From an optimization exercise on the open Yosys and OpenROAD flow, aimed at small area; shortcuts taken in it are not production practice. RTL that was checked went through simulation tests only; none was proved equivalent to the original. Some runs may be left out. An edit can pass the tests and still lose a function that they never use. Only the layout flow was run in runs 3 to 6; the RTL was not checked for function there.

### design/flow/design.v
module	Reset_Delay( input iCLK, input iRST_N, output reg oRESET);
reg	[11:0]	Cont;
always@(posedge iCLK or negedge iRST_N)
begin
	if(!iRST_N)
	begin
		Cont	<=	0;
		oRESET	<=	1'b0;
	end
	else if(Cont!=12'hFFF)
	begin
		Cont	<=	Cont + 1'b1;
		oRESET	<=	1'b0;
	end
	else
	oRESET	<=	1'b1;
end
endmodule
module LCD_Controller (	
input rst,
input [7:0] iDATA,
input iRS,
input iStart,
output reg oDone,
input iCLK,iRST_N,
output [7:0] LCD_DATA,
output LCD_RW,
output reg LCD_EN,
output LCD_RS	);
parameter	CLK_Divide	=	16;
reg		[4:0]	Cont;
reg		[1:0]	ST;
reg		preStart,mStart;
assign	LCD_DATA	=	iDATA; 
assign	LCD_RW		=	1'b0;
assign	LCD_RS		=	iRS;
always@(posedge iCLK or negedge iRST_N)
begin
	if(!iRST_N)
	begin
		oDone	<=	1'b0;
		LCD_EN	<=	1'b0;
		preStart<=	1'b0;
		mStart	<=	1'b0;
		Cont	<=	0;
		ST		<=	0;
	end
	else
	begin
		if(rst <= 1'b0)
			begin
			oDone	<=	1'b0;
			LCD_EN	<=	1'b0;
			preStart<=	1'b0;
			mStart	<=	1'b0;
			Cont	<=	0;
			ST		<=	0;
			end
		preStart<=	iStart;
		if({preStart,iStart}==2'b01)
		begin
			mStart	<=	1'b1;
			oDone	<=	1'b0;
		end
		if(mStart)
		begin
			case(ST)
			0:	ST	<=	1;	 
			1:	begin
					LCD_EN	<=	1'b1;
					ST		<=	2;
				end
			2:	begin					
					if(Cont<CLK_Divide)
					Cont	<=	Cont + 1'b1;
					else
					ST		<=	3;
				end
			3:	begin
					LCD_EN	<=	1'b0;
					mStart	<=	1'b0;
					oDone	<=	1'b1;
					Cont	<=	0;
					ST		<=	0;
				end
			endcase
		end
	end
end
endmodule
module    LCD_TEST (
	input rst, Pulse,
	input [4:0]Display,
  input iCLK,iRST_N,
  output [7:0]     LCD_DATA,
  output LCD_RW,LCD_EN,LCD_RS  
);
reg    [5:0]    LUT_INDEX;
reg    [8:0]    LUT_DATA;
reg    [5:0]    mLCD_ST;
reg    [9:0]    mDLY;
reg        mLCD_Start;
reg    [7:0]    mLCD_DATA;
reg        mLCD_RS;
wire        mLCD_Done;
parameter    LCD_INTIAL    =    0;
parameter    LCD_LINE1    =    5;
parameter    LCD_CH_LINE    =    LCD_LINE1+16;
parameter    LCD_LINE2    =    LCD_LINE1+16+1;
parameter    LUT_SIZE    =    LCD_LINE1+32+1;
parameter
				Start = 5'd0,
				Correct= 5'd1,
				Wrong = 5'd2,
				Q0 = 5'd3,
				Q1 = 5'd4,
				Q2 = 5'd5,
				Q3 = 5'd6,
				Q4 = 5'd7,
				Q5 = 5'd8,
				Q6 = 5'd9,
				Q7 = 5'd10,
				Q8 = 5'd11,
				Q9 = 5'd12,
				Q10 = 5'd13,
				Q11 = 5'd14,
				Q12 = 5'd15,
				Q13 = 5'd16,
				Q14 = 5'd17,
				Q15 = 5'd18,
				Q20 = 5'd19,
				Q30 = 5'd20,
				Q40 = 5'd21,
				Q50 = 5'd22,
				Q60 = 5'd23,
				Q70 = 5'd24,
				Q80 = 5'd25,
				Q90 = 5'd26;
always@(posedge iCLK or negedge iRST_N)
begin
    if(!iRST_N)
    begin
        LUT_INDEX    <=    0;
        mLCD_ST        <=    0;
        mDLY        <=    0;
        mLCD_Start    <=    0;
        mLCD_DATA    <=    0;
        mLCD_RS        <=    0;
    end
	else
	begin
	if(Pulse == 1'b1)
	begin
			LUT_INDEX    <=    0;
        mLCD_ST        <=    0;
        mDLY        <=    0;
        mLCD_Start    <=    0;
        mLCD_DATA    <=    0;
        mLCD_RS        <=    0;
	end
		if(LUT_INDEX<LUT_SIZE)
        begin
            case(mLCD_ST)
            0:    begin
                    mLCD_DATA    <=    LUT_DATA[7:0];
                    mLCD_RS        <=    LUT_DATA[8];
                    mLCD_Start    <=    1;
                    mLCD_ST        <=    1;
                end
            1:    begin
                    if(mLCD_Done)
                    begin
                        mLCD_Start    <=    0;
                        mLCD_ST        <=    2;                    
                    end
                end
            2:    begin
                    if(mDLY<10'h3FE)
                    mDLY    <=    mDLY + 1'b1;
                    else
                    begin
                        mDLY    <=    0;
                        mLCD_ST    <=    3;
                    end
                end
            3:    begin
                    LUT_INDEX    <=    LUT_INDEX + 1'b1;
                    mLCD_ST    <=    0;
                end
            endcase
        end
		end
end
always @(*)
begin
	case(Display)
	Start:
    case(LUT_INDEX)
    LCD_INTIAL+0:    LUT_DATA    =    9'h038;
    LCD_INTIAL+1:    LUT_DATA    =    9'h00C;
    LCD_INTIAL+2:    LUT_DATA    =    9'h001;
    LCD_INTIAL+3:    LUT_DATA    =    9'h006;
    LCD_INTIAL+4:    LUT_DATA    =    9'h080;
	 LCD_LINE1+0:	LUT_DATA	=	9'h153;	 
		LCD_LINE1+1:	LUT_DATA	=	9'h170;	 
		LCD_LINE1+2:	LUT_DATA	=	9'h161;	 
		LCD_LINE1+3:	LUT_DATA	=	9'h16E;	 
		LCD_LINE1+4:	LUT_DATA	=	9'h169;	 
		LCD_LINE1+5:	LUT_DATA	=	9'h173;	 
		LCD_LINE1+6:	LUT_DATA	=	9'h168;	 
		LCD_LINE1+7:	LUT_DATA	=	9'h13E;	 
		LCD_LINE1+8:	LUT_DATA	=	9'h145;	 
		LCD_LINE1+9:	LUT_DATA	=	9'h16E;	 
		LCD_LINE1+10:	LUT_DATA	=	9'h167;	 
		LCD_LINE1+11:	LUT_DATA	=	9'h16C;	 
		LCD_LINE1+12:	LUT_DATA	=	9'h169;	 
		LCD_LINE1+13:	LUT_DATA	=	9'h173;	 
		LCD_LINE1+14:	LUT_DATA	=	9'h168;	 
		LCD_LINE1+15:	LUT_DATA	=	9'h120;	 
    LCD_CH_LINE:    LUT_DATA    =    9'h0C0;
		LCD_LINE2+0:    LUT_DATA    =    9'h14E;     
    LCD_LINE2+1:    LUT_DATA    =    9'h169;
    LCD_LINE2+2:    LUT_DATA    =    9'h163;
    LCD_LINE2+3:    LUT_DATA    =    9'h165;
    LCD_LINE2+4:    LUT_DATA    =    9'h120;
    LCD_LINE2+5:    LUT_DATA    =    9'h154;
    LCD_LINE2+6:    LUT_DATA    =    9'h16F;
    LCD_LINE2+7:    LUT_DATA    =    9'h120;
    LCD_LINE2+8:    LUT_DATA    =    9'h153;
    LCD_LINE2+9:    LUT_DATA    =    9'h165;
    LCD_LINE2+10:    LUT_DATA    =    9'h165;
    LCD_LINE2+11:    LUT_DATA    =    9'h120;
    LCD_LINE2+12:    LUT_DATA    =    9'h159;
    LCD_LINE2+13:    LUT_DATA    =    9'h16F;
    LCD_LINE2+14:    LUT_DATA    =    9'h175;
    LCD_LINE2+15:    LUT_DATA    =    9'h121;
    default:        LUT_DATA    =    9'h000 ;
    endcase
	Q0:
    case(LUT_INDEX)
    LCD_INTIAL+0:    LUT_DATA    =    9'h038;
    LCD_INTIAL+1:    LUT_DATA    =    9'h00C;
    LCD_INTIAL+2:    LUT_DATA    =    9'h001;
    LCD_INTIAL+3:    LUT_DATA    =    9'h006;
    LCD_INTIAL+4:    LUT_DATA    =    9'h080;
	 LCD_LINE1+0:	LUT_DATA	=	9'h153;	 
		LCD_LINE1+1:	LUT_DATA	=	9'h170;	 
		LCD_LINE1+2:	LUT_DATA	=	9'h161;	 
		LCD_LINE1+3:	LUT_DATA	=	9'h16E;	 
		LCD_LINE1+4:	LUT_DATA	=	9'h169;	 
		LCD_LINE1+5:	LUT_DATA	=	9'h173;	 
		LCD_LINE1+6:	LUT_DATA	=	9'h168;	 
		LCD_LINE1+7:	LUT_DATA	=	9'h13E;	 
		LCD_LINE1+8:	LUT_DATA	=	9'h145;	 
		LCD_LINE1+9:	LUT_DATA	=	9'h16E;	 
		LCD_LINE1+10:	LUT_DATA	=	9'h167;	 
		LCD_LINE1+11:	LUT_DATA	=	9'h16C;	 
		LCD_LINE1+12:	LUT_DATA	=	9'h169;	 
		LCD_LINE1+13:	LUT_DATA	=	9'h173;	 
		LCD_LINE1+14:	LUT_DATA	=	9'h168;	 
		LCD_LINE1+15:	LUT_DATA	=	9'h120;	 
    LCD_CH_LINE:    LUT_DATA    =    9'h0C0;
		LCD_LINE2+0:	LUT_DATA	=	9'h120;	 
		LCD_LINE2+1:	LUT_DATA	=	9'h120;	 
		LCD_LINE2+2:	LUT_DATA	=	9'h120;	 
		LCD_LINE2+3:	LUT_DATA	=	9'h120;	 
		LCD_LINE2+4:	LUT_DATA	=	9'h120;	 
		LCD_LINE2+5:	LUT_DATA	=	9'h120;	 
		LCD_LINE2+6:	LUT_DATA	=	9'h143;	 
		LCD_LINE2+7:	LUT_DATA	=	9'h165;	 
		LCD_LINE2+8:	LUT_DATA	=	9'h172;	 
		LCD_LINE2+9:	LUT_DATA	=	9'h16F;	 
		LCD_LINE2+10:	LUT_DATA	=	9'h13F;	 
		LCD_LINE2+11:	LUT_DATA	=	9'h120;	 
		LCD_LINE2+12:	LUT_DATA	=	9'h120;	 
		LCD_LINE2+13:	LUT_DATA	=	9'h120;	 
		LCD_LINE2+14:	LUT_DATA	=	9'h120;	 
		LCD_LINE2+15:	LUT_DATA	=	9'h120;	 
		default:		LUT_DATA	=	9'h000 ;
		endcase
	Correct: 
		case(LUT_INDEX)
		LCD_INTIAL+0:	LUT_DATA	=	9'h038;
		LCD_INTIAL+1:	LUT_DATA	=	9'h00C;
		LCD_INTIAL+2:	LUT_DATA	=	9'h001;
		LCD_INTIAL+3:	LUT_DATA	=	9'h006;
		LCD_INTIAL+4:	LUT_DATA	=	9'h080;
		LCD_LINE1+0:	LUT_DATA	=	9'h153;	 
		LCD_LINE1+1:	LUT_DATA	=	9'h170;	 
		LCD_LINE1+2:	LUT_DATA	=	9'h161;	 
		LCD_LINE1+3:	LUT_DATA	=	9'h16E;	 
		LCD_LINE1+4:	LUT_DATA	=	9'h169;	 
		LCD_LINE1+5:	LUT_DATA	=	9'h173;	 
		LCD_LINE1+6:	LUT_DATA	=	9'h168;	 
		LCD_LINE1+7:	LUT_DATA	=	9'h13E;	 
		LCD_LINE1+8:	LUT_DATA	=	9'h145;	 
		LCD_LINE1+9:	LUT_DATA	=	9'h16E;	 
		LCD_LINE1+10:	LUT_DATA	=	9'h167;	 
		LCD_LINE1+11:	LUT_DATA	=	9'h16C;	 
		LCD_LINE1+12:	LUT_DATA	=	9'h169;	 
		LCD_LINE1+13:	LUT_DATA	=	9'h173;	 
		LCD_LINE1+14:	LUT_DATA	=	9'h168;	 
		LCD_LINE1+15:	LUT_DATA	=	9'h120;	 
		LCD_CH_LINE:	LUT_DATA	=	9'h0C0;
		LCD_LINE2+0:	LUT_DATA	=	9'h120;	 
		LCD_LINE2+1:	LUT_DATA	=	9'h120;	 
		LCD_LINE2+2:	LUT_DATA	=	9'h120;	 
		LCD_LINE2+3:	LUT_DATA	=	9'h120;	 
		LCD_LINE2+4:	LUT_DATA	=	9'h143;	 
		LCD_LINE2+5:	LUT_DATA	=	9'h16F;	 
		LCD_LINE2+6:	LUT_DATA	=	9'h172;	 
		LCD_LINE2+7:	LUT_DATA	=	9'h172;	 
		LCD_LINE2+8:	LUT_DATA	=	9'h165;	 
		LCD_LINE2+9:	LUT_DATA	=	9'h163;	 
		LCD_LINE2+10:	LUT_DATA	=	9'h174;	 
		LCD_LINE2+11:	LUT_DATA	=	9'h121;	 
		LCD_LINE2+12:	LUT_DATA	=	9'h120;	 
		LCD_LINE2+13:	LUT_DATA	=	9'h120;	 
		LCD_LINE2+14:	LUT_DATA	=	9'h120;	 
		LCD_LINE2+15:	LUT_DATA	=	9'h120;	 
		default:		LUT_DATA	=	9'h000 ;
		endcase
	Wrong:
		case(LUT_INDEX)
		LCD_INTIAL+0:	LUT_DATA	=	9'h038;
		LCD_INTIAL+1:	LUT_DATA	=	9'h00C;
		LCD_INTIAL+2:	LUT_DATA	=	9'h001;
		LCD_INTIAL+3:	LUT_DATA	=	9'h006;
		LCD_INTIAL+4:	LUT_DATA	=	9'h080;
		LCD_LINE1+0:	LUT_DATA	=	9'h153;	 
		LCD_LINE1+1:	LUT_DATA	=	9'h170;	 
		LCD_LINE1+2:	LUT_DATA	=	9'h161;	 
		LCD_LINE1+3:	LUT_DATA	=	9'h16E;	 
		LCD_LINE1+4:	LUT_DATA	=	9'h169;	 
		LCD_LINE1+5:	LUT_DATA	=	9'h173;	 
		LCD_LINE1+6:	LUT_DATA	=	9'h168;	 
		LCD_LINE1+7:	LUT_DATA	=	9'h13E;	 
		LCD_LINE1+8:	LUT_DATA	=	9'h145;	 
		LCD_LINE1+9:	LUT_DATA	=	9'h16E;	 
		LCD_LINE1+10:	LUT_DATA	=	9'h167;	 
		LCD_LINE1+11:	LUT_DATA	=	9'h16C;	 
		LCD_LINE1+12:	LUT_DATA	=	9'h169;	 
		LCD_LINE1+13:	LUT_DATA	=	9'h173;	 
		LCD_LINE1+14:	LUT_DATA	=	9'h168;	 
		LCD_LINE1+15:	LUT_DATA	=	9'h120;	 
		LCD_CH_LINE:	LUT_DATA	=	9'h0C0;
		LCD_LINE2+0:	LUT_DATA	=	9'h120;	 
		LCD_LINE2+1:	LUT_DATA	=	9'h120;	 
		LCD_LINE2+2:	LUT_DATA	=	9'h120;	 
		LCD_LINE2+3:	LUT_DATA	=	9'h120;	 
		LCD_LINE2+4:	LUT_DATA	=	9'h120;	 
		LCD_LINE2+5:	LUT_DATA	=	9'h157;	 
		LCD_LINE2+6:	LUT_DATA	=	9'h172;	 
		LCD_LINE2+7:	LUT_DATA	=	9'h16F;	 
		LCD_LINE2+8:	LUT_DATA	=	9'h16E;	 
		LCD_LINE2+9:	LUT_DATA	=	9'h167;	 
		LCD_LINE2+10:	LUT_DATA	=	9'h121;	 
		LCD_LINE2+11:	LUT_DATA	=	9'h120;	 
		LCD_LINE2+12:	LUT_DATA	=	9'h120;	 
		LCD_LINE2+13:	LUT_DATA	=	9'h120;	 
		LCD_LINE2+14:	LUT_DATA	=	9'h120;	 
		LCD_LINE2+15:	LUT_DATA	=	9'h120;	 
		default:		LUT_DATA	=	9'h000 ;
		endcase
	Q1:
	case(LUT_INDEX)
    LCD_INTIAL+0:    LUT_DATA    =    9'h038;
    LCD_INTIAL+1:    LUT_DATA    =    9'h00C;
    LCD_INTIAL+2:    LUT_DATA    =    9'h001;
    LCD_INTIAL+3:    LUT_DATA    =    9'h006;
    LCD_INTIAL+4:    LUT_DATA    =    9'h080;
		LCD_LINE1+0:	LUT_DATA	=	9'h153;	 
		LCD_LINE1+1:	LUT_DATA	=	9'h170;	 
		LCD_LINE1+2:	LUT_DATA	=	9'h161;	 
		LCD_LINE1+3:	LUT_DATA	=	9'h16E;	 
		LCD_LINE1+4:	LUT_DATA	=	9'h169;	 
		LCD_LINE1+5:	LUT_DATA	=	9'h173;	 
		LCD_LINE1+6:	LUT_DATA	=	9'h168;	 
		LCD_LINE1+7:	LUT_DATA	=	9'h13E;	 
		LCD_LINE1+8:	LUT_DATA	=	9'h145;	 
		LCD_LINE1+9:	LUT_DATA	=	9'h16E;	 
		LCD_LINE1+10:	LUT_DATA	=	9'h167;	 
		LCD_LINE1+11:	LUT_DATA	=	9'h16C;	 
		LCD_LINE1+12:	LUT_DATA	=	9'h169;	 
		LCD_LINE1+13:	LUT_DATA	=	9'h173;	 
		LCD_LINE1+14:	LUT_DATA	=	9'h168;	 
		LCD_LINE1+15:	LUT_DATA	=	9'h120;	 
		LCD_CH_LINE:    LUT_DATA    =    9'h0C0;
		LCD_LINE2+0:	LUT_DATA	=	9'h120;	 
		LCD_LINE2+1:	LUT_DATA	=	9'h120;	 
		LCD_LINE2+2:	LUT_DATA	=	9'h120;	 
		LCD_LINE2+3:	LUT_DATA	=	9'h120;	 
		LCD_LINE2+4:	LUT_DATA	=	9'h120;	 
		LCD_LINE2+5:	LUT_DATA	=	9'h120;	 
		LCD_LINE2+6:	LUT_DATA	=	9'h155;	 
		LCD_LINE2+7:	LUT_DATA	=	9'h16E;	 
		LCD_LINE2+8:	LUT_DATA	=	9'h16F;	 
		LCD_LINE2+9:	LUT_DATA	=	9'h13F;	 
		LCD_LINE2+10:	LUT_DATA	=	9'h120;	 
		LCD_LINE2+11:	LUT_DATA	=	9'h120;	 
		LCD_LINE2+12:	LUT_DATA	=	9'h120;	 
		LCD_LINE2+13:	LUT_DATA	=	9'h120;	 
		LCD_LINE2+14:	LUT_DATA	=	9'h120;	 
		LCD_LINE2+15:	LUT_DATA	=	9'h120;	 
		default:		LUT_DATA	=	9'h000 ;
		endcase
		Q2:
	case(LUT_INDEX)
    LCD_INTIAL+0:    LUT_DATA    =    9'h038;
    LCD_INTIAL+1:    LUT_DATA    =    9'h00C;
    LCD_INTIAL+2:    LUT_DATA    =    9'h001;
    LCD_INTIAL+3:    LUT_DATA    =    9'h006;
    LCD_INTIAL+4:    LUT_DATA    =    9'h080;
		LCD_LINE1+0:	LUT_DATA	=	9'h153;	 
		LCD_LINE1+1:	LUT_DATA	=	9'h170;	 
		LCD_LINE1+2:	LUT_DATA	=	9'h161;	 
		LCD_LINE1+3:	LUT_DATA	=	9'h16E;	 
		LCD_LINE1+4:	LUT_DATA	=	9'h169;	 
		LCD_LINE1+5:	LUT_DATA	=	9'h173;	 
		LCD_LINE1+6:	LUT_DATA	=	9'h168;	 
		LCD_LINE1+7:	LUT_DATA	=	9'h13E;	 
		LCD_LINE1+8:	LUT_DATA	=	9'h145;	 
		LCD_LINE1+9:	LUT_DATA	=	9'h16E;	 
		LCD_LINE1+10:	LUT_DATA	=	9'h167;	 
		LCD_LINE1+11:	LUT_DATA	=	9'h16C;	 
		LCD_LINE1+12:	LUT_DATA	=	9'h169;	 
		LCD_LINE1+13:	LUT_DATA	=	9'h173;	 
		LCD_LINE1+14:	LUT_DATA	=	9'h168;	 
		LCD_LINE1+15:	LUT_DATA	=	9'h120;	 
		LCD_CH_LINE:    LUT_DATA    =    9'h0C0;
		LCD_LINE2+0:	LUT_DATA	=	9'h120;	 
		LCD_LINE2+1:	LUT_DATA	=	9'h120;	 
		LCD_LINE2+2:	LUT_DATA	=	9'h120;	 
		LCD_LINE2+3:	LUT_DATA	=	9'h120;	 
		LCD_LINE2+4:	LUT_DATA	=	9'h120;	 
		LCD_LINE2+5:	LUT_DATA	=	9'h120;	 
		LCD_LINE2+6:	LUT_DATA	=	9'h144;	 
		LCD_LINE2+7:	LUT_DATA	=	9'h16F;	 
		LCD_LINE2+8:	LUT_DATA	=	9'h173;	 
		LCD_LINE2+9:	LUT_DATA	=	9'h13F;	 
		LCD_LINE2+10:	LUT_DATA	=	9'h120;	 
		LCD_LINE2+11:	LUT_DATA	=	9'h120;	 
		LCD_LINE2+12:	LUT_DATA	=	9'h120;	 
		LCD_LINE2+13:	LUT_DATA	=	9'h120;	 
		LCD_LINE2+14:	LUT_DATA	=	9'h120;	 
		LCD_LINE2+15:	LUT_DATA	=	9'h120;	 
		default:		LUT_DATA	=	9'h000 ;
		endcase
	Q3:
		case(LUT_INDEX)
		LCD_INTIAL+0:    LUT_DATA    =    9'h038;
		LCD_INTIAL+1:    LUT_DATA    =    9'h00C;
		LCD_INTIAL+2:    LUT_DATA    =    9'h001;
		LCD_INTIAL+3:    LUT_DATA    =    9'h006;
		LCD_INTIAL+4:    LUT_DATA    =    9'h080;
		LCD_LINE1+0:	LUT_DATA	=	9'h153;	 
		LCD_LINE1+1:	LUT_DATA	=	9'h170;	 
		LCD_LINE1+2:	LUT_DATA	=	9'h161;	 
		LCD_LINE1+3:	LUT_DATA	=	9'h16E;	 
		LCD_LINE1+4:	LUT_DATA	=	9'h169;	 
		LCD_LINE1+5:	LUT_DATA	=	9'h173;	 
		LCD_LINE1+6:	LUT_DATA	=	9'h168;	 
		LCD_LINE1+7:	LUT_DATA	=	9'h13E;	 
		LCD_LINE1+8:	LUT_DATA	=	9'h145;	 
		LCD_LINE1+9:	LUT_DATA	=	9'h16E;	 
		LCD_LINE1+10:	LUT_DATA	=	9'h167;	 
		LCD_LINE1+11:	LUT_DATA	=	9'h16C;	 
		LCD_LINE1+12:	LUT_DATA	=	9'h169;	 
		LCD_LINE1+13:	LUT_DATA	=	9'h173;	 
		LCD_LINE1+14:	LUT_DATA	=	9'h168;	 
		LCD_LINE1+15:	LUT_DATA	=	9'h120;	 
		LCD_CH_LINE:    LUT_DATA    =    9'h0C0;
		LCD_LINE2+0:	LUT_DATA	=	9'h120;	 
		LCD_LINE2+1:	LUT_DATA	=	9'h120;	 
		LCD_LINE2+2:	LUT_DATA	=	9'h120;	 
		LCD_LINE2+3:	LUT_DATA	=	9'h120;	 
		LCD_LINE2+4:	LUT_DATA	=	9'h120;	 
		LCD_LINE2+5:	LUT_DATA	=	9'h154;	 
		LCD_LINE2+6:	LUT_DATA	=	9'h172;	 
		LCD_LINE2+7:	LUT_DATA	=	9'h165;	 
		LCD_LINE2+8:	LUT_DATA	=	9'h173;	 
		LCD_LINE2+9:	LUT_DATA	=	9'h13F;	 
		LCD_LINE2+10:	LUT_DATA	=	9'h120;	 
		LCD_LINE2+11:	LUT_DATA	=	9'h120;	 
		LCD_LINE2+12:	LUT_DATA	=	9'h120;	 
		LCD_LINE2+13:	LUT_DATA	=	9'h120;	 
		LCD_LINE2+14:	LUT_DATA	=	9'h120;	 
		LCD_LINE2+15:	LUT_DATA	=	9'h120;	 
		default:		LUT_DATA	=	9'h000 ;
		endcase
	Q4: 
		case(LUT_INDEX)
		LCD_INTIAL+0:	LUT_DATA	=	9'h038;
		LCD_INTIAL+1:	LUT_DATA	=	9'h00C;
		LCD_INTIAL+2:	LUT_DATA	=	9'h001;
		LCD_INTIAL+3:	LUT_DATA	=	9'h006;
		LCD_INTIAL+4:	LUT_DATA	=	9'h080;
		LCD_LINE1+0:	LUT_DATA	=	9'h153;	 
		LCD_LINE1+1:	LUT_DATA	=	9'h170;	 
		LCD_LINE1+2:	LUT_DATA	=	9'h161;	 
		LCD_LINE1+3:	LUT_DATA	=	9'h16E;	 
		LCD_LINE1+4:	LUT_DATA	=	9'h169;	 
		LCD_LINE1+5:	LUT_DATA	=	9'h173;	 
		LCD_LINE1+6:	LUT_DATA	=	9'h168;	 
		LCD_LINE1+7:	LUT_DATA	=	9'h13E;	 
		LCD_LINE1+8:	LUT_DATA	=	9'h145;	 
		LCD_LINE1+9:	LUT_DATA	=	9'h16E;	 
		LCD_LINE1+10:	LUT_DATA	=	9'h167;	 
		LCD_LINE1+11:	LUT_DATA	=	9'h16C;	 
		LCD_LINE1+12:	LUT_DATA	=	9'h169;	 
		LCD_LINE1+13:	LUT_DATA	=	9'h173;	 
		LCD_LINE1+14:	LUT_DATA	=	9'h168;	 
		LCD_LINE1+15:	LUT_DATA	=	9'h120;	 
		LCD_CH_LINE:	LUT_DATA	=	9'h0C0;
		LCD_LINE2+0:	LUT_DATA	=	9'h120;	 
		LCD_LINE2+1:	LUT_DATA	=	9'h120;	 
		LCD_LINE2+2:	LUT_DATA	=	9'h120;	 
		LCD_LINE2+3:	LUT_DATA	=	9'h120;	 
		LCD_LINE2+4:	LUT_DATA	=	9'h120;	 
		LCD_LINE2+5:	LUT_DATA	=	9'h143;	 
		LCD_LINE2+6:	LUT_DATA	=	9'h175;	 
		LCD_LINE2+7:	LUT_DATA	=	9'h161;	 
		LCD_LINE2+8:	LUT_DATA	=	9'h174;	 
		LCD_LINE2+9:	LUT_DATA	=	9'h172;	 
		LCD_LINE2+10:	LUT_DATA	=	9'h16F;	 
		LCD_LINE2+11:	LUT_DATA	=	9'h13F;	 
		LCD_LINE2+12:	LUT_DATA	=	9'h120;	 
		LCD_LINE2+13:	LUT_DATA	=	9'h120;	 
		LCD_LINE2+14:	LUT_DATA	=	9'h120;	 
		LCD_LINE2+15:	LUT_DATA	=	9'h120;	 
		default:		LUT_DATA	=	9'h000 ;
		endcase
	Q5:
		case(LUT_INDEX)
		LCD_INTIAL+0:	LUT_DATA	=	9'h038;
		LCD_INTIAL+1:	LUT_DATA	=	9'h00C;
		LCD_INTIAL+2:	LUT_DATA	=	9'h001;
		LCD_INTIAL+3:	LUT_DATA	=	9'h006;
		LCD_INTIAL+4:	LUT_DATA	=	9'h080;
		LCD_LINE1+0:	LUT_DATA	=	9'h153;	 
		LCD_LINE1+1:	LUT_DATA	=	9'h170;	 
		LCD_LINE1+2:	LUT_DATA	=	9'h161;	 
		LCD_LINE1+3:	LUT_DATA	=	9'h16E;	 
		LCD_LINE1+4:	LUT_DATA	=	9'h169;	 
		LCD_LINE1+5:	LUT_DATA	=	9'h173;	 
		LCD_LINE1+6:	LUT_DATA	=	9'h168;	 
		LCD_LINE1+7:	LUT_DATA	=	9'h13E;	 
		LCD_LINE1+8:	LUT_DATA	=	9'h145;	 
		LCD_LINE1+9:	LUT_DATA	=	9'h16E;	 
		LCD_LINE1+10:	LUT_DATA	=	9'h167;	 
		LCD_LINE1+11:	LUT_DATA	=	9'h16C;	 
		LCD_LINE1+12:	LUT_DATA	=	9'h169;	 
		LCD_LINE1+13:	LUT_DATA	=	9'h173;	 
		LCD_LINE1+14:	LUT_DATA	=	9'h168;	 
		LCD_LINE1+15:	LUT_DATA	=	9'h120;	 
		LCD_CH_LINE:	LUT_DATA	=	9'h0C0;
		LCD_LINE2+0:	LUT_DATA	=	9'h120;	 
		LCD_LINE2+1:	LUT_DATA	=	9'h120;	 
		LCD_LINE2+2:	LUT_DATA	=	9'h120;	 
		LCD_LINE2+3:	LUT_DATA	=	9'h120;	 
		LCD_LINE2+4:	LUT_DATA	=	9'h120;	 
		LCD_LINE2+5:	LUT_DATA	=	9'h143;	 
		LCD_LINE2+6:	LUT_DATA	=	9'h169;	 
		LCD_LINE2+7:	LUT_DATA	=	9'h16E;	 
		LCD_LINE2+8:	LUT_DATA	=	9'h163;	 
		LCD_LINE2+9:	LUT_DATA	=	9'h16F;	 
		LCD_LINE2+10:	LUT_DATA	=	9'h13F;	 
		LCD_LINE2+11:	LUT_DATA	=	9'h120;	 
		LCD_LINE2+12:	LUT_DATA	=	9'h120;	 
		LCD_LINE2+13:	LUT_DATA	=	9'h120;	 
		LCD_LINE2+14:	LUT_DATA	=	9'h120;	 
		LCD_LINE2+15:	LUT_DATA	=	9'h120;	 
		default:		LUT_DATA	=	9'h000 ;
		endcase
	Q6: 
		case(LUT_INDEX)
		LCD_INTIAL+0:	LUT_DATA	=	9'h038;
		LCD_INTIAL+1:	LUT_DATA	=	9'h00C;
		LCD_INTIAL+2:	LUT_DATA	=	9'h001;
		LCD_INTIAL+3:	LUT_DATA	=	9'h006;
		LCD_INTIAL+4:	LUT_DATA	=	9'h080;
		LCD_LINE1+0:	LUT_DATA	=	9'h153;	 
		LCD_LINE1+1:	LUT_DATA	=	9'h170;	 
		LCD_LINE1+2:	LUT_DATA	=	9'h161;	 
		LCD_LINE1+3:	LUT_DATA	=	9'h16E;	 
		LCD_LINE1+4:	LUT_DATA	=	9'h169;	 
		LCD_LINE1+5:	LUT_DATA	=	9'h173;	 
		LCD_LINE1+6:	LUT_DATA	=	9'h168;	 
		LCD_LINE1+7:	LUT_DATA	=	9'h13E;	 
		LCD_LINE1+8:	LUT_DATA	=	9'h145;	 
		LCD_LINE1+9:	LUT_DATA	=	9'h16E;	 
		LCD_LINE1+10:	LUT_DATA	=	9'h167;	 
		LCD_LINE1+11:	LUT_DATA	=	9'h16C;	 
		LCD_LINE1+12:	LUT_DATA	=	9'h169;	 
		LCD_LINE1+13:	LUT_DATA	=	9'h173;	 
		LCD_LINE1+14:	LUT_DATA	=	9'h168;	 
		LCD_LINE1+15:	LUT_DATA	=	9'h120;	 
		LCD_CH_LINE:	LUT_DATA	=	9'h0C0;
		LCD_LINE2+0:	LUT_DATA	=	9'h120;	 
		LCD_LINE2+1:	LUT_DATA	=	9'h120;	 
		LCD_LINE2+2:	LUT_DATA	=	9'h120;	 
		LCD_LINE2+3:	LUT_DATA	=	9'h120;	 
		LCD_LINE2+4:	LUT_DATA	=	9'h120;	 
		LCD_LINE2+5:	LUT_DATA	=	9'h120;	 
		LCD_LINE2+6:	LUT_DATA	=	9'h153;	 
		LCD_LINE2+7:	LUT_DATA	=	9'h165;	 
		LCD_LINE2+8:	LUT_DATA	=	9'h169;	 
		LCD_LINE2+9:	LUT_DATA	=	9'h173;	 
		LCD_LINE2+10:	LUT_DATA	=	9'h13F;	 
		LCD_LINE2+11:	LUT_DATA	=	9'h120;	 
		LCD_LINE2+12:	LUT_DATA	=	9'h120;	 
		LCD_LINE2+13:	LUT_DATA	=	9'h120;	 
		LCD_LINE2+14:	LUT_DATA	=	9'h120;	 
		LCD_LINE2+15:	LUT_DATA	=	9'h120;	 
		default:		LUT_DATA	=	9'h000 ;
		endcase
	Q7:
		case(LUT_INDEX)
		LCD_INTIAL+0:	LUT_DATA	=	9'h038;
		LCD_INTIAL+1:	LUT_DATA	=	9'h00C;
		LCD_INTIAL+2:	LUT_DATA	=	9'h001;
		LCD_INTIAL+3:	LUT_DATA	=	9'h006;
		LCD_INTIAL+4:	LUT_DATA	=	9'h080;
		LCD_LINE1+0:	LUT_DATA	=	9'h153;	 
		LCD_LINE1+1:	LUT_DATA	=	9'h170;	 
		LCD_LINE1+2:	LUT_DATA	=	9'h161;	 
		LCD_LINE1+3:	LUT_DATA	=	9'h16E;	 
		LCD_LINE1+4:	LUT_DATA	=	9'h169;	 
		LCD_LINE1+5:	LUT_DATA	=	9'h173;	 
		LCD_LINE1+6:	LUT_DATA	=	9'h168;	 
		LCD_LINE1+7:	LUT_DATA	=	9'h13E;	 
		LCD_LINE1+8:	LUT_DATA	=	9'h145;	 
		LCD_LINE1+9:	LUT_DATA	=	9'h16E;	 
		LCD_LINE1+10:	LUT_DATA	=	9'h167;	 
		LCD_LINE1+11:	LUT_DATA	=	9'h16C;	 
		LCD_LINE1+12:	LUT_DATA	=	9'h169;	 
		LCD_LINE1+13:	LUT_DATA	=	9'h173;	 
		LCD_LINE1+14:	LUT_DATA	=	9'h168;	 
		LCD_LINE1+15:	LUT_DATA	=	9'h120;	 
		LCD_CH_LINE:	LUT_DATA	=	9'h0C0;
		LCD_LINE2+0:	LUT_DATA	=	9'h120;	 
		LCD_LINE2+1:	LUT_DATA	=	9'h120;	 
		LCD_LINE2+2:	LUT_DATA	=	9'h120;	 
		LCD_LINE2+3:	LUT_DATA	=	9'h120;	 
		LCD_LINE2+4:	LUT_DATA	=	9'h120;	 
		LCD_LINE2+5:	LUT_DATA	=	9'h153;	 
		LCD_LINE2+6:	LUT_DATA	=	9'h169;	 
		LCD_LINE2+7:	LUT_DATA	=	9'h165;	 
		LCD_LINE2+8:	LUT_DATA	=	9'h174;	 
		LCD_LINE2+9:	LUT_DATA	=	9'h165;	 
		LCD_LINE2+10:	LUT_DATA	=	9'h13F;	 
		LCD_LINE2+11:	LUT_DATA	=	9'h120;	 
		LCD_LINE2+12:	LUT_DATA	=	9'h120;	 
		LCD_LINE2+13:	LUT_DATA	=	9'h120;	 
		LCD_LINE2+14:	LUT_DATA	=	9'h120;	 
		LCD_LINE2+15:	LUT_DATA	=	9'h120;	 
		default:		LUT_DATA	=	9'h000 ;
		endcase
	Q8: 
		case(LUT_INDEX)
		LCD_INTIAL+0:	LUT_DATA	=	9'h038;
		LCD_INTIAL+1:	LUT_DATA	=	9'h00C;
		LCD_INTIAL+2:	LUT_DATA	=	9'h001;
		LCD_INTIAL+3:	LUT_DATA	=	9'h006;
		LCD_INTIAL+4:	LUT_DATA	=	9'h080;
		LCD_LINE1+0:	LUT_DATA	=	9'h153;	 
		LCD_LINE1+1:	LUT_DATA	=	9'h170;	 
		LCD_LINE1+2:	LUT_DATA	=	9'h161;	 
		LCD_LINE1+3:	LUT_DATA	=	9'h16E;	 
		LCD_LINE1+4:	LUT_DATA	=	9'h169;	 
		LCD_LINE1+5:	LUT_DATA	=	9'h173;	 
		LCD_LINE1+6:	LUT_DATA	=	9'h168;	 
		LCD_LINE1+7:	LUT_DATA	=	9'h13E;	 
		LCD_LINE1+8:	LUT_DATA	=	9'h145;	 
		LCD_LINE1+9:	LUT_DATA	=	9'h16E;	 
		LCD_LINE1+10:	LUT_DATA	=	9'h167;	 
		LCD_LINE1+11:	LUT_DATA	=	9'h16C;	 
		LCD_LINE1+12:	LUT_DATA	=	9'h169;	 
		LCD_LINE1+13:	LUT_DATA	=	9'h173;	 
		LCD_LINE1+14:	LUT_DATA	=	9'h168;	 
		LCD_LINE1+15:	LUT_DATA	=	9'h120;	 
		LCD_CH_LINE:	LUT_DATA	=	9'h0C0;
		LCD_LINE2+0:	LUT_DATA	=	9'h120;	 
		LCD_LINE2+1:	LUT_DATA	=	9'h120;	 
		LCD_LINE2+2:	LUT_DATA	=	9'h120;	 
		LCD_LINE2+3:	LUT_DATA	=	9'h120;	 
		LCD_LINE2+4:	LUT_DATA	=	9'h120;	 
		LCD_LINE2+5:	LUT_DATA	=	9'h14F;	 
		LCD_LINE2+6:	LUT_DATA	=	9'h163;	 
		LCD_LINE2+7:	LUT_DATA	=	9'h168;	 
		LCD_LINE2+8:	LUT_DATA	=	9'h16F;	 
		LCD_LINE2+9:	LUT_DATA	=	9'h13F;	 
		LCD_LINE2+10:	LUT_DATA	=	9'h120;	 
		LCD_LINE2+11:	LUT_DATA	=	9'h120;	 
		LCD_LINE2+12:	LUT_DATA	=	9'h120;	 
		LCD_LINE2+13:	LUT_DATA	=	9'h120;	 
		LCD_LINE2+14:	LUT_DATA	=	9'h120;	 
		LCD_LINE2+15:	LUT_DATA	=	9'h120;	 
		default:		LUT_DATA	=	9'h000 ;
		endcase
	Q9:
		case(LUT_INDEX)
		LCD_INTIAL+0:	LUT_DATA	=	9'h038;
		LCD_INTIAL+1:	LUT_DATA	=	9'h00C;
		LCD_INTIAL+2:	LUT_DATA	=	9'h001;
		LCD_INTIAL+3:	LUT_DATA	=	9'h006;
		LCD_INTIAL+4:	LUT_DATA	=	9'h080;
		LCD_LINE1+0:	LUT_DATA	=	9'h153;	 
		LCD_LINE1+1:	LUT_DATA	=	9'h170;	 
		LCD_LINE1+2:	LUT_DATA	=	9'h161;	 
		LCD_LINE1+3:	LUT_DATA	=	9'h16E;	 
		LCD_LINE1+4:	LUT_DATA	=	9'h169;	 
		LCD_LINE1+5:	LUT_DATA	=	9'h173;	 
		LCD_LINE1+6:	LUT_DATA	=	9'h168;	 
		LCD_LINE1+7:	LUT_DATA	=	9'h13E;	 
		LCD_LINE1+8:	LUT_DATA	=	9'h145;	 
		LCD_LINE1+9:	LUT_DATA	=	9'h16E;	 
		LCD_LINE1+10:	LUT_DATA	=	9'h167;	 
		LCD_LINE1+11:	LUT_DATA	=	9'h16C;	 
		LCD_LINE1+12:	LUT_DATA	=	9'h169;	 
		LCD_LINE1+13:	LUT_DATA	=	9'h173;	 
		LCD_LINE1+14:	LUT_DATA	=	9'h168;	 
		LCD_LINE1+15:	LUT_DATA	=	9'h120;	 
		LCD_CH_LINE:	LUT_DATA	=	9'h0C0;
		LCD_LINE2+0:	LUT_DATA	=	9'h120;	 
		LCD_LINE2+1:	LUT_DATA	=	9'h120;	 
		LCD_LINE2+2:	LUT_DATA	=	9'h120;	 
		LCD_LINE2+3:	LUT_DATA	=	9'h120;	 
		LCD_LINE2+4:	LUT_DATA	=	9'h120;	 
		LCD_LINE2+5:	LUT_DATA	=	9'h14E;	 
		LCD_LINE2+6:	LUT_DATA	=	9'h175;	 
		LCD_LINE2+7:	LUT_DATA	=	9'h165;	 
		LCD_LINE2+8:	LUT_DATA	=	9'h176;	 
		LCD_LINE2+9:	LUT_DATA	=	9'h165;	 
		LCD_LINE2+10:	LUT_DATA	=	9'h13F;	 
		LCD_LINE2+11:	LUT_DATA	=	9'h120;	 
		LCD_LINE2+12:	LUT_DATA	=	9'h120;	 
		LCD_LINE2+13:	LUT_DATA	=	9'h120;	 
		LCD_LINE2+14:	LUT_DATA	=	9'h120;	 
		LCD_LINE2+15:	LUT_DATA	=	9'h120;	 
		default:		LUT_DATA	=	9'h000 ;
		endcase
	Q10:
		case(LUT_INDEX)
		LCD_INTIAL+0:    LUT_DATA    =    9'h038;
		LCD_INTIAL+1:    LUT_DATA    =    9'h00C;
		LCD_INTIAL+2:    LUT_DATA    =    9'h001;
		LCD_INTIAL+3:    LUT_DATA    =    9'h006;
		LCD_INTIAL+4:    LUT_DATA    =    9'h080;
		LCD_LINE1+0:	LUT_DATA	=	9'h153;	 
		LCD_LINE1+1:	LUT_DATA	=	9'h170;	 
		LCD_LINE1+2:	LUT_DATA	=	9'h161;	 
		LCD_LINE1+3:	LUT_DATA	=	9'h16E;	 
		LCD_LINE1+4:	LUT_DATA	=	9'h169;	 
		LCD_LINE1+5:	LUT_DATA	=	9'h173;	 
		LCD_LINE1+6:	LUT_DATA	=	9'h168;	 
		LCD_LINE1+7:	LUT_DATA	=	9'h13E;	 
		LCD_LINE1+8:	LUT_DATA	=	9'h145;	 
		LCD_LINE1+9:	LUT_DATA	=	9'h16E;	 
		LCD_LINE1+10:	LUT_DATA	=	9'h167;	 
		LCD_LINE1+11:	LUT_DATA	=	9'h16C;	 
		LCD_LINE1+12:	LUT_DATA	=	9'h169;	 
		LCD_LINE1+13:	LUT_DATA	=	9'h173;	 
		LCD_LINE1+14:	LUT_DATA	=	9'h168;	 
		LCD_LINE1+15:	LUT_DATA	=	9'h120;	 
		LCD_CH_LINE:    LUT_DATA    =    9'h0C0;
		LCD_LINE2+0:	LUT_DATA	=	9'h120;	 
		LCD_LINE2+1:	LUT_DATA	=	9'h120;	 
		LCD_LINE2+2:	LUT_DATA	=	9'h120;	 
		LCD_LINE2+3:	LUT_DATA	=	9'h120;	 
		LCD_LINE2+4:	LUT_DATA	=	9'h120;	 
		LCD_LINE2+5:	LUT_DATA	=	9'h144;	 
		LCD_LINE2+6:	LUT_DATA	=	9'h169;	 
		LCD_LINE2+7:	LUT_DATA	=	9'h165;	 
		LCD_LINE2+8:	LUT_DATA	=	9'h17A;	 
		LCD_LINE2+9:	LUT_DATA	=	9'h13F;	 
		LCD_LINE2+10:	LUT_DATA	=	9'h120;	 
		LCD_LINE2+11:	LUT_DATA	=	9'h120;	 
		LCD_LINE2+12:	LUT_DATA	=	9'h120;	 
		LCD_LINE2+13:	LUT_DATA	=	9'h120;	 
		LCD_LINE2+14:	LUT_DATA	=	9'h120;	 
		LCD_LINE2+15:	LUT_DATA	=	9'h120;	 
		default:		LUT_DATA	=	9'h000 ;
		endcase
		Q11:
		case(LUT_INDEX)
		LCD_INTIAL+0:    LUT_DATA    =    9'h038;
		LCD_INTIAL+1:    LUT_DATA    =    9'h00C;
		LCD_INTIAL+2:    LUT_DATA    =    9'h001;
			LCD_INTIAL+3:    LUT_DATA    =    9'h006;
		 LCD_INTIAL+4:    LUT_DATA    =    9'h080;
		LCD_LINE1+0:	LUT_DATA	=	9'h153;	 
		LCD_LINE1+1:	LUT_DATA	=	9'h170;	 
		LCD_LINE1+2:	LUT_DATA	=	9'h161;	 
		LCD_LINE1+3:	LUT_DATA	=	9'h16E;	 
		LCD_LINE1+4:	LUT_DATA	=	9'h169;	 
		LCD_LINE1+5:	LUT_DATA	=	9'h173;	 
		LCD_LINE1+6:	LUT_DATA	=	9'h168;	 
		LCD_LINE1+7:	LUT_DATA	=	9'h13E;	 
		LCD_LINE1+8:	LUT_DATA	=	9'h145;	 
		LCD_LINE1+9:	LUT_DATA	=	9'h16E;	 
		LCD_LINE1+10:	LUT_DATA	=	9'h167;	 
		LCD_LINE1+11:	LUT_DATA	=	9'h16C;	 
		LCD_LINE1+12:	LUT_DATA	=	9'h169;	 
		LCD_LINE1+13:	LUT_DATA	=	9'h173;	 
		LCD_LINE1+14:	LUT_DATA	=	9'h168;	 
		LCD_LINE1+15:	LUT_DATA	=	9'h120;	 
		LCD_CH_LINE:    LUT_DATA    =    9'h0C0;
		LCD_LINE2+0:	LUT_DATA	=	9'h120;	 
		LCD_LINE2+1:	LUT_DATA	=	9'h120;	 
		LCD_LINE2+2:	LUT_DATA	=	9'h120;	 
		LCD_LINE2+3:	LUT_DATA	=	9'h120;	 
		LCD_LINE2+4:	LUT_DATA	=	9'h120;	 
		LCD_LINE2+5:	LUT_DATA	=	9'h14F;	 
		LCD_LINE2+6:	LUT_DATA	=	9'h16E;	 
		LCD_LINE2+7:	LUT_DATA	=	9'h163;	 
		LCD_LINE2+8:	LUT_DATA	=	9'h165;	 
		LCD_LINE2+9:	LUT_DATA	=	9'h13F;	 
		LCD_LINE2+10:	LUT_DATA	=	9'h120;	 
		LCD_LINE2+11:	LUT_DATA	=	9'h120;	 
		LCD_LINE2+12:	LUT_DATA	=	9'h120;	 
		LCD_LINE2+13:	LUT_DATA	=	9'h120;	 
		LCD_LINE2+14:	LUT_DATA	=	9'h120;	 
		LCD_LINE2+15:	LUT_DATA	=	9'h120;	 
		default:		LUT_DATA	=	9'h000 ;
		endcase
	Q12:
		case(LUT_INDEX)
		LCD_INTIAL+0:    LUT_DATA    =    9'h038;
		LCD_INTIAL+1:    LUT_DATA    =    9'h00C;
		LCD_INTIAL+2:    LUT_DATA    =    9'h001;
		LCD_INTIAL+3:    LUT_DATA    =    9'h006;
		LCD_INTIAL+4:    LUT_DATA    =    9'h080;
		LCD_LINE1+0:	LUT_DATA	=	9'h153;	 
		LCD_LINE1+1:	LUT_DATA	=	9'h170;	 
		LCD_LINE1+2:	LUT_DATA	=	9'h161;	 
		LCD_LINE1+3:	LUT_DATA	=	9'h16E;	 
		LCD_LINE1+4:	LUT_DATA	=	9'h169;	 
		LCD_LINE1+5:	LUT_DATA	=	9'h173;	 
		LCD_LINE1+6:	LUT_DATA	=	9'h168;	 
		LCD_LINE1+7:	LUT_DATA	=	9'h13E;	 
		LCD_LINE1+8:	LUT_DATA	=	9'h145;	 
		LCD_LINE1+9:	LUT_DATA	=	9'h16E;	 
		LCD_LINE1+10:	LUT_DATA	=	9'h167;	 
		LCD_LINE1+11:	LUT_DATA	=	9'h16C;	 
		LCD_LINE1+12:	LUT_DATA	=	9'h169;	 
		LCD_LINE1+13:	LUT_DATA	=	9'h173;	 
		LCD_LINE1+14:	LUT_DATA	=	9'h168;	 
		LCD_LINE1+15:	LUT_DATA	=	9'h120;	 
		LCD_CH_LINE:    LUT_DATA    =    9'h0C0;
		LCD_LINE2+0:	LUT_DATA	=	9'h120;	 
		LCD_LINE2+1:	LUT_DATA	=	9'h120;	 
		LCD_LINE2+2:	LUT_DATA	=	9'h120;	 
		LCD_LINE2+3:	LUT_DATA	=	9'h120;	 
		LCD_LINE2+4:	LUT_DATA	=	9'h120;	 
		LCD_LINE2+5:	LUT_DATA	=	9'h144;	 
		LCD_LINE2+6:	LUT_DATA	=	9'h16F;	 
		LCD_LINE2+7:	LUT_DATA	=	9'h163;	 
		LCD_LINE2+8:	LUT_DATA	=	9'h165;	 
		LCD_LINE2+9:	LUT_DATA	=	9'h13F;	 
		LCD_LINE2+10:	LUT_DATA	=	9'h120;	 
		LCD_LINE2+11:	LUT_DATA	=	9'h120;	 
		LCD_LINE2+12:	LUT_DATA	=	9'h120;	 
		LCD_LINE2+13:	LUT_DATA	=	9'h120;	 
		LCD_LINE2+14:	LUT_DATA	=	9'h120;	 
		LCD_LINE2+15:	LUT_DATA	=	9'h120;	 
		default:		LUT_DATA	=	9'h000 ;
		endcase
	Q13: 
		case(LUT_INDEX)
		LCD_INTIAL+0:	LUT_DATA	=	9'h038;
		LCD_INTIAL+1:	LUT_DATA	=	9'h00C;
		LCD_INTIAL+2:	LUT_DATA	=	9'h001;
		LCD_INTIAL+3:	LUT_DATA	=	9'h006;
		LCD_INTIAL+4:	LUT_DATA	=	9'h080;
		LCD_LINE1+0:	LUT_DATA	=	9'h153;	 
		LCD_LINE1+1:	LUT_DATA	=	9'h170;	 
		LCD_LINE1+2:	LUT_DATA	=	9'h161;	 
		LCD_LINE1+3:	LUT_DATA	=	9'h16E;	 
		LCD_LINE1+4:	LUT_DATA	=	9'h169;	 
		LCD_LINE1+5:	LUT_DATA	=	9'h173;	 
		LCD_LINE1+6:	LUT_DATA	=	9'h168;	 
		LCD_LINE1+7:	LUT_DATA	=	9'h13E;	 
		LCD_LINE1+8:	LUT_DATA	=	9'h145;	 
		LCD_LINE1+9:	LUT_DATA	=	9'h16E;	 
		LCD_LINE1+10:	LUT_DATA	=	9'h167;	 
		LCD_LINE1+11:	LUT_DATA	=	9'h16C;	 
		LCD_LINE1+12:	LUT_DATA	=	9'h169;	 
		LCD_LINE1+13:	LUT_DATA	=	9'h173;	 
		LCD_LINE1+14:	LUT_DATA	=	9'h168;	 
		LCD_LINE1+15:	LUT_DATA	=	9'h120;	 
		LCD_CH_LINE:	LUT_DATA	=	9'h0C0;
		LCD_LINE2+0:	LUT_DATA	=	9'h120;	 
		LCD_LINE2+1:	LUT_DATA	=	9'h120;	 
		LCD_LINE2+2:	LUT_DATA	=	9'h120;	 
		LCD_LINE2+3:	LUT_DATA	=	9'h120;	 
		LCD_LINE2+4:	LUT_DATA	=	9'h120;	 
		LCD_LINE2+5:	LUT_DATA	=	9'h154;	 
		LCD_LINE2+6:	LUT_DATA	=	9'h172;	 
		LCD_LINE2+7:	LUT_DATA	=	9'h165;	 
		LCD_LINE2+8:	LUT_DATA	=	9'h163;	 
		LCD_LINE2+9:	LUT_DATA	=	9'h165;	 
		LCD_LINE2+10:	LUT_DATA	=	9'h13F;	 
		LCD_LINE2+11:	LUT_DATA	=	9'h120;	 
		LCD_LINE2+12:	LUT_DATA	=	9'h120;	 
		LCD_LINE2+13:	LUT_DATA	=	9'h120;	 
		LCD_LINE2+14:	LUT_DATA	=	9'h120;	 
		LCD_LINE2+15:	LUT_DATA	=	9'h120;	 
		default:		LUT_DATA	=	9'h000 ;
		endcase
	Q14:
		case(LUT_INDEX)
		LCD_INTIAL+0:	LUT_DATA	=	9'h038;
		LCD_INTIAL+1:	LUT_DATA	=	9'h00C;
		LCD_INTIAL+2:	LUT_DATA	=	9'h001;
		LCD_INTIAL+3:	LUT_DATA	=	9'h006;
		LCD_INTIAL+4:	LUT_DATA	=	9'h080;
		LCD_LINE1+0:	LUT_DATA	=	9'h153;	 
		LCD_LINE1+1:	LUT_DATA	=	9'h170;	 
		LCD_LINE1+2:	LUT_DATA	=	9'h161;	 
		LCD_LINE1+3:	LUT_DATA	=	9'h16E;	 
		LCD_LINE1+4:	LUT_DATA	=	9'h169;	 
		LCD_LINE1+5:	LUT_DATA	=	9'h173;	 
		LCD_LINE1+6:	LUT_DATA	=	9'h168;	 
		LCD_LINE1+7:	LUT_DATA	=	9'h13E;	 
		LCD_LINE1+8:	LUT_DATA	=	9'h145;	 
		LCD_LINE1+9:	LUT_DATA	=	9'h16E;	 
		LCD_LINE1+10:	LUT_DATA	=	9'h167;	 
		LCD_LINE1+11:	LUT_DATA	=	9'h16C;	 
		LCD_LINE1+12:	LUT_DATA	=	9'h169;	 
		LCD_LINE1+13:	LUT_DATA	=	9'h173;	 
		LCD_LINE1+14:	LUT_DATA	=	9'h168;	 
		LCD_LINE1+15:	LUT_DATA	=	9'h120;	 
		LCD_CH_LINE:	LUT_DATA	=	9'h0C0;
		LCD_LINE2+0:	LUT_DATA	=	9'h120;	 
		LCD_LINE2+1:	LUT_DATA	=	9'h120;	 
		LCD_LINE2+2:	LUT_DATA	=	9'h120;	 
		LCD_LINE2+3:	LUT_DATA	=	9'h120;	 
		LCD_LINE2+4:	LUT_DATA	=	9'h143;	 
		LCD_LINE2+5:	LUT_DATA	=	9'h161;	 
		LCD_LINE2+6:	LUT_DATA	=	9'h174;	 
		LCD_LINE2+7:	LUT_DATA	=	9'h16F;	 
		LCD_LINE2+8:	LUT_DATA	=	9'h172;	 
		LCD_LINE2+9:	LUT_DATA	=	9'h163;	 
		LCD_LINE2+10:	LUT_DATA	=	9'h165;	 
		LCD_LINE2+11:	LUT_DATA	=	9'h13F;	 
		LCD_LINE2+12:	LUT_DATA	=	9'h120;	 
		LCD_LINE2+13:	LUT_DATA	=	9'h120;	 
		LCD_LINE2+14:	LUT_DATA	=	9'h120;	 
		LCD_LINE2+15:	LUT_DATA	=	9'h120;	 
		default:		LUT_DATA	=	9'h000 ;
		endcase
	Q15: 
		case(LUT_INDEX)
		LCD_INTIAL+0:	LUT_DATA	=	9'h038;
		LCD_INTIAL+1:	LUT_DATA	=	9'h00C;
		LCD_INTIAL+2:	LUT_DATA	=	9'h001;
		LCD_INTIAL+3:	LUT_DATA	=	9'h006;
		LCD_INTIAL+4:	LUT_DATA	=	9'h080;
		LCD_LINE1+0:	LUT_DATA	=	9'h153;	 
		LCD_LINE1+1:	LUT_DATA	=	9'h170;	 
		LCD_LINE1+2:	LUT_DATA	=	9'h161;	 
		LCD_LINE1+3:	LUT_DATA	=	9'h16E;	 
		LCD_LINE1+4:	LUT_DATA	=	9'h169;	 
		LCD_LINE1+5:	LUT_DATA	=	9'h173;	 
		LCD_LINE1+6:	LUT_DATA	=	9'h168;	 
		LCD_LINE1+7:	LUT_DATA	=	9'h13E;	 
		LCD_LINE1+8:	LUT_DATA	=	9'h145;	 
		LCD_LINE1+9:	LUT_DATA	=	9'h16E;	 
		LCD_LINE1+10:	LUT_DATA	=	9'h167;	 
		LCD_LINE1+11:	LUT_DATA	=	9'h16C;	 
		LCD_LINE1+12:	LUT_DATA	=	9'h169;	 
		LCD_LINE1+13:	LUT_DATA	=	9'h173;	 
		LCD_LINE1+14:	LUT_DATA	=	9'h168;	 
		LCD_LINE1+15:	LUT_DATA	=	9'h120;	 
		LCD_CH_LINE:	LUT_DATA	=	9'h0C0;
		LCD_LINE2+0:	LUT_DATA	=	9'h120;	 
		LCD_LINE2+1:	LUT_DATA	=	9'h120;	 
		LCD_LINE2+2:	LUT_DATA	=	9'h120;	 
		LCD_LINE2+3:	LUT_DATA	=	9'h120;	 
		LCD_LINE2+4:	LUT_DATA	=	9'h151;	 
		LCD_LINE2+5:	LUT_DATA	=	9'h175;	 
		LCD_LINE2+6:	LUT_DATA	=	9'h169;	 
		LCD_LINE2+7:	LUT_DATA	=	9'h16E;	 
		LCD_LINE2+8:	LUT_DATA	=	9'h163;	 
		LCD_LINE2+9:	LUT_DATA	=	9'h165;	 
		LCD_LINE2+10:	LUT_DATA	=	9'h13F;	 
		LCD_LINE2+11:	LUT_DATA	=	9'h120;	 
		LCD_LINE2+12:	LUT_DATA	=	9'h120;	 
		LCD_LINE2+13:	LUT_DATA	=	9'h120;	 
		LCD_LINE2+14:	LUT_DATA	=	9'h120;	 
		LCD_LINE2+15:	LUT_DATA	=	9'h120;	 
		default:		LUT_DATA	=	9'h000 ;
		endcase
	Q20:
		case(LUT_INDEX)
		LCD_INTIAL+0:	LUT_DATA	=	9'h038;
		LCD_INTIAL+1:	LUT_DATA	=	9'h00C;
		LCD_INTIAL+2:	LUT_DATA	=	9'h001;
		LCD_INTIAL+3:	LUT_DATA	=	9'h006;
		LCD_INTIAL+4:	LUT_DATA	=	9'h080;
		LCD_LINE1+0:	LUT_DATA	=	9'h153;	 
		LCD_LINE1+1:	LUT_DATA	=	9'h170;	 
		LCD_LINE1+2:	LUT_DATA	=	9'h161;	 
		LCD_LINE1+3:	LUT_DATA	=	9'h16E;	 
		LCD_LINE1+4:	LUT_DATA	=	9'h169;	 
		LCD_LINE1+5:	LUT_DATA	=	9'h173;	 
		LCD_LINE1+6:	LUT_DATA	=	9'h168;	 
		LCD_LINE1+7:	LUT_DATA	=	9'h13E;	 
		LCD_LINE1+8:	LUT_DATA	=	9'h145;	 
		LCD_LINE1+9:	LUT_DATA	=	9'h16E;	 
		LCD_LINE1+10:	LUT_DATA	=	9'h167;	 
		LCD_LINE1+11:	LUT_DATA	=	9'h16C;	 
		LCD_LINE1+12:	LUT_DATA	=	9'h169;	 
		LCD_LINE1+13:	LUT_DATA	=	9'h173;	 
		LCD_LINE1+14:	LUT_DATA	=	9'h168;	 
		LCD_LINE1+15:	LUT_DATA	=	9'h120;	 
		LCD_CH_LINE:	LUT_DATA	=	9'h0C0;
		LCD_LINE2+0:	LUT_DATA	=	9'h120;	 
		LCD_LINE2+1:	LUT_DATA	=	9'h120;	 
		LCD_LINE2+2:	LUT_DATA	=	9'h120;	 
		LCD_LINE2+3:	LUT_DATA	=	9'h120;	 
		LCD_LINE2+4:	LUT_DATA	=	9'h156;	 
		LCD_LINE2+5:	LUT_DATA	=	9'h165;	 
		LCD_LINE2+6:	LUT_DATA	=	9'h169;	 
		LCD_LINE2+7:	LUT_DATA	=	9'h16E;	 
		LCD_LINE2+8:	LUT_DATA	=	9'h174;	 
		LCD_LINE2+9:	LUT_DATA	=	9'h165;	 
		LCD_LINE2+10:	LUT_DATA	=	9'h13F;	 
		LCD_LINE2+11:	LUT_DATA	=	9'h120;	 
		LCD_LINE2+12:	LUT_DATA	=	9'h120;	 
		LCD_LINE2+13:	LUT_DATA	=	9'h120;	 
		LCD_LINE2+14:	LUT_DATA	=	9'h120;	 
		LCD_LINE2+15:	LUT_DATA	=	9'h120;	 
		default:		LUT_DATA	=	9'h000 ;
		endcase
	Q30: 
		case(LUT_INDEX)
		LCD_INTIAL+0:	LUT_DATA	=	9'h038;
		LCD_INTIAL+1:	LUT_DATA	=	9'h00C;
		LCD_INTIAL+2:	LUT_DATA	=	9'h001;
		LCD_INTIAL+3:	LUT_DATA	=	9'h006;
		LCD_INTIAL+4:	LUT_DATA	=	9'h080;
		LCD_LINE1+0:	LUT_DATA	=	9'h153;	 
		LCD_LINE1+1:	LUT_DATA	=	9'h170;	 
		LCD_LINE1+2:	LUT_DATA	=	9'h161;	 
		LCD_LINE1+3:	LUT_DATA	=	9'h16E;	 
		LCD_LINE1+4:	LUT_DATA	=	9'h169;	 
		LCD_LINE1+5:	LUT_DATA	=	9'h173;	 
		LCD_LINE1+6:	LUT_DATA	=	9'h168;	 
		LCD_LINE1+7:	LUT_DATA	=	9'h13E;	 
		LCD_LINE1+8:	LUT_DATA	=	9'h145;	 
		LCD_LINE1+9:	LUT_DATA	=	9'h16E;	 
		LCD_LINE1+10:	LUT_DATA	=	9'h167;	 
		LCD_LINE1+11:	LUT_DATA	=	9'h16C;	 
		LCD_LINE1+12:	LUT_DATA	=	9'h169;	 
		LCD_LINE1+13:	LUT_DATA	=	9'h173;	 
		LCD_LINE1+14:	LUT_DATA	=	9'h168;	 
		LCD_LINE1+15:	LUT_DATA	=	9'h120;	 
		LCD_CH_LINE:	LUT_DATA	=	9'h0C0;
		LCD_LINE2+0:	LUT_DATA	=	9'h120;	 
		LCD_LINE2+1:	LUT_DATA	=	9'h120;	 
		LCD_LINE2+2:	LUT_DATA	=	9'h120;	 
		LCD_LINE2+3:	LUT_DATA	=	9'h154;	 
		LCD_LINE2+4:	LUT_DATA	=	9'h172;	 
		LCD_LINE2+5:	LUT_DATA	=	9'h165;	 
		LCD_LINE2+6:	LUT_DATA	=	9'h169;	 
		LCD_LINE2+7:	LUT_DATA	=	9'h16E;	 
		LCD_LINE2+8:	LUT_DATA	=	9'h174;	 
		LCD_LINE2+9:	LUT_DATA	=	9'h161;	 
		LCD_LINE2+10:	LUT_DATA	=	9'h13F;	 
		LCD_LINE2+11:	LUT_DATA	=	9'h120;	 
		LCD_LINE2+12:	LUT_DATA	=	9'h120;	 
		LCD_LINE2+13:	LUT_DATA	=	9'h120;	 
		LCD_LINE2+14:	LUT_DATA	=	9'h120;	 
		LCD_LINE2+15:	LUT_DATA	=	9'h120;	 
		default:		LUT_DATA	=	9'h000 ;
		endcase
	Q40:
		case(LUT_INDEX)
		LCD_INTIAL+0:	LUT_DATA	=	9'h038;
		LCD_INTIAL+1:	LUT_DATA	=	9'h00C;
		LCD_INTIAL+2:	LUT_DATA	=	9'h001;
		LCD_INTIAL+3:	LUT_DATA	=	9'h006;
		LCD_INTIAL+4:	LUT_DATA	=	9'h080;
		LCD_LINE1+0:	LUT_DATA	=	9'h153;	 
		LCD_LINE1+1:	LUT_DATA	=	9'h170;	 
		LCD_LINE1+2:	LUT_DATA	=	9'h161;	 
		LCD_LINE1+3:	LUT_DATA	=	9'h16E;	 
		LCD_LINE1+4:	LUT_DATA	=	9'h169;	 
		LCD_LINE1+5:	LUT_DATA	=	9'h173;	 
		LCD_LINE1+6:	LUT_DATA	=	9'h168;	 
		LCD_LINE1+7:	LUT_DATA	=	9'h13E;	 
		LCD_LINE1+8:	LUT_DATA	=	9'h145;	 
		LCD_LINE1+9:	LUT_DATA	=	9'h16E;	 
		LCD_LINE1+10:	LUT_DATA	=	9'h167;	 
		LCD_LINE1+11:	LUT_DATA	=	9'h16C;	 
		LCD_LINE1+12:	LUT_DATA	=	9'h169;	 
		LCD_LINE1+13:	LUT_DATA	=	9'h173;	 
		LCD_LINE1+14:	LUT_DATA	=	9'h168;	 
		LCD_LINE1+15:	LUT_DATA	=	9'h120;	 
		LCD_CH_LINE:	LUT_DATA	=	9'h0C0;
		LCD_LINE2+0:	LUT_DATA	=	9'h120;	 
		LCD_LINE2+1:	LUT_DATA	=	9'h120;	 
		LCD_LINE2+2:	LUT_DATA	=	9'h120;	 
		LCD_LINE2+3:	LUT_DATA	=	9'h120;	 
		LCD_LINE2+4:	LUT_DATA	=	9'h143;	 
		LCD_LINE2+5:	LUT_DATA	=	9'h161;	 
		LCD_LINE2+6:	LUT_DATA	=	9'h175;	 
		LCD_LINE2+7:	LUT_DATA	=	9'h172;	 
		LCD_LINE2+8:	LUT_DATA	=	9'h165;	 
		LCD_LINE2+9:	LUT_DATA	=	9'h16E;	 
		LCD_LINE2+10:	LUT_DATA	=	9'h174;	 
		LCD_LINE2+11:	LUT_DATA	=	9'h161;	 
		LCD_LINE2+12:	LUT_DATA	=	9'h13F;	 
		LCD_LINE2+13:	LUT_DATA	=	9'h120;	 
		LCD_LINE2+14:	LUT_DATA	=	9'h120;	 
		LCD_LINE2+15:	LUT_DATA	=	9'h120;	 
		default:		LUT_DATA	=	9'h000 ;
		endcase
	Q50:
		case(LUT_INDEX)
		LCD_INTIAL+0:	LUT_DATA	=	9'h038;
		LCD_INTIAL+1:	LUT_DATA	=	9'h00C;
		LCD_INTIAL+2:	LUT_DATA	=	9'h001;
		LCD_INTIAL+3:	LUT_DATA	=	9'h006;
		LCD_INTIAL+4:	LUT_DATA	=	9'h080;
		LCD_LINE1+0:	LUT_DATA	=	9'h153;	 
		LCD_LINE1+1:	LUT_DATA	=	9'h170;	 
		LCD_LINE1+2:	LUT_DATA	=	9'h161;	 
		LCD_LINE1+3:	LUT_DATA	=	9'h16E;	 
		LCD_LINE1+4:	LUT_DATA	=	9'h169;	 
		LCD_LINE1+5:	LUT_DATA	=	9'h173;	 
		LCD_LINE1+6:	LUT_DATA	=	9'h168;	 
		LCD_LINE1+7:	LUT_DATA	=	9'h13E;	 
		LCD_LINE1+8:	LUT_DATA	=	9'h145;	 
		LCD_LINE1+9:	LUT_DATA	=	9'h16E;	 
		LCD_LINE1+10:	LUT_DATA	=	9'h167;	 
		LCD_LINE1+11:	LUT_DATA	=	9'h16C;	 
		LCD_LINE1+12:	LUT_DATA	=	9'h169;	 
		LCD_LINE1+13:	LUT_DATA	=	9'h173;	 
		LCD_LINE1+14:	LUT_DATA	=	9'h168;	 
		LCD_LINE1+15:	LUT_DATA	=	9'h120;	 
		LCD_CH_LINE:	LUT_DATA	=	9'h0C0;
		LCD_LINE2+0:	LUT_DATA	=	9'h120;	 
		LCD_LINE2+1:	LUT_DATA	=	9'h120;	 
		LCD_LINE2+2:	LUT_DATA	=	9'h120;	 
		LCD_LINE2+3:	LUT_DATA	=	9'h143;	 
		LCD_LINE2+4:	LUT_DATA	=	9'h169;	 
		LCD_LINE2+5:	LUT_DATA	=	9'h16E;	 
		LCD_LINE2+6:	LUT_DATA	=	9'h163;	 
		LCD_LINE2+7:	LUT_DATA	=	9'h175;	 
		LCD_LINE2+8:	LUT_DATA	=	9'h165;	 
		LCD_LINE2+9:	LUT_DATA	=	9'h16E;	 
		LCD_LINE2+10:	LUT_DATA	=	9'h174;	 
		LCD_LINE2+11:	LUT_DATA	=	9'h161;	 
		LCD_LINE2+12:	LUT_DATA	=	9'h13F;	 
		LCD_LINE2+13:	LUT_DATA	=	9'h120;	 
		LCD_LINE2+14:	LUT_DATA	=	9'h120;	 
		LCD_LINE2+15:	LUT_DATA	=	9'h120;	 
		default:		LUT_DATA	=	9'h000 ;
		endcase	
	Q60: 
		case(LUT_INDEX)
		LCD_INTIAL+0:	LUT_DATA	=	9'h038;
		LCD_INTIAL+1:	LUT_DATA	=	9'h00C;
		LCD_INTIAL+2:	LUT_DATA	=	9'h001;
		LCD_INTIAL+3:	LUT_DATA	=	9'h006;
		LCD_INTIAL+4:	LUT_DATA	=	9'h080;
		LCD_LINE1+0:	LUT_DATA	=	9'h153;	 
		LCD_LINE1+1:	LUT_DATA	=	9'h170;	 
		LCD_LINE1+2:	LUT_DATA	=	9'h161;	 
		LCD_LINE1+3:	LUT_DATA	=	9'h16E;	 
		LCD_LINE1+4:	LUT_DATA	=	9'h169;	 
		LCD_LINE1+5:	LUT_DATA	=	9'h173;	 
		LCD_LINE1+6:	LUT_DATA	=	9'h168;	 
		LCD_LINE1+7:	LUT_DATA	=	9'h13E;	 
		LCD_LINE1+8:	LUT_DATA	=	9'h145;	 
		LCD_LINE1+9:	LUT_DATA	=	9'h16E;	 
		LCD_LINE1+10:	LUT_DATA	=	9'h167;	 
		LCD_LINE1+11:	LUT_DATA	=	9'h16C;	 
		LCD_LINE1+12:	LUT_DATA	=	9'h169;	 
		LCD_LINE1+13:	LUT_DATA	=	9'h173;	 
		LCD_LINE1+14:	LUT_DATA	=	9'h168;	 
		LCD_LINE1+15:	LUT_DATA	=	9'h120;	 
		LCD_CH_LINE:	LUT_DATA	=	9'h0C0;
		LCD_LINE2+0:	LUT_DATA	=	9'h120;	 
		LCD_LINE2+1:	LUT_DATA	=	9'h120;	 
		LCD_LINE2+2:	LUT_DATA	=	9'h120;	 
		LCD_LINE2+3:	LUT_DATA	=	9'h153;	 
		LCD_LINE2+4:	LUT_DATA	=	9'h165;	 
		LCD_LINE2+5:	LUT_DATA	=	9'h173;	 
		LCD_LINE2+6:	LUT_DATA	=	9'h165;	 
		LCD_LINE2+7:	LUT_DATA	=	9'h16E;	 
		LCD_LINE2+8:	LUT_DATA	=	9'h174;	 
		LCD_LINE2+9:	LUT_DATA	=	9'h161;	 
		LCD_LINE2+10:	LUT_DATA	=	9'h13F;	 
		LCD_LINE2+11:	LUT_DATA	=	9'h120;	 
		LCD_LINE2+12:	LUT_DATA	=	9'h120;	 
		LCD_LINE2+13:	LUT_DATA	=	9'h120;	 
		LCD_LINE2+14:	LUT_DATA	=	9'h120;	 
		LCD_LINE2+15:	LUT_DATA	=	9'h120;	 
		default:		LUT_DATA	=	9'h000 ;
		endcase
	Q70:
		case(LUT_INDEX)
		LCD_INTIAL+0:	LUT_DATA	=	9'h038;
		LCD_INTIAL+1:	LUT_DATA	=	9'h00C;
		LCD_INTIAL+2:	LUT_DATA	=	9'h001;
		LCD_INTIAL+3:	LUT_DATA	=	9'h006;
		LCD_INTIAL+4:	LUT_DATA	=	9'h080;
		LCD_LINE1+0:	LUT_DATA	=	9'h153;	 
		LCD_LINE1+1:	LUT_DATA	=	9'h170;	 
		LCD_LINE1+2:	LUT_DATA	=	9'h161;	 
		LCD_LINE1+3:	LUT_DATA	=	9'h16E;	 
		LCD_LINE1+4:	LUT_DATA	=	9'h169;	 
		LCD_LINE1+5:	LUT_DATA	=	9'h173;	 
		LCD_LINE1+6:	LUT_DATA	=	9'h168;	 
		LCD_LINE1+7:	LUT_DATA	=	9'h13E;	 
		LCD_LINE1+8:	LUT_DATA	=	9'h145;	 
		LCD_LINE1+9:	LUT_DATA	=	9'h16E;	 
		LCD_LINE1+10:	LUT_DATA	=	9'h167;	 
		LCD_LINE1+11:	LUT_DATA	=	9'h16C;	 
		LCD_LINE1+12:	LUT_DATA	=	9'h169;	 
		LCD_LINE1+13:	LUT_DATA	=	9'h173;	 
		LCD_LINE1+14:	LUT_DATA	=	9'h168;	 
		LCD_LINE1+15:	LUT_DATA	=	9'h120;	 
		LCD_CH_LINE:	LUT_DATA	=	9'h0C0;
		LCD_LINE2+0:	LUT_DATA	=	9'h120;	 
		LCD_LINE2+1:	LUT_DATA	=	9'h120;	 
		LCD_LINE2+2:	LUT_DATA	=	9'h120;	 
		LCD_LINE2+3:	LUT_DATA	=	9'h153;	 
		LCD_LINE2+4:	LUT_DATA	=	9'h165;	 
		LCD_LINE2+5:	LUT_DATA	=	9'h174;	 
		LCD_LINE2+6:	LUT_DATA	=	9'h165;	 
		LCD_LINE2+7:	LUT_DATA	=	9'h16E;	 
		LCD_LINE2+8:	LUT_DATA	=	9'h174;	 
		LCD_LINE2+9:	LUT_DATA	=	9'h161;	 
		LCD_LINE2+10:	LUT_DATA	=	9'h13F;	 
		LCD_LINE2+11:	LUT_DATA	=	9'h120;	 
		LCD_LINE2+12:	LUT_DATA	=	9'h120;	 
		LCD_LINE2+13:	LUT_DATA	=	9'h120;	 
		LCD_LINE2+14:	LUT_DATA	=	9'h120;	 
		LCD_LINE2+15:	LUT_DATA	=	9'h120;	 
		default:		LUT_DATA	=	9'h000 ;
		endcase
	Q80: 
		case(LUT_INDEX)
		LCD_INTIAL+0:	LUT_DATA	=	9'h038;
		LCD_INTIAL+1:	LUT_DATA	=	9'h00C;
		LCD_INTIAL+2:	LUT_DATA	=	9'h001;
		LCD_INTIAL+3:	LUT_DATA	=	9'h006;
		LCD_INTIAL+4:	LUT_DATA	=	9'h080;
		LCD_LINE1+0:	LUT_DATA	=	9'h153;	 
		LCD_LINE1+1:	LUT_DATA	=	9'h170;	 
		LCD_LINE1+2:	LUT_DATA	=	9'h161;	 
		LCD_LINE1+3:	LUT_DATA	=	9'h16E;	 
		LCD_LINE1+4:	LUT_DATA	=	9'h169;	 
		LCD_LINE1+5:	LUT_DATA	=	9'h173;	 
		LCD_LINE1+6:	LUT_DATA	=	9'h168;	 
		LCD_LINE1+7:	LUT_DATA	=	9'h13E;	 
		LCD_LINE1+8:	LUT_DATA	=	9'h145;	 
		LCD_LINE1+9:	LUT_DATA	=	9'h16E;	 
		LCD_LINE1+10:	LUT_DATA	=	9'h167;	 
		LCD_LINE1+11:	LUT_DATA	=	9'h16C;	 
		LCD_LINE1+12:	LUT_DATA	=	9'h169;	 
		LCD_LINE1+13:	LUT_DATA	=	9'h173;	 
		LCD_LINE1+14:	LUT_DATA	=	9'h168;	 
		LCD_LINE1+15:	LUT_DATA	=	9'h120;	 
		LCD_CH_LINE:	LUT_DATA	=	9'h0C0;
		LCD_LINE2+0:	LUT_DATA	=	9'h120;	 
		LCD_LINE2+1:	LUT_DATA	=	9'h120;	 
		LCD_LINE2+2:	LUT_DATA	=	9'h120;	 
		LCD_LINE2+3:	LUT_DATA	=	9'h120;	 
		LCD_LINE2+4:	LUT_DATA	=	9'h120;	 
		LCD_LINE2+5:	LUT_DATA	=	9'h14F;	 
		LCD_LINE2+6:	LUT_DATA	=	9'h163;	 
		LCD_LINE2+7:	LUT_DATA	=	9'h168;	 
		LCD_LINE2+8:	LUT_DATA	=	9'h165;	 
		LCD_LINE2+9:	LUT_DATA	=	9'h16E;	 
		LCD_LINE2+10:	LUT_DATA	=	9'h174;	 
		LCD_LINE2+11:	LUT_DATA	=	9'h161;	 
		LCD_LINE2+12:	LUT_DATA	=	9'h13F;	 
		LCD_LINE2+13:	LUT_DATA	=	9'h120;	 
		LCD_LINE2+14:	LUT_DATA	=	9'h120;	 
		LCD_LINE2+15:	LUT_DATA	=	9'h120;	 
		default:		LUT_DATA	=	9'h000 ;
		endcase
	Q90:
		case(LUT_INDEX)
		LCD_INTIAL+0:	LUT_DATA	=	9'h038;
		LCD_INTIAL+1:	LUT_DATA	=	9'h00C;
		LCD_INTIAL+2:	LUT_DATA	=	9'h001;
		LCD_INTIAL+3:	LUT_DATA	=	9'h006;
		LCD_INTIAL+4:	LUT_DATA	=	9'h080;
		LCD_LINE1+0:	LUT_DATA	=	9'h153;	 
		LCD_LINE1+1:	LUT_DATA	=	9'h170;	 
		LCD_LINE1+2:	LUT_DATA	=	9'h161;	 
		LCD_LINE1+3:	LUT_DATA	=	9'h16E;	 
		LCD_LINE1+4:	LUT_DATA	=	9'h169;	 
		LCD_LINE1+5:	LUT_DATA	=	9'h173;	 
		LCD_LINE1+6:	LUT_DATA	=	9'h168;	 
		LCD_LINE1+7:	LUT_DATA	=	9'h13E;	 
		LCD_LINE1+8:	LUT_DATA	=	9'h145;	 
		LCD_LINE1+9:	LUT_DATA	=	9'h16E;	 
		LCD_LINE1+10:	LUT_DATA	=	9'h167;	 
		LCD_LINE1+11:	LUT_DATA	=	9'h16C;	 
		LCD_LINE1+12:	LUT_DATA	=	9'h169;	 
		LCD_LINE1+13:	LUT_DATA	=	9'h173;	 
		LCD_LINE1+14:	LUT_DATA	=	9'h168;	 
		LCD_LINE1+15:	LUT_DATA	=	9'h120;	 
		LCD_CH_LINE:	LUT_DATA	=	9'h0C0;
		LCD_LINE2+0:	LUT_DATA	=	9'h120;	 
		LCD_LINE2+1:	LUT_DATA	=	9'h120;	 
		LCD_LINE2+2:	LUT_DATA	=	9'h120;	 
		LCD_LINE2+3:	LUT_DATA	=	9'h120;	 
		LCD_LINE2+4:	LUT_DATA	=	9'h120;	 
		LCD_LINE2+5:	LUT_DATA	=	9'h14E;	 
		LCD_LINE2+6:	LUT_DATA	=	9'h16F;	 
		LCD_LINE2+7:	LUT_DATA	=	9'h176;	 
		LCD_LINE2+8:	LUT_DATA	=	9'h165;	 
		LCD_LINE2+9:	LUT_DATA	=	9'h16E;	 
		LCD_LINE2+10:	LUT_DATA	=	9'h174;	 
		LCD_LINE2+11:	LUT_DATA	=	9'h161;	 
		LCD_LINE2+12:	LUT_DATA	=	9'h13F;	 
		LCD_LINE2+13:	LUT_DATA	=	9'h120;	 
		LCD_LINE2+14:	LUT_DATA	=	9'h120;	 
		LCD_LINE2+15:	LUT_DATA	=	9'h120;	 
		default:		LUT_DATA	=	9'h000 ;
		endcase
	default:
	case(LUT_INDEX)
    LCD_INTIAL+0:    LUT_DATA    =    9'h038;
    LCD_INTIAL+1:    LUT_DATA    =    9'h00C;
    LCD_INTIAL+2:    LUT_DATA    =    9'h001;
    LCD_INTIAL+3:    LUT_DATA    =    9'h006;
    LCD_INTIAL+4:    LUT_DATA    =    9'h080;
		LCD_LINE1+0:	LUT_DATA	=	9'h153;	 
		LCD_LINE1+1:	LUT_DATA	=	9'h170;	 
		LCD_LINE1+2:	LUT_DATA	=	9'h161;	 
		LCD_LINE1+3:	LUT_DATA	=	9'h16E;	 
		LCD_LINE1+4:	LUT_DATA	=	9'h169;	 
		LCD_LINE1+5:	LUT_DATA	=	9'h173;	 
		LCD_LINE1+6:	LUT_DATA	=	9'h168;	 
		LCD_LINE1+7:	LUT_DATA	=	9'h13E;	 
		LCD_LINE1+8:	LUT_DATA	=	9'h145;	 
		LCD_LINE1+9:	LUT_DATA	=	9'h16E;	 
		LCD_LINE1+10:	LUT_DATA	=	9'h167;	 
		LCD_LINE1+11:	LUT_DATA	=	9'h16C;	 
		LCD_LINE1+12:	LUT_DATA	=	9'h169;	 
		LCD_LINE1+13:	LUT_DATA	=	9'h173;	 
		LCD_LINE1+14:	LUT_DATA	=	9'h168;	 
		LCD_LINE1+15:	LUT_DATA	=	9'h120;	 
		LCD_CH_LINE:    LUT_DATA    =    9'h0C0;
		LCD_LINE2+0:	LUT_DATA	=	9'h120;	 
		LCD_LINE2+1:	LUT_DATA	=	9'h120;	 
		LCD_LINE2+2:	LUT_DATA	=	9'h120;	 
		LCD_LINE2+3:	LUT_DATA	=	9'h120;	 
		LCD_LINE2+4:	LUT_DATA	=	9'h120;	 
		LCD_LINE2+5:	LUT_DATA	=	9'h120;	 
		LCD_LINE2+6:	LUT_DATA	=	9'h120;	 
		LCD_LINE2+7:	LUT_DATA	=	9'h120;	 
		LCD_LINE2+8:	LUT_DATA	=	9'h120;	 
		LCD_LINE2+9:	LUT_DATA	=	9'h120;	 
		LCD_LINE2+10:	LUT_DATA	=	9'h120;	 
		LCD_LINE2+11:	LUT_DATA	=	9'h120;	 
		LCD_LINE2+12:	LUT_DATA	=	9'h120;	 
		LCD_LINE2+13:	LUT_DATA	=	9'h120;	 
		LCD_LINE2+14:	LUT_DATA	=	9'h120;	 
		LCD_LINE2+15:	LUT_DATA	=	9'h120;	 
		default:		LUT_DATA	=	9'h000 ;
		endcase
	endcase
end
LCD_Controller u0(
.rst(rst),
.iDATA(mLCD_DATA),
.iRS(mLCD_RS),
.iStart(mLCD_Start),
.oDone(mLCD_Done),
.iCLK(iCLK),
.iRST_N(iRST_N),
.LCD_DATA(LCD_DATA),
.LCD_RW(LCD_RW),
.LCD_EN(LCD_EN),
.LCD_RS(LCD_RS)    );
endmodule
module lcdlab1(
	input rst,
  input CLOCK_50,	 
  output LCD_ON,	 
  output LCD_RW,	 
  output LCD_EN,	 
  output LCD_RS,	 
  output [7:0] LCD_DATA,	 
  input [4:0] Display,
  input Pulse
);
wire DLY_RST;
Reset_Delay r0(	.iCLK(CLOCK_50),.iRST_N(rst),.oRESET(DLY_RST) );
assign	LCD_ON		=	1'b1;
LCD_TEST u1(
	.rst(rst),
	.Pulse(Pulse),
	.Display(Display),
   .iCLK(CLOCK_50),
   .iRST_N(DLY_RST),
   .LCD_DATA(LCD_DATA),
   .LCD_RW(LCD_RW),
   .LCD_EN(LCD_EN),
   .LCD_RS(LCD_RS)
);
endmodule 
module FinalProject(answer, submit, clk, rst, redOut, greenOut, LCD_ON, LCD_RW, LCD_EN, LCD_RS, LCD_DATA);
output LCD_ON;	 
output LCD_RW;	 
output LCD_EN;	 
output LCD_RS;	 
output [7:0] LCD_DATA;	 
input [10:0] answer;
input submit, clk, rst;
output redOut, greenOut;
reg redOut, greenOut;
reg [7:0] S, NS;
reg Pulse;
reg [10:0] Answer;
reg [4:0] Display;
parameter
				Start = 8'd0,
				pulseS = 8'd13,
				Q0 = 8'd1,
				check0 = 8'd2,
				wrong0 = 8'd3,
				correct0 = 8'd4,
				pulseW0 = 8'd9,
				pulseC0 = 8'd10,
				Q1 = 8'd5,
				check1 = 8'd6,
				wrong1 = 8'd7,
				correct1 = 8'd8,
				pulseW1 = 8'd11,
				pulseC1 = 8'd12,
				Q2 = 8'd14,
				check2 = 8'd15,
				wrong2 = 8'd16,
				correct2 = 8'd17,
				pulseW2 = 8'd18,
				pulseC2 = 8'd19,
				Q3 = 8'd20,
				check3 = 8'd21,
				wrong3 = 8'd22,
				correct3 = 8'd23,
				pulseW3 = 8'd24,
				pulseC3 = 8'd25,
				Q4 = 8'd26,
				check4 = 8'd27,
				wrong4 = 8'd28,
				correct4 = 8'd29,
				pulseW4 = 8'd30,
				pulseC4 = 8'd31,
				Q5 = 8'd32,
				check5 = 8'd33,
				wrong5 = 8'd34,
				correct5 = 8'd35,
				pulseW5 = 8'd36,
				pulseC5 = 8'd37,
				Q6 = 8'd38,
				check6 = 8'd39,
				wrong6 = 8'd40,
				correct6 = 8'd41,
				pulseW6 = 8'd42,
				pulseC6 = 8'd43,
				Q7 = 8'd44,
				check7 = 8'd45,
				wrong7 = 8'd46,
				correct7 = 8'd47,
				pulseW7 = 8'd48,
				pulseC7 = 8'd49,
				Q8 = 8'd50,
				check8 = 8'd51,
				wrong8 = 8'd52,
				correct8 = 8'd53,
				pulseW8 = 8'd54,
				pulseC8 = 8'd55,
				Q9 = 8'd56,
				check9 = 8'd57,
				wrong9 = 8'd58,
				correct9 = 8'd59,
				pulseW9 = 8'd60,
				pulseC9 = 8'd61,
				Q10 = 8'd62,
				check10 = 8'd63,
				wrong10 = 8'd64,
				correct10 = 8'd65,
				pulseW10 = 8'd66,
				pulseC10 = 8'd67,
				Q11 = 8'd68,
				check11 = 8'd69,
				wrong11 = 8'd70,
				correct11 = 8'd71,
				pulseW11 = 8'd72,
				pulseC11 = 8'd73,
				Q12 = 8'd74,
				check12 = 8'd75,
				wrong12 = 8'd76,
				correct12 = 8'd77,
				pulseW12 = 8'd78,
				pulseC12 = 8'd79,
				Q13 = 8'd80,
				check13 = 8'd81,
				wrong13 = 8'd82,
				correct13 = 8'd83,
				pulseW13 = 8'd84,
				pulseC13 = 8'd85,
				Q14 = 8'd86,
				check14 = 8'd87,
				wrong14 = 8'd88,
				correct14 = 8'd89,
				pulseW14 = 8'd90,
				pulseC14 = 8'd91,
				Q15 = 8'd92,
				check15 = 8'd93,
				wrong15 = 8'd94,
				correct15 = 8'd95,
				pulseW15 = 8'd96,
				pulseC15 = 8'd97,
				Q20 = 8'd98,
				check20 = 8'd99,
				wrong20 = 8'd100,
				correct20 = 8'd101,
				pulseW20 = 8'd102,
				pulseC20 = 8'd103,
				Q30 = 8'd104,
				check30 = 8'd105,
				wrong30 = 8'd106,
				correct30 = 8'd107,
				pulseW30 = 8'd108,
				pulseC30 = 8'd109,
				Q40 = 8'd110,
				check40 = 8'd111,
				wrong40 = 8'd112,
				correct40 = 8'd113,
				pulseW40 = 8'd114,
				pulseC40 = 8'd115,
				Q50 = 8'd116,
				check50 = 8'd117,
				wrong50 = 8'd118,
				correct50 = 8'd119,
				pulseW50 = 8'd120,
				pulseC50 = 8'd121,
				Q60 = 8'd122,
				check60 = 8'd123,
				wrong60 = 8'd124,
				correct60 = 8'd125,
				pulseW60 = 8'd126,
				pulseC60 = 8'd127,
				Q70 = 8'd128,
				check70 = 8'd129,
				wrong70 = 8'd130,
				correct70 = 8'd131,
				pulseW70 = 8'd132,
				pulseC70 = 8'd133,
				Q80 = 8'd134,
				check80 = 8'd135,
				wrong80 = 8'd136,
				correct80 = 8'd137,
				pulseW80 = 8'd138,
				pulseC80 = 8'd139,
				Q90 = 8'd140,
				check90 = 8'd141,
				wrong90 = 8'd142,
				correct90 = 8'd143,
				pulseW90 = 8'd144,
				pulseC90 = 8'd145;
		wire [10:0]SWO;
debounce_DE2_SW deb(clk, rst, answer, SWO);		
always @ (posedge clk or negedge rst)
begin
	if (rst == 1'b0)
	begin
		S <= Start;
	end
	else
	begin
		S<= NS;
	end
end
always @ (*)
begin
	case(S) 
	Start: 
	begin
		if(submit == 1'b0)
		begin
			NS = Start;
		end
		else
		begin
		NS = pulseS;
		end
	end
	pulseS: 
		if( submit == 1'b1) 
		begin	
			NS = pulseS;
		end
		else
		begin
			NS = Q0;
		end
	Q0:
	begin
		if (submit == 1'b0)
		begin	
			NS = Q0;
		end
		else
		begin	
			NS = check0;
		end
	end
	check0:
	begin
		if(submit == 1'b1)
		begin 
			if (Answer == 11'b00000000001 )
			begin
				NS = correct0;
			end
			else 
			begin
				NS = wrong0;
			end
		end
		else 
		begin
			NS = Q0;
		end
	end
	wrong0:
	begin
		if (submit == 0)
		begin
			NS = pulseW0;
		end
		else
		begin
			NS = wrong0;
		end
	end
	correct0:
	begin
		if (submit == 0)
		begin
			NS = pulseC0;
		end
		else
		begin
			NS = correct0;
		end
	end
	pulseC0:NS =Q1;
	pulseW0:	NS= Q0;
	Q1:
	begin
		if (submit == 1'b0)
		begin	
			NS = Q1;
		end
		else
		begin	
			NS = check1;
		end
	end
	check1:
	begin
		if(submit == 1'b1)
		begin
			if (Answer == 11'b00000000010 )
			begin
				NS = correct1;
			end
			else 
			begin
				NS = wrong1;
			end
		end
		else 
		begin
			NS = Q1;
		end
	end
	wrong1:
	begin
		if (submit == 0)
		begin
			NS = pulseW1;
		end
		else
		begin
			NS = wrong1;
		end
	end
	correct1:
	begin
		if (submit == 0)
		begin
			NS = pulseC1;
		end
		else
		begin
			NS = correct1;
		end
	end
	pulseC1:NS = Q2;
	pulseW1:	NS= Q1;
	Q2:
	begin
		if (submit == 1'b0)
		begin	
			NS = Q2;
		end
		else
		begin	
			NS = check2;
		end
	end
	check2:
	begin
		if(submit == 1'b1)
		begin 
			if (Answer == 11'b00000000100 )
			begin
				NS = correct2;
			end
			else 
			begin
				NS = wrong2;
			end
		end
		else 
		begin
			NS = Q2;
		end
	end
	wrong2:
	begin
		if (submit == 0)
		begin
			NS = pulseW2;
		end
		else
		begin
			NS = wrong2;
		end
	end
	correct2:
	begin
		if (submit == 0)
		begin
			NS = pulseC2;
		end
		else
		begin
			NS = correct2;
		end
	end
	pulseC2:NS =Q3;
	pulseW2:	NS= Q2;
	Q4:
	begin
		if (submit == 1'b0)
		begin	
			NS = Q4;
		end
		else
		begin	
			NS = check4;
		end
	end
	check4:
	begin
		if(submit == 1'b1)
		begin 
			if (Answer == 11'b00000010000 )
			begin
				NS = correct4;
			end
			else 
			begin
				NS = wrong4;
			end
		end
		else 
		begin
			NS = Q4;
		end
	end
	wrong4:
	begin
		if (submit == 0)
		begin
			NS = pulseW4;
		end
		else
		begin
			NS = wrong4;
		end
	end
	correct4:
	begin
		if (submit == 0)
		begin
			NS = pulseC4;
		end
		else
		begin
			NS = correct4;
		end
	end
	pulseC4:NS =Q5;
	pulseW4:	NS= Q4;
	Q3:
	begin
		if (submit == 1'b0)
		begin	
			NS = Q3;
		end
		else
		begin	
			NS = check3;
		end
	end
	check3:
	begin
		if(submit == 1'b1)
		begin
			if (Answer == 11'b00000001000 )
			begin
				NS = correct3;
			end
			else 
			begin
				NS = wrong3;
			end
		end
		else 
		begin
			NS = Q3;
		end
	end
	wrong3:
	begin
		if (submit == 0)
		begin
			NS = pulseW3;
		end
		else
		begin
			NS = wrong3;
		end
	end
	correct3:
	begin
		if (submit == 0)
		begin
			NS = pulseC3;
		end
		else
		begin
			NS = correct3;
		end
	end
	pulseC3:NS = Q4;
	pulseW3:	NS= Q3;
		Q5:
	begin
		if (submit == 1'b0)
		begin	
			NS = Q5;
		end
		else
		begin	
			NS = check5;
		end
	end
	check5:
	begin
		if(submit == 1'b1)
		begin
			if (Answer == 11'b00000100000 )
			begin
				NS = correct5;
			end
			else 
			begin
				NS = wrong5;
			end
		end
		else 
		begin
			NS = Q5;
		end
	end
	wrong5:
	begin
		if (submit == 0)
		begin
			NS = pulseW5;
		end
		else
		begin
			NS = wrong5;
		end
	end
	correct5:
	begin
		if (submit == 0)
		begin
			NS = pulseC5;
		end
		else
		begin
			NS = correct5;
		end
	end
	pulseC5:NS = Q6;
	pulseW5:	NS= Q5;
	Q6:
	begin
		if (submit == 1'b0)
		begin	
			NS = Q6;
		end
		else
		begin	
			NS = check6;
		end
	end
	check6:
	begin
		if(submit == 1'b1)
		begin 
			if (Answer == 11'b00001000000 )
			begin
				NS = correct6;
			end
			else 
			begin
				NS = wrong6;
			end
		end
		else 
		begin
			NS = Q6;
		end
	end
	wrong6:
	begin
		if (submit == 0)
		begin
			NS = pulseW6;
		end
		else
		begin
			NS = wrong6;
		end
	end
	correct6:
	begin
		if (submit == 0)
		begin
			NS = pulseC6;
		end
		else
		begin
			NS = correct6;
		end
	end
	pulseC6:NS =Q7;
	pulseW6:	NS= Q6;
	Q7:
	begin
		if (submit == 1'b0)
		begin	
			NS = Q7;
		end
		else
		begin	
			NS = check7;
		end
	end
	check7:
	begin
		if(submit == 1'b1)
		begin
			if (Answer == 11'b00010000000 )
			begin
				NS = correct7;
			end
			else 
			begin
				NS = wrong7;
			end
		end
		else 
		begin
			NS = Q7;
		end
	end
	wrong7:
	begin
		if (submit == 0)
		begin
			NS = pulseW7;
		end
		else
		begin
			NS = wrong7;
		end
	end
	correct7:
	begin
		if (submit == 0)
		begin
			NS = pulseC7;
		end
		else
		begin
			NS = correct7;
		end
	end
	pulseC7:NS = Q8;
	pulseW7:	NS= Q7;
	Q8:
	begin
		if (submit == 1'b0)
		begin	
			NS = Q8;
		end
		else
		begin	
			NS = check8;
		end
	end
	check8:
	begin
		if(submit == 1'b1)
		begin
			if (Answer == 11'b00100000000 )
			begin
				NS = correct8;
			end
			else 
			begin
				NS = wrong8;
			end
		end
		else 
		begin
			NS = Q8;
		end
	end
	wrong8:
	begin
		if (submit == 0)
		begin
			NS = pulseW8;
		end
		else
		begin
			NS = wrong8;
		end
	end
	correct8:
	begin
		if (submit == 0)
		begin
			NS = pulseC8;
		end
		else
		begin
			NS = correct8;
		end
	end
	pulseC8:NS = Q9;
	pulseW8:	NS= Q8;
	Q9:
	begin
		if (submit == 1'b0)
		begin	
			NS = Q9;
		end
		else
		begin	
			NS = check9;
		end
	end
	check9:
	begin
		if(submit == 1'b1)
		begin 
			if (Answer == 11'b01000000000 )
			begin
				NS = correct9;
			end
			else 
			begin
				NS = wrong9;
			end
		end
		else 
		begin
			NS = Q9;
		end
	end
	wrong9:
	begin
		if (submit == 1'b0)
		begin
			NS = pulseW9;
		end
		else
		begin
			NS = wrong9;
		end
	end
	correct9:
	begin
		if (submit == 0)
		begin
			NS = pulseC9;
		end
		else
		begin
			NS = correct9;
		end
	end
	pulseC9:NS =Q10;
	pulseW9:	NS= Q9;
	Q10:
	begin
		if (submit == 1'b0)
		begin	
			NS = Q10;
		end
		else
		begin	
			NS = check10;
		end
	end
	check10:
	begin
		if(submit == 1'b1)
		begin
			if (Answer == 11'b10000000000 )
			begin
				NS = correct10;
			end
			else 
			begin
				NS = wrong10;
			end
		end
		else 
		begin
			NS = Q10;
		end
	end
	wrong10:
	begin
		if (submit == 0)
		begin
			NS = pulseW10;
		end
		else
		begin
			NS = wrong10;
		end
	end
	correct10:
	begin
		if (submit == 0)
		begin
			NS = pulseC10;
		end
		else
		begin
			NS = correct10;
		end
	end
	pulseC10:NS = Q11;
	pulseW10:	NS= Q10;
	Q11:
	begin
		if (submit == 1'b0)
		begin	
			NS = Q11;
		end
		else
		begin	
			NS = check11;
		end
	end
	check11:
	begin
		if(submit == 1'b1)
		begin
			if (Answer == 11'b10000000010 )
			begin
				NS = correct11;
			end
			else 
			begin
				NS = wrong11;
			end
		end
		else 
		begin
			NS = Q11;
		end
	end
	wrong11:
	begin
		if (submit == 0)
		begin
			NS = pulseW11;
		end
		else
		begin
			NS = wrong11;
		end
	end
	correct11:
	begin
		if (submit == 0)
		begin
			NS = pulseC11;
		end
		else
		begin
			NS = correct11;
		end
	end
	pulseC11:NS = Q12;
	pulseW11:	NS= Q11;
	Q12:
	begin
		if (submit == 1'b0)
		begin	
			NS = Q12;
		end
		else
		begin	
			NS = check12;
		end
	end
	check12:
	begin
		if(submit == 1'b1)
		begin 
			if (Answer == 11'b10000000100 )
			begin
				NS = correct12;
			end
			else 
			begin
				NS = wrong12;
			end
		end
		else 
		begin
			NS = Q12;
		end
	end
	wrong12:
	begin
		if (submit == 0)
		begin
			NS = pulseW12;
		end
		else
		begin
			NS = wrong12;
		end
	end
	correct12:
	begin
		if (submit == 0)
		begin
			NS = pulseC12;
		end
		else
		begin
			NS = correct12;
		end
	end
	pulseC12:NS =Q13;
	pulseW12:	NS= Q12;
	Q14:
	begin
		if (submit == 1'b0)
		begin	
			NS = Q14;
		end
		else
		begin	
			NS = check14;
		end
	end
	check14:
	begin
		if(submit == 1'b1)
		begin 
			if (Answer == 11'b10000010000 )
			begin
				NS = correct14;
			end
			else 
			begin
				NS = wrong14;
			end
		end
		else 
		begin
			NS = Q14;
		end
	end
	wrong14:
	begin
		if (submit == 0)
		begin
			NS = pulseW14;
		end
		else
		begin
			NS = wrong14;
		end
	end
	correct14:
	begin
		if (submit == 0)
		begin
			NS = pulseC14;
		end
		else
		begin
			NS = correct14;
		end
	end
	pulseC14:NS =Q15;
	pulseW14:	NS= Q14;
	Q13:
	begin
		if (submit == 1'b0)
		begin	
			NS = Q13;
		end
		else
		begin	
			NS = check13;
		end
	end
	check13:
	begin
		if(submit == 1'b1)
		begin
			if (Answer == 11'b10000001000 )
			begin
				NS = correct13;
			end
			else 
			begin
				NS = wrong13;
			end
		end
		else 
		begin
			NS = Q13;
		end
	end
	wrong13:
	begin
		if (submit == 0)
		begin
			NS = pulseW13;
		end
		else
		begin
			NS = wrong13;
		end
	end
	correct13:
	begin
		if (submit == 0)
		begin
			NS = pulseC13;
		end
		else
		begin
			NS = correct13;
		end
	end
	pulseC13:NS = Q14;
	pulseW13:	NS= Q13;
		Q15:
	begin
		if (submit == 1'b0)
		begin	
			NS = Q15;
		end
		else
		begin	
			NS = check15;
		end
	end
	check15:
	begin
		if(submit == 1'b1)
		begin
			if (Answer == 11'b10000100000 )
			begin
				NS = correct15;
			end
			else 
			begin
				NS = wrong15;
			end
		end
		else 
		begin
			NS = Q15;
		end
	end
	wrong15:
	begin
		if (submit == 0)
		begin
			NS = pulseW15;
		end
		else
		begin
			NS = wrong15;
		end
	end
	correct15:
	begin
		if (submit == 0)
		begin
			NS = pulseC15;
		end
		else
		begin
			NS = correct15;
		end
	end
	pulseC15:NS = Q20;
	pulseW15:	NS= Q15;
	Q20:
	begin
		if (submit == 1'b0)
		begin	
			NS = Q20;
		end
		else
		begin	
			NS = check20;
		end
	end
	check20:
	begin
		if(submit == 1'b1)
		begin 
			if (Answer == 11'b00000000101 )
			begin
				NS = correct20;
			end
			else 
			begin
				NS = wrong20;
			end
		end
		else 
		begin
			NS = Q20;
		end
	end
	wrong20:
	begin
		if (submit == 0)
		begin
			NS = pulseW20;
		end
		else
		begin
			NS = wrong20;
		end
	end
	correct20:
	begin
		if (submit == 0)
		begin
			NS = pulseC20;
		end
		else
		begin
			NS = correct20;
		end
	end
	pulseC20:NS = Q30;
	pulseW20:	NS= Q20;
	Q40:
	begin
		if (submit == 1'b0)
		begin	
			NS = Q40;
		end
		else
		begin	
			NS = check40;
		end
	end
	check40:
	begin
		if(submit == 1'b1)
		begin 
			if (Answer == 11'b00000010001 )
			begin
				NS = correct40;
			end
			else 
			begin
				NS = wrong40;
			end
		end
		else 
		begin
			NS = Q40;
		end
	end
	wrong40:
	begin
		if (submit == 0)
		begin
			NS = pulseW40;
		end
		else
		begin
			NS = wrong40;
		end
	end
	correct40:
	begin
		if (submit == 0)
		begin
			NS = pulseC40;
		end
		else
		begin
			NS = correct40;
		end
	end
	pulseC40:NS =Q50;
	pulseW40:	NS= Q40;
	Q30:
	begin
		if (submit == 1'b0)
		begin	
			NS = Q30;
		end
		else
		begin	
			NS = check30;
		end
	end
	check30:
	begin
		if(submit == 1'b1)
		begin
			if (Answer == 11'b00000001001 )
			begin
				NS = correct30;
			end
			else 
			begin
				NS = wrong30;
			end
		end
		else 
		begin
			NS = Q30;
		end
	end
	wrong30:
	begin
		if (submit == 0)
		begin
			NS = pulseW30;
		end
		else
		begin
			NS = wrong30;
		end
	end
	correct30:
	begin
		if (submit == 0)
		begin
			NS = pulseC30;
		end
		else
		begin
			NS = correct30;
		end
	end
	pulseC30:NS = Q40;
	pulseW30:	NS= Q30;
		Q50:
	begin
		if (submit == 1'b0)
		begin	
			NS = Q50;
		end
		else
		begin	
			NS = check50;
		end
	end
	check50:
	begin
		if(submit == 1'b1)
		begin
			if (Answer == 11'b00000100001 )
			begin
				NS = correct50;
			end
			else 
			begin
				NS = wrong50;
			end
		end
		else 
		begin
			NS = Q50;
		end
	end
	wrong50:
	begin
		if (submit == 0)
		begin
			NS = pulseW50;
		end
		else
		begin
			NS = wrong50;
		end
	end
	correct50:
	begin
		if (submit == 0)
		begin
			NS = pulseC50;
		end
		else
		begin
			NS = correct50;
		end
	end
	pulseC50:NS = Q60;
	pulseW50:	NS= Q50;
	Q60:
	begin
		if (submit == 1'b0)
		begin	
			NS = Q60;
		end
		else
		begin	
			NS = check60;
		end
	end
	check60:
	begin
		if(submit == 1'b1)
		begin 
			if (Answer == 11'b00001000001 )
			begin
				NS = correct60;
			end
			else 
			begin
				NS = wrong60;
			end
		end
		else 
		begin
			NS = Q60;
		end
	end
	wrong60:
	begin
		if (submit == 0)
		begin
			NS = pulseW60;
		end
		else
		begin
			NS = wrong60;
		end
	end
	correct60:
	begin
		if (submit == 0)
		begin
			NS = pulseC60;
		end
		else
		begin
			NS = correct60;
		end
	end
	pulseC60:NS =Q70;
	pulseW60:	NS= Q60;
	Q70:
	begin
		if (submit == 1'b0)
		begin	
			NS = Q70;
		end
		else
		begin	
			NS = check70;
		end
	end
	check70:
	begin
		if(submit == 1'b1)
		begin
			if (Answer == 11'b00010000001 )
			begin
				NS = correct70;
			end
			else 
			begin
				NS = wrong70;
			end
		end
		else 
		begin
			NS = Q70;
		end
	end
	wrong70:
	begin
		if (submit == 0)
		begin
			NS = pulseW70;
		end
		else
		begin
			NS = wrong70;
		end
	end
	correct70:
	begin
		if (submit == 0)
		begin
			NS = pulseC70;
		end
		else
		begin
			NS = correct70;
		end
	end
	pulseC70:NS = Q80;
	pulseW70:	NS= Q70;
	Q80:
	begin
		if (submit == 1'b0)
		begin	
			NS = Q80;
		end
		else
		begin	
			NS = check80;
		end
	end
	check80:
	begin
		if(submit == 1'b1)
		begin
			if (Answer == 11'b00100000001 )
			begin
				NS = correct80;
			end
			else 
			begin
				NS = wrong80;
			end
		end
		else 
		begin
			NS = Q80;
		end
	end
	wrong80:
	begin
		if (submit == 0)
		begin
			NS = pulseW80;
		end
		else
		begin
			NS = wrong80;
		end
	end
	correct80:
	begin
		if (submit == 0)
		begin
			NS = pulseC80;
		end
		else
		begin
			NS = correct80;
		end
	end
	pulseC80:NS = Q90;
	pulseW80:	NS= Q80;
	Q90:
	begin
		if (submit == 1'b0)
		begin	
			NS = Q90;
		end
		else
		begin	
			NS = check90;
		end
	end
	check90:
	begin
		if(submit == 1'b1)
		begin 
			if (Answer == 11'b01000000001 )
			begin
				NS = correct90;
			end
			else 
			begin
				NS = wrong90;
			end
		end
		else 
		begin
			NS = Q90;
		end
	end
	wrong90:
	begin
		if (submit == 0)
		begin
			NS = pulseW90;
		end
		else
		begin
			NS = wrong90;
		end
	end
	correct90:
	begin
		if (submit == 0)
		begin
			NS = pulseC90;
		end
		else
		begin
			NS = correct90;
		end
	end
	pulseC90:NS =Start;
	pulseW90:	NS= Q90;
	default:	NS = Start;
	endcase
end	
always @ (posedge clk or negedge rst)
begin
	if(rst == 1'b0)
	begin
	Pulse <= 1'b1;
	greenOut <= 1'b0;
	redOut <= 1'b0;
	Answer <= 10'b0;
	Display <= 5'd0;
	end
	else
	begin
		case(S)
		Start:
		begin
		greenOut <= 1'b0;
		redOut <= 1'b0;
		Display <= 5'd0;
		Pulse <= 1'b0;
		end
		pulseS: Pulse <= 1'b1; 
		Q0: 
		begin
		Pulse <= 1'b0;
		Answer <= SWO;
		greenOut <= 1'b0;
		redOut <= 1'b0;
		Display <= 5'd3;
		end	
	check0: Pulse <= 1'b1;
	correct0: 
		begin
						greenOut <= 1'b1;
						Display <= 5'd1;
						Pulse <= 1'b0;
						Answer <= 11'b0;
		end
	wrong0: 
		begin
		Display <= 5'd2;
			redOut <= 1'b1;
			Pulse <= 1'b0;
		end
		pulseW0: Pulse <= 1'b1;
		pulseC0: Pulse <= 1'b1;
	Q1: 
		begin
		Pulse <= 1'b0;
		Answer <= SWO;
		greenOut <= 1'b0;
		redOut <= 1'b0;
		Display <= 5'd4;
		end
	check1: Pulse <= 1'b1;
	correct1: 
		begin
						greenOut <= 1'b1;
						Pulse <= 1'b0;
						Display <= 5'd1;
						Answer <= 11'b0;
		end
	wrong1: 
		begin
			redOut <= 1'b1;
			Display <= 5'd2;
			Pulse <= 1'b0;
		end
	pulseW1: Pulse <= 1'b1;
	pulseC1: Pulse <= 1'b1;
	Q2: 
		begin
		Pulse <= 1'b0;
		Answer <= SWO;
		greenOut <= 1'b0;
		redOut <= 1'b0;
		Display <= 5'd5;
		end	
	check2: Pulse <= 1'b1;
	correct2: 
		begin
						greenOut <= 1'b1;
						Display <= 5'd1;
						Pulse <= 1'b0;
						Answer <= 11'b0;
		end
	wrong2: 
		begin
			Display <= 5'd2;
			redOut <= 1'b1;
			Pulse <= 1'b0;
		end
	pulseW2: Pulse <= 1'b1;
	pulseC2: Pulse <= 1'b1;
	Q3: 
		begin
		Pulse <= 1'b0;
		Answer <= SWO;
		greenOut <= 1'b0;
		redOut <= 1'b0;
		Display <= 5'd6;
		end
	check3: Pulse <= 1'b1;
	correct3: 
		begin
						Answer <= 11'b0;
						greenOut <= 1'b1;
						Pulse <= 1'b0;
						Display <= 5'd1;
		end
	wrong3: 
		begin
			redOut <= 1'b1;
			Display <= 5'd2;
			Pulse <= 1'b0;
		end
	pulseW3: Pulse <= 1'b1;
	pulseC3: Pulse <= 1'b1;
		Q4: 
		begin
		Pulse <= 1'b0;
		Answer <= SWO;
		greenOut <= 1'b0;
		redOut <= 1'b0;
		Display <= 5'd7;
		end
		check4: Pulse <= 1'b1;
		correct4: 
		begin
						greenOut <= 1'b1;
						Pulse <= 1'b0;
						Display <= 5'd1;
						Answer <= 10'b0;
		end
		wrong4: 
		begin
			redOut <= 1'b1;
			Display <= 5'd2;
			Pulse <= 1'b0;
		end
		pulseW4: Pulse <= 1'b1;
		pulseC4: Pulse <= 1'b1;
	Q5: 
		begin
		Pulse <= 1'b0;
		Answer <= SWO;
		greenOut <= 1'b0;
		redOut <= 1'b0;
		Display <= 5'd8;
		end
	check5: Pulse <= 1'b1;
	correct5: 
		begin
						greenOut <= 1'b1;
						Pulse <= 1'b0;
						Display <= 5'd1;
						Answer <= 11'b0;
		end
	wrong5: 
		begin
			redOut <= 1'b1;
			Display <= 5'd2;
			Pulse <= 1'b0;
		end
	pulseW5: Pulse <= 1'b1;
	pulseC5: Pulse <= 1'b1;
	Q6: 
		begin
		Pulse <= 1'b0;
		Answer <= SWO;
		greenOut <= 1'b0;
		redOut <= 1'b0;
		Display <= 5'd9;
		end
	check6: Pulse <= 1'b1;
	correct6: 
		begin
						greenOut <= 1'b1;
						Pulse <= 1'b0;
						Display <= 5'd1;
						Answer <= 11'b0;
		end
	wrong6: 
		begin
			redOut <= 1'b1;
			Display <= 5'd2;
			Pulse <= 1'b0;
		end
	pulseW6: Pulse <= 1'b1;
	pulseC6: Pulse <= 1'b1;
	Q7: 
		begin
		Pulse <= 1'b0;
		Answer <= SWO;
		greenOut <= 1'b0;
		redOut <= 1'b0;
		Display <= 5'd10;
		end
		check7: Pulse <= 1'b1;
		correct7: 
		begin
						greenOut <= 1'b1;
						Pulse <= 1'b0;
						Display <= 5'd1;
						Answer <= 11'b0;
		end
		wrong7: 
		begin
			redOut <= 1'b1;
			Display <= 5'd2;
			Pulse <= 1'b0;
		end
		pulseW7: Pulse <= 1'b1;
		pulseC7: Pulse <= 1'b1;
	Q8: 
		begin
		Pulse <= 1'b0;
		Answer <= SWO;
		greenOut <= 1'b0;
		redOut <= 1'b0;
		Display <= 5'd11;
		end
	check8: Pulse <= 1'b1;
	correct8: 
		begin
						greenOut <= 1'b1;
						Pulse <= 1'b0;
						Display <= 5'd1;
						Answer <= 11'b0;
		end
	wrong8: 
		begin
			redOut <= 1'b1;
			Display <= 5'd2;
			Pulse <= 1'b0;
		end
	pulseW8: Pulse <= 1'b1;
	pulseC8: Pulse <= 1'b1;
	Q9: 
		begin
		Pulse <= 1'b0;
		Answer <= SWO;
		greenOut <= 1'b0;
		redOut <= 1'b0;
		Display <= 5'd12;
		end
	check9: Pulse <= 1'b1;
	correct9: 
		begin
						greenOut <= 1'b1;
						Pulse <= 1'b0;
						Display <= 5'd1;
						Answer <= 11'b0;
		end
	wrong9: 
		begin
			redOut <= 1'b1;
			Display <= 5'd2;
			Pulse <= 1'b0;
		end
	pulseW9: Pulse <= 1'b1;
	pulseC9: Pulse <= 1'b1;
	Q10: 
		begin
		Pulse <= 1'b0;
		Answer <= SWO;
		greenOut <= 1'b0;
		redOut <= 1'b0;
		Display <= 5'd13;
		end
	check10: Pulse <= 1'b1;
	correct10: 
		begin
						greenOut <= 1'b1;
						Pulse <= 1'b0;
						Display <= 5'd1;
						Answer <= 11'b0;
		end
	wrong10: 
		begin
			redOut <= 1'b1;
			Display <= 5'd2;
			Pulse <= 1'b0;
		end
	pulseW10: Pulse <= 1'b1;
	pulseC10: Pulse <= 1'b1;
	Q11: 
		begin
		Pulse <= 1'b0;
		Answer <= SWO;
		greenOut <= 1'b0;
		redOut <= 1'b0;
		Display <= 5'd14;
		end
	check11: Pulse <= 1'b1;
	correct11: 
		begin
						greenOut <= 1'b1;
						Pulse <= 1'b0;
						Display <= 5'd1;
						Answer <= 11'b0;
		end
	wrong11: 
		begin
			redOut <= 1'b1;
			Display <= 5'd2;
			Pulse <= 1'b0;
		end
	pulseW11: Pulse <= 1'b1;
	pulseC11: Pulse <= 1'b1;
	Q12: 
		begin
		Pulse <= 1'b0;
		Answer <= SWO;
		greenOut <= 1'b0;
		redOut <= 1'b0;
		Display <= 5'd15;
		end	
	check12: Pulse <= 1'b1;
	correct12: 
		begin
						greenOut <= 1'b1;
						Display <= 5'd1;
						Pulse <= 1'b0;
						Answer <= 11'b0;
		end
	wrong12: 
		begin
			Display <= 5'd2;
			redOut <= 1'b1;
			Pulse <= 1'b0;
		end
	pulseW12: Pulse <= 1'b1;
	pulseC12: Pulse <= 1'b1;
	Q13: 
		begin
		Pulse <= 1'b0;
		Answer <= SWO;
		greenOut <= 1'b0;
		redOut <= 1'b0;
		Display <= 5'd16;
		end
	check13: Pulse <= 1'b1;
	correct13: 
		begin
						Answer <= 11'b0;
						greenOut <= 1'b1;
						Pulse <= 1'b0;
						Display <= 5'd1;
		end
	wrong13: 
		begin
			redOut <= 1'b1;
			Display <= 5'd2;
			Pulse <= 1'b0;
		end
	pulseW13: Pulse <= 1'b1;
	pulseC13: Pulse <= 1'b1;
		Q14: 
		begin
		Pulse <= 1'b0;
		Answer <= SWO;
		greenOut <= 1'b0;
		redOut <= 1'b0;
		Display <= 5'd17;
		end
		check14: Pulse <= 1'b1;
		correct14: 
		begin
						greenOut <= 1'b1;
						Pulse <= 1'b0;
						Display <= 5'd1;
						Answer <= 11'b0;
		end
		wrong14: 
		begin
			redOut <= 1'b1;
			Display <= 5'd2;
			Pulse <= 1'b0;
		end
		pulseW14: Pulse <= 1'b1;
		pulseC14: Pulse <= 1'b1;
	Q15: 
		begin
		Pulse <= 1'b0;
		Answer <= SWO;
		greenOut <= 1'b0;
		redOut <= 1'b0;
		Display <= 5'd18;
		end
	check15: Pulse <= 1'b1;
	correct15: 
		begin
						greenOut <= 1'b1;
						Pulse <= 1'b0;
						Display <= 5'd1;
						Answer <= 11'b0;
		end
	wrong15: 
		begin
			redOut <= 1'b1;
			Display <= 5'd2;
			Pulse <= 1'b0;
		end
	pulseW15: Pulse <= 1'b1;
	pulseC15: Pulse <= 1'b1;
	Q20: 
		begin
		Pulse <= 1'b0;
		Answer <= SWO;
		greenOut <= 1'b0;
		redOut <= 1'b0;
		Display <= 5'd19;
		end	
	check20: Pulse <= 1'b1;
	correct20: 
		begin
						greenOut <= 1'b1;
						Display <= 5'd1;
						Pulse <= 1'b0;
						Answer <= 11'b0;
		end
	wrong20: 
		begin
			Display <= 5'd2;
			redOut <= 1'b1;
			Pulse <= 1'b0;
		end
	pulseW20: Pulse <= 1'b1;
	pulseC20: Pulse <= 1'b1;
	Q30: 
		begin
		Pulse <= 1'b0;
		Answer <= SWO;
		greenOut <= 1'b0;
		redOut <= 1'b0;
		Display <= 5'd20;
		end
		check30: Pulse <= 1'b1;
		correct30: 
		begin
						Answer <= 11'b0;
						greenOut <= 1'b1;
						Pulse <= 1'b0;
						Display <= 5'd1;
		end
		wrong30: 
		begin
			redOut <= 1'b1;
			Display <= 5'd2;
			Pulse <= 1'b0;
		end
		pulseW30: Pulse <= 1'b1;
		pulseC30: Pulse <= 1'b1;
		Q40: 
		begin
		Pulse <= 1'b0;
		Answer <= SWO;
		greenOut <= 1'b0;
		redOut <= 1'b0;
		Display <= 5'd21;
		end
		check40: Pulse <= 1'b1;
		correct40: 
		begin
						greenOut <= 1'b1;
						Pulse <= 1'b0;
						Display <= 5'd1;
						Answer <= 11'b0;
		end
		wrong40: 
		begin
			redOut <= 1'b1;
			Display <= 5'd2;
			Pulse <= 1'b0;
		end
		pulseW40: Pulse <= 1'b1;
		pulseC40: Pulse <= 1'b1;
	Q50: 
		begin
		Pulse <= 1'b0;
		Answer <= SWO;
		greenOut <= 1'b0;
		redOut <= 1'b0;
		Display <= 5'd22;
		end
	check50: Pulse <= 1'b1;
	correct50: 
		begin
						greenOut <= 1'b1;
						Pulse <= 1'b0;
						Display <= 5'd1;
						Answer <= 11'b0;
		end
	wrong50: 
		begin
			redOut <= 1'b1;
			Display <= 5'd2;
			Pulse <= 1'b0;
		end
	pulseW50: Pulse <= 1'b1;
	pulseC50: Pulse <= 1'b1;
	Q60: 
		begin
		Pulse <= 1'b0;
		Answer <= SWO;
		greenOut <= 1'b0;
		redOut <= 1'b0;
		Display <= 5'd23;
		end
	check60: Pulse <= 1'b1;
	correct60: 
		begin
						greenOut <= 1'b1;
						Pulse <= 1'b0;
						Display <= 5'd1;
						Answer <= 11'b0;
		end
	wrong60: 
		begin
			redOut <= 1'b1;
			Display <= 5'd2;
			Pulse <= 1'b0;
		end
	pulseW60: Pulse <= 1'b1;
	pulseC60: Pulse <= 1'b1;
	Q70: 
		begin
		Pulse <= 1'b0;
		Answer <= SWO;
		greenOut <= 1'b0;
		redOut <= 1'b0;
		Display <= 5'd24;
		end
		check70: Pulse <= 1'b1;
		correct70: 
		begin
						greenOut <= 1'b1;
						Pulse <= 1'b0;
						Display <= 5'd1;
						Answer <= 11'b0;
		end
		wrong70: 
		begin
			redOut <= 1'b1;
			Display <= 5'd2;
			Pulse <= 1'b0;
		end
		pulseW70: Pulse <= 1'b1;
		pulseC70: Pulse <= 1'b1;
	Q80: 
		begin
		Pulse <= 1'b0;
		Answer <= SWO;
		greenOut <= 1'b0;
		redOut <= 1'b0;
		Display <= 5'd25;
		end
	check80: Pulse <= 1'b1;
	correct80: 
		begin
						greenOut <= 1'b1;
						Pulse <= 1'b0;
						Display <= 5'd1;
						Answer <= 11'b0;
		end
	wrong80: 
		begin
			redOut <= 1'b1;
			Display <= 5'd2;
			Pulse <= 1'b0;
		end
	pulseW80: Pulse <= 1'b1;
	pulseC80: Pulse <= 1'b1;
	Q90: 
		begin
		Pulse <= 1'b0;
		Answer <= SWO;
		greenOut <= 1'b0;
		redOut <= 1'b0;
		Display <= 5'd26;
		end
	check90: Pulse <= 1'b1;
	correct90: 
		begin
						greenOut <= 1'b1;
						Pulse <= 1'b0;
						Display <= 5'd1;
						Answer <= 11'b0;
		end
	wrong90: 
		begin
			redOut <= 1'b1;
			Display <= 5'd2;
			Pulse <= 1'b0;
		end
	pulseW90: Pulse <= 1'b1;
	pulseC90: Pulse <= 1'b1;
		endcase
	end
end
lcdlab1 info(
	.rst(rst),
  .CLOCK_50(clk),	 
  .LCD_ON(LCD_ON),	 
  .LCD_RW(LCD_RW),	 
  .LCD_EN(LCD_EN),	 
  .LCD_RS(LCD_RS),	 
  .LCD_DATA(LCD_DATA),	 
  .Display(Display),
  .Pulse(Pulse)
);
endmodule
module debounce_DE2_SW (clk, rst_n, answer, SWO);
input rst_n, clk;
input [10:0]answer;
output [10:0]SWO;
wire [10:0]SWO;
debouncer sw0(clk, rst_n, answer[0], SWO[0]);
debouncer sw1(clk, rst_n, answer[1], SWO[1]);
debouncer sw2(clk, rst_n, answer[2], SWO[2]);
debouncer sw3(clk, rst_n, answer[3], SWO[3]);
debouncer sw4(clk, rst_n, answer[4], SWO[4]);
debouncer sw5(clk, rst_n, answer[5], SWO[5]);
debouncer sw6(clk, rst_n, answer[6], SWO[6]);
debouncer sw7(clk, rst_n, answer[7], SWO[7]);
debouncer sw8(clk, rst_n, answer[8], SWO[8]);
debouncer sw9(clk, rst_n, answer[9], SWO[9]);
debouncer sw10(clk, rst_n, answer[10], SWO[10]);
endmodule
module debouncer (clk, rst_n, noisy, clean);
input rst_n, clk, noisy;
output clean;
reg xnew, clean;
reg [1:0] b_state;
reg [19:0] b_counter;
parameter 	ON=		2'd0, 
		ON_2_OFF=	2'd1, 
		OFF=		2'd2, 
		OFF_2_ON=	2'd3;
always @ (posedge clk or negedge rst_n) 
begin
	if (rst_n == 1'b0) 
	begin
		b_state <= OFF;
		b_counter <= 20'b0;
		clean <= 1'b0;
	end
	else 
	begin
		case (b_state)
			ON:
			begin
				b_state <= (noisy == 1'b0) ? ON_2_OFF : ON; 
				b_counter <= 20'b0;
				clean <= 1'b1;
			end
			OFF:
			begin
				b_state <= (noisy == 1'b1) ? OFF_2_ON : OFF; 
				b_counter <= 20'b0;
				clean <= 1'b0;
			end
			ON_2_OFF:
			begin
				b_state <= (b_counter >= 20'd5000) ? OFF : ON_2_OFF; 
				b_counter <= b_counter + 1'b1;
				clean <= 1'b1;
			end
			OFF_2_ON:
			begin
				b_state <= (b_counter >= 20'd5000) ? ON : OFF_2_ON; 
				b_counter <= b_counter + 1'b1;
				clean <= 1'b0;
			end
		endcase
	end
end
endmodule
### design/flow/run.sh
#!/bin/bash
# synth_recipe.tcl (not shown) runs the flow's synth.tcl, then flattens the netlist and writes it again
# the make line also repeats each setting of config.mk as NAME=value (left out here)
make -C /OpenROAD-flow-scripts/flow DESIGN_CONFIG=/design/flow/config.mk WORK_HOME=/design/flow/orfs CLKGATE_MAP_FILE= SYNTH_SCRIPT=/design/flow/synth_recipe.tcl finish
### design/flow/config.mk
export PLATFORM = sky130hd
export DESIGN_NAME = FinalProject
export DESIGN_NICKNAME = FinalProject
export VERILOG_FILES = /design/flow/design.v
export SDC_FILE = /design/flow/constraint.sdc
export NUM_CORES = 4
export LEC_CHECK = 0
export CAP_MARGIN = 20
export CORE_MARGIN = 2
export CORE_UTILIZATION = 40
export SLEW_MARGIN = 20
### design/flow/constraint.sdc
create_clock -name core_clock -period 10.0 [get_ports {clk}]
set_input_delay 2.0000 -clock core_clock [delete_from_list [all_inputs] [get_ports {clk}]]
set_output_delay 2.0000 -clock core_clock [all_outputs]
set_load 0.01 [all_outputs]
==> impl_summary.txt, run 1 <==
----------------------------------------------------
[Placed design]
  Final weighted congestion in routability-driven placement ... 1.05
  Pre-CTS WS ... 5.04 ns
  IO buf count ... 25
  Total half-perimeter wirelength after legalization and detailed placement ... 53600 um

[Clocking]
  CTS tree ... done
  H-tree levels ... 2
  Post-CTS setup repair buffer count ... 0
  Number of clock buffers inserted by TritonCTS ... a little over 40
  Maximum number of buffers from clock root to sink ... 3
  Clock-pin slew on the worst setup and hold paths ... 0.07 ns
  Worst-Skew Late Latency ... 0.58 ns
  CTS Hold Buffers Added ... 0
  TritonCTS Sinks ... 336
  Root buffer cell ... clkbuf_16
  Post-cts gate resize count ... 0

[Routing]
  Vias per inst ... 6.28
  DRC violations left ... 0
  First drt pass iteration count ... 8
  Antenna viol nets, final ... 0
  Wirelength per Cell ... 22.5 um
  DRC marker count from the first detailed-route iteration ... 2574

[Synth]
  Number of instances in the synthesized netlist ... 2775
  Fraction of synthesized cell area taken by the top area cell type ... 0.355
  Cell type with the largest total area after synthesis ... dfrtp_1
  Top area cells in the synthesized netlist ... dfrtp_1, xor2_1, nor2_1, o21ai_0, nand2_1
  Ys flop type ... dfrtp_1
  Mapped Area ... roughly 23000 sq um
  Fraction of synthesis flops using an asynchronous set or reset pin ... 1.00
  Synth Area per Inst ... between 8 and 9 sq um
  Count of synthesis-stage warnings from yosys ... 5
  EDFF count, synth ... 0
  Number of distinct library cell variants in the gate-level netlist after synthesis ... 109
  Sequential cell area fraction in the yosys report ... 0.368
  Syn_nets ... 2825
  Flip-flop and latch count after synthesis ... 336

[Global routing]
  Antenna violations before repair ... 0
  Pin count of the biggest net entering global routing ... 78
  Vias in the first global route ... 20600
  First-pass GRT wire length ... between 100000 and 150000 um
  Remaining Overflow, GRT ... 0

[Timing]
  Period utilisation layout ... 0.440
  Shortest clock period the worst path allows after layout ... 4.40 ns
  Final setup vio count ... 0
  Clock Skew ... 0.0177 ns
  Setup TNS ... 0 ns
  Hold violation total from the final report ... 0
  Max-slew violation count ... 0
  Relative max-transition margin ... 0.233
  Slew of the pin with the lowest slew margin ... 1.15 ns
  Maximum frequency from static timing analysis ... about 230 MHz
  Unrepaired setup endpoints after global routing ... no

[Setup path]
  Critical path data required time ... between 10 and 15 ns
  Max FO, Critical Path ... 21
  Arrival time at the worst endpoint ... 4.86 ns
  Worst Setup Path Type ... in -> reg
  Critical path launch point type ... input pin
  Crit path capture type ... flip-flop

[Status]
  Result of the run ... complete, no violations

[Die]
  Standard-cell rows ... 87
  Placeable Area ... approximately 56000 sq um
  Count of pins on the block boundary ... 28
  Effective utilization at floorplan ... 0.405
  Horiz. Die Dim ... about 240 um
  Die boundary height ... 243 um
  Die Outline Area ... between 50000 and 60000 sq um

[Final layout]
  Total inserted antenna cells ... 0
  Most frequent cells in the layout ... dfrtp_1, nor2_1, nand2_1
  Layout cell share with drive strength beyond 1 ... 0.0656
  Final net count ... 2746

[Min path]
  Path type of the worst min-delay path ... reg -> async

[Run]
  Number of violations of the max-capacitance limit ... 0

----------------------------------------------------
## run 1: synthesized netlist by cell type (18+ instances only)
cell,instances
buf_2,49
o21ai_0,187
nand2b_1,30
nor2_1,317
o211ai_1,29
inv_1,80
o31ai_1,29
and2_1,26
nor4_1,33
or3_1,45
nand3_1,152
xnor2_1,65
xor2_1,137
o22ai_1,24
ha_1,36
dfrtp_1,324
nand2_1,246
nor2b_1,32
nand4_1,50
and3_1,59
nor3b_1,21
o32ai_1,18
nor3_1,61
a31oi_1,43
a21oi_1,174
clkbuf_1,112
## run 1: routing by layer
metal / wire, um / part of all wire / vias to the layer above / GRT usage
met5: 0 / 0 / - / 0
met4: 3980 / 0.051 / 0 / 0.130
met3: 6630 / 0.084 / 258 / 0.0529
met2: 34300 / 0.44 / 1060 / 0.389
met1: 33700 / 0.43 / 10700 / 0.355
li1: - / - / 9916 / -
## run 1: worst max-delay path, cell delays in order
cell	delay, ns
clkdlybuf4s50_1	1.04
clkinv_1	0.49
a22o_1	0.31
a311o_1	0.37
a41oi_1	0.19
o2111ai_1	0.14
or3_1	0.32
## run 1: worst paths after layout
path / slack [ns] / from / depth (start not counted) / endpoint
hold / removal: 0.35 / info.r0.oRESET$_DFF_PN0_ / 1 / info.u1.mLCD_DATA[4]$_DFF_PN0_
max in group asynchronous: 6.55 / rst / 3 / deb.sw1.b_counter[12]$_DFF_PN0_
hold reg to reg: 0.35 / info.r0.oRESET$_DFF_PN0_ / 1 / info.u1.mLCD_DATA[4]$_DFF_PN0_
setup / recovery: 5.60 / submit / 7 / S[0]$_DFF_PN0_
setup reg to reg: 5.67 / S[1]$_DFF_PN0_ / 8 / Answer[0]$_DFFE_PN0P_
min in group core_clock: 0.40 / info.u1.mLCD_Start$_DFF_PN0_ / 0 / info.u1.u0.preStart$_DFF_PN0_
## run 1: logic make-up after synthesis
| kind of cell | count (synthesis) | synth area share |
|---|---|---|
| and+or+nand+nor | 1170 | 0.261 |
| other | 2 | 0.000328 |
| adders and majority gates | 36 | 0.0197 |
| muxes | 17 | 0.00821 |
| AOI/OAI and AO/OA | 734 | 0.212 |
| DFF | 336 | 0.368 |
| buffers and inverters | 277 | 0.0518 |
| xor gates and xnor gates | 203 | 0.0786 |
## run 1: through the flow
stage,cells,utilization,hold slack (ns),cell area [sq um]
after floorplan,2775,-,0.367,22900
after global placement,3409,0.417,0.382,23600
after detailed placement,3409,0.417,0.386,23600
after CTS,3484,0.441,0.398,24900
after global routing,3484,0.441,0.409,24900
final,3484,0.441,0.351,24900
## run 1: cell type report
type | count | area, sq um
Tap cell | 756 | 946
Fill cell | 5551 | 31600
Timing Repair Buffer | 71 | 601
Clock inverter | 13 | 163
Multi-Input combinational cell | 2162 | 13300
Clock buffer | 62 | 1190
Inverter | 84 | 315
Sequential cell | 336 | 8430
## run 1: registers in the layout, summed over array words and instances, names as in the netlist, 12 cells and up, named ones only
| name | cells |
|---|---|
| deb.sw0.b_counter | 20 |
| deb.sw1.b_counter | 20 |
| deb.sw10.b_counter | 20 |
| deb.sw2.b_counter | 20 |
| deb.sw3.b_counter | 20 |
| deb.sw4.b_counter | 20 |
| deb.sw5.b_counter | 20 |
| deb.sw6.b_counter | 20 |
| deb.sw7.b_counter | 20 |
| deb.sw8.b_counter | 20 |
| deb.sw9.b_counter | 20 |
| info.r0.Cont | 12 |
**Run 1: signal wires on met4**

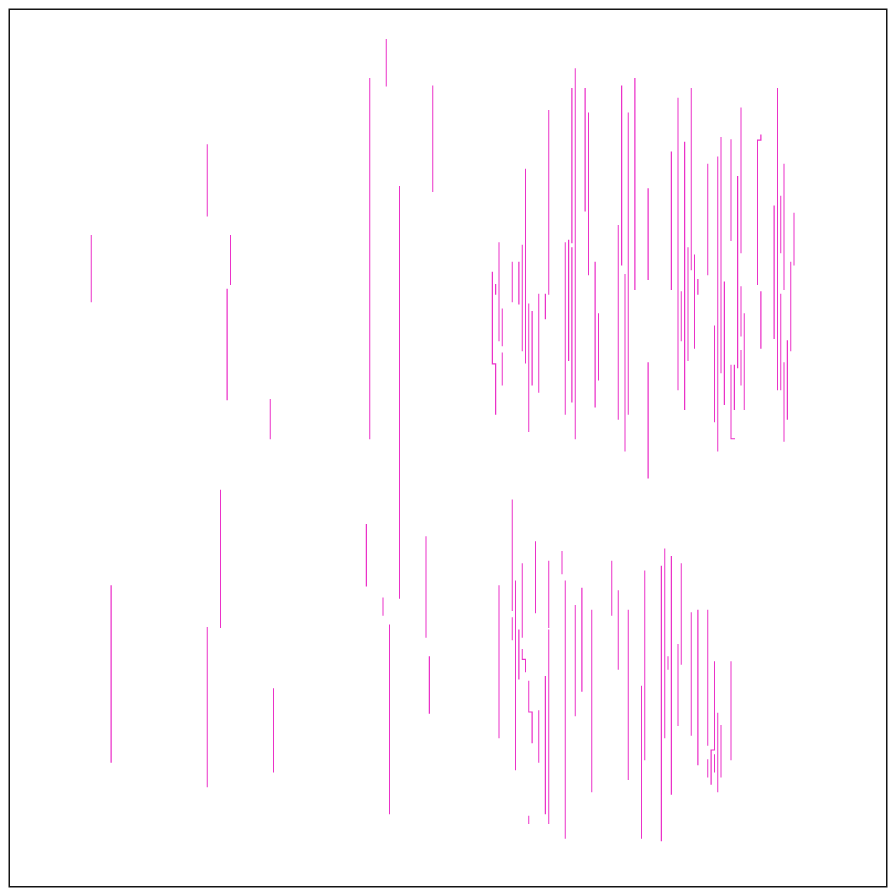
The longest straight run is 114 um. The layer holds 5.1% of the routed length. The wires run mostly vertical.
total number of vias: 21900
Routed Wire Length: 78500 um

**Run 1: drive-strength map**

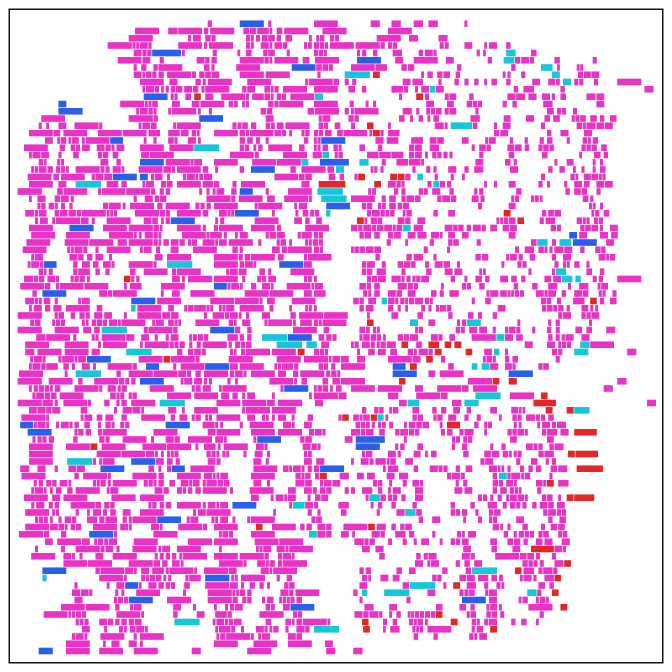
Magenta shows drive 1 or less, cells 2549. Cyan shows drive 2, cells 63. Blue shows drive 6 and up, cells 57. Red shows drive 3 to 4, cells 59.
layout buffer count excluding clock buffers: 71
signed area change from the synthesized netlist to the final layout: 9.03%
Worst Slack Setup Final: 5.60 ns
final design instance area without fill: 24900 sq um

**Run 1: signal routing as the flow saved it**

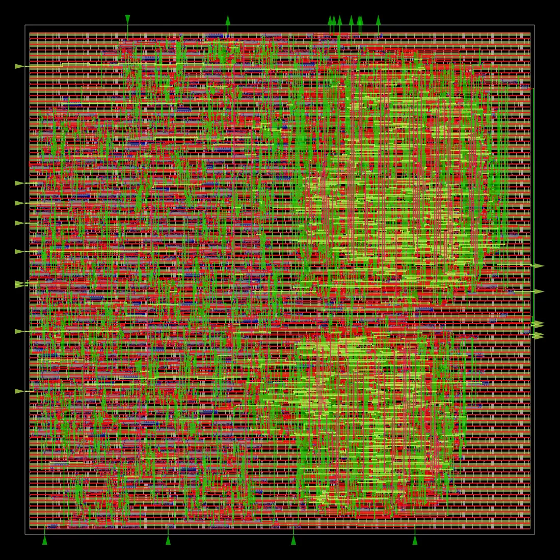
GRT Util Overall: 0.259
met3 wirelength from detailed routing: 6630 um
top layer in use: met4

--- run 2 (changed files replaced; the others as in run 1) ---
==> design/flow/design.v <==
module	Reset_Delay( input iCLK, input iRST_N, input iCarry, output reg oRESET);
reg	[1:0]	Cont;
always@(posedge iCLK or negedge iRST_N)
begin
	if(!iRST_N)
	begin
		Cont	<=	2'd0;
		oRESET	<=	1'b0;
	end
	else if(!oRESET && iCarry)
	begin
		Cont	<=	Cont + 1'b1;
		if(&Cont)
			oRESET	<=	1'b1;
	end
end
endmodule
module LCD_Controller (
input [7:0] iDATA,
input iRS,
input iStart,
output reg oDone,
input iCLK,iRST_N,
output [7:0] LCD_DATA,
output LCD_RW,
output LCD_EN,
output LCD_RS	);
reg		[4:0]	Cont;
reg		preStart;
wire	rise = iStart & ~preStart;
assign	LCD_DATA	=	iDATA;
assign	LCD_RW		=	1'b0;
assign	LCD_RS		=	iRS;
assign	LCD_EN		=	Cont[4] | (&Cont[3:1]);
always@(posedge iCLK or negedge iRST_N)
begin
	if(!iRST_N)
	begin
		oDone	<=	1'b0;
		preStart<=	1'b0;
		Cont	<=	5'd0;
	end
	else
	begin
		preStart<=	iStart;
		if(Cont != 5'd0)
			Cont	<=	Cont + 1'b1;
		else if(rise)
			Cont	<=	5'd12;
		if(&Cont)
			oDone	<=	1'b1;
		else if(rise)
			oDone	<=	1'b0;
	end
end
endmodule
module    LCD_TEST (
	input rst, Pulse,
	input [4:0]Display,
  input iCLK,iRST_N,
  output oCarry,
  output [7:0]     LCD_DATA,
  output LCD_RW,LCD_EN,LCD_RS
);
reg    [5:0]    LUT_INDEX;
wire   [8:0]    LUT_DATA;
reg    [1:0]    mLCD_ST;
reg    [9:0]    mDLY;
reg    [7:0]    mLCD_DATA;
reg        mLCD_RS;
wire        mLCD_Done;
wire        mLCD_Start = (mLCD_ST == 2'd1);
wire        run = ~(LUT_INDEX[5] & LUT_INDEX[4]);
wire        dly_end = ~(mDLY < 10'h3FE);
assign oCarry = &mDLY;
always@(posedge iCLK or negedge iRST_N)
begin
    if(!iRST_N)
    begin
        LUT_INDEX    <=    6'd10;
        mLCD_ST      <=    2'd0;
        mLCD_DATA    <=    8'd0;
        mLCD_RS      <=    1'b0;
    end
    else
    begin
        if(Pulse)
        begin
            LUT_INDEX    <=    6'd10;
            mLCD_ST      <=    2'd0;
            mLCD_DATA    <=    8'd0;
            mLCD_RS      <=    1'b0;
        end
        if(run)
        begin
            case(mLCD_ST)
            2'd0:    begin
                    mLCD_DATA    <=    LUT_DATA[7:0];
                    mLCD_RS      <=    LUT_DATA[8];
                    mLCD_ST      <=    2'd1;
                end
            2'd1:    if(mLCD_Done) mLCD_ST <= 2'd2;
            2'd2:    if(dly_end) mLCD_ST <= 2'd3;
            2'd3:    begin
                    LUT_INDEX    <=    LUT_INDEX + 1'b1;
                    mLCD_ST      <=    2'd0;
                end
            endcase
        end
    end
end
always@(posedge iCLK or negedge rst)
begin
    if(!rst)
        mDLY    <=    10'd0;
    else if(!iRST_N)
        mDLY    <=    mDLY + 1'b1;
    else
    begin
        if(Pulse)
            mDLY    <=    10'd0;
        if(run && mLCD_ST == 2'd2)
            mDLY    <=    dly_end ? 10'd0 : mDLY + 1'b1;
    end
end
LCD_LUT lut(.idx(LUT_INDEX), .disp(Display), .data(LUT_DATA));
LCD_Controller u0(
.iDATA(mLCD_DATA),
.iRS(mLCD_RS),
.iStart(mLCD_Start),
.oDone(mLCD_Done),
.iCLK(iCLK),
.iRST_N(iRST_N),
.LCD_DATA(LCD_DATA),
.LCD_RW(LCD_RW),
.LCD_EN(LCD_EN),
.LCD_RS(LCD_RS)    );
endmodule
module LCD_LUT(input [5:0] idx, input [4:0] disp, output reg [8:0] data);
always @(*) begin
  if (idx[5]) begin
    data[8] = 1'b1;
    case ({disp, idx[3:0]})
      9'd384: data[7:0] = 8'h4E;
      9'd385: data[7:0] = 8'h69;
      9'd386: data[7:0] = 8'h63;
      9'd387: data[7:0] = 8'h65;
      9'd388: data[7:0] = 8'h20;
      9'd389: data[7:0] = 8'h54;
      9'd390: data[7:0] = 8'h6F;
      9'd391: data[7:0] = 8'h20;
      9'd392: data[7:0] = 8'h53;
      9'd393: data[7:0] = 8'h65;
      9'd394: data[7:0] = 8'h65;
      9'd395: data[7:0] = 8'h20;
      9'd396: data[7:0] = 8'h59;
      9'd397: data[7:0] = 8'h6F;
      9'd398: data[7:0] = 8'h75;
      9'd399: data[7:0] = 8'h21;
      9'd0: data[7:0] = 8'h20;
      9'd1: data[7:0] = 8'h20;
      9'd2: data[7:0] = 8'h20;
      9'd3: data[7:0] = 8'h20;
      9'd4: data[7:0] = 8'h20;
      9'd5: data[7:0] = 8'h20;
      9'd6: data[7:0] = 8'h43;
      9'd7: data[7:0] = 8'h65;
      9'd8: data[7:0] = 8'h72;
      9'd9: data[7:0] = 8'h6F;
      9'd10: data[7:0] = 8'h3F;
      9'd11: data[7:0] = 8'h20;
      9'd12: data[7:0] = 8'h20;
      9'd13: data[7:0] = 8'h20;
      9'd14: data[7:0] = 8'h20;
      9'd15: data[7:0] = 8'h20;
      9'd400: data[7:0] = 8'h20;
      9'd401: data[7:0] = 8'h20;
      9'd402: data[7:0] = 8'h20;
      9'd403: data[7:0] = 8'h20;
      9'd404: data[7:0] = 8'h43;
      9'd405: data[7:0] = 8'h6F;
      9'd406: data[7:0] = 8'h72;
      9'd407: data[7:0] = 8'h72;
      9'd408: data[7:0] = 8'h65;
      9'd409: data[7:0] = 8'h63;
      9'd410: data[7:0] = 8'h74;
      9'd411: data[7:0] = 8'h21;
      9'd412: data[7:0] = 8'h20;
      9'd413: data[7:0] = 8'h20;
      9'd414: data[7:0] = 8'h20;
      9'd415: data[7:0] = 8'h20;
      9'd416: data[7:0] = 8'h20;
      9'd417: data[7:0] = 8'h20;
      9'd418: data[7:0] = 8'h20;
      9'd419: data[7:0] = 8'h20;
      9'd420: data[7:0] = 8'h20;
      9'd421: data[7:0] = 8'h57;
      9'd422: data[7:0] = 8'h72;
      9'd423: data[7:0] = 8'h6F;
      9'd424: data[7:0] = 8'h6E;
      9'd425: data[7:0] = 8'h67;
      9'd426: data[7:0] = 8'h21;
      9'd427: data[7:0] = 8'h20;
      9'd428: data[7:0] = 8'h20;
      9'd429: data[7:0] = 8'h20;
      9'd430: data[7:0] = 8'h20;
      9'd431: data[7:0] = 8'h20;
      9'd16: data[7:0] = 8'h20;
      9'd17: data[7:0] = 8'h20;
      9'd18: data[7:0] = 8'h20;
      9'd19: data[7:0] = 8'h20;
      9'd20: data[7:0] = 8'h20;
      9'd21: data[7:0] = 8'h20;
      9'd22: data[7:0] = 8'h55;
      9'd23: data[7:0] = 8'h6E;
      9'd24: data[7:0] = 8'h6F;
      9'd25: data[7:0] = 8'h3F;
      9'd26: data[7:0] = 8'h20;
      9'd27: data[7:0] = 8'h20;
      9'd28: data[7:0] = 8'h20;
      9'd29: data[7:0] = 8'h20;
      9'd30: data[7:0] = 8'h20;
      9'd31: data[7:0] = 8'h20;
      9'd32: data[7:0] = 8'h20;
      9'd33: data[7:0] = 8'h20;
      9'd34: data[7:0] = 8'h20;
      9'd35: data[7:0] = 8'h20;
      9'd36: data[7:0] = 8'h20;
      9'd37: data[7:0] = 8'h20;
      9'd38: data[7:0] = 8'h44;
      9'd39: data[7:0] = 8'h6F;
      9'd40: data[7:0] = 8'h73;
      9'd41: data[7:0] = 8'h3F;
      9'd42: data[7:0] = 8'h20;
      9'd43: data[7:0] = 8'h20;
      9'd44: data[7:0] = 8'h20;
      9'd45: data[7:0] = 8'h20;
      9'd46: data[7:0] = 8'h20;
      9'd47: data[7:0] = 8'h20;
      9'd48: data[7:0] = 8'h20;
      9'd49: data[7:0] = 8'h20;
      9'd50: data[7:0] = 8'h20;
      9'd51: data[7:0] = 8'h20;
      9'd52: data[7:0] = 8'h20;
      9'd53: data[7:0] = 8'h54;
      9'd54: data[7:0] = 8'h72;
      9'd55: data[7:0] = 8'h65;
      9'd56: data[7:0] = 8'h73;
      9'd57: data[7:0] = 8'h3F;
      9'd58: data[7:0] = 8'h20;
      9'd59: data[7:0] = 8'h20;
      9'd60: data[7:0] = 8'h20;
      9'd61: data[7:0] = 8'h20;
      9'd62: data[7:0] = 8'h20;
      9'd63: data[7:0] = 8'h20;
      9'd64: data[7:0] = 8'h20;
      9'd65: data[7:0] = 8'h20;
      9'd66: data[7:0] = 8'h20;
      9'd67: data[7:0] = 8'h20;
      9'd68: data[7:0] = 8'h20;
      9'd69: data[7:0] = 8'h43;
      9'd70: data[7:0] = 8'h75;
      9'd71: data[7:0] = 8'h61;
      9'd72: data[7:0] = 8'h74;
      9'd73: data[7:0] = 8'h72;
      9'd74: data[7:0] = 8'h6F;
      9'd75: data[7:0] = 8'h3F;
      9'd76: data[7:0] = 8'h20;
      9'd77: data[7:0] = 8'h20;
      9'd78: data[7:0] = 8'h20;
      9'd79: data[7:0] = 8'h20;
      9'd80: data[7:0] = 8'h20;
      9'd81: data[7:0] = 8'h20;
      9'd82: data[7:0] = 8'h20;
      9'd83: data[7:0] = 8'h20;
      9'd84: data[7:0] = 8'h20;
      9'd85: data[7:0] = 8'h43;
      9'd86: data[7:0] = 8'h69;
      9'd87: data[7:0] = 8'h6E;
      9'd88: data[7:0] = 8'h63;
      9'd89: data[7:0] = 8'h6F;
      9'd90: data[7:0] = 8'h3F;
      9'd91: data[7:0] = 8'h20;
      9'd92: data[7:0] = 8'h20;
      9'd93: data[7:0] = 8'h20;
      9'd94: data[7:0] = 8'h20;
      9'd95: data[7:0] = 8'h20;
      9'd96: data[7:0] = 8'h20;
      9'd97: data[7:0] = 8'h20;
      9'd98: data[7:0] = 8'h20;
      9'd99: data[7:0] = 8'h20;
      9'd100: data[7:0] = 8'h20;
      9'd101: data[7:0] = 8'h20;
      9'd102: data[7:0] = 8'h53;
      9'd103: data[7:0] = 8'h65;
      9'd104: data[7:0] = 8'h69;
      9'd105: data[7:0] = 8'h73;
      9'd106: data[7:0] = 8'h3F;
      9'd107: data[7:0] = 8'h20;
      9'd108: data[7:0] = 8'h20;
      9'd109: data[7:0] = 8'h20;
      9'd110: data[7:0] = 8'h20;
      9'd111: data[7:0] = 8'h20;
      9'd112: data[7:0] = 8'h20;
      9'd113: data[7:0] = 8'h20;
      9'd114: data[7:0] = 8'h20;
      9'd115: data[7:0] = 8'h20;
      9'd116: data[7:0] = 8'h20;
      9'd117: data[7:0] = 8'h53;
      9'd118: data[7:0] = 8'h69;
      9'd119: data[7:0] = 8'h65;
      9'd120: data[7:0] = 8'h74;
      9'd121: data[7:0] = 8'h65;
      9'd122: data[7:0] = 8'h3F;
      9'd123: data[7:0] = 8'h20;
      9'd124: data[7:0] = 8'h20;
      9'd125: data[7:0] = 8'h20;
      9'd126: data[7:0] = 8'h20;
      9'd127: data[7:0] = 8'h20;
      9'd128: data[7:0] = 8'h20;
      9'd129: data[7:0] = 8'h20;
      9'd130: data[7:0] = 8'h20;
      9'd131: data[7:0] = 8'h20;
      9'd132: data[7:0] = 8'h20;
      9'd133: data[7:0] = 8'h4F;
      9'd134: data[7:0] = 8'h63;
      9'd135: data[7:0] = 8'h68;
      9'd136: data[7:0] = 8'h6F;
      9'd137: data[7:0] = 8'h3F;
      9'd138: data[7:0] = 8'h20;
      9'd139: data[7:0] = 8'h20;
      9'd140: data[7:0] = 8'h20;
      9'd141: data[7:0] = 8'h20;
      9'd142: data[7:0] = 8'h20;
      9'd143: data[7:0] = 8'h20;
      9'd144: data[7:0] = 8'h20;
      9'd145: data[7:0] = 8'h20;
      9'd146: data[7:0] = 8'h20;
      9'd147: data[7:0] = 8'h20;
      9'd148: data[7:0] = 8'h20;
      9'd149: data[7:0] = 8'h4E;
      9'd150: data[7:0] = 8'h75;
      9'd151: data[7:0] = 8'h65;
      9'd152: data[7:0] = 8'h76;
      9'd153: data[7:0] = 8'h65;
      9'd154: data[7:0] = 8'h3F;
      9'd155: data[7:0] = 8'h20;
      9'd156: data[7:0] = 8'h20;
      9'd157: data[7:0] = 8'h20;
      9'd158: data[7:0] = 8'h20;
      9'd159: data[7:0] = 8'h20;
      9'd160: data[7:0] = 8'h20;
      9'd161: data[7:0] = 8'h20;
      9'd162: data[7:0] = 8'h20;
      9'd163: data[7:0] = 8'h20;
      9'd164: data[7:0] = 8'h20;
      9'd165: data[7:0] = 8'h44;
      9'd166: data[7:0] = 8'h69;
      9'd167: data[7:0] = 8'h65;
      9'd168: data[7:0] = 8'h7A;
      9'd169: data[7:0] = 8'h3F;
      9'd170: data[7:0] = 8'h20;
      9'd171: data[7:0] = 8'h20;
      9'd172: data[7:0] = 8'h20;
      9'd173: data[7:0] = 8'h20;
      9'd174: data[7:0] = 8'h20;
      9'd175: data[7:0] = 8'h20;
      9'd176: data[7:0] = 8'h20;
      9'd177: data[7:0] = 8'h20;
      9'd178: data[7:0] = 8'h20;
      9'd179: data[7:0] = 8'h20;
      9'd180: data[7:0] = 8'h20;
      9'd181: data[7:0] = 8'h4F;
      9'd182: data[7:0] = 8'h6E;
      9'd183: data[7:0] = 8'h63;
      9'd184: data[7:0] = 8'h65;
      9'd185: data[7:0] = 8'h3F;
      9'd186: data[7:0] = 8'h20;
      9'd187: data[7:0] = 8'h20;
      9'd188: data[7:0] = 8'h20;
      9'd189: data[7:0] = 8'h20;
      9'd190: data[7:0] = 8'h20;
      9'd191: data[7:0] = 8'h20;
      9'd192: data[7:0] = 8'h20;
      9'd193: data[7:0] = 8'h20;
      9'd194: data[7:0] = 8'h20;
      9'd195: data[7:0] = 8'h20;
      9'd196: data[7:0] = 8'h20;
      9'd197: data[7:0] = 8'h44;
      9'd198: data[7:0] = 8'h6F;
      9'd199: data[7:0] = 8'h63;
      9'd200: data[7:0] = 8'h65;
      9'd201: data[7:0] = 8'h3F;
      9'd202: data[7:0] = 8'h20;
      9'd203: data[7:0] = 8'h20;
      9'd204: data[7:0] = 8'h20;
      9'd205: data[7:0] = 8'h20;
      9'd206: data[7:0] = 8'h20;
      9'd207: data[7:0] = 8'h20;
      9'd208: data[7:0] = 8'h20;
      9'd209: data[7:0] = 8'h20;
      9'd210: data[7:0] = 8'h20;
      9'd211: data[7:0] = 8'h20;
      9'd212: data[7:0] = 8'h20;
      9'd213: data[7:0] = 8'h54;
      9'd214: data[7:0] = 8'h72;
      9'd215: data[7:0] = 8'h65;
      9'd216: data[7:0] = 8'h63;
      9'd217: data[7:0] = 8'h65;
      9'd218: data[7:0] = 8'h3F;
      9'd219: data[7:0] = 8'h20;
      9'd220: data[7:0] = 8'h20;
      9'd221: data[7:0] = 8'h20;
      9'd222: data[7:0] = 8'h20;
      9'd223: data[7:0] = 8'h20;
      9'd224: data[7:0] = 8'h20;
      9'd225: data[7:0] = 8'h20;
      9'd226: data[7:0] = 8'h20;
      9'd227: data[7:0] = 8'h20;
      9'd228: data[7:0] = 8'h43;
      9'd229: data[7:0] = 8'h61;
      9'd230: data[7:0] = 8'h74;
      9'd231: data[7:0] = 8'h6F;
      9'd232: data[7:0] = 8'h72;
      9'd233: data[7:0] = 8'h63;
      9'd234: data[7:0] = 8'h65;
      9'd235: data[7:0] = 8'h3F;
      9'd236: data[7:0] = 8'h20;
      9'd237: data[7:0] = 8'h20;
      9'd238: data[7:0] = 8'h20;
      9'd239: data[7:0] = 8'h20;
      9'd240: data[7:0] = 8'h20;
      9'd241: data[7:0] = 8'h20;
      9'd242: data[7:0] = 8'h20;
      9'd243: data[7:0] = 8'h20;
      9'd244: data[7:0] = 8'h51;
      9'd245: data[7:0] = 8'h75;
      9'd246: data[7:0] = 8'h69;
      9'd247: data[7:0] = 8'h6E;
      9'd248: data[7:0] = 8'h63;
      9'd249: data[7:0] = 8'h65;
      9'd250: data[7:0] = 8'h3F;
      9'd251: data[7:0] = 8'h20;
      9'd252: data[7:0] = 8'h20;
      9'd253: data[7:0] = 8'h20;
      9'd254: data[7:0] = 8'h20;
      9'd255: data[7:0] = 8'h20;
      9'd256: data[7:0] = 8'h20;
      9'd257: data[7:0] = 8'h20;
      9'd258: data[7:0] = 8'h20;
      9'd259: data[7:0] = 8'h20;
      9'd260: data[7:0] = 8'h56;
      9'd261: data[7:0] = 8'h65;
      9'd262: data[7:0] = 8'h69;
      9'd263: data[7:0] = 8'h6E;
      9'd264: data[7:0] = 8'h74;
      9'd265: data[7:0] = 8'h65;
      9'd266: data[7:0] = 8'h3F;
      9'd267: data[7:0] = 8'h20;
      9'd268: data[7:0] = 8'h20;
      9'd269: data[7:0] = 8'h20;
      9'd270: data[7:0] = 8'h20;
      9'd271: data[7:0] = 8'h20;
      9'd272: data[7:0] = 8'h20;
      9'd273: data[7:0] = 8'h20;
      9'd274: data[7:0] = 8'h20;
      9'd275: data[7:0] = 8'h54;
      9'd276: data[7:0] = 8'h72;
      9'd277: data[7:0] = 8'h65;
      9'd278: data[7:0] = 8'h69;
      9'd279: data[7:0] = 8'h6E;
      9'd280: data[7:0] = 8'h74;
      9'd281: data[7:0] = 8'h61;
      9'd282: data[7:0] = 8'h3F;
      9'd283: data[7:0] = 8'h20;
      9'd284: data[7:0] = 8'h20;
      9'd285: data[7:0] = 8'h20;
      9'd286: data[7:0] = 8'h20;
      9'd287: data[7:0] = 8'h20;
      9'd288: data[7:0] = 8'h20;
      9'd289: data[7:0] = 8'h20;
      9'd290: data[7:0] = 8'h20;
      9'd291: data[7:0] = 8'h20;
      9'd292: data[7:0] = 8'h43;
      9'd293: data[7:0] = 8'h61;
      9'd294: data[7:0] = 8'h75;
      9'd295: data[7:0] = 8'h72;
      9'd296: data[7:0] = 8'h65;
      9'd297: data[7:0] = 8'h6E;
      9'd298: data[7:0] = 8'h74;
      9'd299: data[7:0] = 8'h61;
      9'd300: data[7:0] = 8'h3F;
      9'd301: data[7:0] = 8'h20;
      9'd302: data[7:0] = 8'h20;
      9'd303: data[7:0] = 8'h20;
      9'd304: data[7:0] = 8'h20;
      9'd305: data[7:0] = 8'h20;
      9'd306: data[7:0] = 8'h20;
      9'd307: data[7:0] = 8'h43;
      9'd308: data[7:0] = 8'h69;
      9'd309: data[7:0] = 8'h6E;
      9'd310: data[7:0] = 8'h63;
      9'd311: data[7:0] = 8'h75;
      9'd312: data[7:0] = 8'h65;
      9'd313: data[7:0] = 8'h6E;
      9'd314: data[7:0] = 8'h74;
      9'd315: data[7:0] = 8'h61;
      9'd316: data[7:0] = 8'h3F;
      9'd317: data[7:0] = 8'h20;
      9'd318: data[7:0] = 8'h20;
      9'd319: data[7:0] = 8'h20;
      9'd320: data[7:0] = 8'h20;
      9'd321: data[7:0] = 8'h20;
      9'd322: data[7:0] = 8'h20;
      9'd323: data[7:0] = 8'h53;
      9'd324: data[7:0] = 8'h65;
      9'd325: data[7:0] = 8'h73;
      9'd326: data[7:0] = 8'h65;
      9'd327: data[7:0] = 8'h6E;
      9'd328: data[7:0] = 8'h74;
      9'd329: data[7:0] = 8'h61;
      9'd330: data[7:0] = 8'h3F;
      9'd331: data[7:0] = 8'h20;
      9'd332: data[7:0] = 8'h20;
      9'd333: data[7:0] = 8'h20;
      9'd334: data[7:0] = 8'h20;
      9'd335: data[7:0] = 8'h20;
      9'd336: data[7:0] = 8'h20;
      9'd337: data[7:0] = 8'h20;
      9'd338: data[7:0] = 8'h20;
      9'd339: data[7:0] = 8'h53;
      9'd340: data[7:0] = 8'h65;
      9'd341: data[7:0] = 8'h74;
      9'd342: data[7:0] = 8'h65;
      9'd343: data[7:0] = 8'h6E;
      9'd344: data[7:0] = 8'h74;
      9'd345: data[7:0] = 8'h61;
      9'd346: data[7:0] = 8'h3F;
      9'd347: data[7:0] = 8'h20;
      9'd348: data[7:0] = 8'h20;
      9'd349: data[7:0] = 8'h20;
      9'd350: data[7:0] = 8'h20;
      9'd351: data[7:0] = 8'h20;
      9'd352: data[7:0] = 8'h20;
      9'd353: data[7:0] = 8'h20;
      9'd354: data[7:0] = 8'h20;
      9'd355: data[7:0] = 8'h20;
      9'd356: data[7:0] = 8'h20;
      9'd357: data[7:0] = 8'h4F;
      9'd358: data[7:0] = 8'h63;
      9'd359: data[7:0] = 8'h68;
      9'd360: data[7:0] = 8'h65;
      9'd361: data[7:0] = 8'h6E;
      9'd362: data[7:0] = 8'h74;
      9'd363: data[7:0] = 8'h61;
      9'd364: data[7:0] = 8'h3F;
      9'd365: data[7:0] = 8'h20;
      9'd366: data[7:0] = 8'h20;
      9'd367: data[7:0] = 8'h20;
      9'd368: data[7:0] = 8'h20;
      9'd369: data[7:0] = 8'h20;
      9'd370: data[7:0] = 8'h20;
      9'd371: data[7:0] = 8'h20;
      9'd372: data[7:0] = 8'h20;
      9'd373: data[7:0] = 8'h4E;
      9'd374: data[7:0] = 8'h6F;
      9'd375: data[7:0] = 8'h76;
      9'd376: data[7:0] = 8'h65;
      9'd377: data[7:0] = 8'h6E;
      9'd378: data[7:0] = 8'h74;
      9'd379: data[7:0] = 8'h61;
      9'd380: data[7:0] = 8'h3F;
      9'd381: data[7:0] = 8'h20;
      9'd382: data[7:0] = 8'h20;
      9'd383: data[7:0] = 8'h20;
      default: data[7:0] = 8'h20;
    endcase
  end else begin
    case (idx[4:0])
      5'd10: data = 9'h038;
      5'd11: data = 9'h00C;
      5'd12: data = 9'h001;
      5'd13: data = 9'h006;
      5'd14: data = 9'h080;
      5'd15: data = 9'h153;
      5'd16: data = 9'h170;
      5'd17: data = 9'h161;
      5'd18: data = 9'h16E;
      5'd19: data = 9'h169;
      5'd20: data = 9'h173;
      5'd21: data = 9'h168;
      5'd22: data = 9'h13E;
      5'd23: data = 9'h145;
      5'd24: data = 9'h16E;
      5'd25: data = 9'h167;
      5'd26: data = 9'h16C;
      5'd27: data = 9'h169;
      5'd28: data = 9'h173;
      5'd29: data = 9'h168;
      5'd30: data = 9'h120;
      5'd31: data = 9'h0C0;
      default: data = 9'h038;
    endcase
  end
end
endmodule
module lcdlab1(
	input rst,
  input CLOCK_50,
  output LCD_ON,	 
  output LCD_RW,	 
  output LCD_EN,	 
  output LCD_RS,	 
  output [7:0] LCD_DATA,	 
  input [4:0] Display,
  input Pulse
);
wire DLY_RST;
wire DLY_CARRY;
Reset_Delay r0(.iCLK(CLOCK_50), .iRST_N(rst), .iCarry(DLY_CARRY), .oRESET(DLY_RST));
assign	LCD_ON		=	1'b1;
LCD_TEST u1(
	.rst(rst),
	.Pulse(Pulse),
	.Display(Display),
   .iCLK(CLOCK_50),
   .iRST_N(DLY_RST),
   .oCarry(DLY_CARRY),
   .LCD_DATA(LCD_DATA),
   .LCD_RW(LCD_RW),
   .LCD_EN(LCD_EN),
   .LCD_RS(LCD_RS)
);
endmodule
module FinalProject(answer, submit, clk, rst, redOut, greenOut, LCD_ON, LCD_RW, LCD_EN, LCD_RS, LCD_DATA);
output LCD_ON;	 
output LCD_RW;	 
output LCD_EN;	 
output LCD_RS;	 
output [7:0] LCD_DATA;	 
input [10:0] answer;
input submit, clk, rst;
output redOut, greenOut;
reg redOut, greenOut;
localparam	Start   = 3'd0,
		pulseS  = 3'd1,
		Q       = 3'd2,
		check   = 3'd3,
		wrong   = 3'd4,
		correct = 3'd5,
		pulseW  = 3'd6,
		pulseC  = 3'd7;
localparam	D_START   = 5'd24,
		D_CORRECT = 5'd25,
		D_WRONG   = 5'd26;
reg [2:0] S;
reg [4:0] q;
reg Pulse;
reg Match;	 
reg [4:0] Display;
wire [10:0] SWO;
debounce_DE2_SW deb(clk, rst, answer, SWO);
reg [10:0] Key;
always @(*)
begin
	case (q)
	5'd0:  Key = 11'b00000000001;
	5'd1:  Key = 11'b00000000010;
	5'd2:  Key = 11'b00000000100;
	5'd3:  Key = 11'b00000001000;
	5'd4:  Key = 11'b00000010000;
	5'd5:  Key = 11'b00000100000;
	5'd6:  Key = 11'b00001000000;
	5'd7:  Key = 11'b00010000000;
	5'd8:  Key = 11'b00100000000;
	5'd9:  Key = 11'b01000000000;
	5'd10: Key = 11'b10000000000;
	5'd11: Key = 11'b10000000010;
	5'd12: Key = 11'b10000000100;
	5'd13: Key = 11'b10000001000;
	5'd14: Key = 11'b10000010000;
	5'd15: Key = 11'b10000100000;
	5'd16: Key = 11'b00000000101;
	5'd17: Key = 11'b00000001001;
	5'd18: Key = 11'b00000010001;
	5'd19: Key = 11'b00000100001;
	5'd20: Key = 11'b00001000001;
	5'd21: Key = 11'b00010000001;
	5'd22: Key = 11'b00100000001;
	default: Key = 11'b01000000001;
	endcase
end
always @ (posedge clk or negedge rst)
begin
	if (rst == 1'b0)
	begin
		S <= Start;
		q <= 5'd0;
		Pulse <= 1'b1;
		Match <= 1'b0;
		greenOut <= 1'b0;
		redOut <= 1'b0;
		Display <= D_START;
	end
	else
	begin
		case (S)
		Start:
		begin
			greenOut <= 1'b0;
			redOut <= 1'b0;
			Display <= D_START;
			Pulse <= 1'b0;
			if (submit) S <= pulseS;
		end
		pulseS:
		begin
			Pulse <= 1'b1;
			if (!submit) S <= Q;
		end
		Q:
		begin
			Pulse <= 1'b0;
			Match <= (SWO == Key);
			greenOut <= 1'b0;
			redOut <= 1'b0;
			Display <= q;
			if (submit) S <= check;
		end
		check:
		begin
			Pulse <= 1'b1;
			if (!submit) S <= Q;
			else if (Match) S <= correct;
			else S <= wrong;
		end
		wrong:
		begin
			Display <= D_WRONG;
			redOut <= 1'b1;
			Pulse <= 1'b0;
			if (!submit) S <= pulseW;
		end
		correct:
		begin
			greenOut <= 1'b1;
			Display <= D_CORRECT;
			Pulse <= 1'b0;
			if (!submit) S <= pulseC;
		end
		pulseW:
		begin
			Pulse <= 1'b1;
			S <= Q;
		end
		pulseC:
		begin
			Pulse <= 1'b1;
			if (q == 5'd23)
			begin
				q <= 5'd0;
				S <= Start;
			end
			else
			begin
				q <= q + 1'b1;
				S <= Q;
			end
		end
		endcase
	end
end
lcdlab1 info(
	.rst(rst),
  .CLOCK_50(clk),
  .LCD_ON(LCD_ON),
  .LCD_RW(LCD_RW),
  .LCD_EN(LCD_EN),
  .LCD_RS(LCD_RS),
  .LCD_DATA(LCD_DATA),
  .Display(Display),
  .Pulse(Pulse)
);
endmodule
module debounce_DE2_SW (clk, rst_n, answer, SWO);
input rst_n, clk;
input [10:0]answer;
output [10:0]SWO;
wire [10:0]SWO;
debouncer sw0(clk, rst_n, answer[0], SWO[0]);
debouncer sw1(clk, rst_n, answer[1], SWO[1]);
debouncer sw2(clk, rst_n, answer[2], SWO[2]);
debouncer sw3(clk, rst_n, answer[3], SWO[3]);
debouncer sw4(clk, rst_n, answer[4], SWO[4]);
debouncer sw5(clk, rst_n, answer[5], SWO[5]);
debouncer sw6(clk, rst_n, answer[6], SWO[6]);
debouncer sw7(clk, rst_n, answer[7], SWO[7]);
debouncer sw8(clk, rst_n, answer[8], SWO[8]);
debouncer sw9(clk, rst_n, answer[9], SWO[9]);
debouncer sw10(clk, rst_n, answer[10], SWO[10]);
endmodule
module debouncer (clk, rst_n, noisy, clean);
input rst_n, clk, noisy;
output clean;
reg lvl;
reg [12:0] cnt;
wire low0 = ~|cnt[10:0];
wire settled = low0 & ~cnt[11];
wire fresh = settled & cnt[12];
wire last = low0 & cnt[11] & ~cnt[12];
wire fb = (cnt[12] ^ cnt[3] ^ cnt[2] ^ cnt[0]) & ~settled;
assign clean = lvl ^ fresh;
always @ (posedge clk or negedge rst_n)
begin
	if (rst_n == 1'b0)
	begin
		lvl <= 1'b0;
		cnt <= 13'd0;
	end
	else
	begin
		if (settled & (noisy ^ lvl))
			cnt <= 13'h0B1C;
		else
			cnt <= {cnt[11:0], fb};
		if (last)
			lvl <= ~lvl;
	end
end
endmodule
==> impl_summary.txt, run 2 <==
----------------------------------------------------
[Clocking]
  TritonCTS Sinks ... 208 (-38%)
  Post-CTS setup repair buffer count ... 0 (unchanged)
  CTS Hold Buffers Added ... 0 (unchanged)
  Root buffer cell ... clkbuf_16
  Worst-Skew Late Latency ... 0.50 ns (-0.08 ns)
  Clock-pin slew on the worst setup and hold paths ... 0.05 ns (-0.02 ns)
  Number of clock buffers inserted by TritonCTS ... 23 (-44%)

[Synth]
  Count of synthesis-stage warnings from yosys ... 6 (+1)
  Syn_nets ... 1218 (-57%)
  Number of distinct library cell variants in the gate-level netlist after synthesis ... 78 (-28%)
  Flip-flop and latch count after synthesis ... 208 (-38%)
  Fraction of synthesis flops using an asynchronous set or reset pin ... 1.00 (unchanged)
  Sequential cell area fraction in the yosys report ... 0.474 (+0.106)
  Synth Area per Inst ... 9.31 sq um (+13%)
  Ys flop type ... dfrtp_1
  Most common library cells after synthesis ... dfrtp_1, clkbuf_1, nand2_1
  Cell type with the largest total area after synthesis ... dfrtp_1
  Most instantiated library cell after synthesis ... dfrtp_1
  Number of instances in the synthesized netlist ... 1180 (-57%)

[Run]
  Number of violations of the max-capacitance limit ... 0 (unchanged)

[Die]
  Effective utilization at floorplan ... 0.408 (+0.00286)
  Die boundary height ... 170 um (-30%)
  Count of pins on the block boundary ... 28 (unchanged)
  Standard-cell rows ... 60 (-31%)
  Horiz. Die Dim ... 170 um (-30%)

[Timing]
  Clock Skew ... 0.0114 ns (-0.00632 ns)
  Relative max-transition margin ... 0.320 (+0.0867)
  Shortest clock period the worst path allows after layout ... 3.74 ns (-0.663 ns)
  Unrepaired setup endpoints after global routing ... no
  Setup TNS ... 0 ns (unchanged)
  Slew of the pin with the lowest slew margin ... 1.02 ns (-0.126 ns)
  Period utilisation layout ... 0.374 (-0.0663)
  Worst hold slack ... 0.141 ns (-0.211 ns)
  Hold violation total from the final report ... 0 (unchanged)

[Placed design]
  IO buf count ... 25 (unchanged)
  Final weighted congestion in routability-driven placement ... 0.935 (-11%)
  Pre-CTS WS ... 6.27 ns (+1.23 ns)
  Total half-perimeter wirelength after legalization and detailed placement ... 17100 um (-68%)
  DP Area ... 11200 sq um (-52%)

[Final layout]
  Most frequent cells in the layout ... dfrtp_1, nand2_1, nor2_1
  Final design instance area without fill ... 12000 sq um (-52%)
  Combined flip-flop and latch cell area ... 5210 sq um (-38%)
  Signed area change from the synthesized netlist to the final layout ... 8.95% (about the same)
  Final net count ... 1144 (-58%)
  Layout cell share with drive strength beyond 1 ... 0.0644 (-0.00122)
  Area occupied by multi-input gates ... 5170 sq um (-61%)

[Setup path]
  Max stage delay cell, worst path ... dfstp_2
  Worst Setup Path Type ... reg -> reg
  Path depth of the worst reg2reg path ... 9 (+1)
  Critical register-to-register path endpoint ... info.u1.mLCD_DATA[0]$_DFF_PN0_
  Delay of the slowest cell on the worst path ... 0.83 ns (-0.21 ns)
  Reg-to-reg critical path startpoint ... info.u1.LUT_INDEX[1]$_DFF_PN1_
  Critical path data required time ... 10.34 ns (-0.12 ns)
  Cells along the critical path ... inv_1 -> ha_1 -> and2_1 -> o21ai_0 -> nand4_1 -> a21oi_1 -> a21oi_1 -> a2111oi_0 -> o21ai_0
  Max FO, Critical Path ... 23 (+9.5%)
  Arrival time at the worst endpoint ... 4.08 ns (-0.78 ns)
  Sum of buffers and inverters on the critical path ... 1 (-1)
  Critical path launch point type ... flip-flop

[Global routing]
  Pin count of the biggest net entering global routing ... 101 (+29%)
  Vias in the first global route ... 8373 (-59%)
  Antenna violations before repair ... 1 (+1)
  GRT Util Overall ... 0.184 (-0.0753)
  Remaining Overflow, GRT ... 0 (unchanged)
  First-pass GRT wire length ... 43400 um (-64%)

[Routing]
  DRC violations left ... 0 (unchanged)
  DRC marker count from the first detailed-route iteration ... 873 (-66%)
  Wirelength per Cell ... 17.8 um (-21%)

[Min path]
  Path type of the worst min-delay path ... reg -> async

[Status]
  Result of the run ... complete, no violations

----------------------------------------------------
-- run 2: logic make-up after synthesis --
kind of cell | after synthesis | share of synthesized area
AOI/OAI and AO/OA | 286 | 0.171
and+or+nand+nor | 417 | 0.195
DFF | 208 | 0.474
adders and majority gates | 24 | 0.0273
xor gates and xnor gates | 80 | 0.0664
other | 2 | 0.000684
buffers and inverters | 153 | 0.0548
muxes | 10 | 0.0108
-- run 2: worst max-delay path by stage --
stage	startpoint	endpoint	slack [ns]	cells past startpoint
after floorplan	info.u1.LUT_INDEX[1]$_DFF_PN1_	info.u1.mLCD_DATA[1]$_DFF_PN0_	7.24	11
after global placement	rst	info.u1.mDLY[2]$_DFFE_PN0P_	6.27	2
after detailed placement	rst	deb.sw8.cnt[2]$_DFF_PN0_	6.27	2
after CTS	info.u1.u0.Cont[2]$_DFFE_PN0P_	LCD_EN	6.30	2
after global routing	info.u1.LUT_INDEX[3]$_DFF_PN1_	info.u1.mLCD_DATA[0]$_DFF_PN0_	6.03	7
final	info.u1.LUT_INDEX[1]$_DFF_PN1_	info.u1.mLCD_DATA[0]$_DFF_PN0_	6.26	9
-- run 2: area by class of cell --
class,count,share of cell area
flip-flops and latches,208,0.435
multi-input cells,819,0.432
clock buffers,27,0.0502
well taps,341,0.0356
repair buffers,34,0.0272
clock inverters,10,0.0129
inverters,20,0.00627
diodes,1,0.000209
-- run 2: layer usage --
| metal | vias to the layer above | routed length [um] | GRT usage |
|---|---|---|---|
| met2 | 371 | 11400 | 0.281 |
| met5 | - | 0 | 0 |
| met1 | 4103 | 11500 | 0.258 |
| li1 | 3970 | - | - |
| met4 | 0 | 1100 | 0.0836 |
| met3 | 85 | 1900 | 0.0303 |
-- run 2: metrics by stage --
step	instances	util
2_1_floorplan	1180	-
3_3_place_gp	1422	0.416
3_5_place_dp	1422	0.416
4_1_cts	1459	0.444
5_1_grt	1459	0.444
6_report	1460	0.444
**Run 2: signal wires on met4**

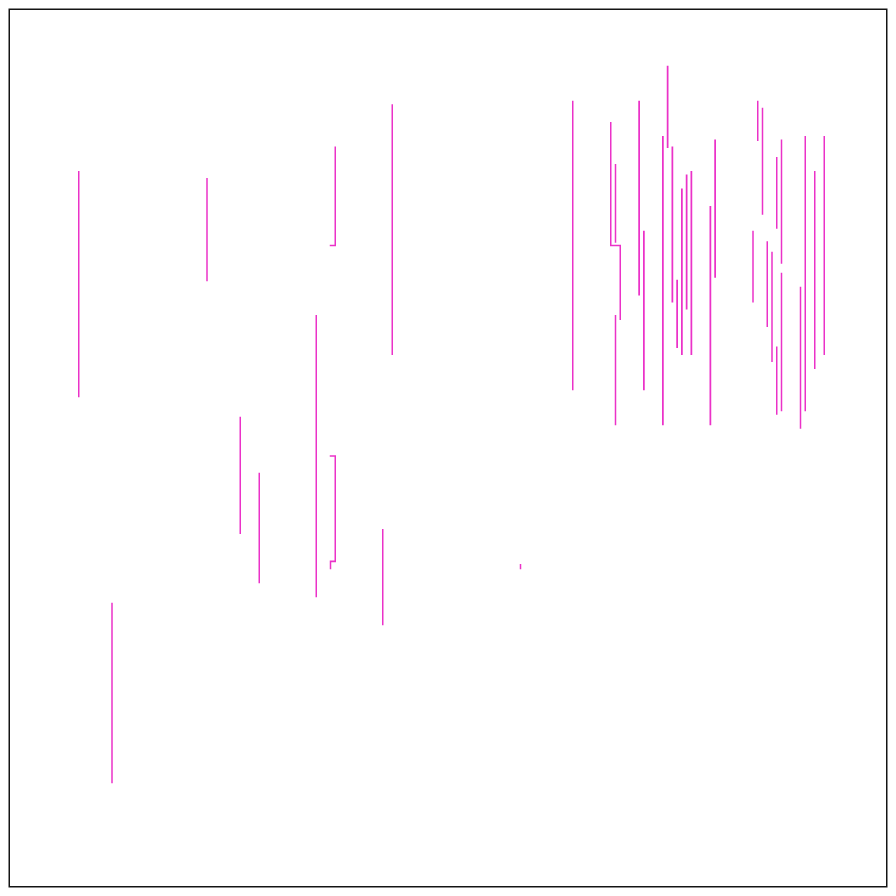
The layer carries 1100 um of wire. The layer holds 4.2% of the routed length.
Routed Wire Length: 25900 um
total number of vias: 8529

**Run 2: selected gate families**

Bar = 50 um.
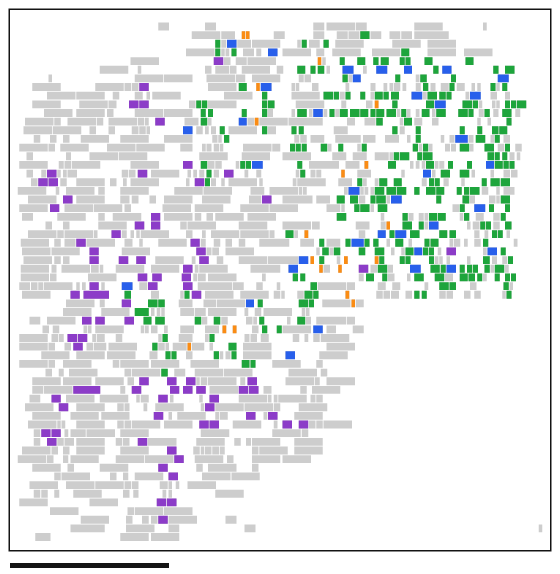
Purple shows XOR/XNOR gates, cells 80, most used xnor2_1. Blue shows AND-OR and OR-AND gates, cells 36, most used a21o_1. Orange shows inverters, cells 20, most used inv_1. Green shows inverting AOI/OAI gates, cells 250, most used o21ai_0.

**Run 2: hierarchy map of the flops**

Bar = 50 um. Other sequential cells in the stronger gray, the rest of the logic in the fainter gray.
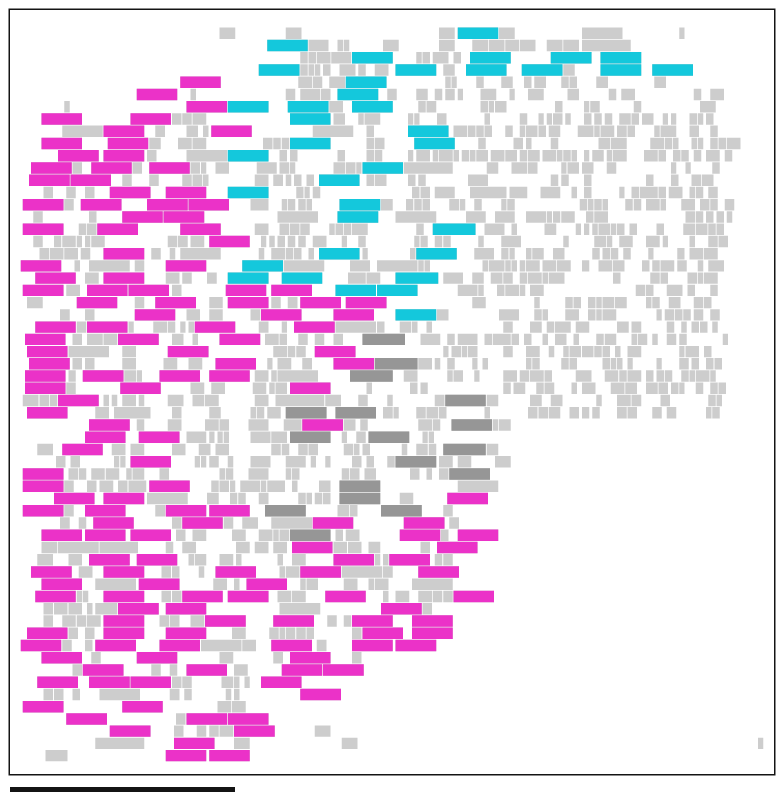
Cyan shows info, flops 37, where north. Magenta shows deb, flops 154.

## Run 3: files that changed since run 2, shown whole
==> design/flow/design.v <==
module	Reset_Delay( input iCLK, input iRST_N, input iWrap, output reg oRESET);
reg	[2:0]	Cont;
always@(posedge iCLK or negedge iRST_N)
begin
	if(!iRST_N)
	begin
		Cont	<=	3'd0;
		oRESET	<=	1'b0;
	end
	else if(!oRESET && iWrap)
	begin
		Cont	<=	Cont + 1'b1;
		if(Cont[2])
			oRESET	<=	1'b1;
	end
end
endmodule
module LCD_Controller (
input [7:0] iDATA,
input iRS,
input iStart,
output reg oDone,
input iCLK,iRST_N,
output [7:0] LCD_DATA,
output LCD_RW,
output LCD_EN,
output LCD_RS	);
reg		[4:0]	Cont;
reg		preStart;
wire	rise = iStart & ~preStart;
assign	LCD_DATA	=	iDATA;
assign	LCD_RW		=	1'b0;
assign	LCD_RS		=	iRS;
assign	LCD_EN		=	Cont[4] | (&Cont[3:1]);
always@(posedge iCLK or negedge iRST_N)
begin
	if(!iRST_N)
	begin
		oDone	<=	1'b0;
		preStart<=	1'b0;
		Cont	<=	5'd0;
	end
	else
	begin
		preStart<=	iStart;
		if(Cont != 5'd0)
			Cont	<=	Cont + 1'b1;
		else if(rise)
			Cont	<=	5'd12;
		if(&Cont)
			oDone	<=	1'b1;
		else if(rise)
			oDone	<=	1'b0;
	end
end
endmodule
module    LCD_TEST (
	input rst, Pulse,
	input [1:0]Kind,
	input [4:0]Qn,
  input iCLK,iRST_N,
  output oWrap,
  output [7:0]     LCD_DATA,
  output LCD_RW,LCD_EN,LCD_RS
);
reg    [5:0]    LUT_INDEX;
wire   [8:0]    LUT_DATA;
reg    [1:0]    mLCD_ST;
reg    [9:0]    mDLY;
reg    [7:0]    mLCD_DATA;
reg        mLCD_RS;
wire        mLCD_Done;
wire        mLCD_Start = (mLCD_ST == 2'd1);
wire        run = ~(LUT_INDEX[5] & LUT_INDEX[4]);
wire   [9:0]    mDLY_next = {mDLY[8:0], mDLY[9] ^ mDLY[6]};
wire        dly_end = (mDLY == 10'h200);
assign oWrap = dly_end;
always@(posedge iCLK or negedge iRST_N)
begin
    if(!iRST_N)
    begin
        LUT_INDEX    <=    6'd10;
        mLCD_ST      <=    2'd0;
        mLCD_DATA    <=    8'd0;
        mLCD_RS      <=    1'b0;
    end
    else
    begin
        if(Pulse)
        begin
            LUT_INDEX    <=    6'd10;
            mLCD_ST      <=    2'd0;
            mLCD_DATA    <=    8'd0;
            mLCD_RS      <=    1'b0;
        end
        if(run)
        begin
            case(mLCD_ST)
            2'd0:    begin
                    mLCD_DATA    <=    LUT_DATA[7:0];
                    mLCD_RS      <=    LUT_DATA[8];
                    mLCD_ST      <=    2'd1;
                end
            2'd1:    if(mLCD_Done) mLCD_ST <= 2'd2;
            2'd2:    if(dly_end) mLCD_ST <= 2'd3;
            2'd3:    begin
                    LUT_INDEX    <=    LUT_INDEX + 1'b1;
                    mLCD_ST      <=    2'd0;
                end
            endcase
        end
    end
end
always@(posedge iCLK or negedge rst)
begin
    if(!rst)
        mDLY    <=    10'h240;
    else if(!iRST_N)
        mDLY    <=    mDLY_next;
    else
    begin
        if(Pulse)
            mDLY    <=    10'h001;
        if(run && mLCD_ST == 2'd2)
            mDLY    <=    mDLY_next;
    end
end
LCD_LUT lut(.idx(LUT_INDEX), .kind(Kind), .qn(Qn), .data(LUT_DATA));
LCD_Controller u0(
.iDATA(mLCD_DATA),
.iRS(mLCD_RS),
.iStart(mLCD_Start),
.oDone(mLCD_Done),
.iCLK(iCLK),
.iRST_N(iRST_N),
.LCD_DATA(LCD_DATA),
.LCD_RW(LCD_RW),
.LCD_EN(LCD_EN),
.LCD_RS(LCD_RS)    );
endmodule
module LCD_LUT(input [5:0] idx, input [1:0] kind, input [4:0] qn, output reg [8:0] data);
always @(*) begin
  if (idx[5]) begin
    data[8] = 1'b1;
    casez ({kind, qn, idx[3:0]})
      {2'b01, 5'b?????, 4'd0}: data[7:0] = 8'h20;
      {2'b01, 5'b?????, 4'd1}: data[7:0] = 8'h20;
      {2'b01, 5'b?????, 4'd2}: data[7:0] = 8'h20;
      {2'b01, 5'b?????, 4'd3}: data[7:0] = 8'h20;
      {2'b01, 5'b?????, 4'd4}: data[7:0] = 8'h20;
      {2'b01, 5'b?????, 4'd5}: data[7:0] = 8'h57;
      {2'b01, 5'b?????, 4'd6}: data[7:0] = 8'h72;
      {2'b01, 5'b?????, 4'd7}: data[7:0] = 8'h6F;
      {2'b01, 5'b?????, 4'd8}: data[7:0] = 8'h6E;
      {2'b01, 5'b?????, 4'd9}: data[7:0] = 8'h67;
      {2'b01, 5'b?????, 4'd10}: data[7:0] = 8'h21;
      {2'b01, 5'b?????, 4'd11}: data[7:0] = 8'h20;
      {2'b01, 5'b?????, 4'd12}: data[7:0] = 8'h20;
      {2'b01, 5'b?????, 4'd13}: data[7:0] = 8'h20;
      {2'b01, 5'b?????, 4'd14}: data[7:0] = 8'h20;
      {2'b01, 5'b?????, 4'd15}: data[7:0] = 8'h20;
      {2'b10, 5'b?????, 4'd0}: data[7:0] = 8'h20;
      {2'b10, 5'b?????, 4'd1}: data[7:0] = 8'h20;
      {2'b10, 5'b?????, 4'd2}: data[7:0] = 8'h20;
      {2'b10, 5'b?????, 4'd3}: data[7:0] = 8'h20;
      {2'b10, 5'b?????, 4'd4}: data[7:0] = 8'h43;
      {2'b10, 5'b?????, 4'd5}: data[7:0] = 8'h6F;
      {2'b10, 5'b?????, 4'd6}: data[7:0] = 8'h72;
      {2'b10, 5'b?????, 4'd7}: data[7:0] = 8'h72;
      {2'b10, 5'b?????, 4'd8}: data[7:0] = 8'h65;
      {2'b10, 5'b?????, 4'd9}: data[7:0] = 8'h63;
      {2'b10, 5'b?????, 4'd10}: data[7:0] = 8'h74;
      {2'b10, 5'b?????, 4'd11}: data[7:0] = 8'h21;
      {2'b10, 5'b?????, 4'd12}: data[7:0] = 8'h20;
      {2'b10, 5'b?????, 4'd13}: data[7:0] = 8'h20;
      {2'b10, 5'b?????, 4'd14}: data[7:0] = 8'h20;
      {2'b10, 5'b?????, 4'd15}: data[7:0] = 8'h20;
      {2'b11, 5'b?????, 4'd0}: data[7:0] = 8'h4E;
      {2'b11, 5'b?????, 4'd1}: data[7:0] = 8'h69;
      {2'b11, 5'b?????, 4'd2}: data[7:0] = 8'h63;
      {2'b11, 5'b?????, 4'd3}: data[7:0] = 8'h65;
      {2'b11, 5'b?????, 4'd4}: data[7:0] = 8'h20;
      {2'b11, 5'b?????, 4'd5}: data[7:0] = 8'h54;
      {2'b11, 5'b?????, 4'd6}: data[7:0] = 8'h6F;
      {2'b11, 5'b?????, 4'd7}: data[7:0] = 8'h20;
      {2'b11, 5'b?????, 4'd8}: data[7:0] = 8'h53;
      {2'b11, 5'b?????, 4'd9}: data[7:0] = 8'h65;
      {2'b11, 5'b?????, 4'd10}: data[7:0] = 8'h65;
      {2'b11, 5'b?????, 4'd11}: data[7:0] = 8'h20;
      {2'b11, 5'b?????, 4'd12}: data[7:0] = 8'h59;
      {2'b11, 5'b?????, 4'd13}: data[7:0] = 8'h6F;
      {2'b11, 5'b?????, 4'd14}: data[7:0] = 8'h75;
      {2'b11, 5'b?????, 4'd15}: data[7:0] = 8'h21;
      {2'b00, 5'd0, 4'd0}: data[7:0] = 8'h20;
      {2'b00, 5'd0, 4'd1}: data[7:0] = 8'h20;
      {2'b00, 5'd0, 4'd2}: data[7:0] = 8'h20;
      {2'b00, 5'd0, 4'd3}: data[7:0] = 8'h20;
      {2'b00, 5'd0, 4'd4}: data[7:0] = 8'h20;
      {2'b00, 5'd0, 4'd5}: data[7:0] = 8'h20;
      {2'b00, 5'd0, 4'd6}: data[7:0] = 8'h43;
      {2'b00, 5'd0, 4'd7}: data[7:0] = 8'h65;
      {2'b00, 5'd0, 4'd8}: data[7:0] = 8'h72;
      {2'b00, 5'd0, 4'd9}: data[7:0] = 8'h6F;
      {2'b00, 5'd0, 4'd10}: data[7:0] = 8'h3F;
      {2'b00, 5'd0, 4'd11}: data[7:0] = 8'h20;
      {2'b00, 5'd0, 4'd12}: data[7:0] = 8'h20;
      {2'b00, 5'd0, 4'd13}: data[7:0] = 8'h20;
      {2'b00, 5'd0, 4'd14}: data[7:0] = 8'h20;
      {2'b00, 5'd0, 4'd15}: data[7:0] = 8'h20;
      {2'b00, 5'd1, 4'd0}: data[7:0] = 8'h20;
      {2'b00, 5'd1, 4'd1}: data[7:0] = 8'h20;
      {2'b00, 5'd1, 4'd2}: data[7:0] = 8'h20;
      {2'b00, 5'd1, 4'd3}: data[7:0] = 8'h20;
      {2'b00, 5'd1, 4'd4}: data[7:0] = 8'h20;
      {2'b00, 5'd1, 4'd5}: data[7:0] = 8'h20;
      {2'b00, 5'd1, 4'd6}: data[7:0] = 8'h55;
      {2'b00, 5'd1, 4'd7}: data[7:0] = 8'h6E;
      {2'b00, 5'd1, 4'd8}: data[7:0] = 8'h6F;
      {2'b00, 5'd1, 4'd9}: data[7:0] = 8'h3F;
      {2'b00, 5'd1, 4'd10}: data[7:0] = 8'h20;
      {2'b00, 5'd1, 4'd11}: data[7:0] = 8'h20;
      {2'b00, 5'd1, 4'd12}: data[7:0] = 8'h20;
      {2'b00, 5'd1, 4'd13}: data[7:0] = 8'h20;
      {2'b00, 5'd1, 4'd14}: data[7:0] = 8'h20;
      {2'b00, 5'd1, 4'd15}: data[7:0] = 8'h20;
      {2'b00, 5'd2, 4'd0}: data[7:0] = 8'h20;
      {2'b00, 5'd2, 4'd1}: data[7:0] = 8'h20;
      {2'b00, 5'd2, 4'd2}: data[7:0] = 8'h20;
      {2'b00, 5'd2, 4'd3}: data[7:0] = 8'h20;
      {2'b00, 5'd2, 4'd4}: data[7:0] = 8'h20;
      {2'b00, 5'd2, 4'd5}: data[7:0] = 8'h20;
      {2'b00, 5'd2, 4'd6}: data[7:0] = 8'h44;
      {2'b00, 5'd2, 4'd7}: data[7:0] = 8'h6F;
      {2'b00, 5'd2, 4'd8}: data[7:0] = 8'h73;
      {2'b00, 5'd2, 4'd9}: data[7:0] = 8'h3F;
      {2'b00, 5'd2, 4'd10}: data[7:0] = 8'h20;
      {2'b00, 5'd2, 4'd11}: data[7:0] = 8'h20;
      {2'b00, 5'd2, 4'd12}: data[7:0] = 8'h20;
      {2'b00, 5'd2, 4'd13}: data[7:0] = 8'h20;
      {2'b00, 5'd2, 4'd14}: data[7:0] = 8'h20;
      {2'b00, 5'd2, 4'd15}: data[7:0] = 8'h20;
      {2'b00, 5'd3, 4'd0}: data[7:0] = 8'h20;
      {2'b00, 5'd3, 4'd1}: data[7:0] = 8'h20;
      {2'b00, 5'd3, 4'd2}: data[7:0] = 8'h20;
      {2'b00, 5'd3, 4'd3}: data[7:0] = 8'h20;
      {2'b00, 5'd3, 4'd4}: data[7:0] = 8'h20;
      {2'b00, 5'd3, 4'd5}: data[7:0] = 8'h54;
      {2'b00, 5'd3, 4'd6}: data[7:0] = 8'h72;
      {2'b00, 5'd3, 4'd7}: data[7:0] = 8'h65;
      {2'b00, 5'd3, 4'd8}: data[7:0] = 8'h73;
      {2'b00, 5'd3, 4'd9}: data[7:0] = 8'h3F;
      {2'b00, 5'd3, 4'd10}: data[7:0] = 8'h20;
      {2'b00, 5'd3, 4'd11}: data[7:0] = 8'h20;
      {2'b00, 5'd3, 4'd12}: data[7:0] = 8'h20;
      {2'b00, 5'd3, 4'd13}: data[7:0] = 8'h20;
      {2'b00, 5'd3, 4'd14}: data[7:0] = 8'h20;
      {2'b00, 5'd3, 4'd15}: data[7:0] = 8'h20;
      {2'b00, 5'd4, 4'd0}: data[7:0] = 8'h20;
      {2'b00, 5'd4, 4'd1}: data[7:0] = 8'h20;
      {2'b00, 5'd4, 4'd2}: data[7:0] = 8'h20;
      {2'b00, 5'd4, 4'd3}: data[7:0] = 8'h20;
      {2'b00, 5'd4, 4'd4}: data[7:0] = 8'h20;
      {2'b00, 5'd4, 4'd5}: data[7:0] = 8'h43;
      {2'b00, 5'd4, 4'd6}: data[7:0] = 8'h75;
      {2'b00, 5'd4, 4'd7}: data[7:0] = 8'h61;
      {2'b00, 5'd4, 4'd8}: data[7:0] = 8'h74;
      {2'b00, 5'd4, 4'd9}: data[7:0] = 8'h72;
      {2'b00, 5'd4, 4'd10}: data[7:0] = 8'h6F;
      {2'b00, 5'd4, 4'd11}: data[7:0] = 8'h3F;
      {2'b00, 5'd4, 4'd12}: data[7:0] = 8'h20;
      {2'b00, 5'd4, 4'd13}: data[7:0] = 8'h20;
      {2'b00, 5'd4, 4'd14}: data[7:0] = 8'h20;
      {2'b00, 5'd4, 4'd15}: data[7:0] = 8'h20;
      {2'b00, 5'd5, 4'd0}: data[7:0] = 8'h20;
      {2'b00, 5'd5, 4'd1}: data[7:0] = 8'h20;
      {2'b00, 5'd5, 4'd2}: data[7:0] = 8'h20;
      {2'b00, 5'd5, 4'd3}: data[7:0] = 8'h20;
      {2'b00, 5'd5, 4'd4}: data[7:0] = 8'h20;
      {2'b00, 5'd5, 4'd5}: data[7:0] = 8'h43;
      {2'b00, 5'd5, 4'd6}: data[7:0] = 8'h69;
      {2'b00, 5'd5, 4'd7}: data[7:0] = 8'h6E;
      {2'b00, 5'd5, 4'd8}: data[7:0] = 8'h63;
      {2'b00, 5'd5, 4'd9}: data[7:0] = 8'h6F;
      {2'b00, 5'd5, 4'd10}: data[7:0] = 8'h3F;
      {2'b00, 5'd5, 4'd11}: data[7:0] = 8'h20;
      {2'b00, 5'd5, 4'd12}: data[7:0] = 8'h20;
      {2'b00, 5'd5, 4'd13}: data[7:0] = 8'h20;
      {2'b00, 5'd5, 4'd14}: data[7:0] = 8'h20;
      {2'b00, 5'd5, 4'd15}: data[7:0] = 8'h20;
      {2'b00, 5'd6, 4'd0}: data[7:0] = 8'h20;
      {2'b00, 5'd6, 4'd1}: data[7:0] = 8'h20;
      {2'b00, 5'd6, 4'd2}: data[7:0] = 8'h20;
      {2'b00, 5'd6, 4'd3}: data[7:0] = 8'h20;
      {2'b00, 5'd6, 4'd4}: data[7:0] = 8'h20;
      {2'b00, 5'd6, 4'd5}: data[7:0] = 8'h20;
      {2'b00, 5'd6, 4'd6}: data[7:0] = 8'h53;
      {2'b00, 5'd6, 4'd7}: data[7:0] = 8'h65;
      {2'b00, 5'd6, 4'd8}: data[7:0] = 8'h69;
      {2'b00, 5'd6, 4'd9}: data[7:0] = 8'h73;
      {2'b00, 5'd6, 4'd10}: data[7:0] = 8'h3F;
      {2'b00, 5'd6, 4'd11}: data[7:0] = 8'h20;
      {2'b00, 5'd6, 4'd12}: data[7:0] = 8'h20;
      {2'b00, 5'd6, 4'd13}: data[7:0] = 8'h20;
      {2'b00, 5'd6, 4'd14}: data[7:0] = 8'h20;
      {2'b00, 5'd6, 4'd15}: data[7:0] = 8'h20;
      {2'b00, 5'd7, 4'd0}: data[7:0] = 8'h20;
      {2'b00, 5'd7, 4'd1}: data[7:0] = 8'h20;
      {2'b00, 5'd7, 4'd2}: data[7:0] = 8'h20;
      {2'b00, 5'd7, 4'd3}: data[7:0] = 8'h20;
      {2'b00, 5'd7, 4'd4}: data[7:0] = 8'h20;
      {2'b00, 5'd7, 4'd5}: data[7:0] = 8'h53;
      {2'b00, 5'd7, 4'd6}: data[7:0] = 8'h69;
      {2'b00, 5'd7, 4'd7}: data[7:0] = 8'h65;
      {2'b00, 5'd7, 4'd8}: data[7:0] = 8'h74;
      {2'b00, 5'd7, 4'd9}: data[7:0] = 8'h65;
      {2'b00, 5'd7, 4'd10}: data[7:0] = 8'h3F;
      {2'b00, 5'd7, 4'd11}: data[7:0] = 8'h20;
      {2'b00, 5'd7, 4'd12}: data[7:0] = 8'h20;
      {2'b00, 5'd7, 4'd13}: data[7:0] = 8'h20;
      {2'b00, 5'd7, 4'd14}: data[7:0] = 8'h20;
      {2'b00, 5'd7, 4'd15}: data[7:0] = 8'h20;
      {2'b00, 5'd8, 4'd0}: data[7:0] = 8'h20;
      {2'b00, 5'd8, 4'd1}: data[7:0] = 8'h20;
      {2'b00, 5'd8, 4'd2}: data[7:0] = 8'h20;
      {2'b00, 5'd8, 4'd3}: data[7:0] = 8'h20;
      {2'b00, 5'd8, 4'd4}: data[7:0] = 8'h20;
      {2'b00, 5'd8, 4'd5}: data[7:0] = 8'h4F;
      {2'b00, 5'd8, 4'd6}: data[7:0] = 8'h63;
      {2'b00, 5'd8, 4'd7}: data[7:0] = 8'h68;
      {2'b00, 5'd8, 4'd8}: data[7:0] = 8'h6F;
      {2'b00, 5'd8, 4'd9}: data[7:0] = 8'h3F;
      {2'b00, 5'd8, 4'd10}: data[7:0] = 8'h20;
      {2'b00, 5'd8, 4'd11}: data[7:0] = 8'h20;
      {2'b00, 5'd8, 4'd12}: data[7:0] = 8'h20;
      {2'b00, 5'd8, 4'd13}: data[7:0] = 8'h20;
      {2'b00, 5'd8, 4'd14}: data[7:0] = 8'h20;
      {2'b00, 5'd8, 4'd15}: data[7:0] = 8'h20;
      {2'b00, 5'd9, 4'd0}: data[7:0] = 8'h20;
      {2'b00, 5'd9, 4'd1}: data[7:0] = 8'h20;
      {2'b00, 5'd9, 4'd2}: data[7:0] = 8'h20;
      {2'b00, 5'd9, 4'd3}: data[7:0] = 8'h20;
      {2'b00, 5'd9, 4'd4}: data[7:0] = 8'h20;
      {2'b00, 5'd9, 4'd5}: data[7:0] = 8'h4E;
      {2'b00, 5'd9, 4'd6}: data[7:0] = 8'h75;
      {2'b00, 5'd9, 4'd7}: data[7:0] = 8'h65;
      {2'b00, 5'd9, 4'd8}: data[7:0] = 8'h76;
      {2'b00, 5'd9, 4'd9}: data[7:0] = 8'h65;
      {2'b00, 5'd9, 4'd10}: data[7:0] = 8'h3F;
      {2'b00, 5'd9, 4'd11}: data[7:0] = 8'h20;
      {2'b00, 5'd9, 4'd12}: data[7:0] = 8'h20;
      {2'b00, 5'd9, 4'd13}: data[7:0] = 8'h20;
      {2'b00, 5'd9, 4'd14}: data[7:0] = 8'h20;
      {2'b00, 5'd9, 4'd15}: data[7:0] = 8'h20;
      {2'b00, 5'd10, 4'd0}: data[7:0] = 8'h20;
      {2'b00, 5'd10, 4'd1}: data[7:0] = 8'h20;
      {2'b00, 5'd10, 4'd2}: data[7:0] = 8'h20;
      {2'b00, 5'd10, 4'd3}: data[7:0] = 8'h20;
      {2'b00, 5'd10, 4'd4}: data[7:0] = 8'h20;
      {2'b00, 5'd10, 4'd5}: data[7:0] = 8'h44;
      {2'b00, 5'd10, 4'd6}: data[7:0] = 8'h69;
      {2'b00, 5'd10, 4'd7}: data[7:0] = 8'h65;
      {2'b00, 5'd10, 4'd8}: data[7:0] = 8'h7A;
      {2'b00, 5'd10, 4'd9}: data[7:0] = 8'h3F;
      {2'b00, 5'd10, 4'd10}: data[7:0] = 8'h20;
      {2'b00, 5'd10, 4'd11}: data[7:0] = 8'h20;
      {2'b00, 5'd10, 4'd12}: data[7:0] = 8'h20;
      {2'b00, 5'd10, 4'd13}: data[7:0] = 8'h20;
      {2'b00, 5'd10, 4'd14}: data[7:0] = 8'h20;
      {2'b00, 5'd10, 4'd15}: data[7:0] = 8'h20;
      {2'b00, 5'd11, 4'd0}: data[7:0] = 8'h20;
      {2'b00, 5'd11, 4'd1}: data[7:0] = 8'h20;
      {2'b00, 5'd11, 4'd2}: data[7:0] = 8'h20;
      {2'b00, 5'd11, 4'd3}: data[7:0] = 8'h20;
      {2'b00, 5'd11, 4'd4}: data[7:0] = 8'h20;
      {2'b00, 5'd11, 4'd5}: data[7:0] = 8'h4F;
      {2'b00, 5'd11, 4'd6}: data[7:0] = 8'h6E;
      {2'b00, 5'd11, 4'd7}: data[7:0] = 8'h63;
      {2'b00, 5'd11, 4'd8}: data[7:0] = 8'h65;
      {2'b00, 5'd11, 4'd9}: data[7:0] = 8'h3F;
      {2'b00, 5'd11, 4'd10}: data[7:0] = 8'h20;
      {2'b00, 5'd11, 4'd11}: data[7:0] = 8'h20;
      {2'b00, 5'd11, 4'd12}: data[7:0] = 8'h20;
      {2'b00, 5'd11, 4'd13}: data[7:0] = 8'h20;
      {2'b00, 5'd11, 4'd14}: data[7:0] = 8'h20;
      {2'b00, 5'd11, 4'd15}: data[7:0] = 8'h20;
      {2'b00, 5'd12, 4'd0}: data[7:0] = 8'h20;
      {2'b00, 5'd12, 4'd1}: data[7:0] = 8'h20;
      {2'b00, 5'd12, 4'd2}: data[7:0] = 8'h20;
      {2'b00, 5'd12, 4'd3}: data[7:0] = 8'h20;
      {2'b00, 5'd12, 4'd4}: data[7:0] = 8'h20;
      {2'b00, 5'd12, 4'd5}: data[7:0] = 8'h44;
      {2'b00, 5'd12, 4'd6}: data[7:0] = 8'h6F;
      {2'b00, 5'd12, 4'd7}: data[7:0] = 8'h63;
      {2'b00, 5'd12, 4'd8}: data[7:0] = 8'h65;
      {2'b00, 5'd12, 4'd9}: data[7:0] = 8'h3F;
      {2'b00, 5'd12, 4'd10}: data[7:0] = 8'h20;
      {2'b00, 5'd12, 4'd11}: data[7:0] = 8'h20;
      {2'b00, 5'd12, 4'd12}: data[7:0] = 8'h20;
      {2'b00, 5'd12, 4'd13}: data[7:0] = 8'h20;
      {2'b00, 5'd12, 4'd14}: data[7:0] = 8'h20;
      {2'b00, 5'd12, 4'd15}: data[7:0] = 8'h20;
      {2'b00, 5'd13, 4'd0}: data[7:0] = 8'h20;
      {2'b00, 5'd13, 4'd1}: data[7:0] = 8'h20;
      {2'b00, 5'd13, 4'd2}: data[7:0] = 8'h20;
      {2'b00, 5'd13, 4'd3}: data[7:0] = 8'h20;
      {2'b00, 5'd13, 4'd4}: data[7:0] = 8'h20;
      {2'b00, 5'd13, 4'd5}: data[7:0] = 8'h54;
      {2'b00, 5'd13, 4'd6}: data[7:0] = 8'h72;
      {2'b00, 5'd13, 4'd7}: data[7:0] = 8'h65;
      {2'b00, 5'd13, 4'd8}: data[7:0] = 8'h63;
      {2'b00, 5'd13, 4'd9}: data[7:0] = 8'h65;
      {2'b00, 5'd13, 4'd10}: data[7:0] = 8'h3F;
      {2'b00, 5'd13, 4'd11}: data[7:0] = 8'h20;
      {2'b00, 5'd13, 4'd12}: data[7:0] = 8'h20;
      {2'b00, 5'd13, 4'd13}: data[7:0] = 8'h20;
      {2'b00, 5'd13, 4'd14}: data[7:0] = 8'h20;
      {2'b00, 5'd13, 4'd15}: data[7:0] = 8'h20;
      {2'b00, 5'd14, 4'd0}: data[7:0] = 8'h20;
      {2'b00, 5'd14, 4'd1}: data[7:0] = 8'h20;
      {2'b00, 5'd14, 4'd2}: data[7:0] = 8'h20;
      {2'b00, 5'd14, 4'd3}: data[7:0] = 8'h20;
      {2'b00, 5'd14, 4'd4}: data[7:0] = 8'h43;
      {2'b00, 5'd14, 4'd5}: data[7:0] = 8'h61;
      {2'b00, 5'd14, 4'd6}: data[7:0] = 8'h74;
      {2'b00, 5'd14, 4'd7}: data[7:0] = 8'h6F;
      {2'b00, 5'd14, 4'd8}: data[7:0] = 8'h72;
      {2'b00, 5'd14, 4'd9}: data[7:0] = 8'h63;
      {2'b00, 5'd14, 4'd10}: data[7:0] = 8'h65;
      {2'b00, 5'd14, 4'd11}: data[7:0] = 8'h3F;
      {2'b00, 5'd14, 4'd12}: data[7:0] = 8'h20;
      {2'b00, 5'd14, 4'd13}: data[7:0] = 8'h20;
      {2'b00, 5'd14, 4'd14}: data[7:0] = 8'h20;
      {2'b00, 5'd14, 4'd15}: data[7:0] = 8'h20;
      {2'b00, 5'd15, 4'd0}: data[7:0] = 8'h20;
      {2'b00, 5'd15, 4'd1}: data[7:0] = 8'h20;
      {2'b00, 5'd15, 4'd2}: data[7:0] = 8'h20;
      {2'b00, 5'd15, 4'd3}: data[7:0] = 8'h20;
      {2'b00, 5'd15, 4'd4}: data[7:0] = 8'h51;
      {2'b00, 5'd15, 4'd5}: data[7:0] = 8'h75;
      {2'b00, 5'd15, 4'd6}: data[7:0] = 8'h69;
      {2'b00, 5'd15, 4'd7}: data[7:0] = 8'h6E;
      {2'b00, 5'd15, 4'd8}: data[7:0] = 8'h63;
      {2'b00, 5'd15, 4'd9}: data[7:0] = 8'h65;
      {2'b00, 5'd15, 4'd10}: data[7:0] = 8'h3F;
      {2'b00, 5'd15, 4'd11}: data[7:0] = 8'h20;
      {2'b00, 5'd15, 4'd12}: data[7:0] = 8'h20;
      {2'b00, 5'd15, 4'd13}: data[7:0] = 8'h20;
      {2'b00, 5'd15, 4'd14}: data[7:0] = 8'h20;
      {2'b00, 5'd15, 4'd15}: data[7:0] = 8'h20;
      {2'b00, 5'd16, 4'd0}: data[7:0] = 8'h20;
      {2'b00, 5'd16, 4'd1}: data[7:0] = 8'h20;
      {2'b00, 5'd16, 4'd2}: data[7:0] = 8'h20;
      {2'b00, 5'd16, 4'd3}: data[7:0] = 8'h20;
      {2'b00, 5'd16, 4'd4}: data[7:0] = 8'h56;
      {2'b00, 5'd16, 4'd5}: data[7:0] = 8'h65;
      {2'b00, 5'd16, 4'd6}: data[7:0] = 8'h69;
      {2'b00, 5'd16, 4'd7}: data[7:0] = 8'h6E;
      {2'b00, 5'd16, 4'd8}: data[7:0] = 8'h74;
      {2'b00, 5'd16, 4'd9}: data[7:0] = 8'h65;
      {2'b00, 5'd16, 4'd10}: data[7:0] = 8'h3F;
      {2'b00, 5'd16, 4'd11}: data[7:0] = 8'h20;
      {2'b00, 5'd16, 4'd12}: data[7:0] = 8'h20;
      {2'b00, 5'd16, 4'd13}: data[7:0] = 8'h20;
      {2'b00, 5'd16, 4'd14}: data[7:0] = 8'h20;
      {2'b00, 5'd16, 4'd15}: data[7:0] = 8'h20;
      {2'b00, 5'd17, 4'd0}: data[7:0] = 8'h20;
      {2'b00, 5'd17, 4'd1}: data[7:0] = 8'h20;
      {2'b00, 5'd17, 4'd2}: data[7:0] = 8'h20;
      {2'b00, 5'd17, 4'd3}: data[7:0] = 8'h54;
      {2'b00, 5'd17, 4'd4}: data[7:0] = 8'h72;
      {2'b00, 5'd17, 4'd5}: data[7:0] = 8'h65;
      {2'b00, 5'd17, 4'd6}: data[7:0] = 8'h69;
      {2'b00, 5'd17, 4'd7}: data[7:0] = 8'h6E;
      {2'b00, 5'd17, 4'd8}: data[7:0] = 8'h74;
      {2'b00, 5'd17, 4'd9}: data[7:0] = 8'h61;
      {2'b00, 5'd17, 4'd10}: data[7:0] = 8'h3F;
      {2'b00, 5'd17, 4'd11}: data[7:0] = 8'h20;
      {2'b00, 5'd17, 4'd12}: data[7:0] = 8'h20;
      {2'b00, 5'd17, 4'd13}: data[7:0] = 8'h20;
      {2'b00, 5'd17, 4'd14}: data[7:0] = 8'h20;
      {2'b00, 5'd17, 4'd15}: data[7:0] = 8'h20;
      {2'b00, 5'd18, 4'd0}: data[7:0] = 8'h20;
      {2'b00, 5'd18, 4'd1}: data[7:0] = 8'h20;
      {2'b00, 5'd18, 4'd2}: data[7:0] = 8'h20;
      {2'b00, 5'd18, 4'd3}: data[7:0] = 8'h20;
      {2'b00, 5'd18, 4'd4}: data[7:0] = 8'h43;
      {2'b00, 5'd18, 4'd5}: data[7:0] = 8'h61;
      {2'b00, 5'd18, 4'd6}: data[7:0] = 8'h75;
      {2'b00, 5'd18, 4'd7}: data[7:0] = 8'h72;
      {2'b00, 5'd18, 4'd8}: data[7:0] = 8'h65;
      {2'b00, 5'd18, 4'd9}: data[7:0] = 8'h6E;
      {2'b00, 5'd18, 4'd10}: data[7:0] = 8'h74;
      {2'b00, 5'd18, 4'd11}: data[7:0] = 8'h61;
      {2'b00, 5'd18, 4'd12}: data[7:0] = 8'h3F;
      {2'b00, 5'd18, 4'd13}: data[7:0] = 8'h20;
      {2'b00, 5'd18, 4'd14}: data[7:0] = 8'h20;
      {2'b00, 5'd18, 4'd15}: data[7:0] = 8'h20;
      {2'b00, 5'd19, 4'd0}: data[7:0] = 8'h20;
      {2'b00, 5'd19, 4'd1}: data[7:0] = 8'h20;
      {2'b00, 5'd19, 4'd2}: data[7:0] = 8'h20;
      {2'b00, 5'd19, 4'd3}: data[7:0] = 8'h43;
      {2'b00, 5'd19, 4'd4}: data[7:0] = 8'h69;
      {2'b00, 5'd19, 4'd5}: data[7:0] = 8'h6E;
      {2'b00, 5'd19, 4'd6}: data[7:0] = 8'h63;
      {2'b00, 5'd19, 4'd7}: data[7:0] = 8'h75;
      {2'b00, 5'd19, 4'd8}: data[7:0] = 8'h65;
      {2'b00, 5'd19, 4'd9}: data[7:0] = 8'h6E;
      {2'b00, 5'd19, 4'd10}: data[7:0] = 8'h74;
      {2'b00, 5'd19, 4'd11}: data[7:0] = 8'h61;
      {2'b00, 5'd19, 4'd12}: data[7:0] = 8'h3F;
      {2'b00, 5'd19, 4'd13}: data[7:0] = 8'h20;
      {2'b00, 5'd19, 4'd14}: data[7:0] = 8'h20;
      {2'b00, 5'd19, 4'd15}: data[7:0] = 8'h20;
      {2'b00, 5'd20, 4'd0}: data[7:0] = 8'h20;
      {2'b00, 5'd20, 4'd1}: data[7:0] = 8'h20;
      {2'b00, 5'd20, 4'd2}: data[7:0] = 8'h20;
      {2'b00, 5'd20, 4'd3}: data[7:0] = 8'h53;
      {2'b00, 5'd20, 4'd4}: data[7:0] = 8'h65;
      {2'b00, 5'd20, 4'd5}: data[7:0] = 8'h73;
      {2'b00, 5'd20, 4'd6}: data[7:0] = 8'h65;
      {2'b00, 5'd20, 4'd7}: data[7:0] = 8'h6E;
      {2'b00, 5'd20, 4'd8}: data[7:0] = 8'h74;
      {2'b00, 5'd20, 4'd9}: data[7:0] = 8'h61;
      {2'b00, 5'd20, 4'd10}: data[7:0] = 8'h3F;
      {2'b00, 5'd20, 4'd11}: data[7:0] = 8'h20;
      {2'b00, 5'd20, 4'd12}: data[7:0] = 8'h20;
      {2'b00, 5'd20, 4'd13}: data[7:0] = 8'h20;
      {2'b00, 5'd20, 4'd14}: data[7:0] = 8'h20;
      {2'b00, 5'd20, 4'd15}: data[7:0] = 8'h20;
      {2'b00, 5'd21, 4'd0}: data[7:0] = 8'h20;
      {2'b00, 5'd21, 4'd1}: data[7:0] = 8'h20;
      {2'b00, 5'd21, 4'd2}: data[7:0] = 8'h20;
      {2'b00, 5'd21, 4'd3}: data[7:0] = 8'h53;
      {2'b00, 5'd21, 4'd4}: data[7:0] = 8'h65;
      {2'b00, 5'd21, 4'd5}: data[7:0] = 8'h74;
      {2'b00, 5'd21, 4'd6}: data[7:0] = 8'h65;
      {2'b00, 5'd21, 4'd7}: data[7:0] = 8'h6E;
      {2'b00, 5'd21, 4'd8}: data[7:0] = 8'h74;
      {2'b00, 5'd21, 4'd9}: data[7:0] = 8'h61;
      {2'b00, 5'd21, 4'd10}: data[7:0] = 8'h3F;
      {2'b00, 5'd21, 4'd11}: data[7:0] = 8'h20;
      {2'b00, 5'd21, 4'd12}: data[7:0] = 8'h20;
      {2'b00, 5'd21, 4'd13}: data[7:0] = 8'h20;
      {2'b00, 5'd21, 4'd14}: data[7:0] = 8'h20;
      {2'b00, 5'd21, 4'd15}: data[7:0] = 8'h20;
      {2'b00, 5'd22, 4'd0}: data[7:0] = 8'h20;
      {2'b00, 5'd22, 4'd1}: data[7:0] = 8'h20;
      {2'b00, 5'd22, 4'd2}: data[7:0] = 8'h20;
      {2'b00, 5'd22, 4'd3}: data[7:0] = 8'h20;
      {2'b00, 5'd22, 4'd4}: data[7:0] = 8'h20;
      {2'b00, 5'd22, 4'd5}: data[7:0] = 8'h4F;
      {2'b00, 5'd22, 4'd6}: data[7:0] = 8'h63;
      {2'b00, 5'd22, 4'd7}: data[7:0] = 8'h68;
      {2'b00, 5'd22, 4'd8}: data[7:0] = 8'h65;
      {2'b00, 5'd22, 4'd9}: data[7:0] = 8'h6E;
      {2'b00, 5'd22, 4'd10}: data[7:0] = 8'h74;
      {2'b00, 5'd22, 4'd11}: data[7:0] = 8'h61;
      {2'b00, 5'd22, 4'd12}: data[7:0] = 8'h3F;
      {2'b00, 5'd22, 4'd13}: data[7:0] = 8'h20;
      {2'b00, 5'd22, 4'd14}: data[7:0] = 8'h20;
      {2'b00, 5'd22, 4'd15}: data[7:0] = 8'h20;
      {2'b00, 5'd23, 4'd0}: data[7:0] = 8'h20;
      {2'b00, 5'd23, 4'd1}: data[7:0] = 8'h20;
      {2'b00, 5'd23, 4'd2}: data[7:0] = 8'h20;
      {2'b00, 5'd23, 4'd3}: data[7:0] = 8'h20;
      {2'b00, 5'd23, 4'd4}: data[7:0] = 8'h20;
      {2'b00, 5'd23, 4'd5}: data[7:0] = 8'h4E;
      {2'b00, 5'd23, 4'd6}: data[7:0] = 8'h6F;
      {2'b00, 5'd23, 4'd7}: data[7:0] = 8'h76;
      {2'b00, 5'd23, 4'd8}: data[7:0] = 8'h65;
      {2'b00, 5'd23, 4'd9}: data[7:0] = 8'h6E;
      {2'b00, 5'd23, 4'd10}: data[7:0] = 8'h74;
      {2'b00, 5'd23, 4'd11}: data[7:0] = 8'h61;
      {2'b00, 5'd23, 4'd12}: data[7:0] = 8'h3F;
      {2'b00, 5'd23, 4'd13}: data[7:0] = 8'h20;
      {2'b00, 5'd23, 4'd14}: data[7:0] = 8'h20;
      {2'b00, 5'd23, 4'd15}: data[7:0] = 8'h20;
      default: data[7:0] = 8'h20;
    endcase
  end else begin
    case (idx[4:0])
      5'd10: data = 9'h038;
      5'd11: data = 9'h00C;
      5'd12: data = 9'h001;
      5'd13: data = 9'h006;
      5'd14: data = 9'h080;
      5'd15: data = 9'h153;
      5'd16: data = 9'h170;
      5'd17: data = 9'h161;
      5'd18: data = 9'h16E;
      5'd19: data = 9'h169;
      5'd20: data = 9'h173;
      5'd21: data = 9'h168;
      5'd22: data = 9'h13E;
      5'd23: data = 9'h145;
      5'd24: data = 9'h16E;
      5'd25: data = 9'h167;
      5'd26: data = 9'h16C;
      5'd27: data = 9'h169;
      5'd28: data = 9'h173;
      5'd29: data = 9'h168;
      5'd30: data = 9'h120;
      5'd31: data = 9'h0C0;
      default: data = 9'h038;
    endcase
  end
end
endmodule
module lcdlab1(
	input rst,
  input CLOCK_50,
  output LCD_ON,	 
  output LCD_RW,	 
  output LCD_EN,	 
  output LCD_RS,	 
  output [7:0] LCD_DATA,	 
  input [1:0] Kind,
  input [4:0] Qn,
  input Pulse
);
wire DLY_RST;
wire DLY_WRAP;
Reset_Delay r0(.iCLK(CLOCK_50), .iRST_N(rst), .iWrap(DLY_WRAP), .oRESET(DLY_RST));
assign	LCD_ON		=	1'b1;
LCD_TEST u1(
	.rst(rst),
	.Pulse(Pulse),
	.Kind(Kind),
	.Qn(Qn),
   .iCLK(CLOCK_50),
   .iRST_N(DLY_RST),
   .oWrap(DLY_WRAP),
   .LCD_DATA(LCD_DATA),
   .LCD_RW(LCD_RW),
   .LCD_EN(LCD_EN),
   .LCD_RS(LCD_RS)
);
endmodule
module FinalProject(answer, submit, clk, rst, redOut, greenOut, LCD_ON, LCD_RW, LCD_EN, LCD_RS, LCD_DATA);
output LCD_ON;	 
output LCD_RW;	 
output LCD_EN;	 
output LCD_RS;	 
output [7:0] LCD_DATA;	 
input [10:0] answer;
input submit, clk, rst;
output redOut, greenOut;
localparam	Start   = 3'd0,
		pulseS  = 3'd1,
		Q       = 3'd2,
		check   = 3'd3,
		wrong   = 3'd4,
		correct = 3'd5,
		pulseW  = 3'd6,
		pulseC  = 3'd7;
localparam	K_Q       = 2'b00,
		K_WRONG   = 2'b01,
		K_CORRECT = 2'b10,
		K_START   = 2'b11;
reg [2:0] S;
reg [4:0] q;
reg Pulse;
reg Match;	 
reg [1:0] Kind;
assign greenOut = Kind[1] & ~Kind[0];
assign redOut = Kind[0] & ~Kind[1];
wire [10:0] SWO;
debounce_DE2_SW deb(clk, rst, answer, SWO);
reg [10:0] Key;
always @(*)
begin
	case (q)
	5'd0:  Key = 11'b00000000001;
	5'd1:  Key = 11'b00000000010;
	5'd2:  Key = 11'b00000000100;
	5'd3:  Key = 11'b00000001000;
	5'd4:  Key = 11'b00000010000;
	5'd5:  Key = 11'b00000100000;
	5'd6:  Key = 11'b00001000000;
	5'd7:  Key = 11'b00010000000;
	5'd8:  Key = 11'b00100000000;
	5'd9:  Key = 11'b01000000000;
	5'd10: Key = 11'b10000000000;
	5'd11: Key = 11'b10000000010;
	5'd12: Key = 11'b10000000100;
	5'd13: Key = 11'b10000001000;
	5'd14: Key = 11'b10000010000;
	5'd15: Key = 11'b10000100000;
	5'd16: Key = 11'b00000000101;
	5'd17: Key = 11'b00000001001;
	5'd18: Key = 11'b00000010001;
	5'd19: Key = 11'b00000100001;
	5'd20: Key = 11'b00001000001;
	5'd21: Key = 11'b00010000001;
	5'd22: Key = 11'b00100000001;
	default: Key = 11'b01000000001;
	endcase
end
always @ (posedge clk or negedge rst)
begin
	if (rst == 1'b0)
	begin
		S <= Start;
		q <= 5'd0;
		Pulse <= 1'b1;
		Match <= 1'b0;
		Kind <= K_START;
	end
	else
	begin
		case (S)
		Start:
		begin
			Kind <= K_START;
			Pulse <= 1'b0;
			if (submit) S <= pulseS;
		end
		pulseS:
		begin
			Pulse <= 1'b1;
			if (!submit) S <= Q;
		end
		Q:
		begin
			Pulse <= 1'b0;
			Match <= (SWO == Key);
			Kind <= K_Q;
			if (submit) S <= check;
		end
		check:
		begin
			Pulse <= 1'b1;
			if (!submit) S <= Q;
			else if (Match) S <= correct;
			else S <= wrong;
		end
		wrong:
		begin
			Kind <= K_WRONG;
			Pulse <= 1'b0;
			if (!submit) S <= pulseW;
		end
		correct:
		begin
			Kind <= K_CORRECT;
			Pulse <= 1'b0;
			if (!submit) S <= pulseC;
		end
		pulseW:
		begin
			Pulse <= 1'b1;
			S <= Q;
		end
		pulseC:
		begin
			Pulse <= 1'b1;
			if (q == 5'd23)
			begin
				q <= 5'd0;
				S <= Start;
			end
			else
			begin
				q <= q + 1'b1;
				S <= Q;
			end
		end
		endcase
	end
end
lcdlab1 info(
	.rst(rst),
  .CLOCK_50(clk),
  .LCD_ON(LCD_ON),
  .LCD_RW(LCD_RW),
  .LCD_EN(LCD_EN),
  .LCD_RS(LCD_RS),
  .LCD_DATA(LCD_DATA),
  .Kind(Kind),
  .Qn(q),
  .Pulse(Pulse)
);
endmodule
module debounce_DE2_SW (clk, rst_n, answer, SWO);
input rst_n, clk;
input [10:0]answer;
output [10:0]SWO;
wire [10:0]SWO;
debouncer sw0(clk, rst_n, answer[0], SWO[0]);
debouncer sw1(clk, rst_n, answer[1], SWO[1]);
debouncer sw2(clk, rst_n, answer[2], SWO[2]);
debouncer sw3(clk, rst_n, answer[3], SWO[3]);
debouncer sw4(clk, rst_n, answer[4], SWO[4]);
debouncer sw5(clk, rst_n, answer[5], SWO[5]);
debouncer sw6(clk, rst_n, answer[6], SWO[6]);
debouncer sw7(clk, rst_n, answer[7], SWO[7]);
debouncer sw8(clk, rst_n, answer[8], SWO[8]);
debouncer sw9(clk, rst_n, answer[9], SWO[9]);
debouncer sw10(clk, rst_n, answer[10], SWO[10]);
endmodule
module debouncer (clk, rst_n, noisy, clean);
input rst_n, clk, noisy;
output clean;
reg lvl;
reg [12:0] cnt;
wire low0 = ~|cnt[10:0];
wire settled = low0 & ~cnt[11];
wire fresh = settled & cnt[12];
wire last = low0 & cnt[11] & ~cnt[12];
wire fb = (cnt[12] ^ cnt[3] ^ cnt[2] ^ cnt[0]) & ~settled;
assign clean = lvl ^ fresh;
always @ (posedge clk or negedge rst_n)
begin
	if (rst_n == 1'b0)
	begin
		lvl <= 1'b0;
		cnt <= 13'd0;
	end
	else
	begin
		if (settled & (noisy ^ lvl))
			cnt <= 13'h0B1C;
		else
			cnt <= {cnt[11:0], fb};
		if (last)
			lvl <= ~lvl;
	end
end
endmodule
==> design/flow/config.mk <==
export PLATFORM = sky130hd
export DESIGN_NAME = FinalProject
export DESIGN_NICKNAME = FinalProject
export VERILOG_FILES = /design/flow/design.v
export SDC_FILE = /design/flow/constraint.sdc
export NUM_CORES = 4
export LEC_CHECK = 0
export CAP_MARGIN = 20
export CORE_MARGIN = 2
export CORE_UTILIZATION = 40
export CTS_BUF_LIST = sky130_fd_sc_hd__clkbuf_4
export SLEW_MARGIN = 20
==> impl_summary.txt, run 3 <==
----------------------------------------------------
[Routing]
  DRC violations left ... 0 (unchanged)

[Synth]
  Number of instances in the synthesized netlist ... 1073 (-9.1%)
  Sequential cell area fraction in the yosys report ... 0.493 (+0.0187)
  Most common library cells after synthesis ... dfrtp_1, clkbuf_1, nand2_1
  Synth Area per Inst ... 9.67 sq um (+3.8%)
  Most instantiated library cell after synthesis ... dfrtp_1
  Cell type with the largest total area after synthesis ... dfrtp_1

[Clocking]
  Post-CTS setup repair buffer count ... 0 (unchanged)
  CTS Hold Buffers Added ... 0 (unchanged)
  Worst-Skew Late Latency ... 0.64 ns (+0.14 ns)
  Clock-pin slew on the worst setup and hold paths ... 0.07 ns (+0.02 ns)
  Root buffer cell ... clkbuf_4
  Number of clock buffers inserted by TritonCTS ... 53 (+130%)

[Timing]
  Slew of the pin with the lowest slew margin ... 0.987 ns (-0.0333 ns)
  Hold violation total from the final report ... 0 (unchanged)
  Setup TNS ... 0 ns (unchanged)
  Clock Skew ... 0.0362 ns (+0.0248 ns)
  Shortest clock period the worst path allows after layout ... 4.34 ns (+0.602 ns)
  Relative max-transition margin ... 0.342 (+0.0222)

[Final layout]
  Area occupied by multi-input gates ... 4650 sq um (-10%)
  Layout cell share with drive strength beyond 1 ... 0.120 (+0.0560)
  Final design instance area without fill ... 11300 sq um (-6.0%)
  Signed area change from the synthesized netlist to the final layout ... 8.53%
  Final net count ... 1072 (-6.3%)

[Setup path]
  Worst Setup Path Type ... reg -> out
  Max FO, Critical Path ... 18 (-22%)
  Critical path launch point type ... flip-flop
  Arrival time at the worst endpoint ... 2.34 ns (-1.74 ns)
  Crit path capture ... redOut
  Reg-to-reg critical path startpoint ... info.u1.LUT_INDEX[0]$_DFF_PN0_
  Launch point of the critical path ... Kind[0]$_DFFE_PN1P_

[Global routing]
  Antenna violations before repair ... 1 (unchanged)
  First-pass GRT wire length ... 40300 um (-7.1%)
  Vias in the first global route ... 7583 (-9.4%)
  Remaining Overflow, GRT ... 0 (unchanged)

[Placed design]
  DP Area ... 10600 sq um (-5.7%)
  Final weighted congestion in routability-driven placement ... 1.01 (+8.3%)
  Total half-perimeter wirelength after legalization and detailed placement ... 16500 um (-3.1%)

[Die]
  Horiz. Die Dim ... 165 um (-2.8%)
  Count of pins on the block boundary ... 28 (unchanged)
  Die boundary height ... 165 um (-2.8%)

[Run]
  Number of violations of the max-capacitance limit ... 0 (unchanged)

[Status]
  Result of the run ... complete, no violations

----------------------------------------------------
==> run 3: cell types whose count changed in the layout (fill, tap and decap cells not counted), moves of 6 or more <==
cell	before	now
clkbuf_4	0	83
a21oi_1	70	40
o21ai_0	72	47
clkbuf_16	23	0
nor2_1	79	61
nor4_1	23	34
a211oi_1	11	3
nand3b_1	8	15
clkinv_1	3	9
dfrtp_1	202	196
nand3_1	42	36
nor2b_1	19	13
==> run 3: worst min-delay path by stage <==
stage | startpoint | endpoint | slack (ns) | depth (start not counted)
final | info.r0.oRESET$_DFFE_PN0P_ | info.u1.mLCD_RS$_DFF_PN0_ | 0.26 | 0
after global placement | deb.sw0.cnt[9]$_DFF_PN0_ | deb.sw0.cnt[10]$_DFF_PN0_ | 0.36 | 0
after floorplan | info.r0.oRESET$_DFFE_PN0P_ | info.u1.LUT_INDEX[0]$_DFF_PN0_ | 0.33 | 0
after global routing | info.r0.oRESET$_DFFE_PN0P_ | info.u1.mLCD_DATA[4]$_DFF_PN0_ | 0.32 | 0
after detailed placement | deb.sw6.cnt[5]$_DFF_PN0_ | deb.sw6.cnt[6]$_DFF_PN0_ | 0.36 | 0
after CTS | deb.sw0.cnt[9]$_DFF_PN0_ | deb.sw0.cnt[10]$_DFF_PN0_ | 0.36 | 0
==> run 3: cell families (layout without fill, tap and decap cells) <==
logic type	count (synthesis)	after routing	share of synthesized area
simple gates	421	421	0.221
flops	204	204	0.493
compound gates	189	189	0.122
buf+inv	144	151	0.0591
xor+xnor	84	84	0.0709
fa+ha+maj	19	19	0.0229
mux	10	10	0.0101
other cells	2	5	0.000724
==> run 3: cell type report <==
cell class | instances | share of cell area
antenna | 3 | 0.000667
clock buffer | 83 | 0.0554
clock inverter | 13 | 0.00522
inverter | 22 | 0.00734
multi-input combinational | 725 | 0.413
sequential | 204 | 0.454
tap | 330 | 0.0367
timing repair buffer | 33 | 0.0277
==> run 3: per-layer routing <==
metal | routed length [um] | vias up | track usage
met5 | 0 | - | 0
met4 | 846 | 0 | 0.0806
met3 | 1590 | 66 | 0.0349
met2 | 10600 | 294 | 0.266
met1 | 11400 | 3676 | 0.276
li1 | - | 3660 | -
==> run 3: worst max-delay path, cell delays in order (launching register included) <==
cell	delay (ns)
dfstp_2	0.74
nand2_1	0.21
inv_1	0.19
clkdlybuf4s50_1	0.56
==> run 3: metrics by stage <==
step	utilization
5_1_grt	0.444
2_1_floorplan	-
3_3_place_gp	0.417
3_5_place_dp	0.417
6_report	0.444
4_1_cts	0.444
**Run 3: signal routing as the flow saved it**

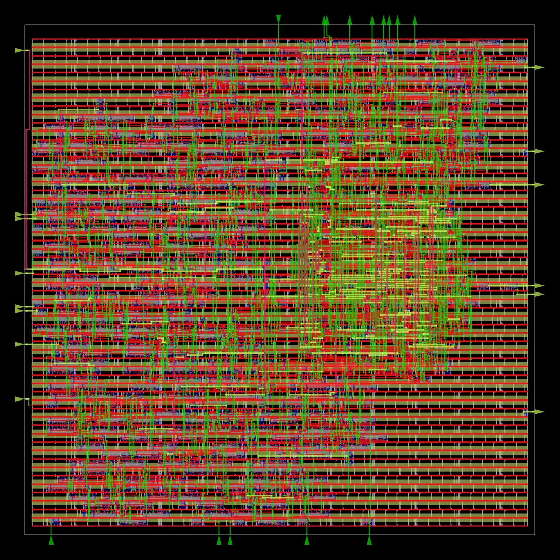
GRT Util Overall: 0.187
total number of vias: 7696
Routed Wire Length: 24400 um
Wirelength per Cell: 17.3 um
met3 wirelength from detailed routing: 1590 um

**Run 3: drive-strength map**

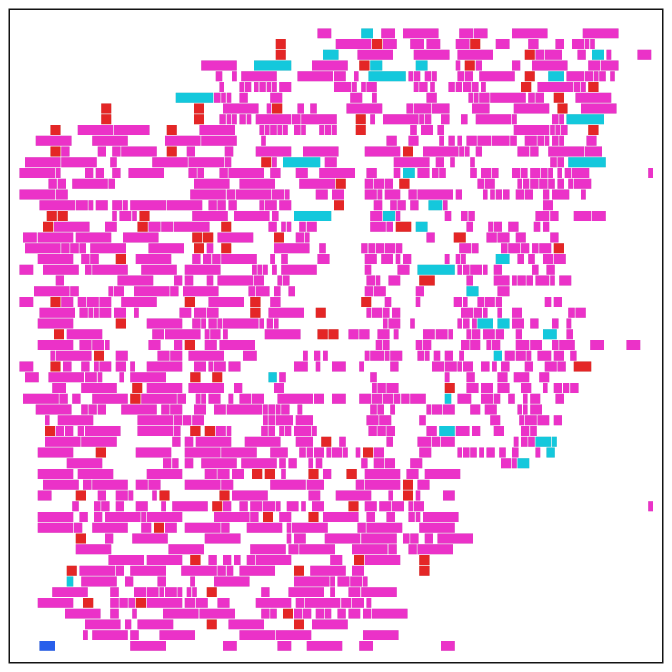
Blue shows drive 6 and up, cells 1. Magenta shows drive 1 or less, cells 950. Red shows drive 3 to 4, cells 97. Cyan shows drive 2, cells 32.

**Run 3: selected gate families**

Bar = 50 um.
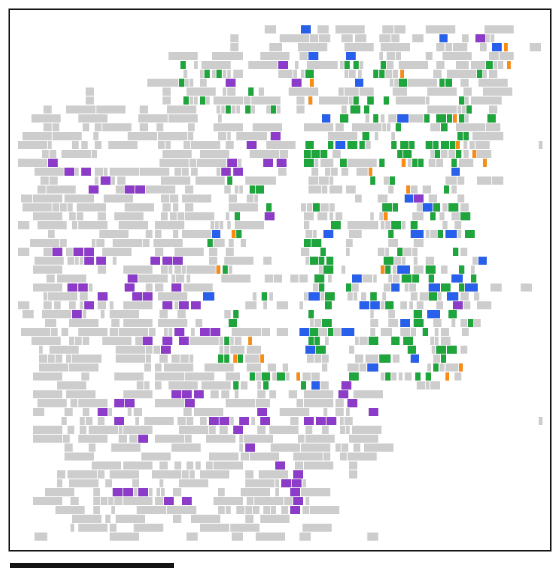
Green shows inverting AOI/OAI gates, cells 153, most used o21ai_0. Purple shows XOR/XNOR gates, cells 84, most used xnor2_1. Orange shows inverters, cells 22, most used inv_1. Blue shows AND-OR and OR-AND gates, cells 36, most used a21o_1.
multi-input gate share of the layout cell area: 0.413
number of cells in the finished layout apart from fillers: 1413
most common cell after layout, fill and taps aside: dfrtp_1

## Run 4: what changed since run 3
--- a/design/flow/config.mk
+++ b/design/flow/config.mk
@@ -8,5 +8,6 @@
 export CAP_MARGIN = 20
 export CORE_MARGIN = 2
 export CORE_UTILIZATION = 40
-export CTS_BUF_LIST = sky130_fd_sc_hd__clkbuf_4
+export CTS_BUF_LIST = sky130_fd_sc_hd__clkbuf_8
+export CTS_CLUSTER_SIZE = 30
 export SLEW_MARGIN = 20
==> impl_summary.txt, run 4 <==
----------------------------------------------------
[Die]
  Effective utilization at floorplan ... 0.410
  Placeable Area ... 25300 sq um
  Horiz. Die Dim ... 165 um (unchanged)
  Count of pins on the block boundary ... 28 (unchanged)
  Die Outline Area ... 27200 sq um
  Standard-cell rows ... 58
  Die boundary height ... 165 um (unchanged)

[Synth]
  Ys flop type ... dfrtp_1
  Syn_nets ... ~1100
  Number of instances in the synthesized netlist ... 1073 (unchanged)
  Most instantiated library cell after synthesis ... dfrtp_1
  Top area cells in the synthesized netlist ... dfrtp_1, nand2b_1, xnor2_1, clkbuf_1, nand2_1
  Fraction of synthesized cell area taken by the top area cell type ... 0.475
  Flip-flop and latch count after synthesis ... roughly 200
  Fraction of synthesis flops using an asynchronous set or reset pin ... 1.00
  Synth Area per Inst ... 9.67 sq um (unchanged)
  EDFF count, synth ... 0
  Number of distinct library cell variants in the gate-level netlist after synthesis ... 80
  Cell type with the largest total area after synthesis ... dfrtp_1
  Mapped Area ... between 10000 and 15000 sq um
  Count of synthesis-stage warnings from yosys ... 6
  Most common library cells after synthesis ... dfrtp_1, clkbuf_1, nand2_1
  Sequential cell area fraction in the yosys report ... 0.493 (unchanged)

[Clocking]
  Clock-pin slew on the worst setup and hold paths ... 0.06 ns (about the same)
  TritonCTS Sinks ... between 200 and 250
  H-tree levels ... 2
  Root buffer cell ... clkbuf_8
  Maximum number of buffers from clock root to sink ... 3
  CTS Hold Buffers Added ... 0 (unchanged)
  Post-CTS setup repair buffer count ... 0 (unchanged)
  CTS tree ... done
  Number of clock buffers inserted by TritonCTS ... 36 (-32%)
  Post-cts gate resize count ... 0
  Worst-Skew Late Latency ... 0.51 ns (-0.13 ns)

[Final layout]
  Total inserted antenna cells ... 0 (-3)
  Most frequent cells in the layout ... dfrtp_1, nand2_1, nand2b_1
  Signed area change from the synthesized netlist to the final layout ... 8.96%
  Final design instance area without fill ... 11300 sq um (+0.40%)
  Final net count ... 1055 (-1.6%)
  Layout cell share with drive strength beyond 1 ... 0.0872 (-0.0332)
  Most common cell after layout, fill and taps aside ... dfrtp_1

[Placed design]
  Final weighted congestion in routability-driven placement ... 1.01 (unchanged)
  DP Area ... 10600 sq um (unchanged)
  Total half-perimeter wirelength after legalization and detailed placement ... 16500 um (unchanged)
  IO buf count ... 25

[Timing]
  Unrepaired setup endpoints after global routing ... no
  Final setup vio count ... 0
  Clock Skew ... 0.0201 ns (-0.0161 ns)
  Slew of the pin with the lowest slew margin ... 0.963 ns (-0.0237 ns)
  Shortest clock period the worst path allows after layout ... 4.20 ns (-0.135 ns)
  Hold violation total from the final report ... 0 (unchanged)
  Period utilisation layout ... 0.420
  Maximum frequency from static timing analysis ... approximately 240 MHz
  Setup TNS ... 0 ns (unchanged)
  Relative max-transition margin ... 0.358 (+0.0158)
  Max-slew violation count ... 0

[Setup path]
  Reg-to-reg critical path startpoint ... info.u1.LUT_INDEX[0]$_DFF_PN0_
  Critical path launch point type ... flip-flop
  Critical path data required time ... approximately 8 ns
  Register-to-register setup slack ... between 6 and 7 ns
  Crit path capture type ... output port
  Worst Setup Path Type ... reg -> out
  Critical register-to-register path endpoint ... info.u1.mLCD_DATA[6]$_DFF_PN0_
  Max FO, Critical Path ... 18 (unchanged)
  Path depth of the worst reg2reg path ... 9
  Arrival time at the worst endpoint ... 2.20 ns (-0.14 ns)

[Routing]
  Total number of vias ... 7590 (-1.4%)
  DRC violations left ... 0 (unchanged)
  First drt pass iteration count ... 5
  Wirelength per Cell ... 17.6 um (+1.6%)
  Vias per inst ... 5.52
  DRC marker count from the first detailed-route iteration ... ~650
  Antenna viol nets, final ... 0
  Routed Wire Length ... 24200 um (-1.2%)

[Min path]
  Path type of the worst min-delay path ... reg -> async

[Status]
  Result of the run ... complete, no violations

[Global routing]
  First-pass GRT wire length ... 39900 um (-1.1%)
  Remaining Overflow, GRT ... 0 (unchanged)
  Pin count of the biggest net entering global routing ... 110
  Vias in the first global route ... 7357 (-3.0%)
  Antenna violations before repair ... 0 (-1)

[Run]
  Number of violations of the max-capacitance limit ... 0 (unchanged)

----------------------------------------------------
run 4: cell counts after synthesis:
No cell type changed its count.
run 4: how the worst max path moves through the flow:
stage,start,end,slack [ns],cells after the start
floorplan,info.u1.LUT_INDEX[1]$_DFF_PN1_,info.u1.mLCD_DATA[6]$_DFF_PN0_,6.93,10
global placement,rst,deb.sw3.cnt[11]$_DFF_PN0_,6.28,2
detailed placement,rst,deb.sw1.cnt[7]$_DFF_PN0_,6.27,2
CTS,Kind[0]$_DFFE_PN1P_,redOut,5.77,3
global route,Kind[0]$_DFFE_PN1P_,redOut,5.70,3
finish,Kind[0]$_DFFE_PN1P_,redOut,5.80,3
run 4: logic make-up (layout without fill, tap and decap cells):
logic type | Yosys count | in the layout | synth area share
AND/OR/NAND/NOR | 421 | 421 | 0.221
flip-flops | 204 | 204 | 0.493
AO/OA/AOI/OAI | 189 | 189 | 0.122
buffers and inverters | 144 | 115 | 0.0591
XOR/XNOR | 84 | 84 | 0.0709
adder cells (fa/ha/maj) | 19 | 19 | 0.0229
multiplexers | 10 | 10 | 0.0101
other | 2 | 2 | 0.000724
run 4: critical path: stages, from the launching register on:
cell             delay (ns)
dfstp_2                0.74
nand2_1                0.21
inv_1                  0.19
clkdlybuf4s50_1        0.56
run 4: layout make-up:
type                    count  area, sq um
well taps                 330          413
repair buffers             33          312
inverters                  22         82.6
multi-input cells         725         4650
flip-flops and latches    204         5110
clock buffers              42          578
clock inverters            18          156
fillers                  2390        14000
run 4: stage by stage:
step                      hold WS, ns  setup slack [ns]  instances   util
after floorplan                 0.330              6.93       1073      -
after global placement          0.359              6.28       1314  0.417
after detailed placement        0.361              6.27       1314  0.417
after CTS                       0.368              5.77       1374  0.446
after global routing            0.320              5.70       1374  0.446
final                           0.261              5.80       1374  0.446
run 4: layer usage:
layer  track usage  vias to the layer above  routed length [um]
met3        0.0337                       54                1560
met2         0.264                      283               10600
met5             0                        -                   0
met1         0.278                     3663               11300
met4        0.0704                        0                 741
li1              -                     3590                   -
**Run 4: drive-strength map**

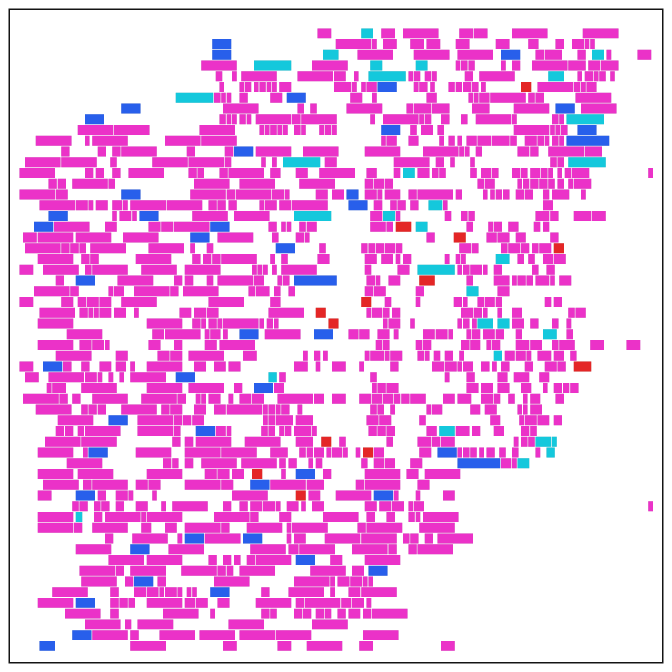
Blue shows drive 6 and up, cells 47. Cyan shows drive 2, cells 31. Red shows drive 3 to 4, cells 13. Magenta shows drive 1 or less, cells 953.

**Run 4: signal routing as the flow saved it**

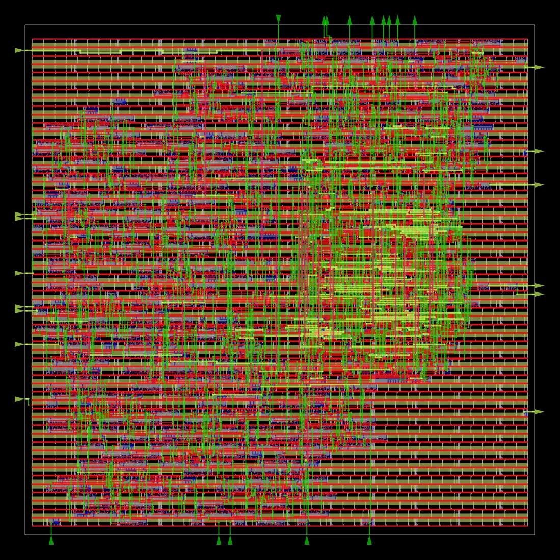
Met2 Wirelength: 10600 um
met3 wirelength from detailed routing: 1560 um
GRT Util Overall: 0.185

**Run 4: selected gate families**

Bar = 50 um.
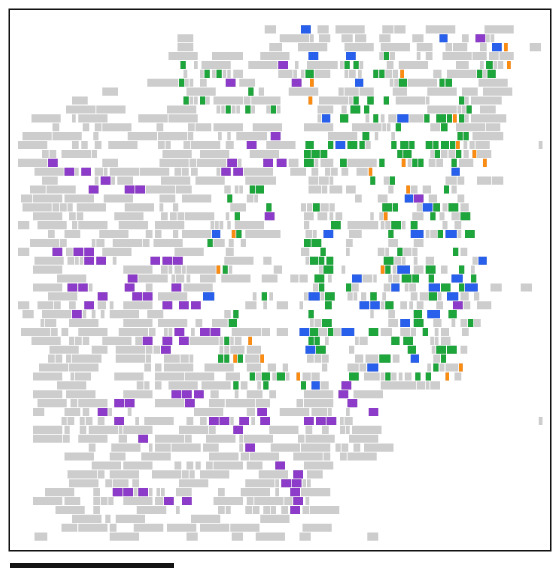
Purple shows XOR/XNOR gates, cells 84, most used xnor2_1. Blue shows AND-OR and OR-AND gates, cells 36, most used a21o_1. Green shows inverting AOI/OAI gates, cells 153, most used o21ai_0. Orange shows inverters, cells 22, most used inv_1.

## Run 5: what changed since run 4
==> design/flow/flow/run.sh (new file) <==
#!/bin/bash
# Own layout flow: the standard ORFS flow (standard.sh), with two
# changes: synthesis maps the logic with an area-oriented ABC script
# (flow/abc_area.script, in a copy of ORFS's scripts folder), and clock tree
# synthesis uses fewer, larger clusters and no dummy loads.
set -euo pipefail
W=$PWD
rm -rf "$W/scr"
cp -r "$FLOW_HOME/scripts" "$W/scr"
cp "$W/flow/abc_area.script" "$W/scr/abc_area.script"
CTS="$(cat "$W/flow/cts_args.txt")"
bash "$W/standard.sh" SCRIPTS_DIR="$W/scr" ABC_AREA=1 "CTS_ARGS=$CTS" finish > "$W/orfs_make.log" 2>&1
==> design/flow/flow/abc_area.script (new file) <==
strash
&get -n
&deepsyn -T 30
&dch
&nf -R 1000
&put
topo
==> design/flow/flow/cts_args.txt (new file) <==
-sink_clustering_enable -repair_clock_nets -dont_use_dummy_load -buf_list sky130_fd_sc_hd__clkbuf_16 -sink_clustering_size 30 -sink_clustering_max_diameter 100
==> design/flow/standard.sh (new file) <==
#!/bin/bash
# synth_recipe.tcl (not shown) runs the flow's synth.tcl, then flattens the netlist and writes it again
# the make line also repeats each setting of config.mk as NAME=value (left out here)
make -C /OpenROAD-flow-scripts/flow DESIGN_CONFIG=/design/flow/config.mk WORK_HOME=/design/flow/orfs CLKGATE_MAP_FILE= SYNTH_SCRIPT=/design/flow/synth_recipe.tcl "${@:-finish}"
--- a/design/flow/config.mk
+++ b/design/flow/config.mk
@@ -8,6 +8,4 @@
 export CAP_MARGIN = 20
 export CORE_MARGIN = 2
 export CORE_UTILIZATION = 40
-export CTS_BUF_LIST = sky130_fd_sc_hd__clkbuf_8
-export CTS_CLUSTER_SIZE = 30
 export SLEW_MARGIN = 20
removed: design/flow/run.sh
==> impl_summary.txt, run 5 <==
----------------------------------------------------
[Setup path]
  Max FO, Critical Path ... 11 (-7)
  Cells along the critical path ... nor2b_1 -> clkdlybuf4s50_1
  Delay of the slowest cell on the worst path ... 0.65 ns (-0.09 ns)
  Critical path data required time ... 8.00 ns (about the same)
  Arrival time at the worst endpoint ... 2.29 ns (+0.09 ns)
  Crit path capture type ... output port
  Worst Setup Path Type ... reg -> out
  Max stage delay cell, worst path ... dfstp_2

[Timing]
  Hold violation total from the final report ... 0 (unchanged)
  Relative max-transition margin ... 0.373 (+0.0150)
  Shortest clock period the worst path allows after layout ... 4.29 ns (+0.0862 ns)
  Slew of the pin with the lowest slew margin ... 0.941 ns (-0.0225 ns)
  Unrepaired setup endpoints after global routing ... no
  Clock Skew ... 0.0509 ns (+0.0308 ns)

[Global routing]
  Vias in the first global route ... 6486 (-12%)
  Antenna violations before repair ... 0 (unchanged)
  First-pass GRT wire length ... 34500 um (-14%)
  Remaining Overflow, GRT ... 0 (unchanged)
  GRT Util Overall ... 0.172 (-0.0127)

[Placed design]
  Count of placed standard cells including taps ... 1220 (-7.2%)
  IO buf count ... 25 (unchanged)
  Total half-perimeter wirelength after legalization and detailed placement ... 14700 um (-11%)

[Routing]
  First drt pass iteration count ... 8 (+3)
  Antenna viol nets, final ... 0 (unchanged)
  Routed Wire Length ... 20700 um (-14%)

[Clocking]
  CTS tree ... done
  Clock-pin slew on the worst setup and hold paths ... 0.10 ns (+0.04 ns)
  TritonCTS Sinks ... 204 (unchanged)
  CTS Hold Buffers Added ... 0 (unchanged)
  Worst-Skew Late Latency ... 0.48 ns (-0.03 ns)

[Final layout]
  Final net count ... 947 (-10%)
  Most common cell after layout, fill and taps aside ... dfrtp_1

[Synth]
  Number of distinct library cell variants in the gate-level netlist after synthesis ... 57 (-29%)
  Most common library cells after synthesis ... dfrtp_1, nor2_1, nand2_1
  Cell type with the largest total area after synthesis ... dfrtp_1

[Status]
  Result of the run ... complete, no violations

[Die]
  Effective utilization at floorplan ... 0.403 (-0.00647)
  Count of pins on the block boundary ... 28 (unchanged)
  Die boundary height ... 157 um (-4.8%)

[Run]
  Number of violations of the max-capacitance limit ... 0 (unchanged)

----------------------------------------------------
## run 5: cell count changes in the layout (fill, tap and decap cells not counted), sizes merged, moves of 11 or more
cell    change
nand2      -16
nand3b     -14
nor2       +31
a22o       +12
clkinv     +16
o21ai      -11
inv        -35
clkbuf     -31
## run 5: metal layers
metal / wire, um / part of all wire / GRT usage / vias to the layer above
li1: - / - / - / 3155
met1: 9800 / 0.47 / 0.258 / 3201
met2: 8950 / 0.43 / 0.255 / 230
met3: 1200 / 0.058 / 0.0275 / 52
met4: 697 / 0.034 / 0.0567 / 0
met5: 0 / 0 / 0 / -
## run 5: cells by family (layout without fill, tap and decap cells)
group,count (synthesis),in the layout,synth area share
compound gates,156,156,0.110
xor+xnor,77,77,0.0719
fa+ha+maj,19,19,0.0254
buf+inv,85,60,0.0348
flops,204,204,0.545
mux,3,3,0.00347
other cells,2,2,0.000801
simple gates,391,391,0.208
## run 5: path summary, 6_finish.rpt
path                                            start                             end  slack (ns)  cells after the start
max in group asynchronous                         rst               Match$_DFFE_PN0P_        6.91                      2
max reg2reg                          q[2]$_DFFE_PN0P_  info.u1.mLCD_DATA[1]$_DFF_PN0_        6.05                     10
min in group core_clock      deb.sw5.cnt[5]$_DFF_PN0_        deb.sw5.cnt[6]$_DFF_PN0_        0.38                      0
min reg2reg                info.r0.oRESET$_DFFE_PN0P_    info.u1.mLCD_ST[1]$_DFF_PN0_        0.25                      1
min                        info.r0.oRESET$_DFFE_PN0P_    info.u1.mLCD_ST[1]$_DFF_PN0_        0.25                      1
max                               Kind[1]$_DFFE_PN1P_                        greenOut        5.71                      2
## run 5: area by class of cell
| class | instances | area (sq um) |
|---|---|---|
| inverters | 17 | 63.8 |
| well taps | 319 | 399 |
| flip-flops and latches | 204 | 5110 |
| clock buffers | 11 | 275 |
| repair buffers | 32 | 304 |
| multi-input cells | 648 | 3940 |
| fillers | 2274 | 13200 |
## run 5: per-stage QoR
stage | hold slack (ns) | setup slack (ns) | cell area (sq um) | util
floorplan | 0.328 | 6.86 | 9380 | -
global placement | 0.261 | 6.24 | 9820 | 0.422
detailed placement | 0.264 | 6.22 | 9820 | 0.422
CTS | 0.278 | 5.68 | 10100 | 0.434
global route | 0.323 | 5.59 | 10100 | 0.434
finish | 0.253 | 5.71 | 10100 | 0.434
## run 5: critical path: cells and delay by family, from the launching register on
| kind | cells | cell delay (ns) |
|---|---|---|
| flops | 1 | 0.65 |
| buf+inv | 1 | 0.65 |
| simple gates | 1 | 0.52 |
**Run 5: drive-strength map**

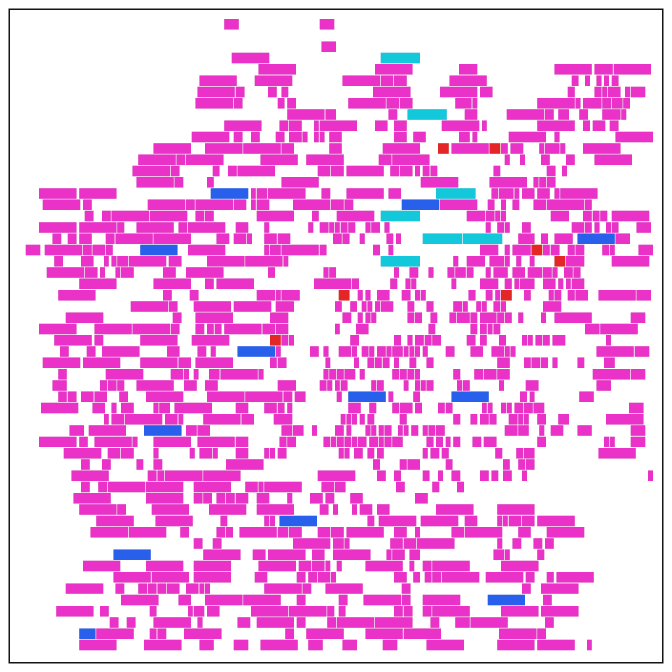
Red shows drive 3 to 4, cells 7. Cyan shows drive 2, cells 7. Magenta shows drive 1 or less, cells 886. Blue shows drive 6 and up, cells 12.
final design instance area without fill: 10100 sq um
signed area change from the synthesized netlist to the final layout: 7.63%
Worst Slack Setup Final: 5.71 ns

**Run 5: selected gate families**

Bar = 50 um.
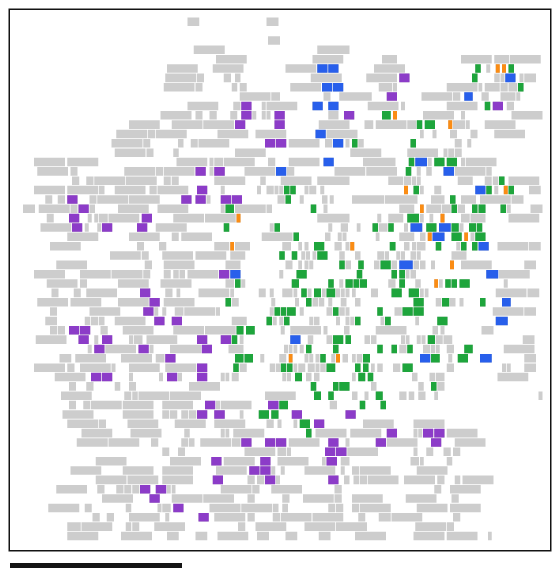
Purple shows XOR/XNOR gates, cells 77, most used xnor2_1. Blue shows AND-OR and OR-AND gates, cells 27, most used a22o_1. Orange shows inverters, cells 17, most used clkinv_1. Green shows inverting AOI/OAI gates, cells 129, most used a21oi_1.
number of cells in the finished layout apart from fillers: 1231
multi-input gate share of the layout cell area: 0.390

**Run 5: signal routing as the flow saved it**

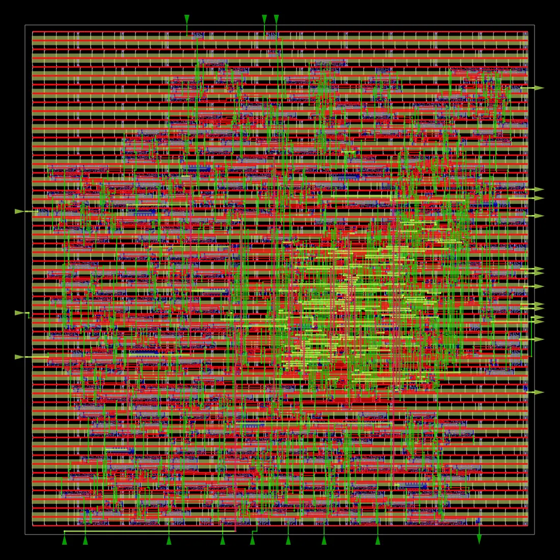
met3 wirelength from detailed routing: 1200 um
Met2 Wirelength: 8950 um
Wirelength per Cell: 16.8 um
total number of vias: 6638

## Run 6: what changed since run 5
==> design/flow/flow/cts_args.txt (replaced) <==
-sink_clustering_enable -repair_clock_nets -dont_use_dummy_load -buf_list sky130_fd_sc_hd__clkbuf_8 -sink_clustering_size 20 -sink_clustering_max_diameter 60
==> impl_summary.txt, run 6 <==
----------------------------------------------------
[Clocking]
  TritonCTS Sinks ... 204 (unchanged)
  Number of clock buffers inserted by TritonCTS ... 18
  H-tree levels ... 1
  CTS Hold Buffers Added ... 0 (unchanged)
  Clock-pin slew on the worst setup and hold paths ... 0.10 ns (about the same)
  CTS tree ... done
  Worst-Skew Late Latency ... 0.54 ns (+0.06 ns)

[Global routing]
  Pin count of the biggest net entering global routing ... 109
  Vias in the first global route ... 6578 (+1.4%)
  Peak-usage layer in the global routing report ... met2
  Antenna violations before repair ... 0 (unchanged)
  First-pass GRT wire length ... 34900 um (+1.2%)
  Grt met3 use ... 0.0286 (+0.00110)
  GRT Util Overall ... 0.175 (+0.00279)
  Grt met1 use ... 0.258 (-0.000713)
  Met2 track demand over resource ... 0.258 (+0.00355)
  Remaining Overflow, GRT ... 0 (unchanged)

[Timing]
  Slew of the pin with the lowest slew margin ... 0.933 ns (-0.00801 ns)
  Clock Skew ... 0.0488 ns (-0.00209 ns)
  Worst hold slack ... 0.241 ns (-0.0120 ns)
  Relative max-transition margin ... 0.378 (+0.00534)
  Unrepaired setup endpoints after global routing ... no
  Hold violation total from the final report ... 0 (unchanged)
  Worst Slack Setup Final ... 5.65 ns (-0.0586 ns)
  Shortest clock period the worst path allows after layout ... 4.35 ns (+0.0586 ns)

[Synth]
  Cell type with the largest total area after synthesis ... dfrtp_1
  EDFF count, synth ... 0
  Ys flop type ... dfrtp_1
  Flip-flop and latch count after synthesis ... 204
  Dominant combinational cell family by area after synthesis ... simple AND/OR/NAND/NOR gates
  Count of synthesis-stage warnings from yosys ... 6
  Most common library cells after synthesis ... dfrtp_1, nor2_1, nand2_1
  Post-synthesis adder-cell area fraction ... 0.0254 (unchanged)
  Number of distinct library cell variants in the gate-level netlist after synthesis ... 57 (unchanged)
  Mapped Area ... 9380 sq um
  Most instantiated library cell after synthesis ... dfrtp_1
  Complex-gate fraction of the synthesized area ... 0.110 (unchanged)
  Multiplexer share of the synthesized area ... 0.00347 (unchanged)
  Simple-gate share of the synthesized area ... 0.208 (unchanged)
  Synth Area in XOR/XNOR ... 0.0719 (unchanged)

[Die]
  Horiz. Die Dim ... roughly 160 um
  Effective utilization at floorplan ... 0.403 (unchanged)
  Standard-cell rows ... 56
  Die Outline Area ... 24700 sq um
  Count of pins on the block boundary ... 28 (unchanged)
  Die boundary height ... 157 um (unchanged)

[Final layout]
  Final design instance area without fill ... 10100 sq um (-0.27%)
  Layout cell share with drive strength beyond 1 ... 0.0359
  Most frequent cells in the layout ... dfrtp_1, nor2_1, nand2_1
  Most common cell after layout, fill and taps aside ... dfrtp_1
  Final net count ... 954 (+0.74%)
  Signed area change from the synthesized netlist to the final layout ... 7.34%

[Routing]
  Antenna viol nets, final ... 0 (unchanged)
  Total number of vias ... 6639 (+0.015%)
  First drt pass iteration count ... 6 (-2)
  Vias per inst ... approximately 5.4

[Placed design]
  Final weighted congestion in routability-driven placement ... a little under 1
  Pre-CTS WS ... 6.22 ns (unchanged)
  Total half-perimeter wirelength after legalization and detailed placement ... 14700 um (unchanged)
  DP Area ... 9820 sq um (unchanged)
  IO buf count ... 25 (unchanged)

[Setup path]
  Critical register-to-register path endpoint ... info.u1.mLCD_DATA[2]$_DFF_PN0_
  Critical path launch point type ... flip-flop
  Crit path capture type ... output port
  Critical path data required time ... 8.00 ns (about the same)
  Register-to-register setup slack ... 6.03 ns (-0.02 ns)
  Worst Setup Path Type ... reg -> out
  Sum of buffers and inverters on the critical path ... 1 (unchanged)
  Reg-to-reg critical path startpoint ... q[2]$_DFFE_PN0P_
  Family of cells with the greatest summed delay on the critical path ... flip-flops
  Cells along the critical path ... nor2b_1 -> clkdlybuf4s50_1
  Max stage delay cell, worst path ... dfstp_2
  Arrival time at the worst endpoint ... 2.35 ns (+0.06 ns)
  Path depth of the worst reg2reg path ... 11 (+1)
  Delay of the slowest cell on the worst path ... 0.68 ns (+0.03 ns)
  Max FO, Critical Path ... 14 (+3)

[Run]
  Number of violations of the max-capacitance limit ... 0 (unchanged)

[Status]
  Result of the run ... complete, no violations

----------------------------------------------------
## run 6: cell counts after synthesis
No cell type changed its count.
## run 6: logic make-up (layout without fill, tap and decap cells)
| kind of cell | Yosys count | after routing |
|---|---|---|
| flip-flops | 204 | 204 |
| AND/OR/NAND/NOR | 391 | 391 |
| adder cells (fa/ha/maj) | 19 | 19 |
| buffers and inverters | 85 | 67 |
| multiplexers | 3 | 3 |
| XOR/XNOR | 77 | 77 |
| AO/OA/AOI/OAI | 156 | 156 |
| other | 2 | 2 |
## run 6: how the worst max path moves through the flow
stage	from	end	slack (ns)	cells after the start
3_5_place_dp	Kind[1]$_DFFE_PN1P_	greenOut	6.22	2
2_1_floorplan	q[3]$_DFFE_PN0P_	info.u1.mLCD_DATA[4]$_DFF_PN0_	6.86	11
6_report	Kind[0]$_DFFE_PN1P_	redOut	5.65	2
3_3_place_gp	Kind[1]$_DFFE_PN1P_	greenOut	6.24	2
4_1_cts	Kind[1]$_DFFE_PN1P_	greenOut	5.61	2
5_1_grt	Kind[1]$_DFFE_PN1P_	greenOut	5.52	2
## run 6: routing by layer
| metal | routed length [um] | up-vias |
|---|---|---|
| met2 | 9120 | 234 |
| met1 | 9750 | 3177 |
| li1 | - | 3168 |
| met5 | 0 | - |
| met4 | 804 | 0 |
| met3 | 1240 | 60 |
## run 6: area by class of cell
| cell class | instances | area, sq um |
|---|---|---|
| Clock buffer | 18 | 248 |
| Fill cell | 2270 | 13200 |
| Inverter | 17 | 63.8 |
| Multi-Input combinational cell | 648 | 3940 |
| Sequential cell | 204 | 5110 |
| Tap cell | 319 | 399 |
| Timing Repair Buffer | 32 | 304 |
## run 6: stage by stage
stage | util | std cells
6_report | 0.433 | 1238
5_1_grt | 0.433 | 1238
4_1_cts | 0.433 | 1238
3_5_place_dp | 0.422 | 1220
3_3_place_gp | 0.422 | 1220
2_1_floorplan | - | 937
**Run 6: signal routing as the flow saved it**

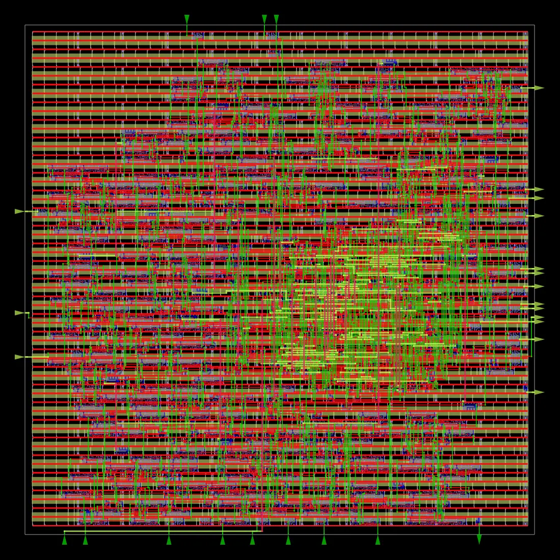
Routed Wire Length: 20900 um
met3 wirelength from detailed routing: 1240 um
Wirelength per Cell: 16.9 um

**Run 6: selected gate families**

Bar = 50 um.
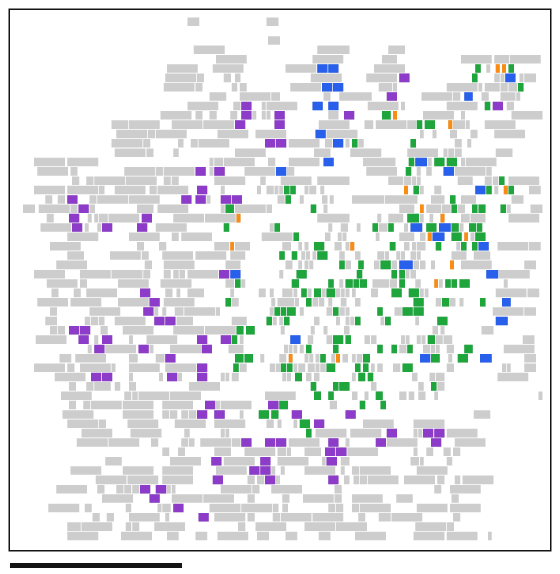
Purple shows XOR/XNOR gates, cells 77, most used xnor2_1. Blue shows AND-OR and OR-AND gates, cells 27, most used a22o_1. Orange shows inverters, cells 17, most used clkinv_1. Green shows inverting AOI/OAI gates, cells 129, most used a21oi_1.

**Run 6: hierarchy map of the flops**

Bar = 50 um. Other sequential cells in the stronger gray, the rest of the logic in the fainter gray.
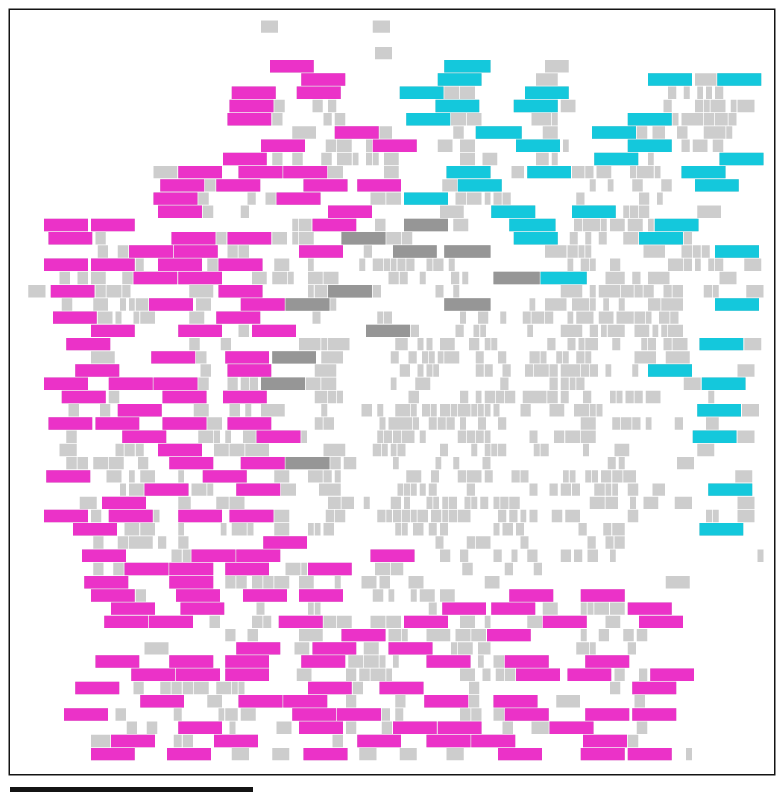
Magenta shows deb, flops 154. Cyan shows info, flops 38.
Another 12 sequential cells are not colored.

## Run 7: what changed since run 6
--- a/design/flow/design.v
+++ b/design/flow/design.v
@@ -28,6 +28,8 @@
 reg		[4:0]	Cont;
 reg		preStart;
 wire	rise = iStart & ~preStart;
+always@(posedge iCLK)
+	preStart	<=	iStart;
 assign	LCD_DATA	=	iDATA;
 assign	LCD_RW		=	1'b0;
 assign	LCD_RS		=	iRS;
@@ -37,12 +39,10 @@
 	if(!iRST_N)
 	begin
 		oDone	<=	1'b0;
-		preStart<=	1'b0;
 		Cont	<=	5'd0;
 	end
 	else
 	begin
-		preStart<=	iStart;
 		if(Cont != 5'd0)
 			Cont	<=	Cont + 1'b1;
 		else if(rise)
@@ -703,7 +703,6 @@
 		S <= Start;
 		q <= 5'd0;
 		Pulse <= 1'b1;
-		Match <= 1'b0;
 		Kind <= K_START;
 	end
 	else
@@ -723,7 +722,6 @@
 		Q:
 		begin
 			Pulse <= 1'b0;
-			Match <= (SWO == Key);
 			Kind <= K_Q;
 			if (submit) S <= check;
 		end
@@ -768,6 +766,11 @@
 		endcase
 	end
 end
+always @ (posedge clk)
+begin
+	if (S == Q)
+		Match <= (SWO == Key);
+end
 lcdlab1 info(
 	.rst(rst),
   .CLOCK_50(clk),
@@ -807,7 +810,7 @@
 wire settled = low0 & ~cnt[11];
 wire fresh = settled & cnt[12];
 wire last = low0 & cnt[11] & ~cnt[12];
-wire fb = (cnt[12] ^ cnt[3] ^ cnt[2] ^ cnt[0]) & ~settled;
+wire fb = cnt[12] ^ cnt[10] ^ cnt[3] ^ (cnt[8] & cnt[0]);
 assign clean = lvl ^ fresh;
 always @ (posedge clk or negedge rst_n)
 begin
@@ -818,10 +821,7 @@
 	end
 	else
 	begin
-		if (settled & (noisy ^ lvl))
-			cnt <= 13'h0B1C;
-		else
-			cnt <= {cnt[11:0], fb};
+		cnt <= {cnt[11:0], settled ? (noisy ^ lvl) : fb};
 		if (last)
 			lvl <= ~lvl;
 	end
--- a/design/flow/flow/run.sh
+++ b/design/flow/flow/run.sh
@@ -9,4 +9,6 @@
 cp -r "$FLOW_HOME/scripts" "$W/scr"
 cp "$W/flow/abc_area.script" "$W/scr/abc_area.script"
 CTS="$(cat "$W/flow/cts_args.txt")"
-bash "$W/standard.sh" SCRIPTS_DIR="$W/scr" ABC_AREA=1 "CTS_ARGS=$CTS" finish > "$W/orfs_make.log" 2>&1
+EXTRA=()
+if [[ -f "$W/flow/buffer_ports_args.txt" ]]; then EXTRA+=("BUFFER_PORTS_ARGS=$(cat "$W/flow/buffer_ports_args.txt")"); fi
+bash "$W/standard.sh" SCRIPTS_DIR="$W/scr" ABC_AREA=1 "CTS_ARGS=$CTS" "${EXTRA[@]}" finish > "$W/orfs_make.log" 2>&1
==> impl_summary.txt, run 7 <==
----------------------------------------------------
[Global routing]
  Antenna violations before repair ... 0 (unchanged)
  First-pass GRT wire length ... 33800 um (-3.2%)
  Vias in the first global route ... 6314 (-4.0%)
  Pin count of the biggest net entering global routing ... 78 (-28%)
  Remaining Overflow, GRT ... 0 (unchanged)

[Status]
  Result of the run ... complete, no violations

[Setup path]
  Delay of the slowest cell on the worst path ... 0.67 ns (about the same)
  Critical path launch point type ... flip-flop
  Worst Setup Path Type ... reg -> out
  Critical register-to-register path endpoint ... info.u1.mLCD_DATA[0]$_DFF_PN0_
  Launch point of the critical path ... Kind[0]$_DFFE_PN1P_

[Synth]
  Ys flop type ... dfrtp_1
  Flip-flop and latch count after synthesis ... 204 (unchanged)
  Most common library cells after synthesis ... dfrtp_1, nand2_1, nor2_1
  Complex-gate fraction of the synthesized area ... 0.124 (+0.0146)

[Clocking]
  H-tree levels ... 1 (unchanged)

[Die]
  Effective utilization at floorplan ... 0.405 (+0.00190)
  Standard-cell rows ... 54 (-3.6%)
  Die Outline Area ... 23100 sq um (-6.5%)

[Final layout]
  Final net count ... 900 (-5.7%)
  Most frequent cells in the layout ... dfrtp_1, nand2_1, nor2_1

[Timing]
  Shortest clock period the worst path allows after layout ... 4.16 ns (-0.193 ns)

----------------------------------------------------
[run 7: cell families (layout without fill, tap and decap cells)]
group / after synthesis / count (layout)
XOR/XNOR: 74 / 74
adder cells (fa/ha/maj): 19 / 19
AO/OA/AOI/OAI: 173 / 173
AND/OR/NAND/NOR: 324 / 324
multiplexers: 3 / 3
buffers and inverters: 21 / 66
other: 2 / 2
flip-flops: 204 / 204
[run 7: per-stage QoR]
stage	hold WS, ns	instances	setup WS [ns]	utilization
floorplan	0.314	820	7.10	-
global placement	0.356	1127	6.04	0.434
detailed placement	0.361	1127	6.04	0.434
CTS	0.342	1145	5.84	0.445
global route	0.352	1145	5.72	0.445
finish	0.301	1145	5.84	0.445
[run 7: cell type report]
cell class | instances | area share
Timing Repair Buffer | 29 | 0.0293
Clock buffer | 18 | 0.0257
Multi-Input combinational cell | 595 | 0.370
Sequential cell | 204 | 0.532
Inverter | 19 | 0.00741
Tap cell | 280 | 0.0364
[run 7: metal layers]
layer  GRT usage  share of wire  vias up
li1            -              -     3038
met1       0.258           0.47     3052
met2       0.267           0.44      223
met3      0.0294          0.056       57
met4      0.0668          0.036        0
met5           0              0        -
**Run 7: hierarchy map of the flops**

Bar = 50 um. Other sequential cells in the stronger gray, the rest of the logic in the fainter gray.
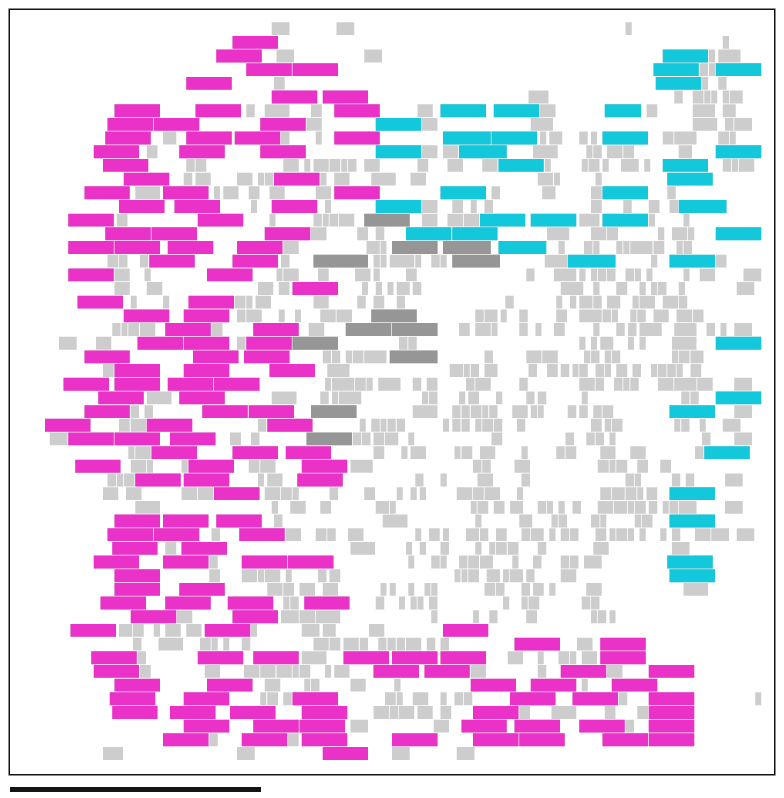
Cyan shows info, flops 38. Magenta shows deb, flops 154.
Another 12 sequential cells are not colored.

**Run 7: signal routing as the flow saved it**

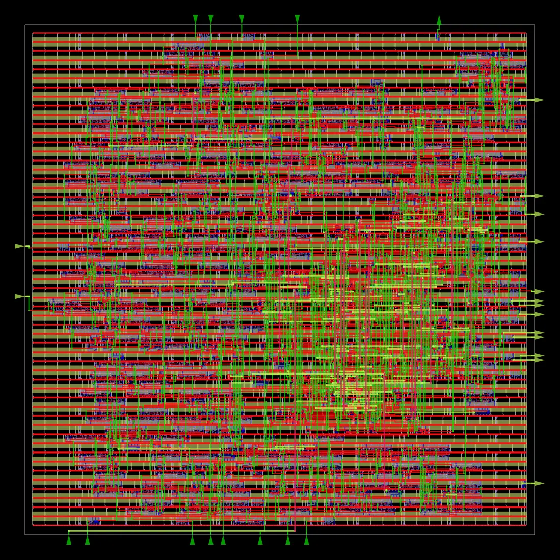
GRT Util Overall: 0.177
Wirelength per Cell: 17.7 um
total number of vias: 6370
routed length on met1: 9450 um
met3 wirelength from detailed routing: 1130 um

**Run 7: selected gate families**

Bar = 50 um.
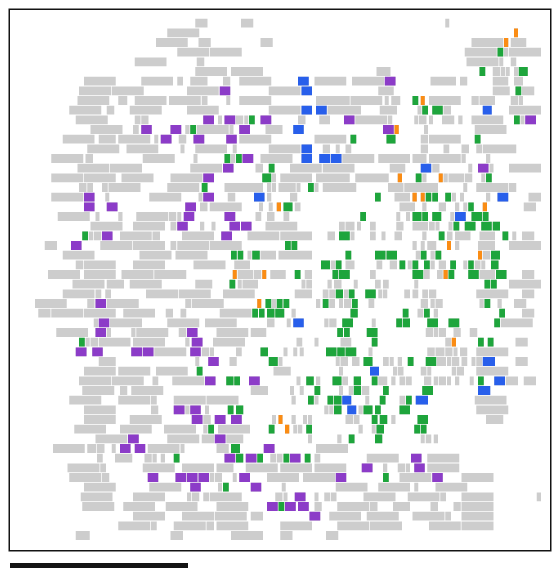
Orange shows inverters, cells 19, most used clkinv_1. Blue shows AND-OR and OR-AND gates, cells 22, most used a22o_1. Purple shows XOR/XNOR gates, cells 74, most used xnor2_1. Green shows inverting AOI/OAI gates, cells 151, most used a21oi_1.


==> layout pictures side by side <==
Drive-strength map.
(a)
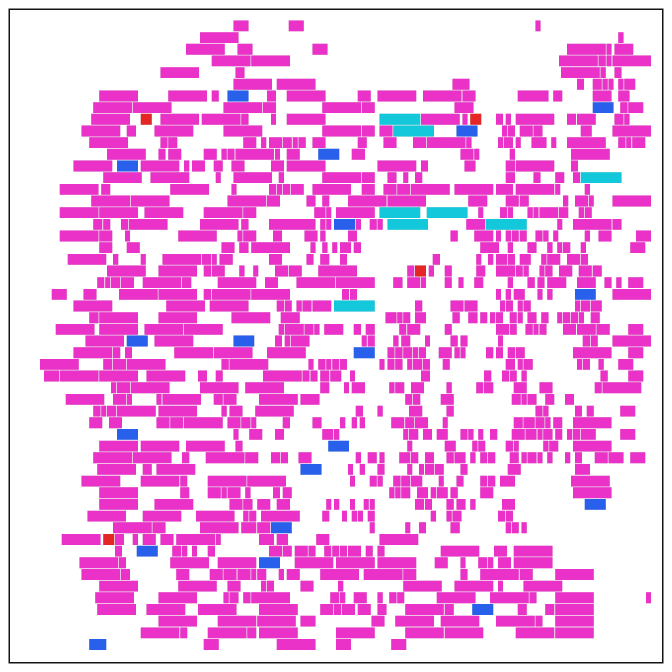
(b)
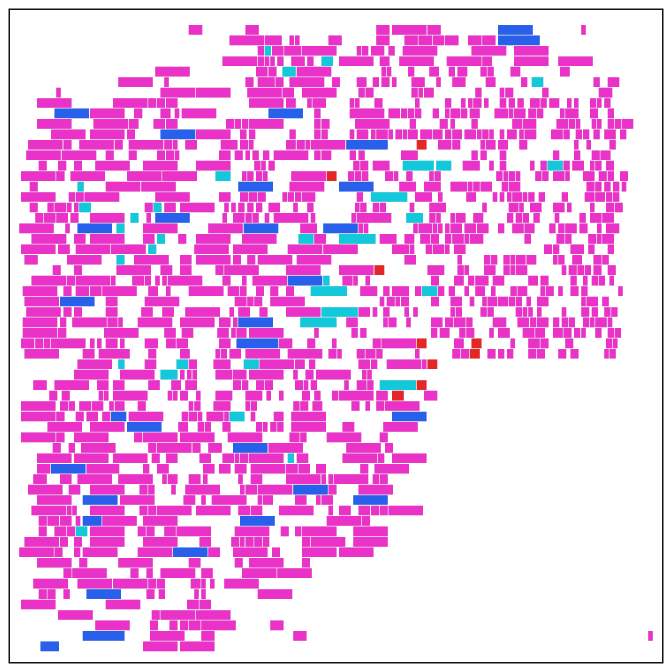
(c)
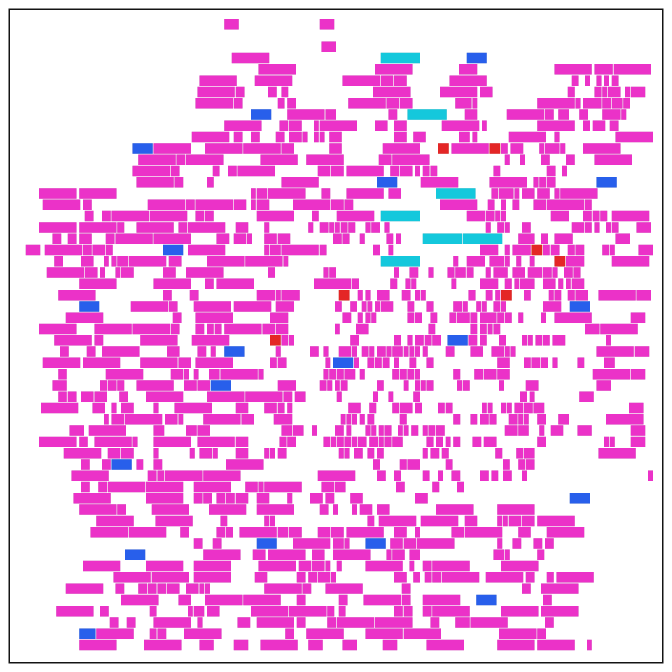
For run 6, see (c).
For run 7, see (a).
For run 2, see (b).
Of these, most cells: (b)

Key to (c):
Magenta shows drive 1 or less, cells 886. Red shows drive 3 to 4, cells 7. Blue shows drive 6 and up, cells 19. Cyan shows drive 2, cells 7.


==> layout pictures side by side <==
Hierarchy map of the flops.
Bar = 50 um. Other sequential cells in the stronger gray, the rest of the logic in the fainter gray.
picture 1
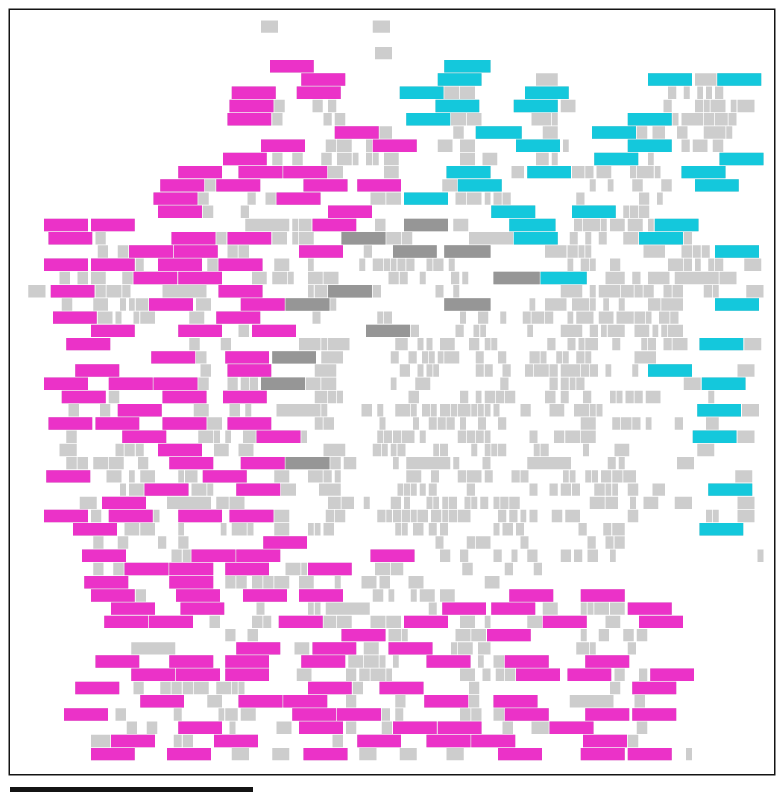
picture 2
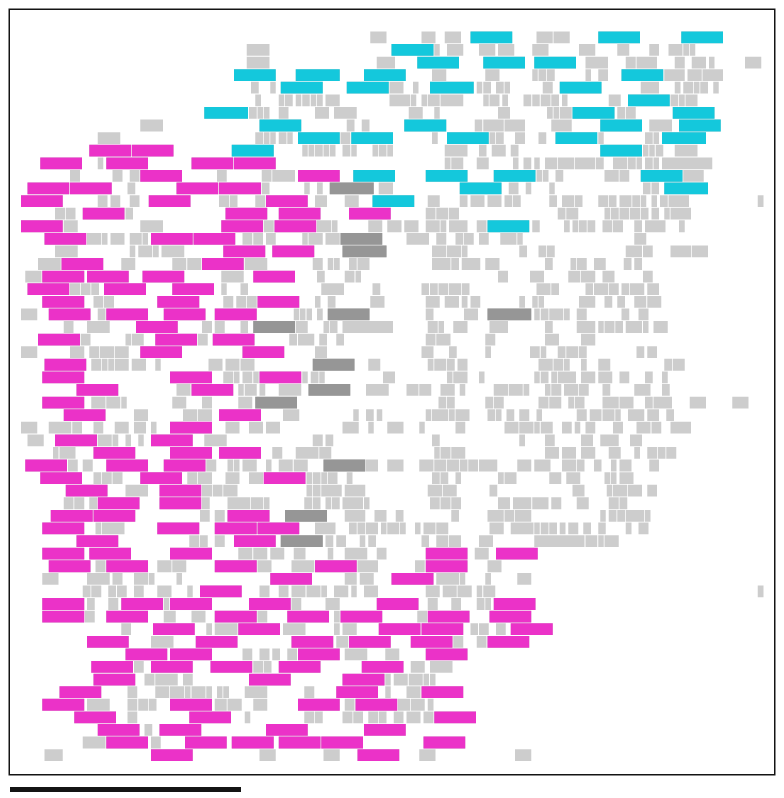
| from | picture |
|---|---|
| run 5 | picture 1 |
| run 4 | picture 2 |

## what the ideal ports hide
In the flow no input, the clock included, has a driving cell. The finished layouts below were timed again as built, in two steps.
Step 1, drivers: a clkbuf_16 drives clk and a buf_2 each remaining input, both assumed.
Step 2 adds t to the input delays and takes it off the output delays; t is the mean of the earliest and latest rising clock arrival at the registers after step 1. Input paths then give back, and output paths get back, about the clock's delay inside the block.
Slacks: ideal ports / drivers / drivers and shift; pairs: ideal ports / drivers.
run	t (ns)	setup slack, ns	pins driven straight from the clock port
run 1	0.626	5.599 / 5.634 / 5.008	1
run 2	0.538	6.262 / 6.262 / 6.262	1
run 3	0.665	5.660 / 5.620 / 6.285	1
run 4	0.538	5.796 / 5.757 / 6.295	1
run 5	0.493	5.710 / 5.667 / 6.049	1
run 6	0.554	5.651 / 5.613 / 6.028	1
run 7	0.533	5.844 / 5.807 / 6.026	1
After both steps setup and hold are still met in every run listed. The setup slack of run 1, which loses most, moves by +0.035 ns with the drivers and by -0.591 ns with both steps.
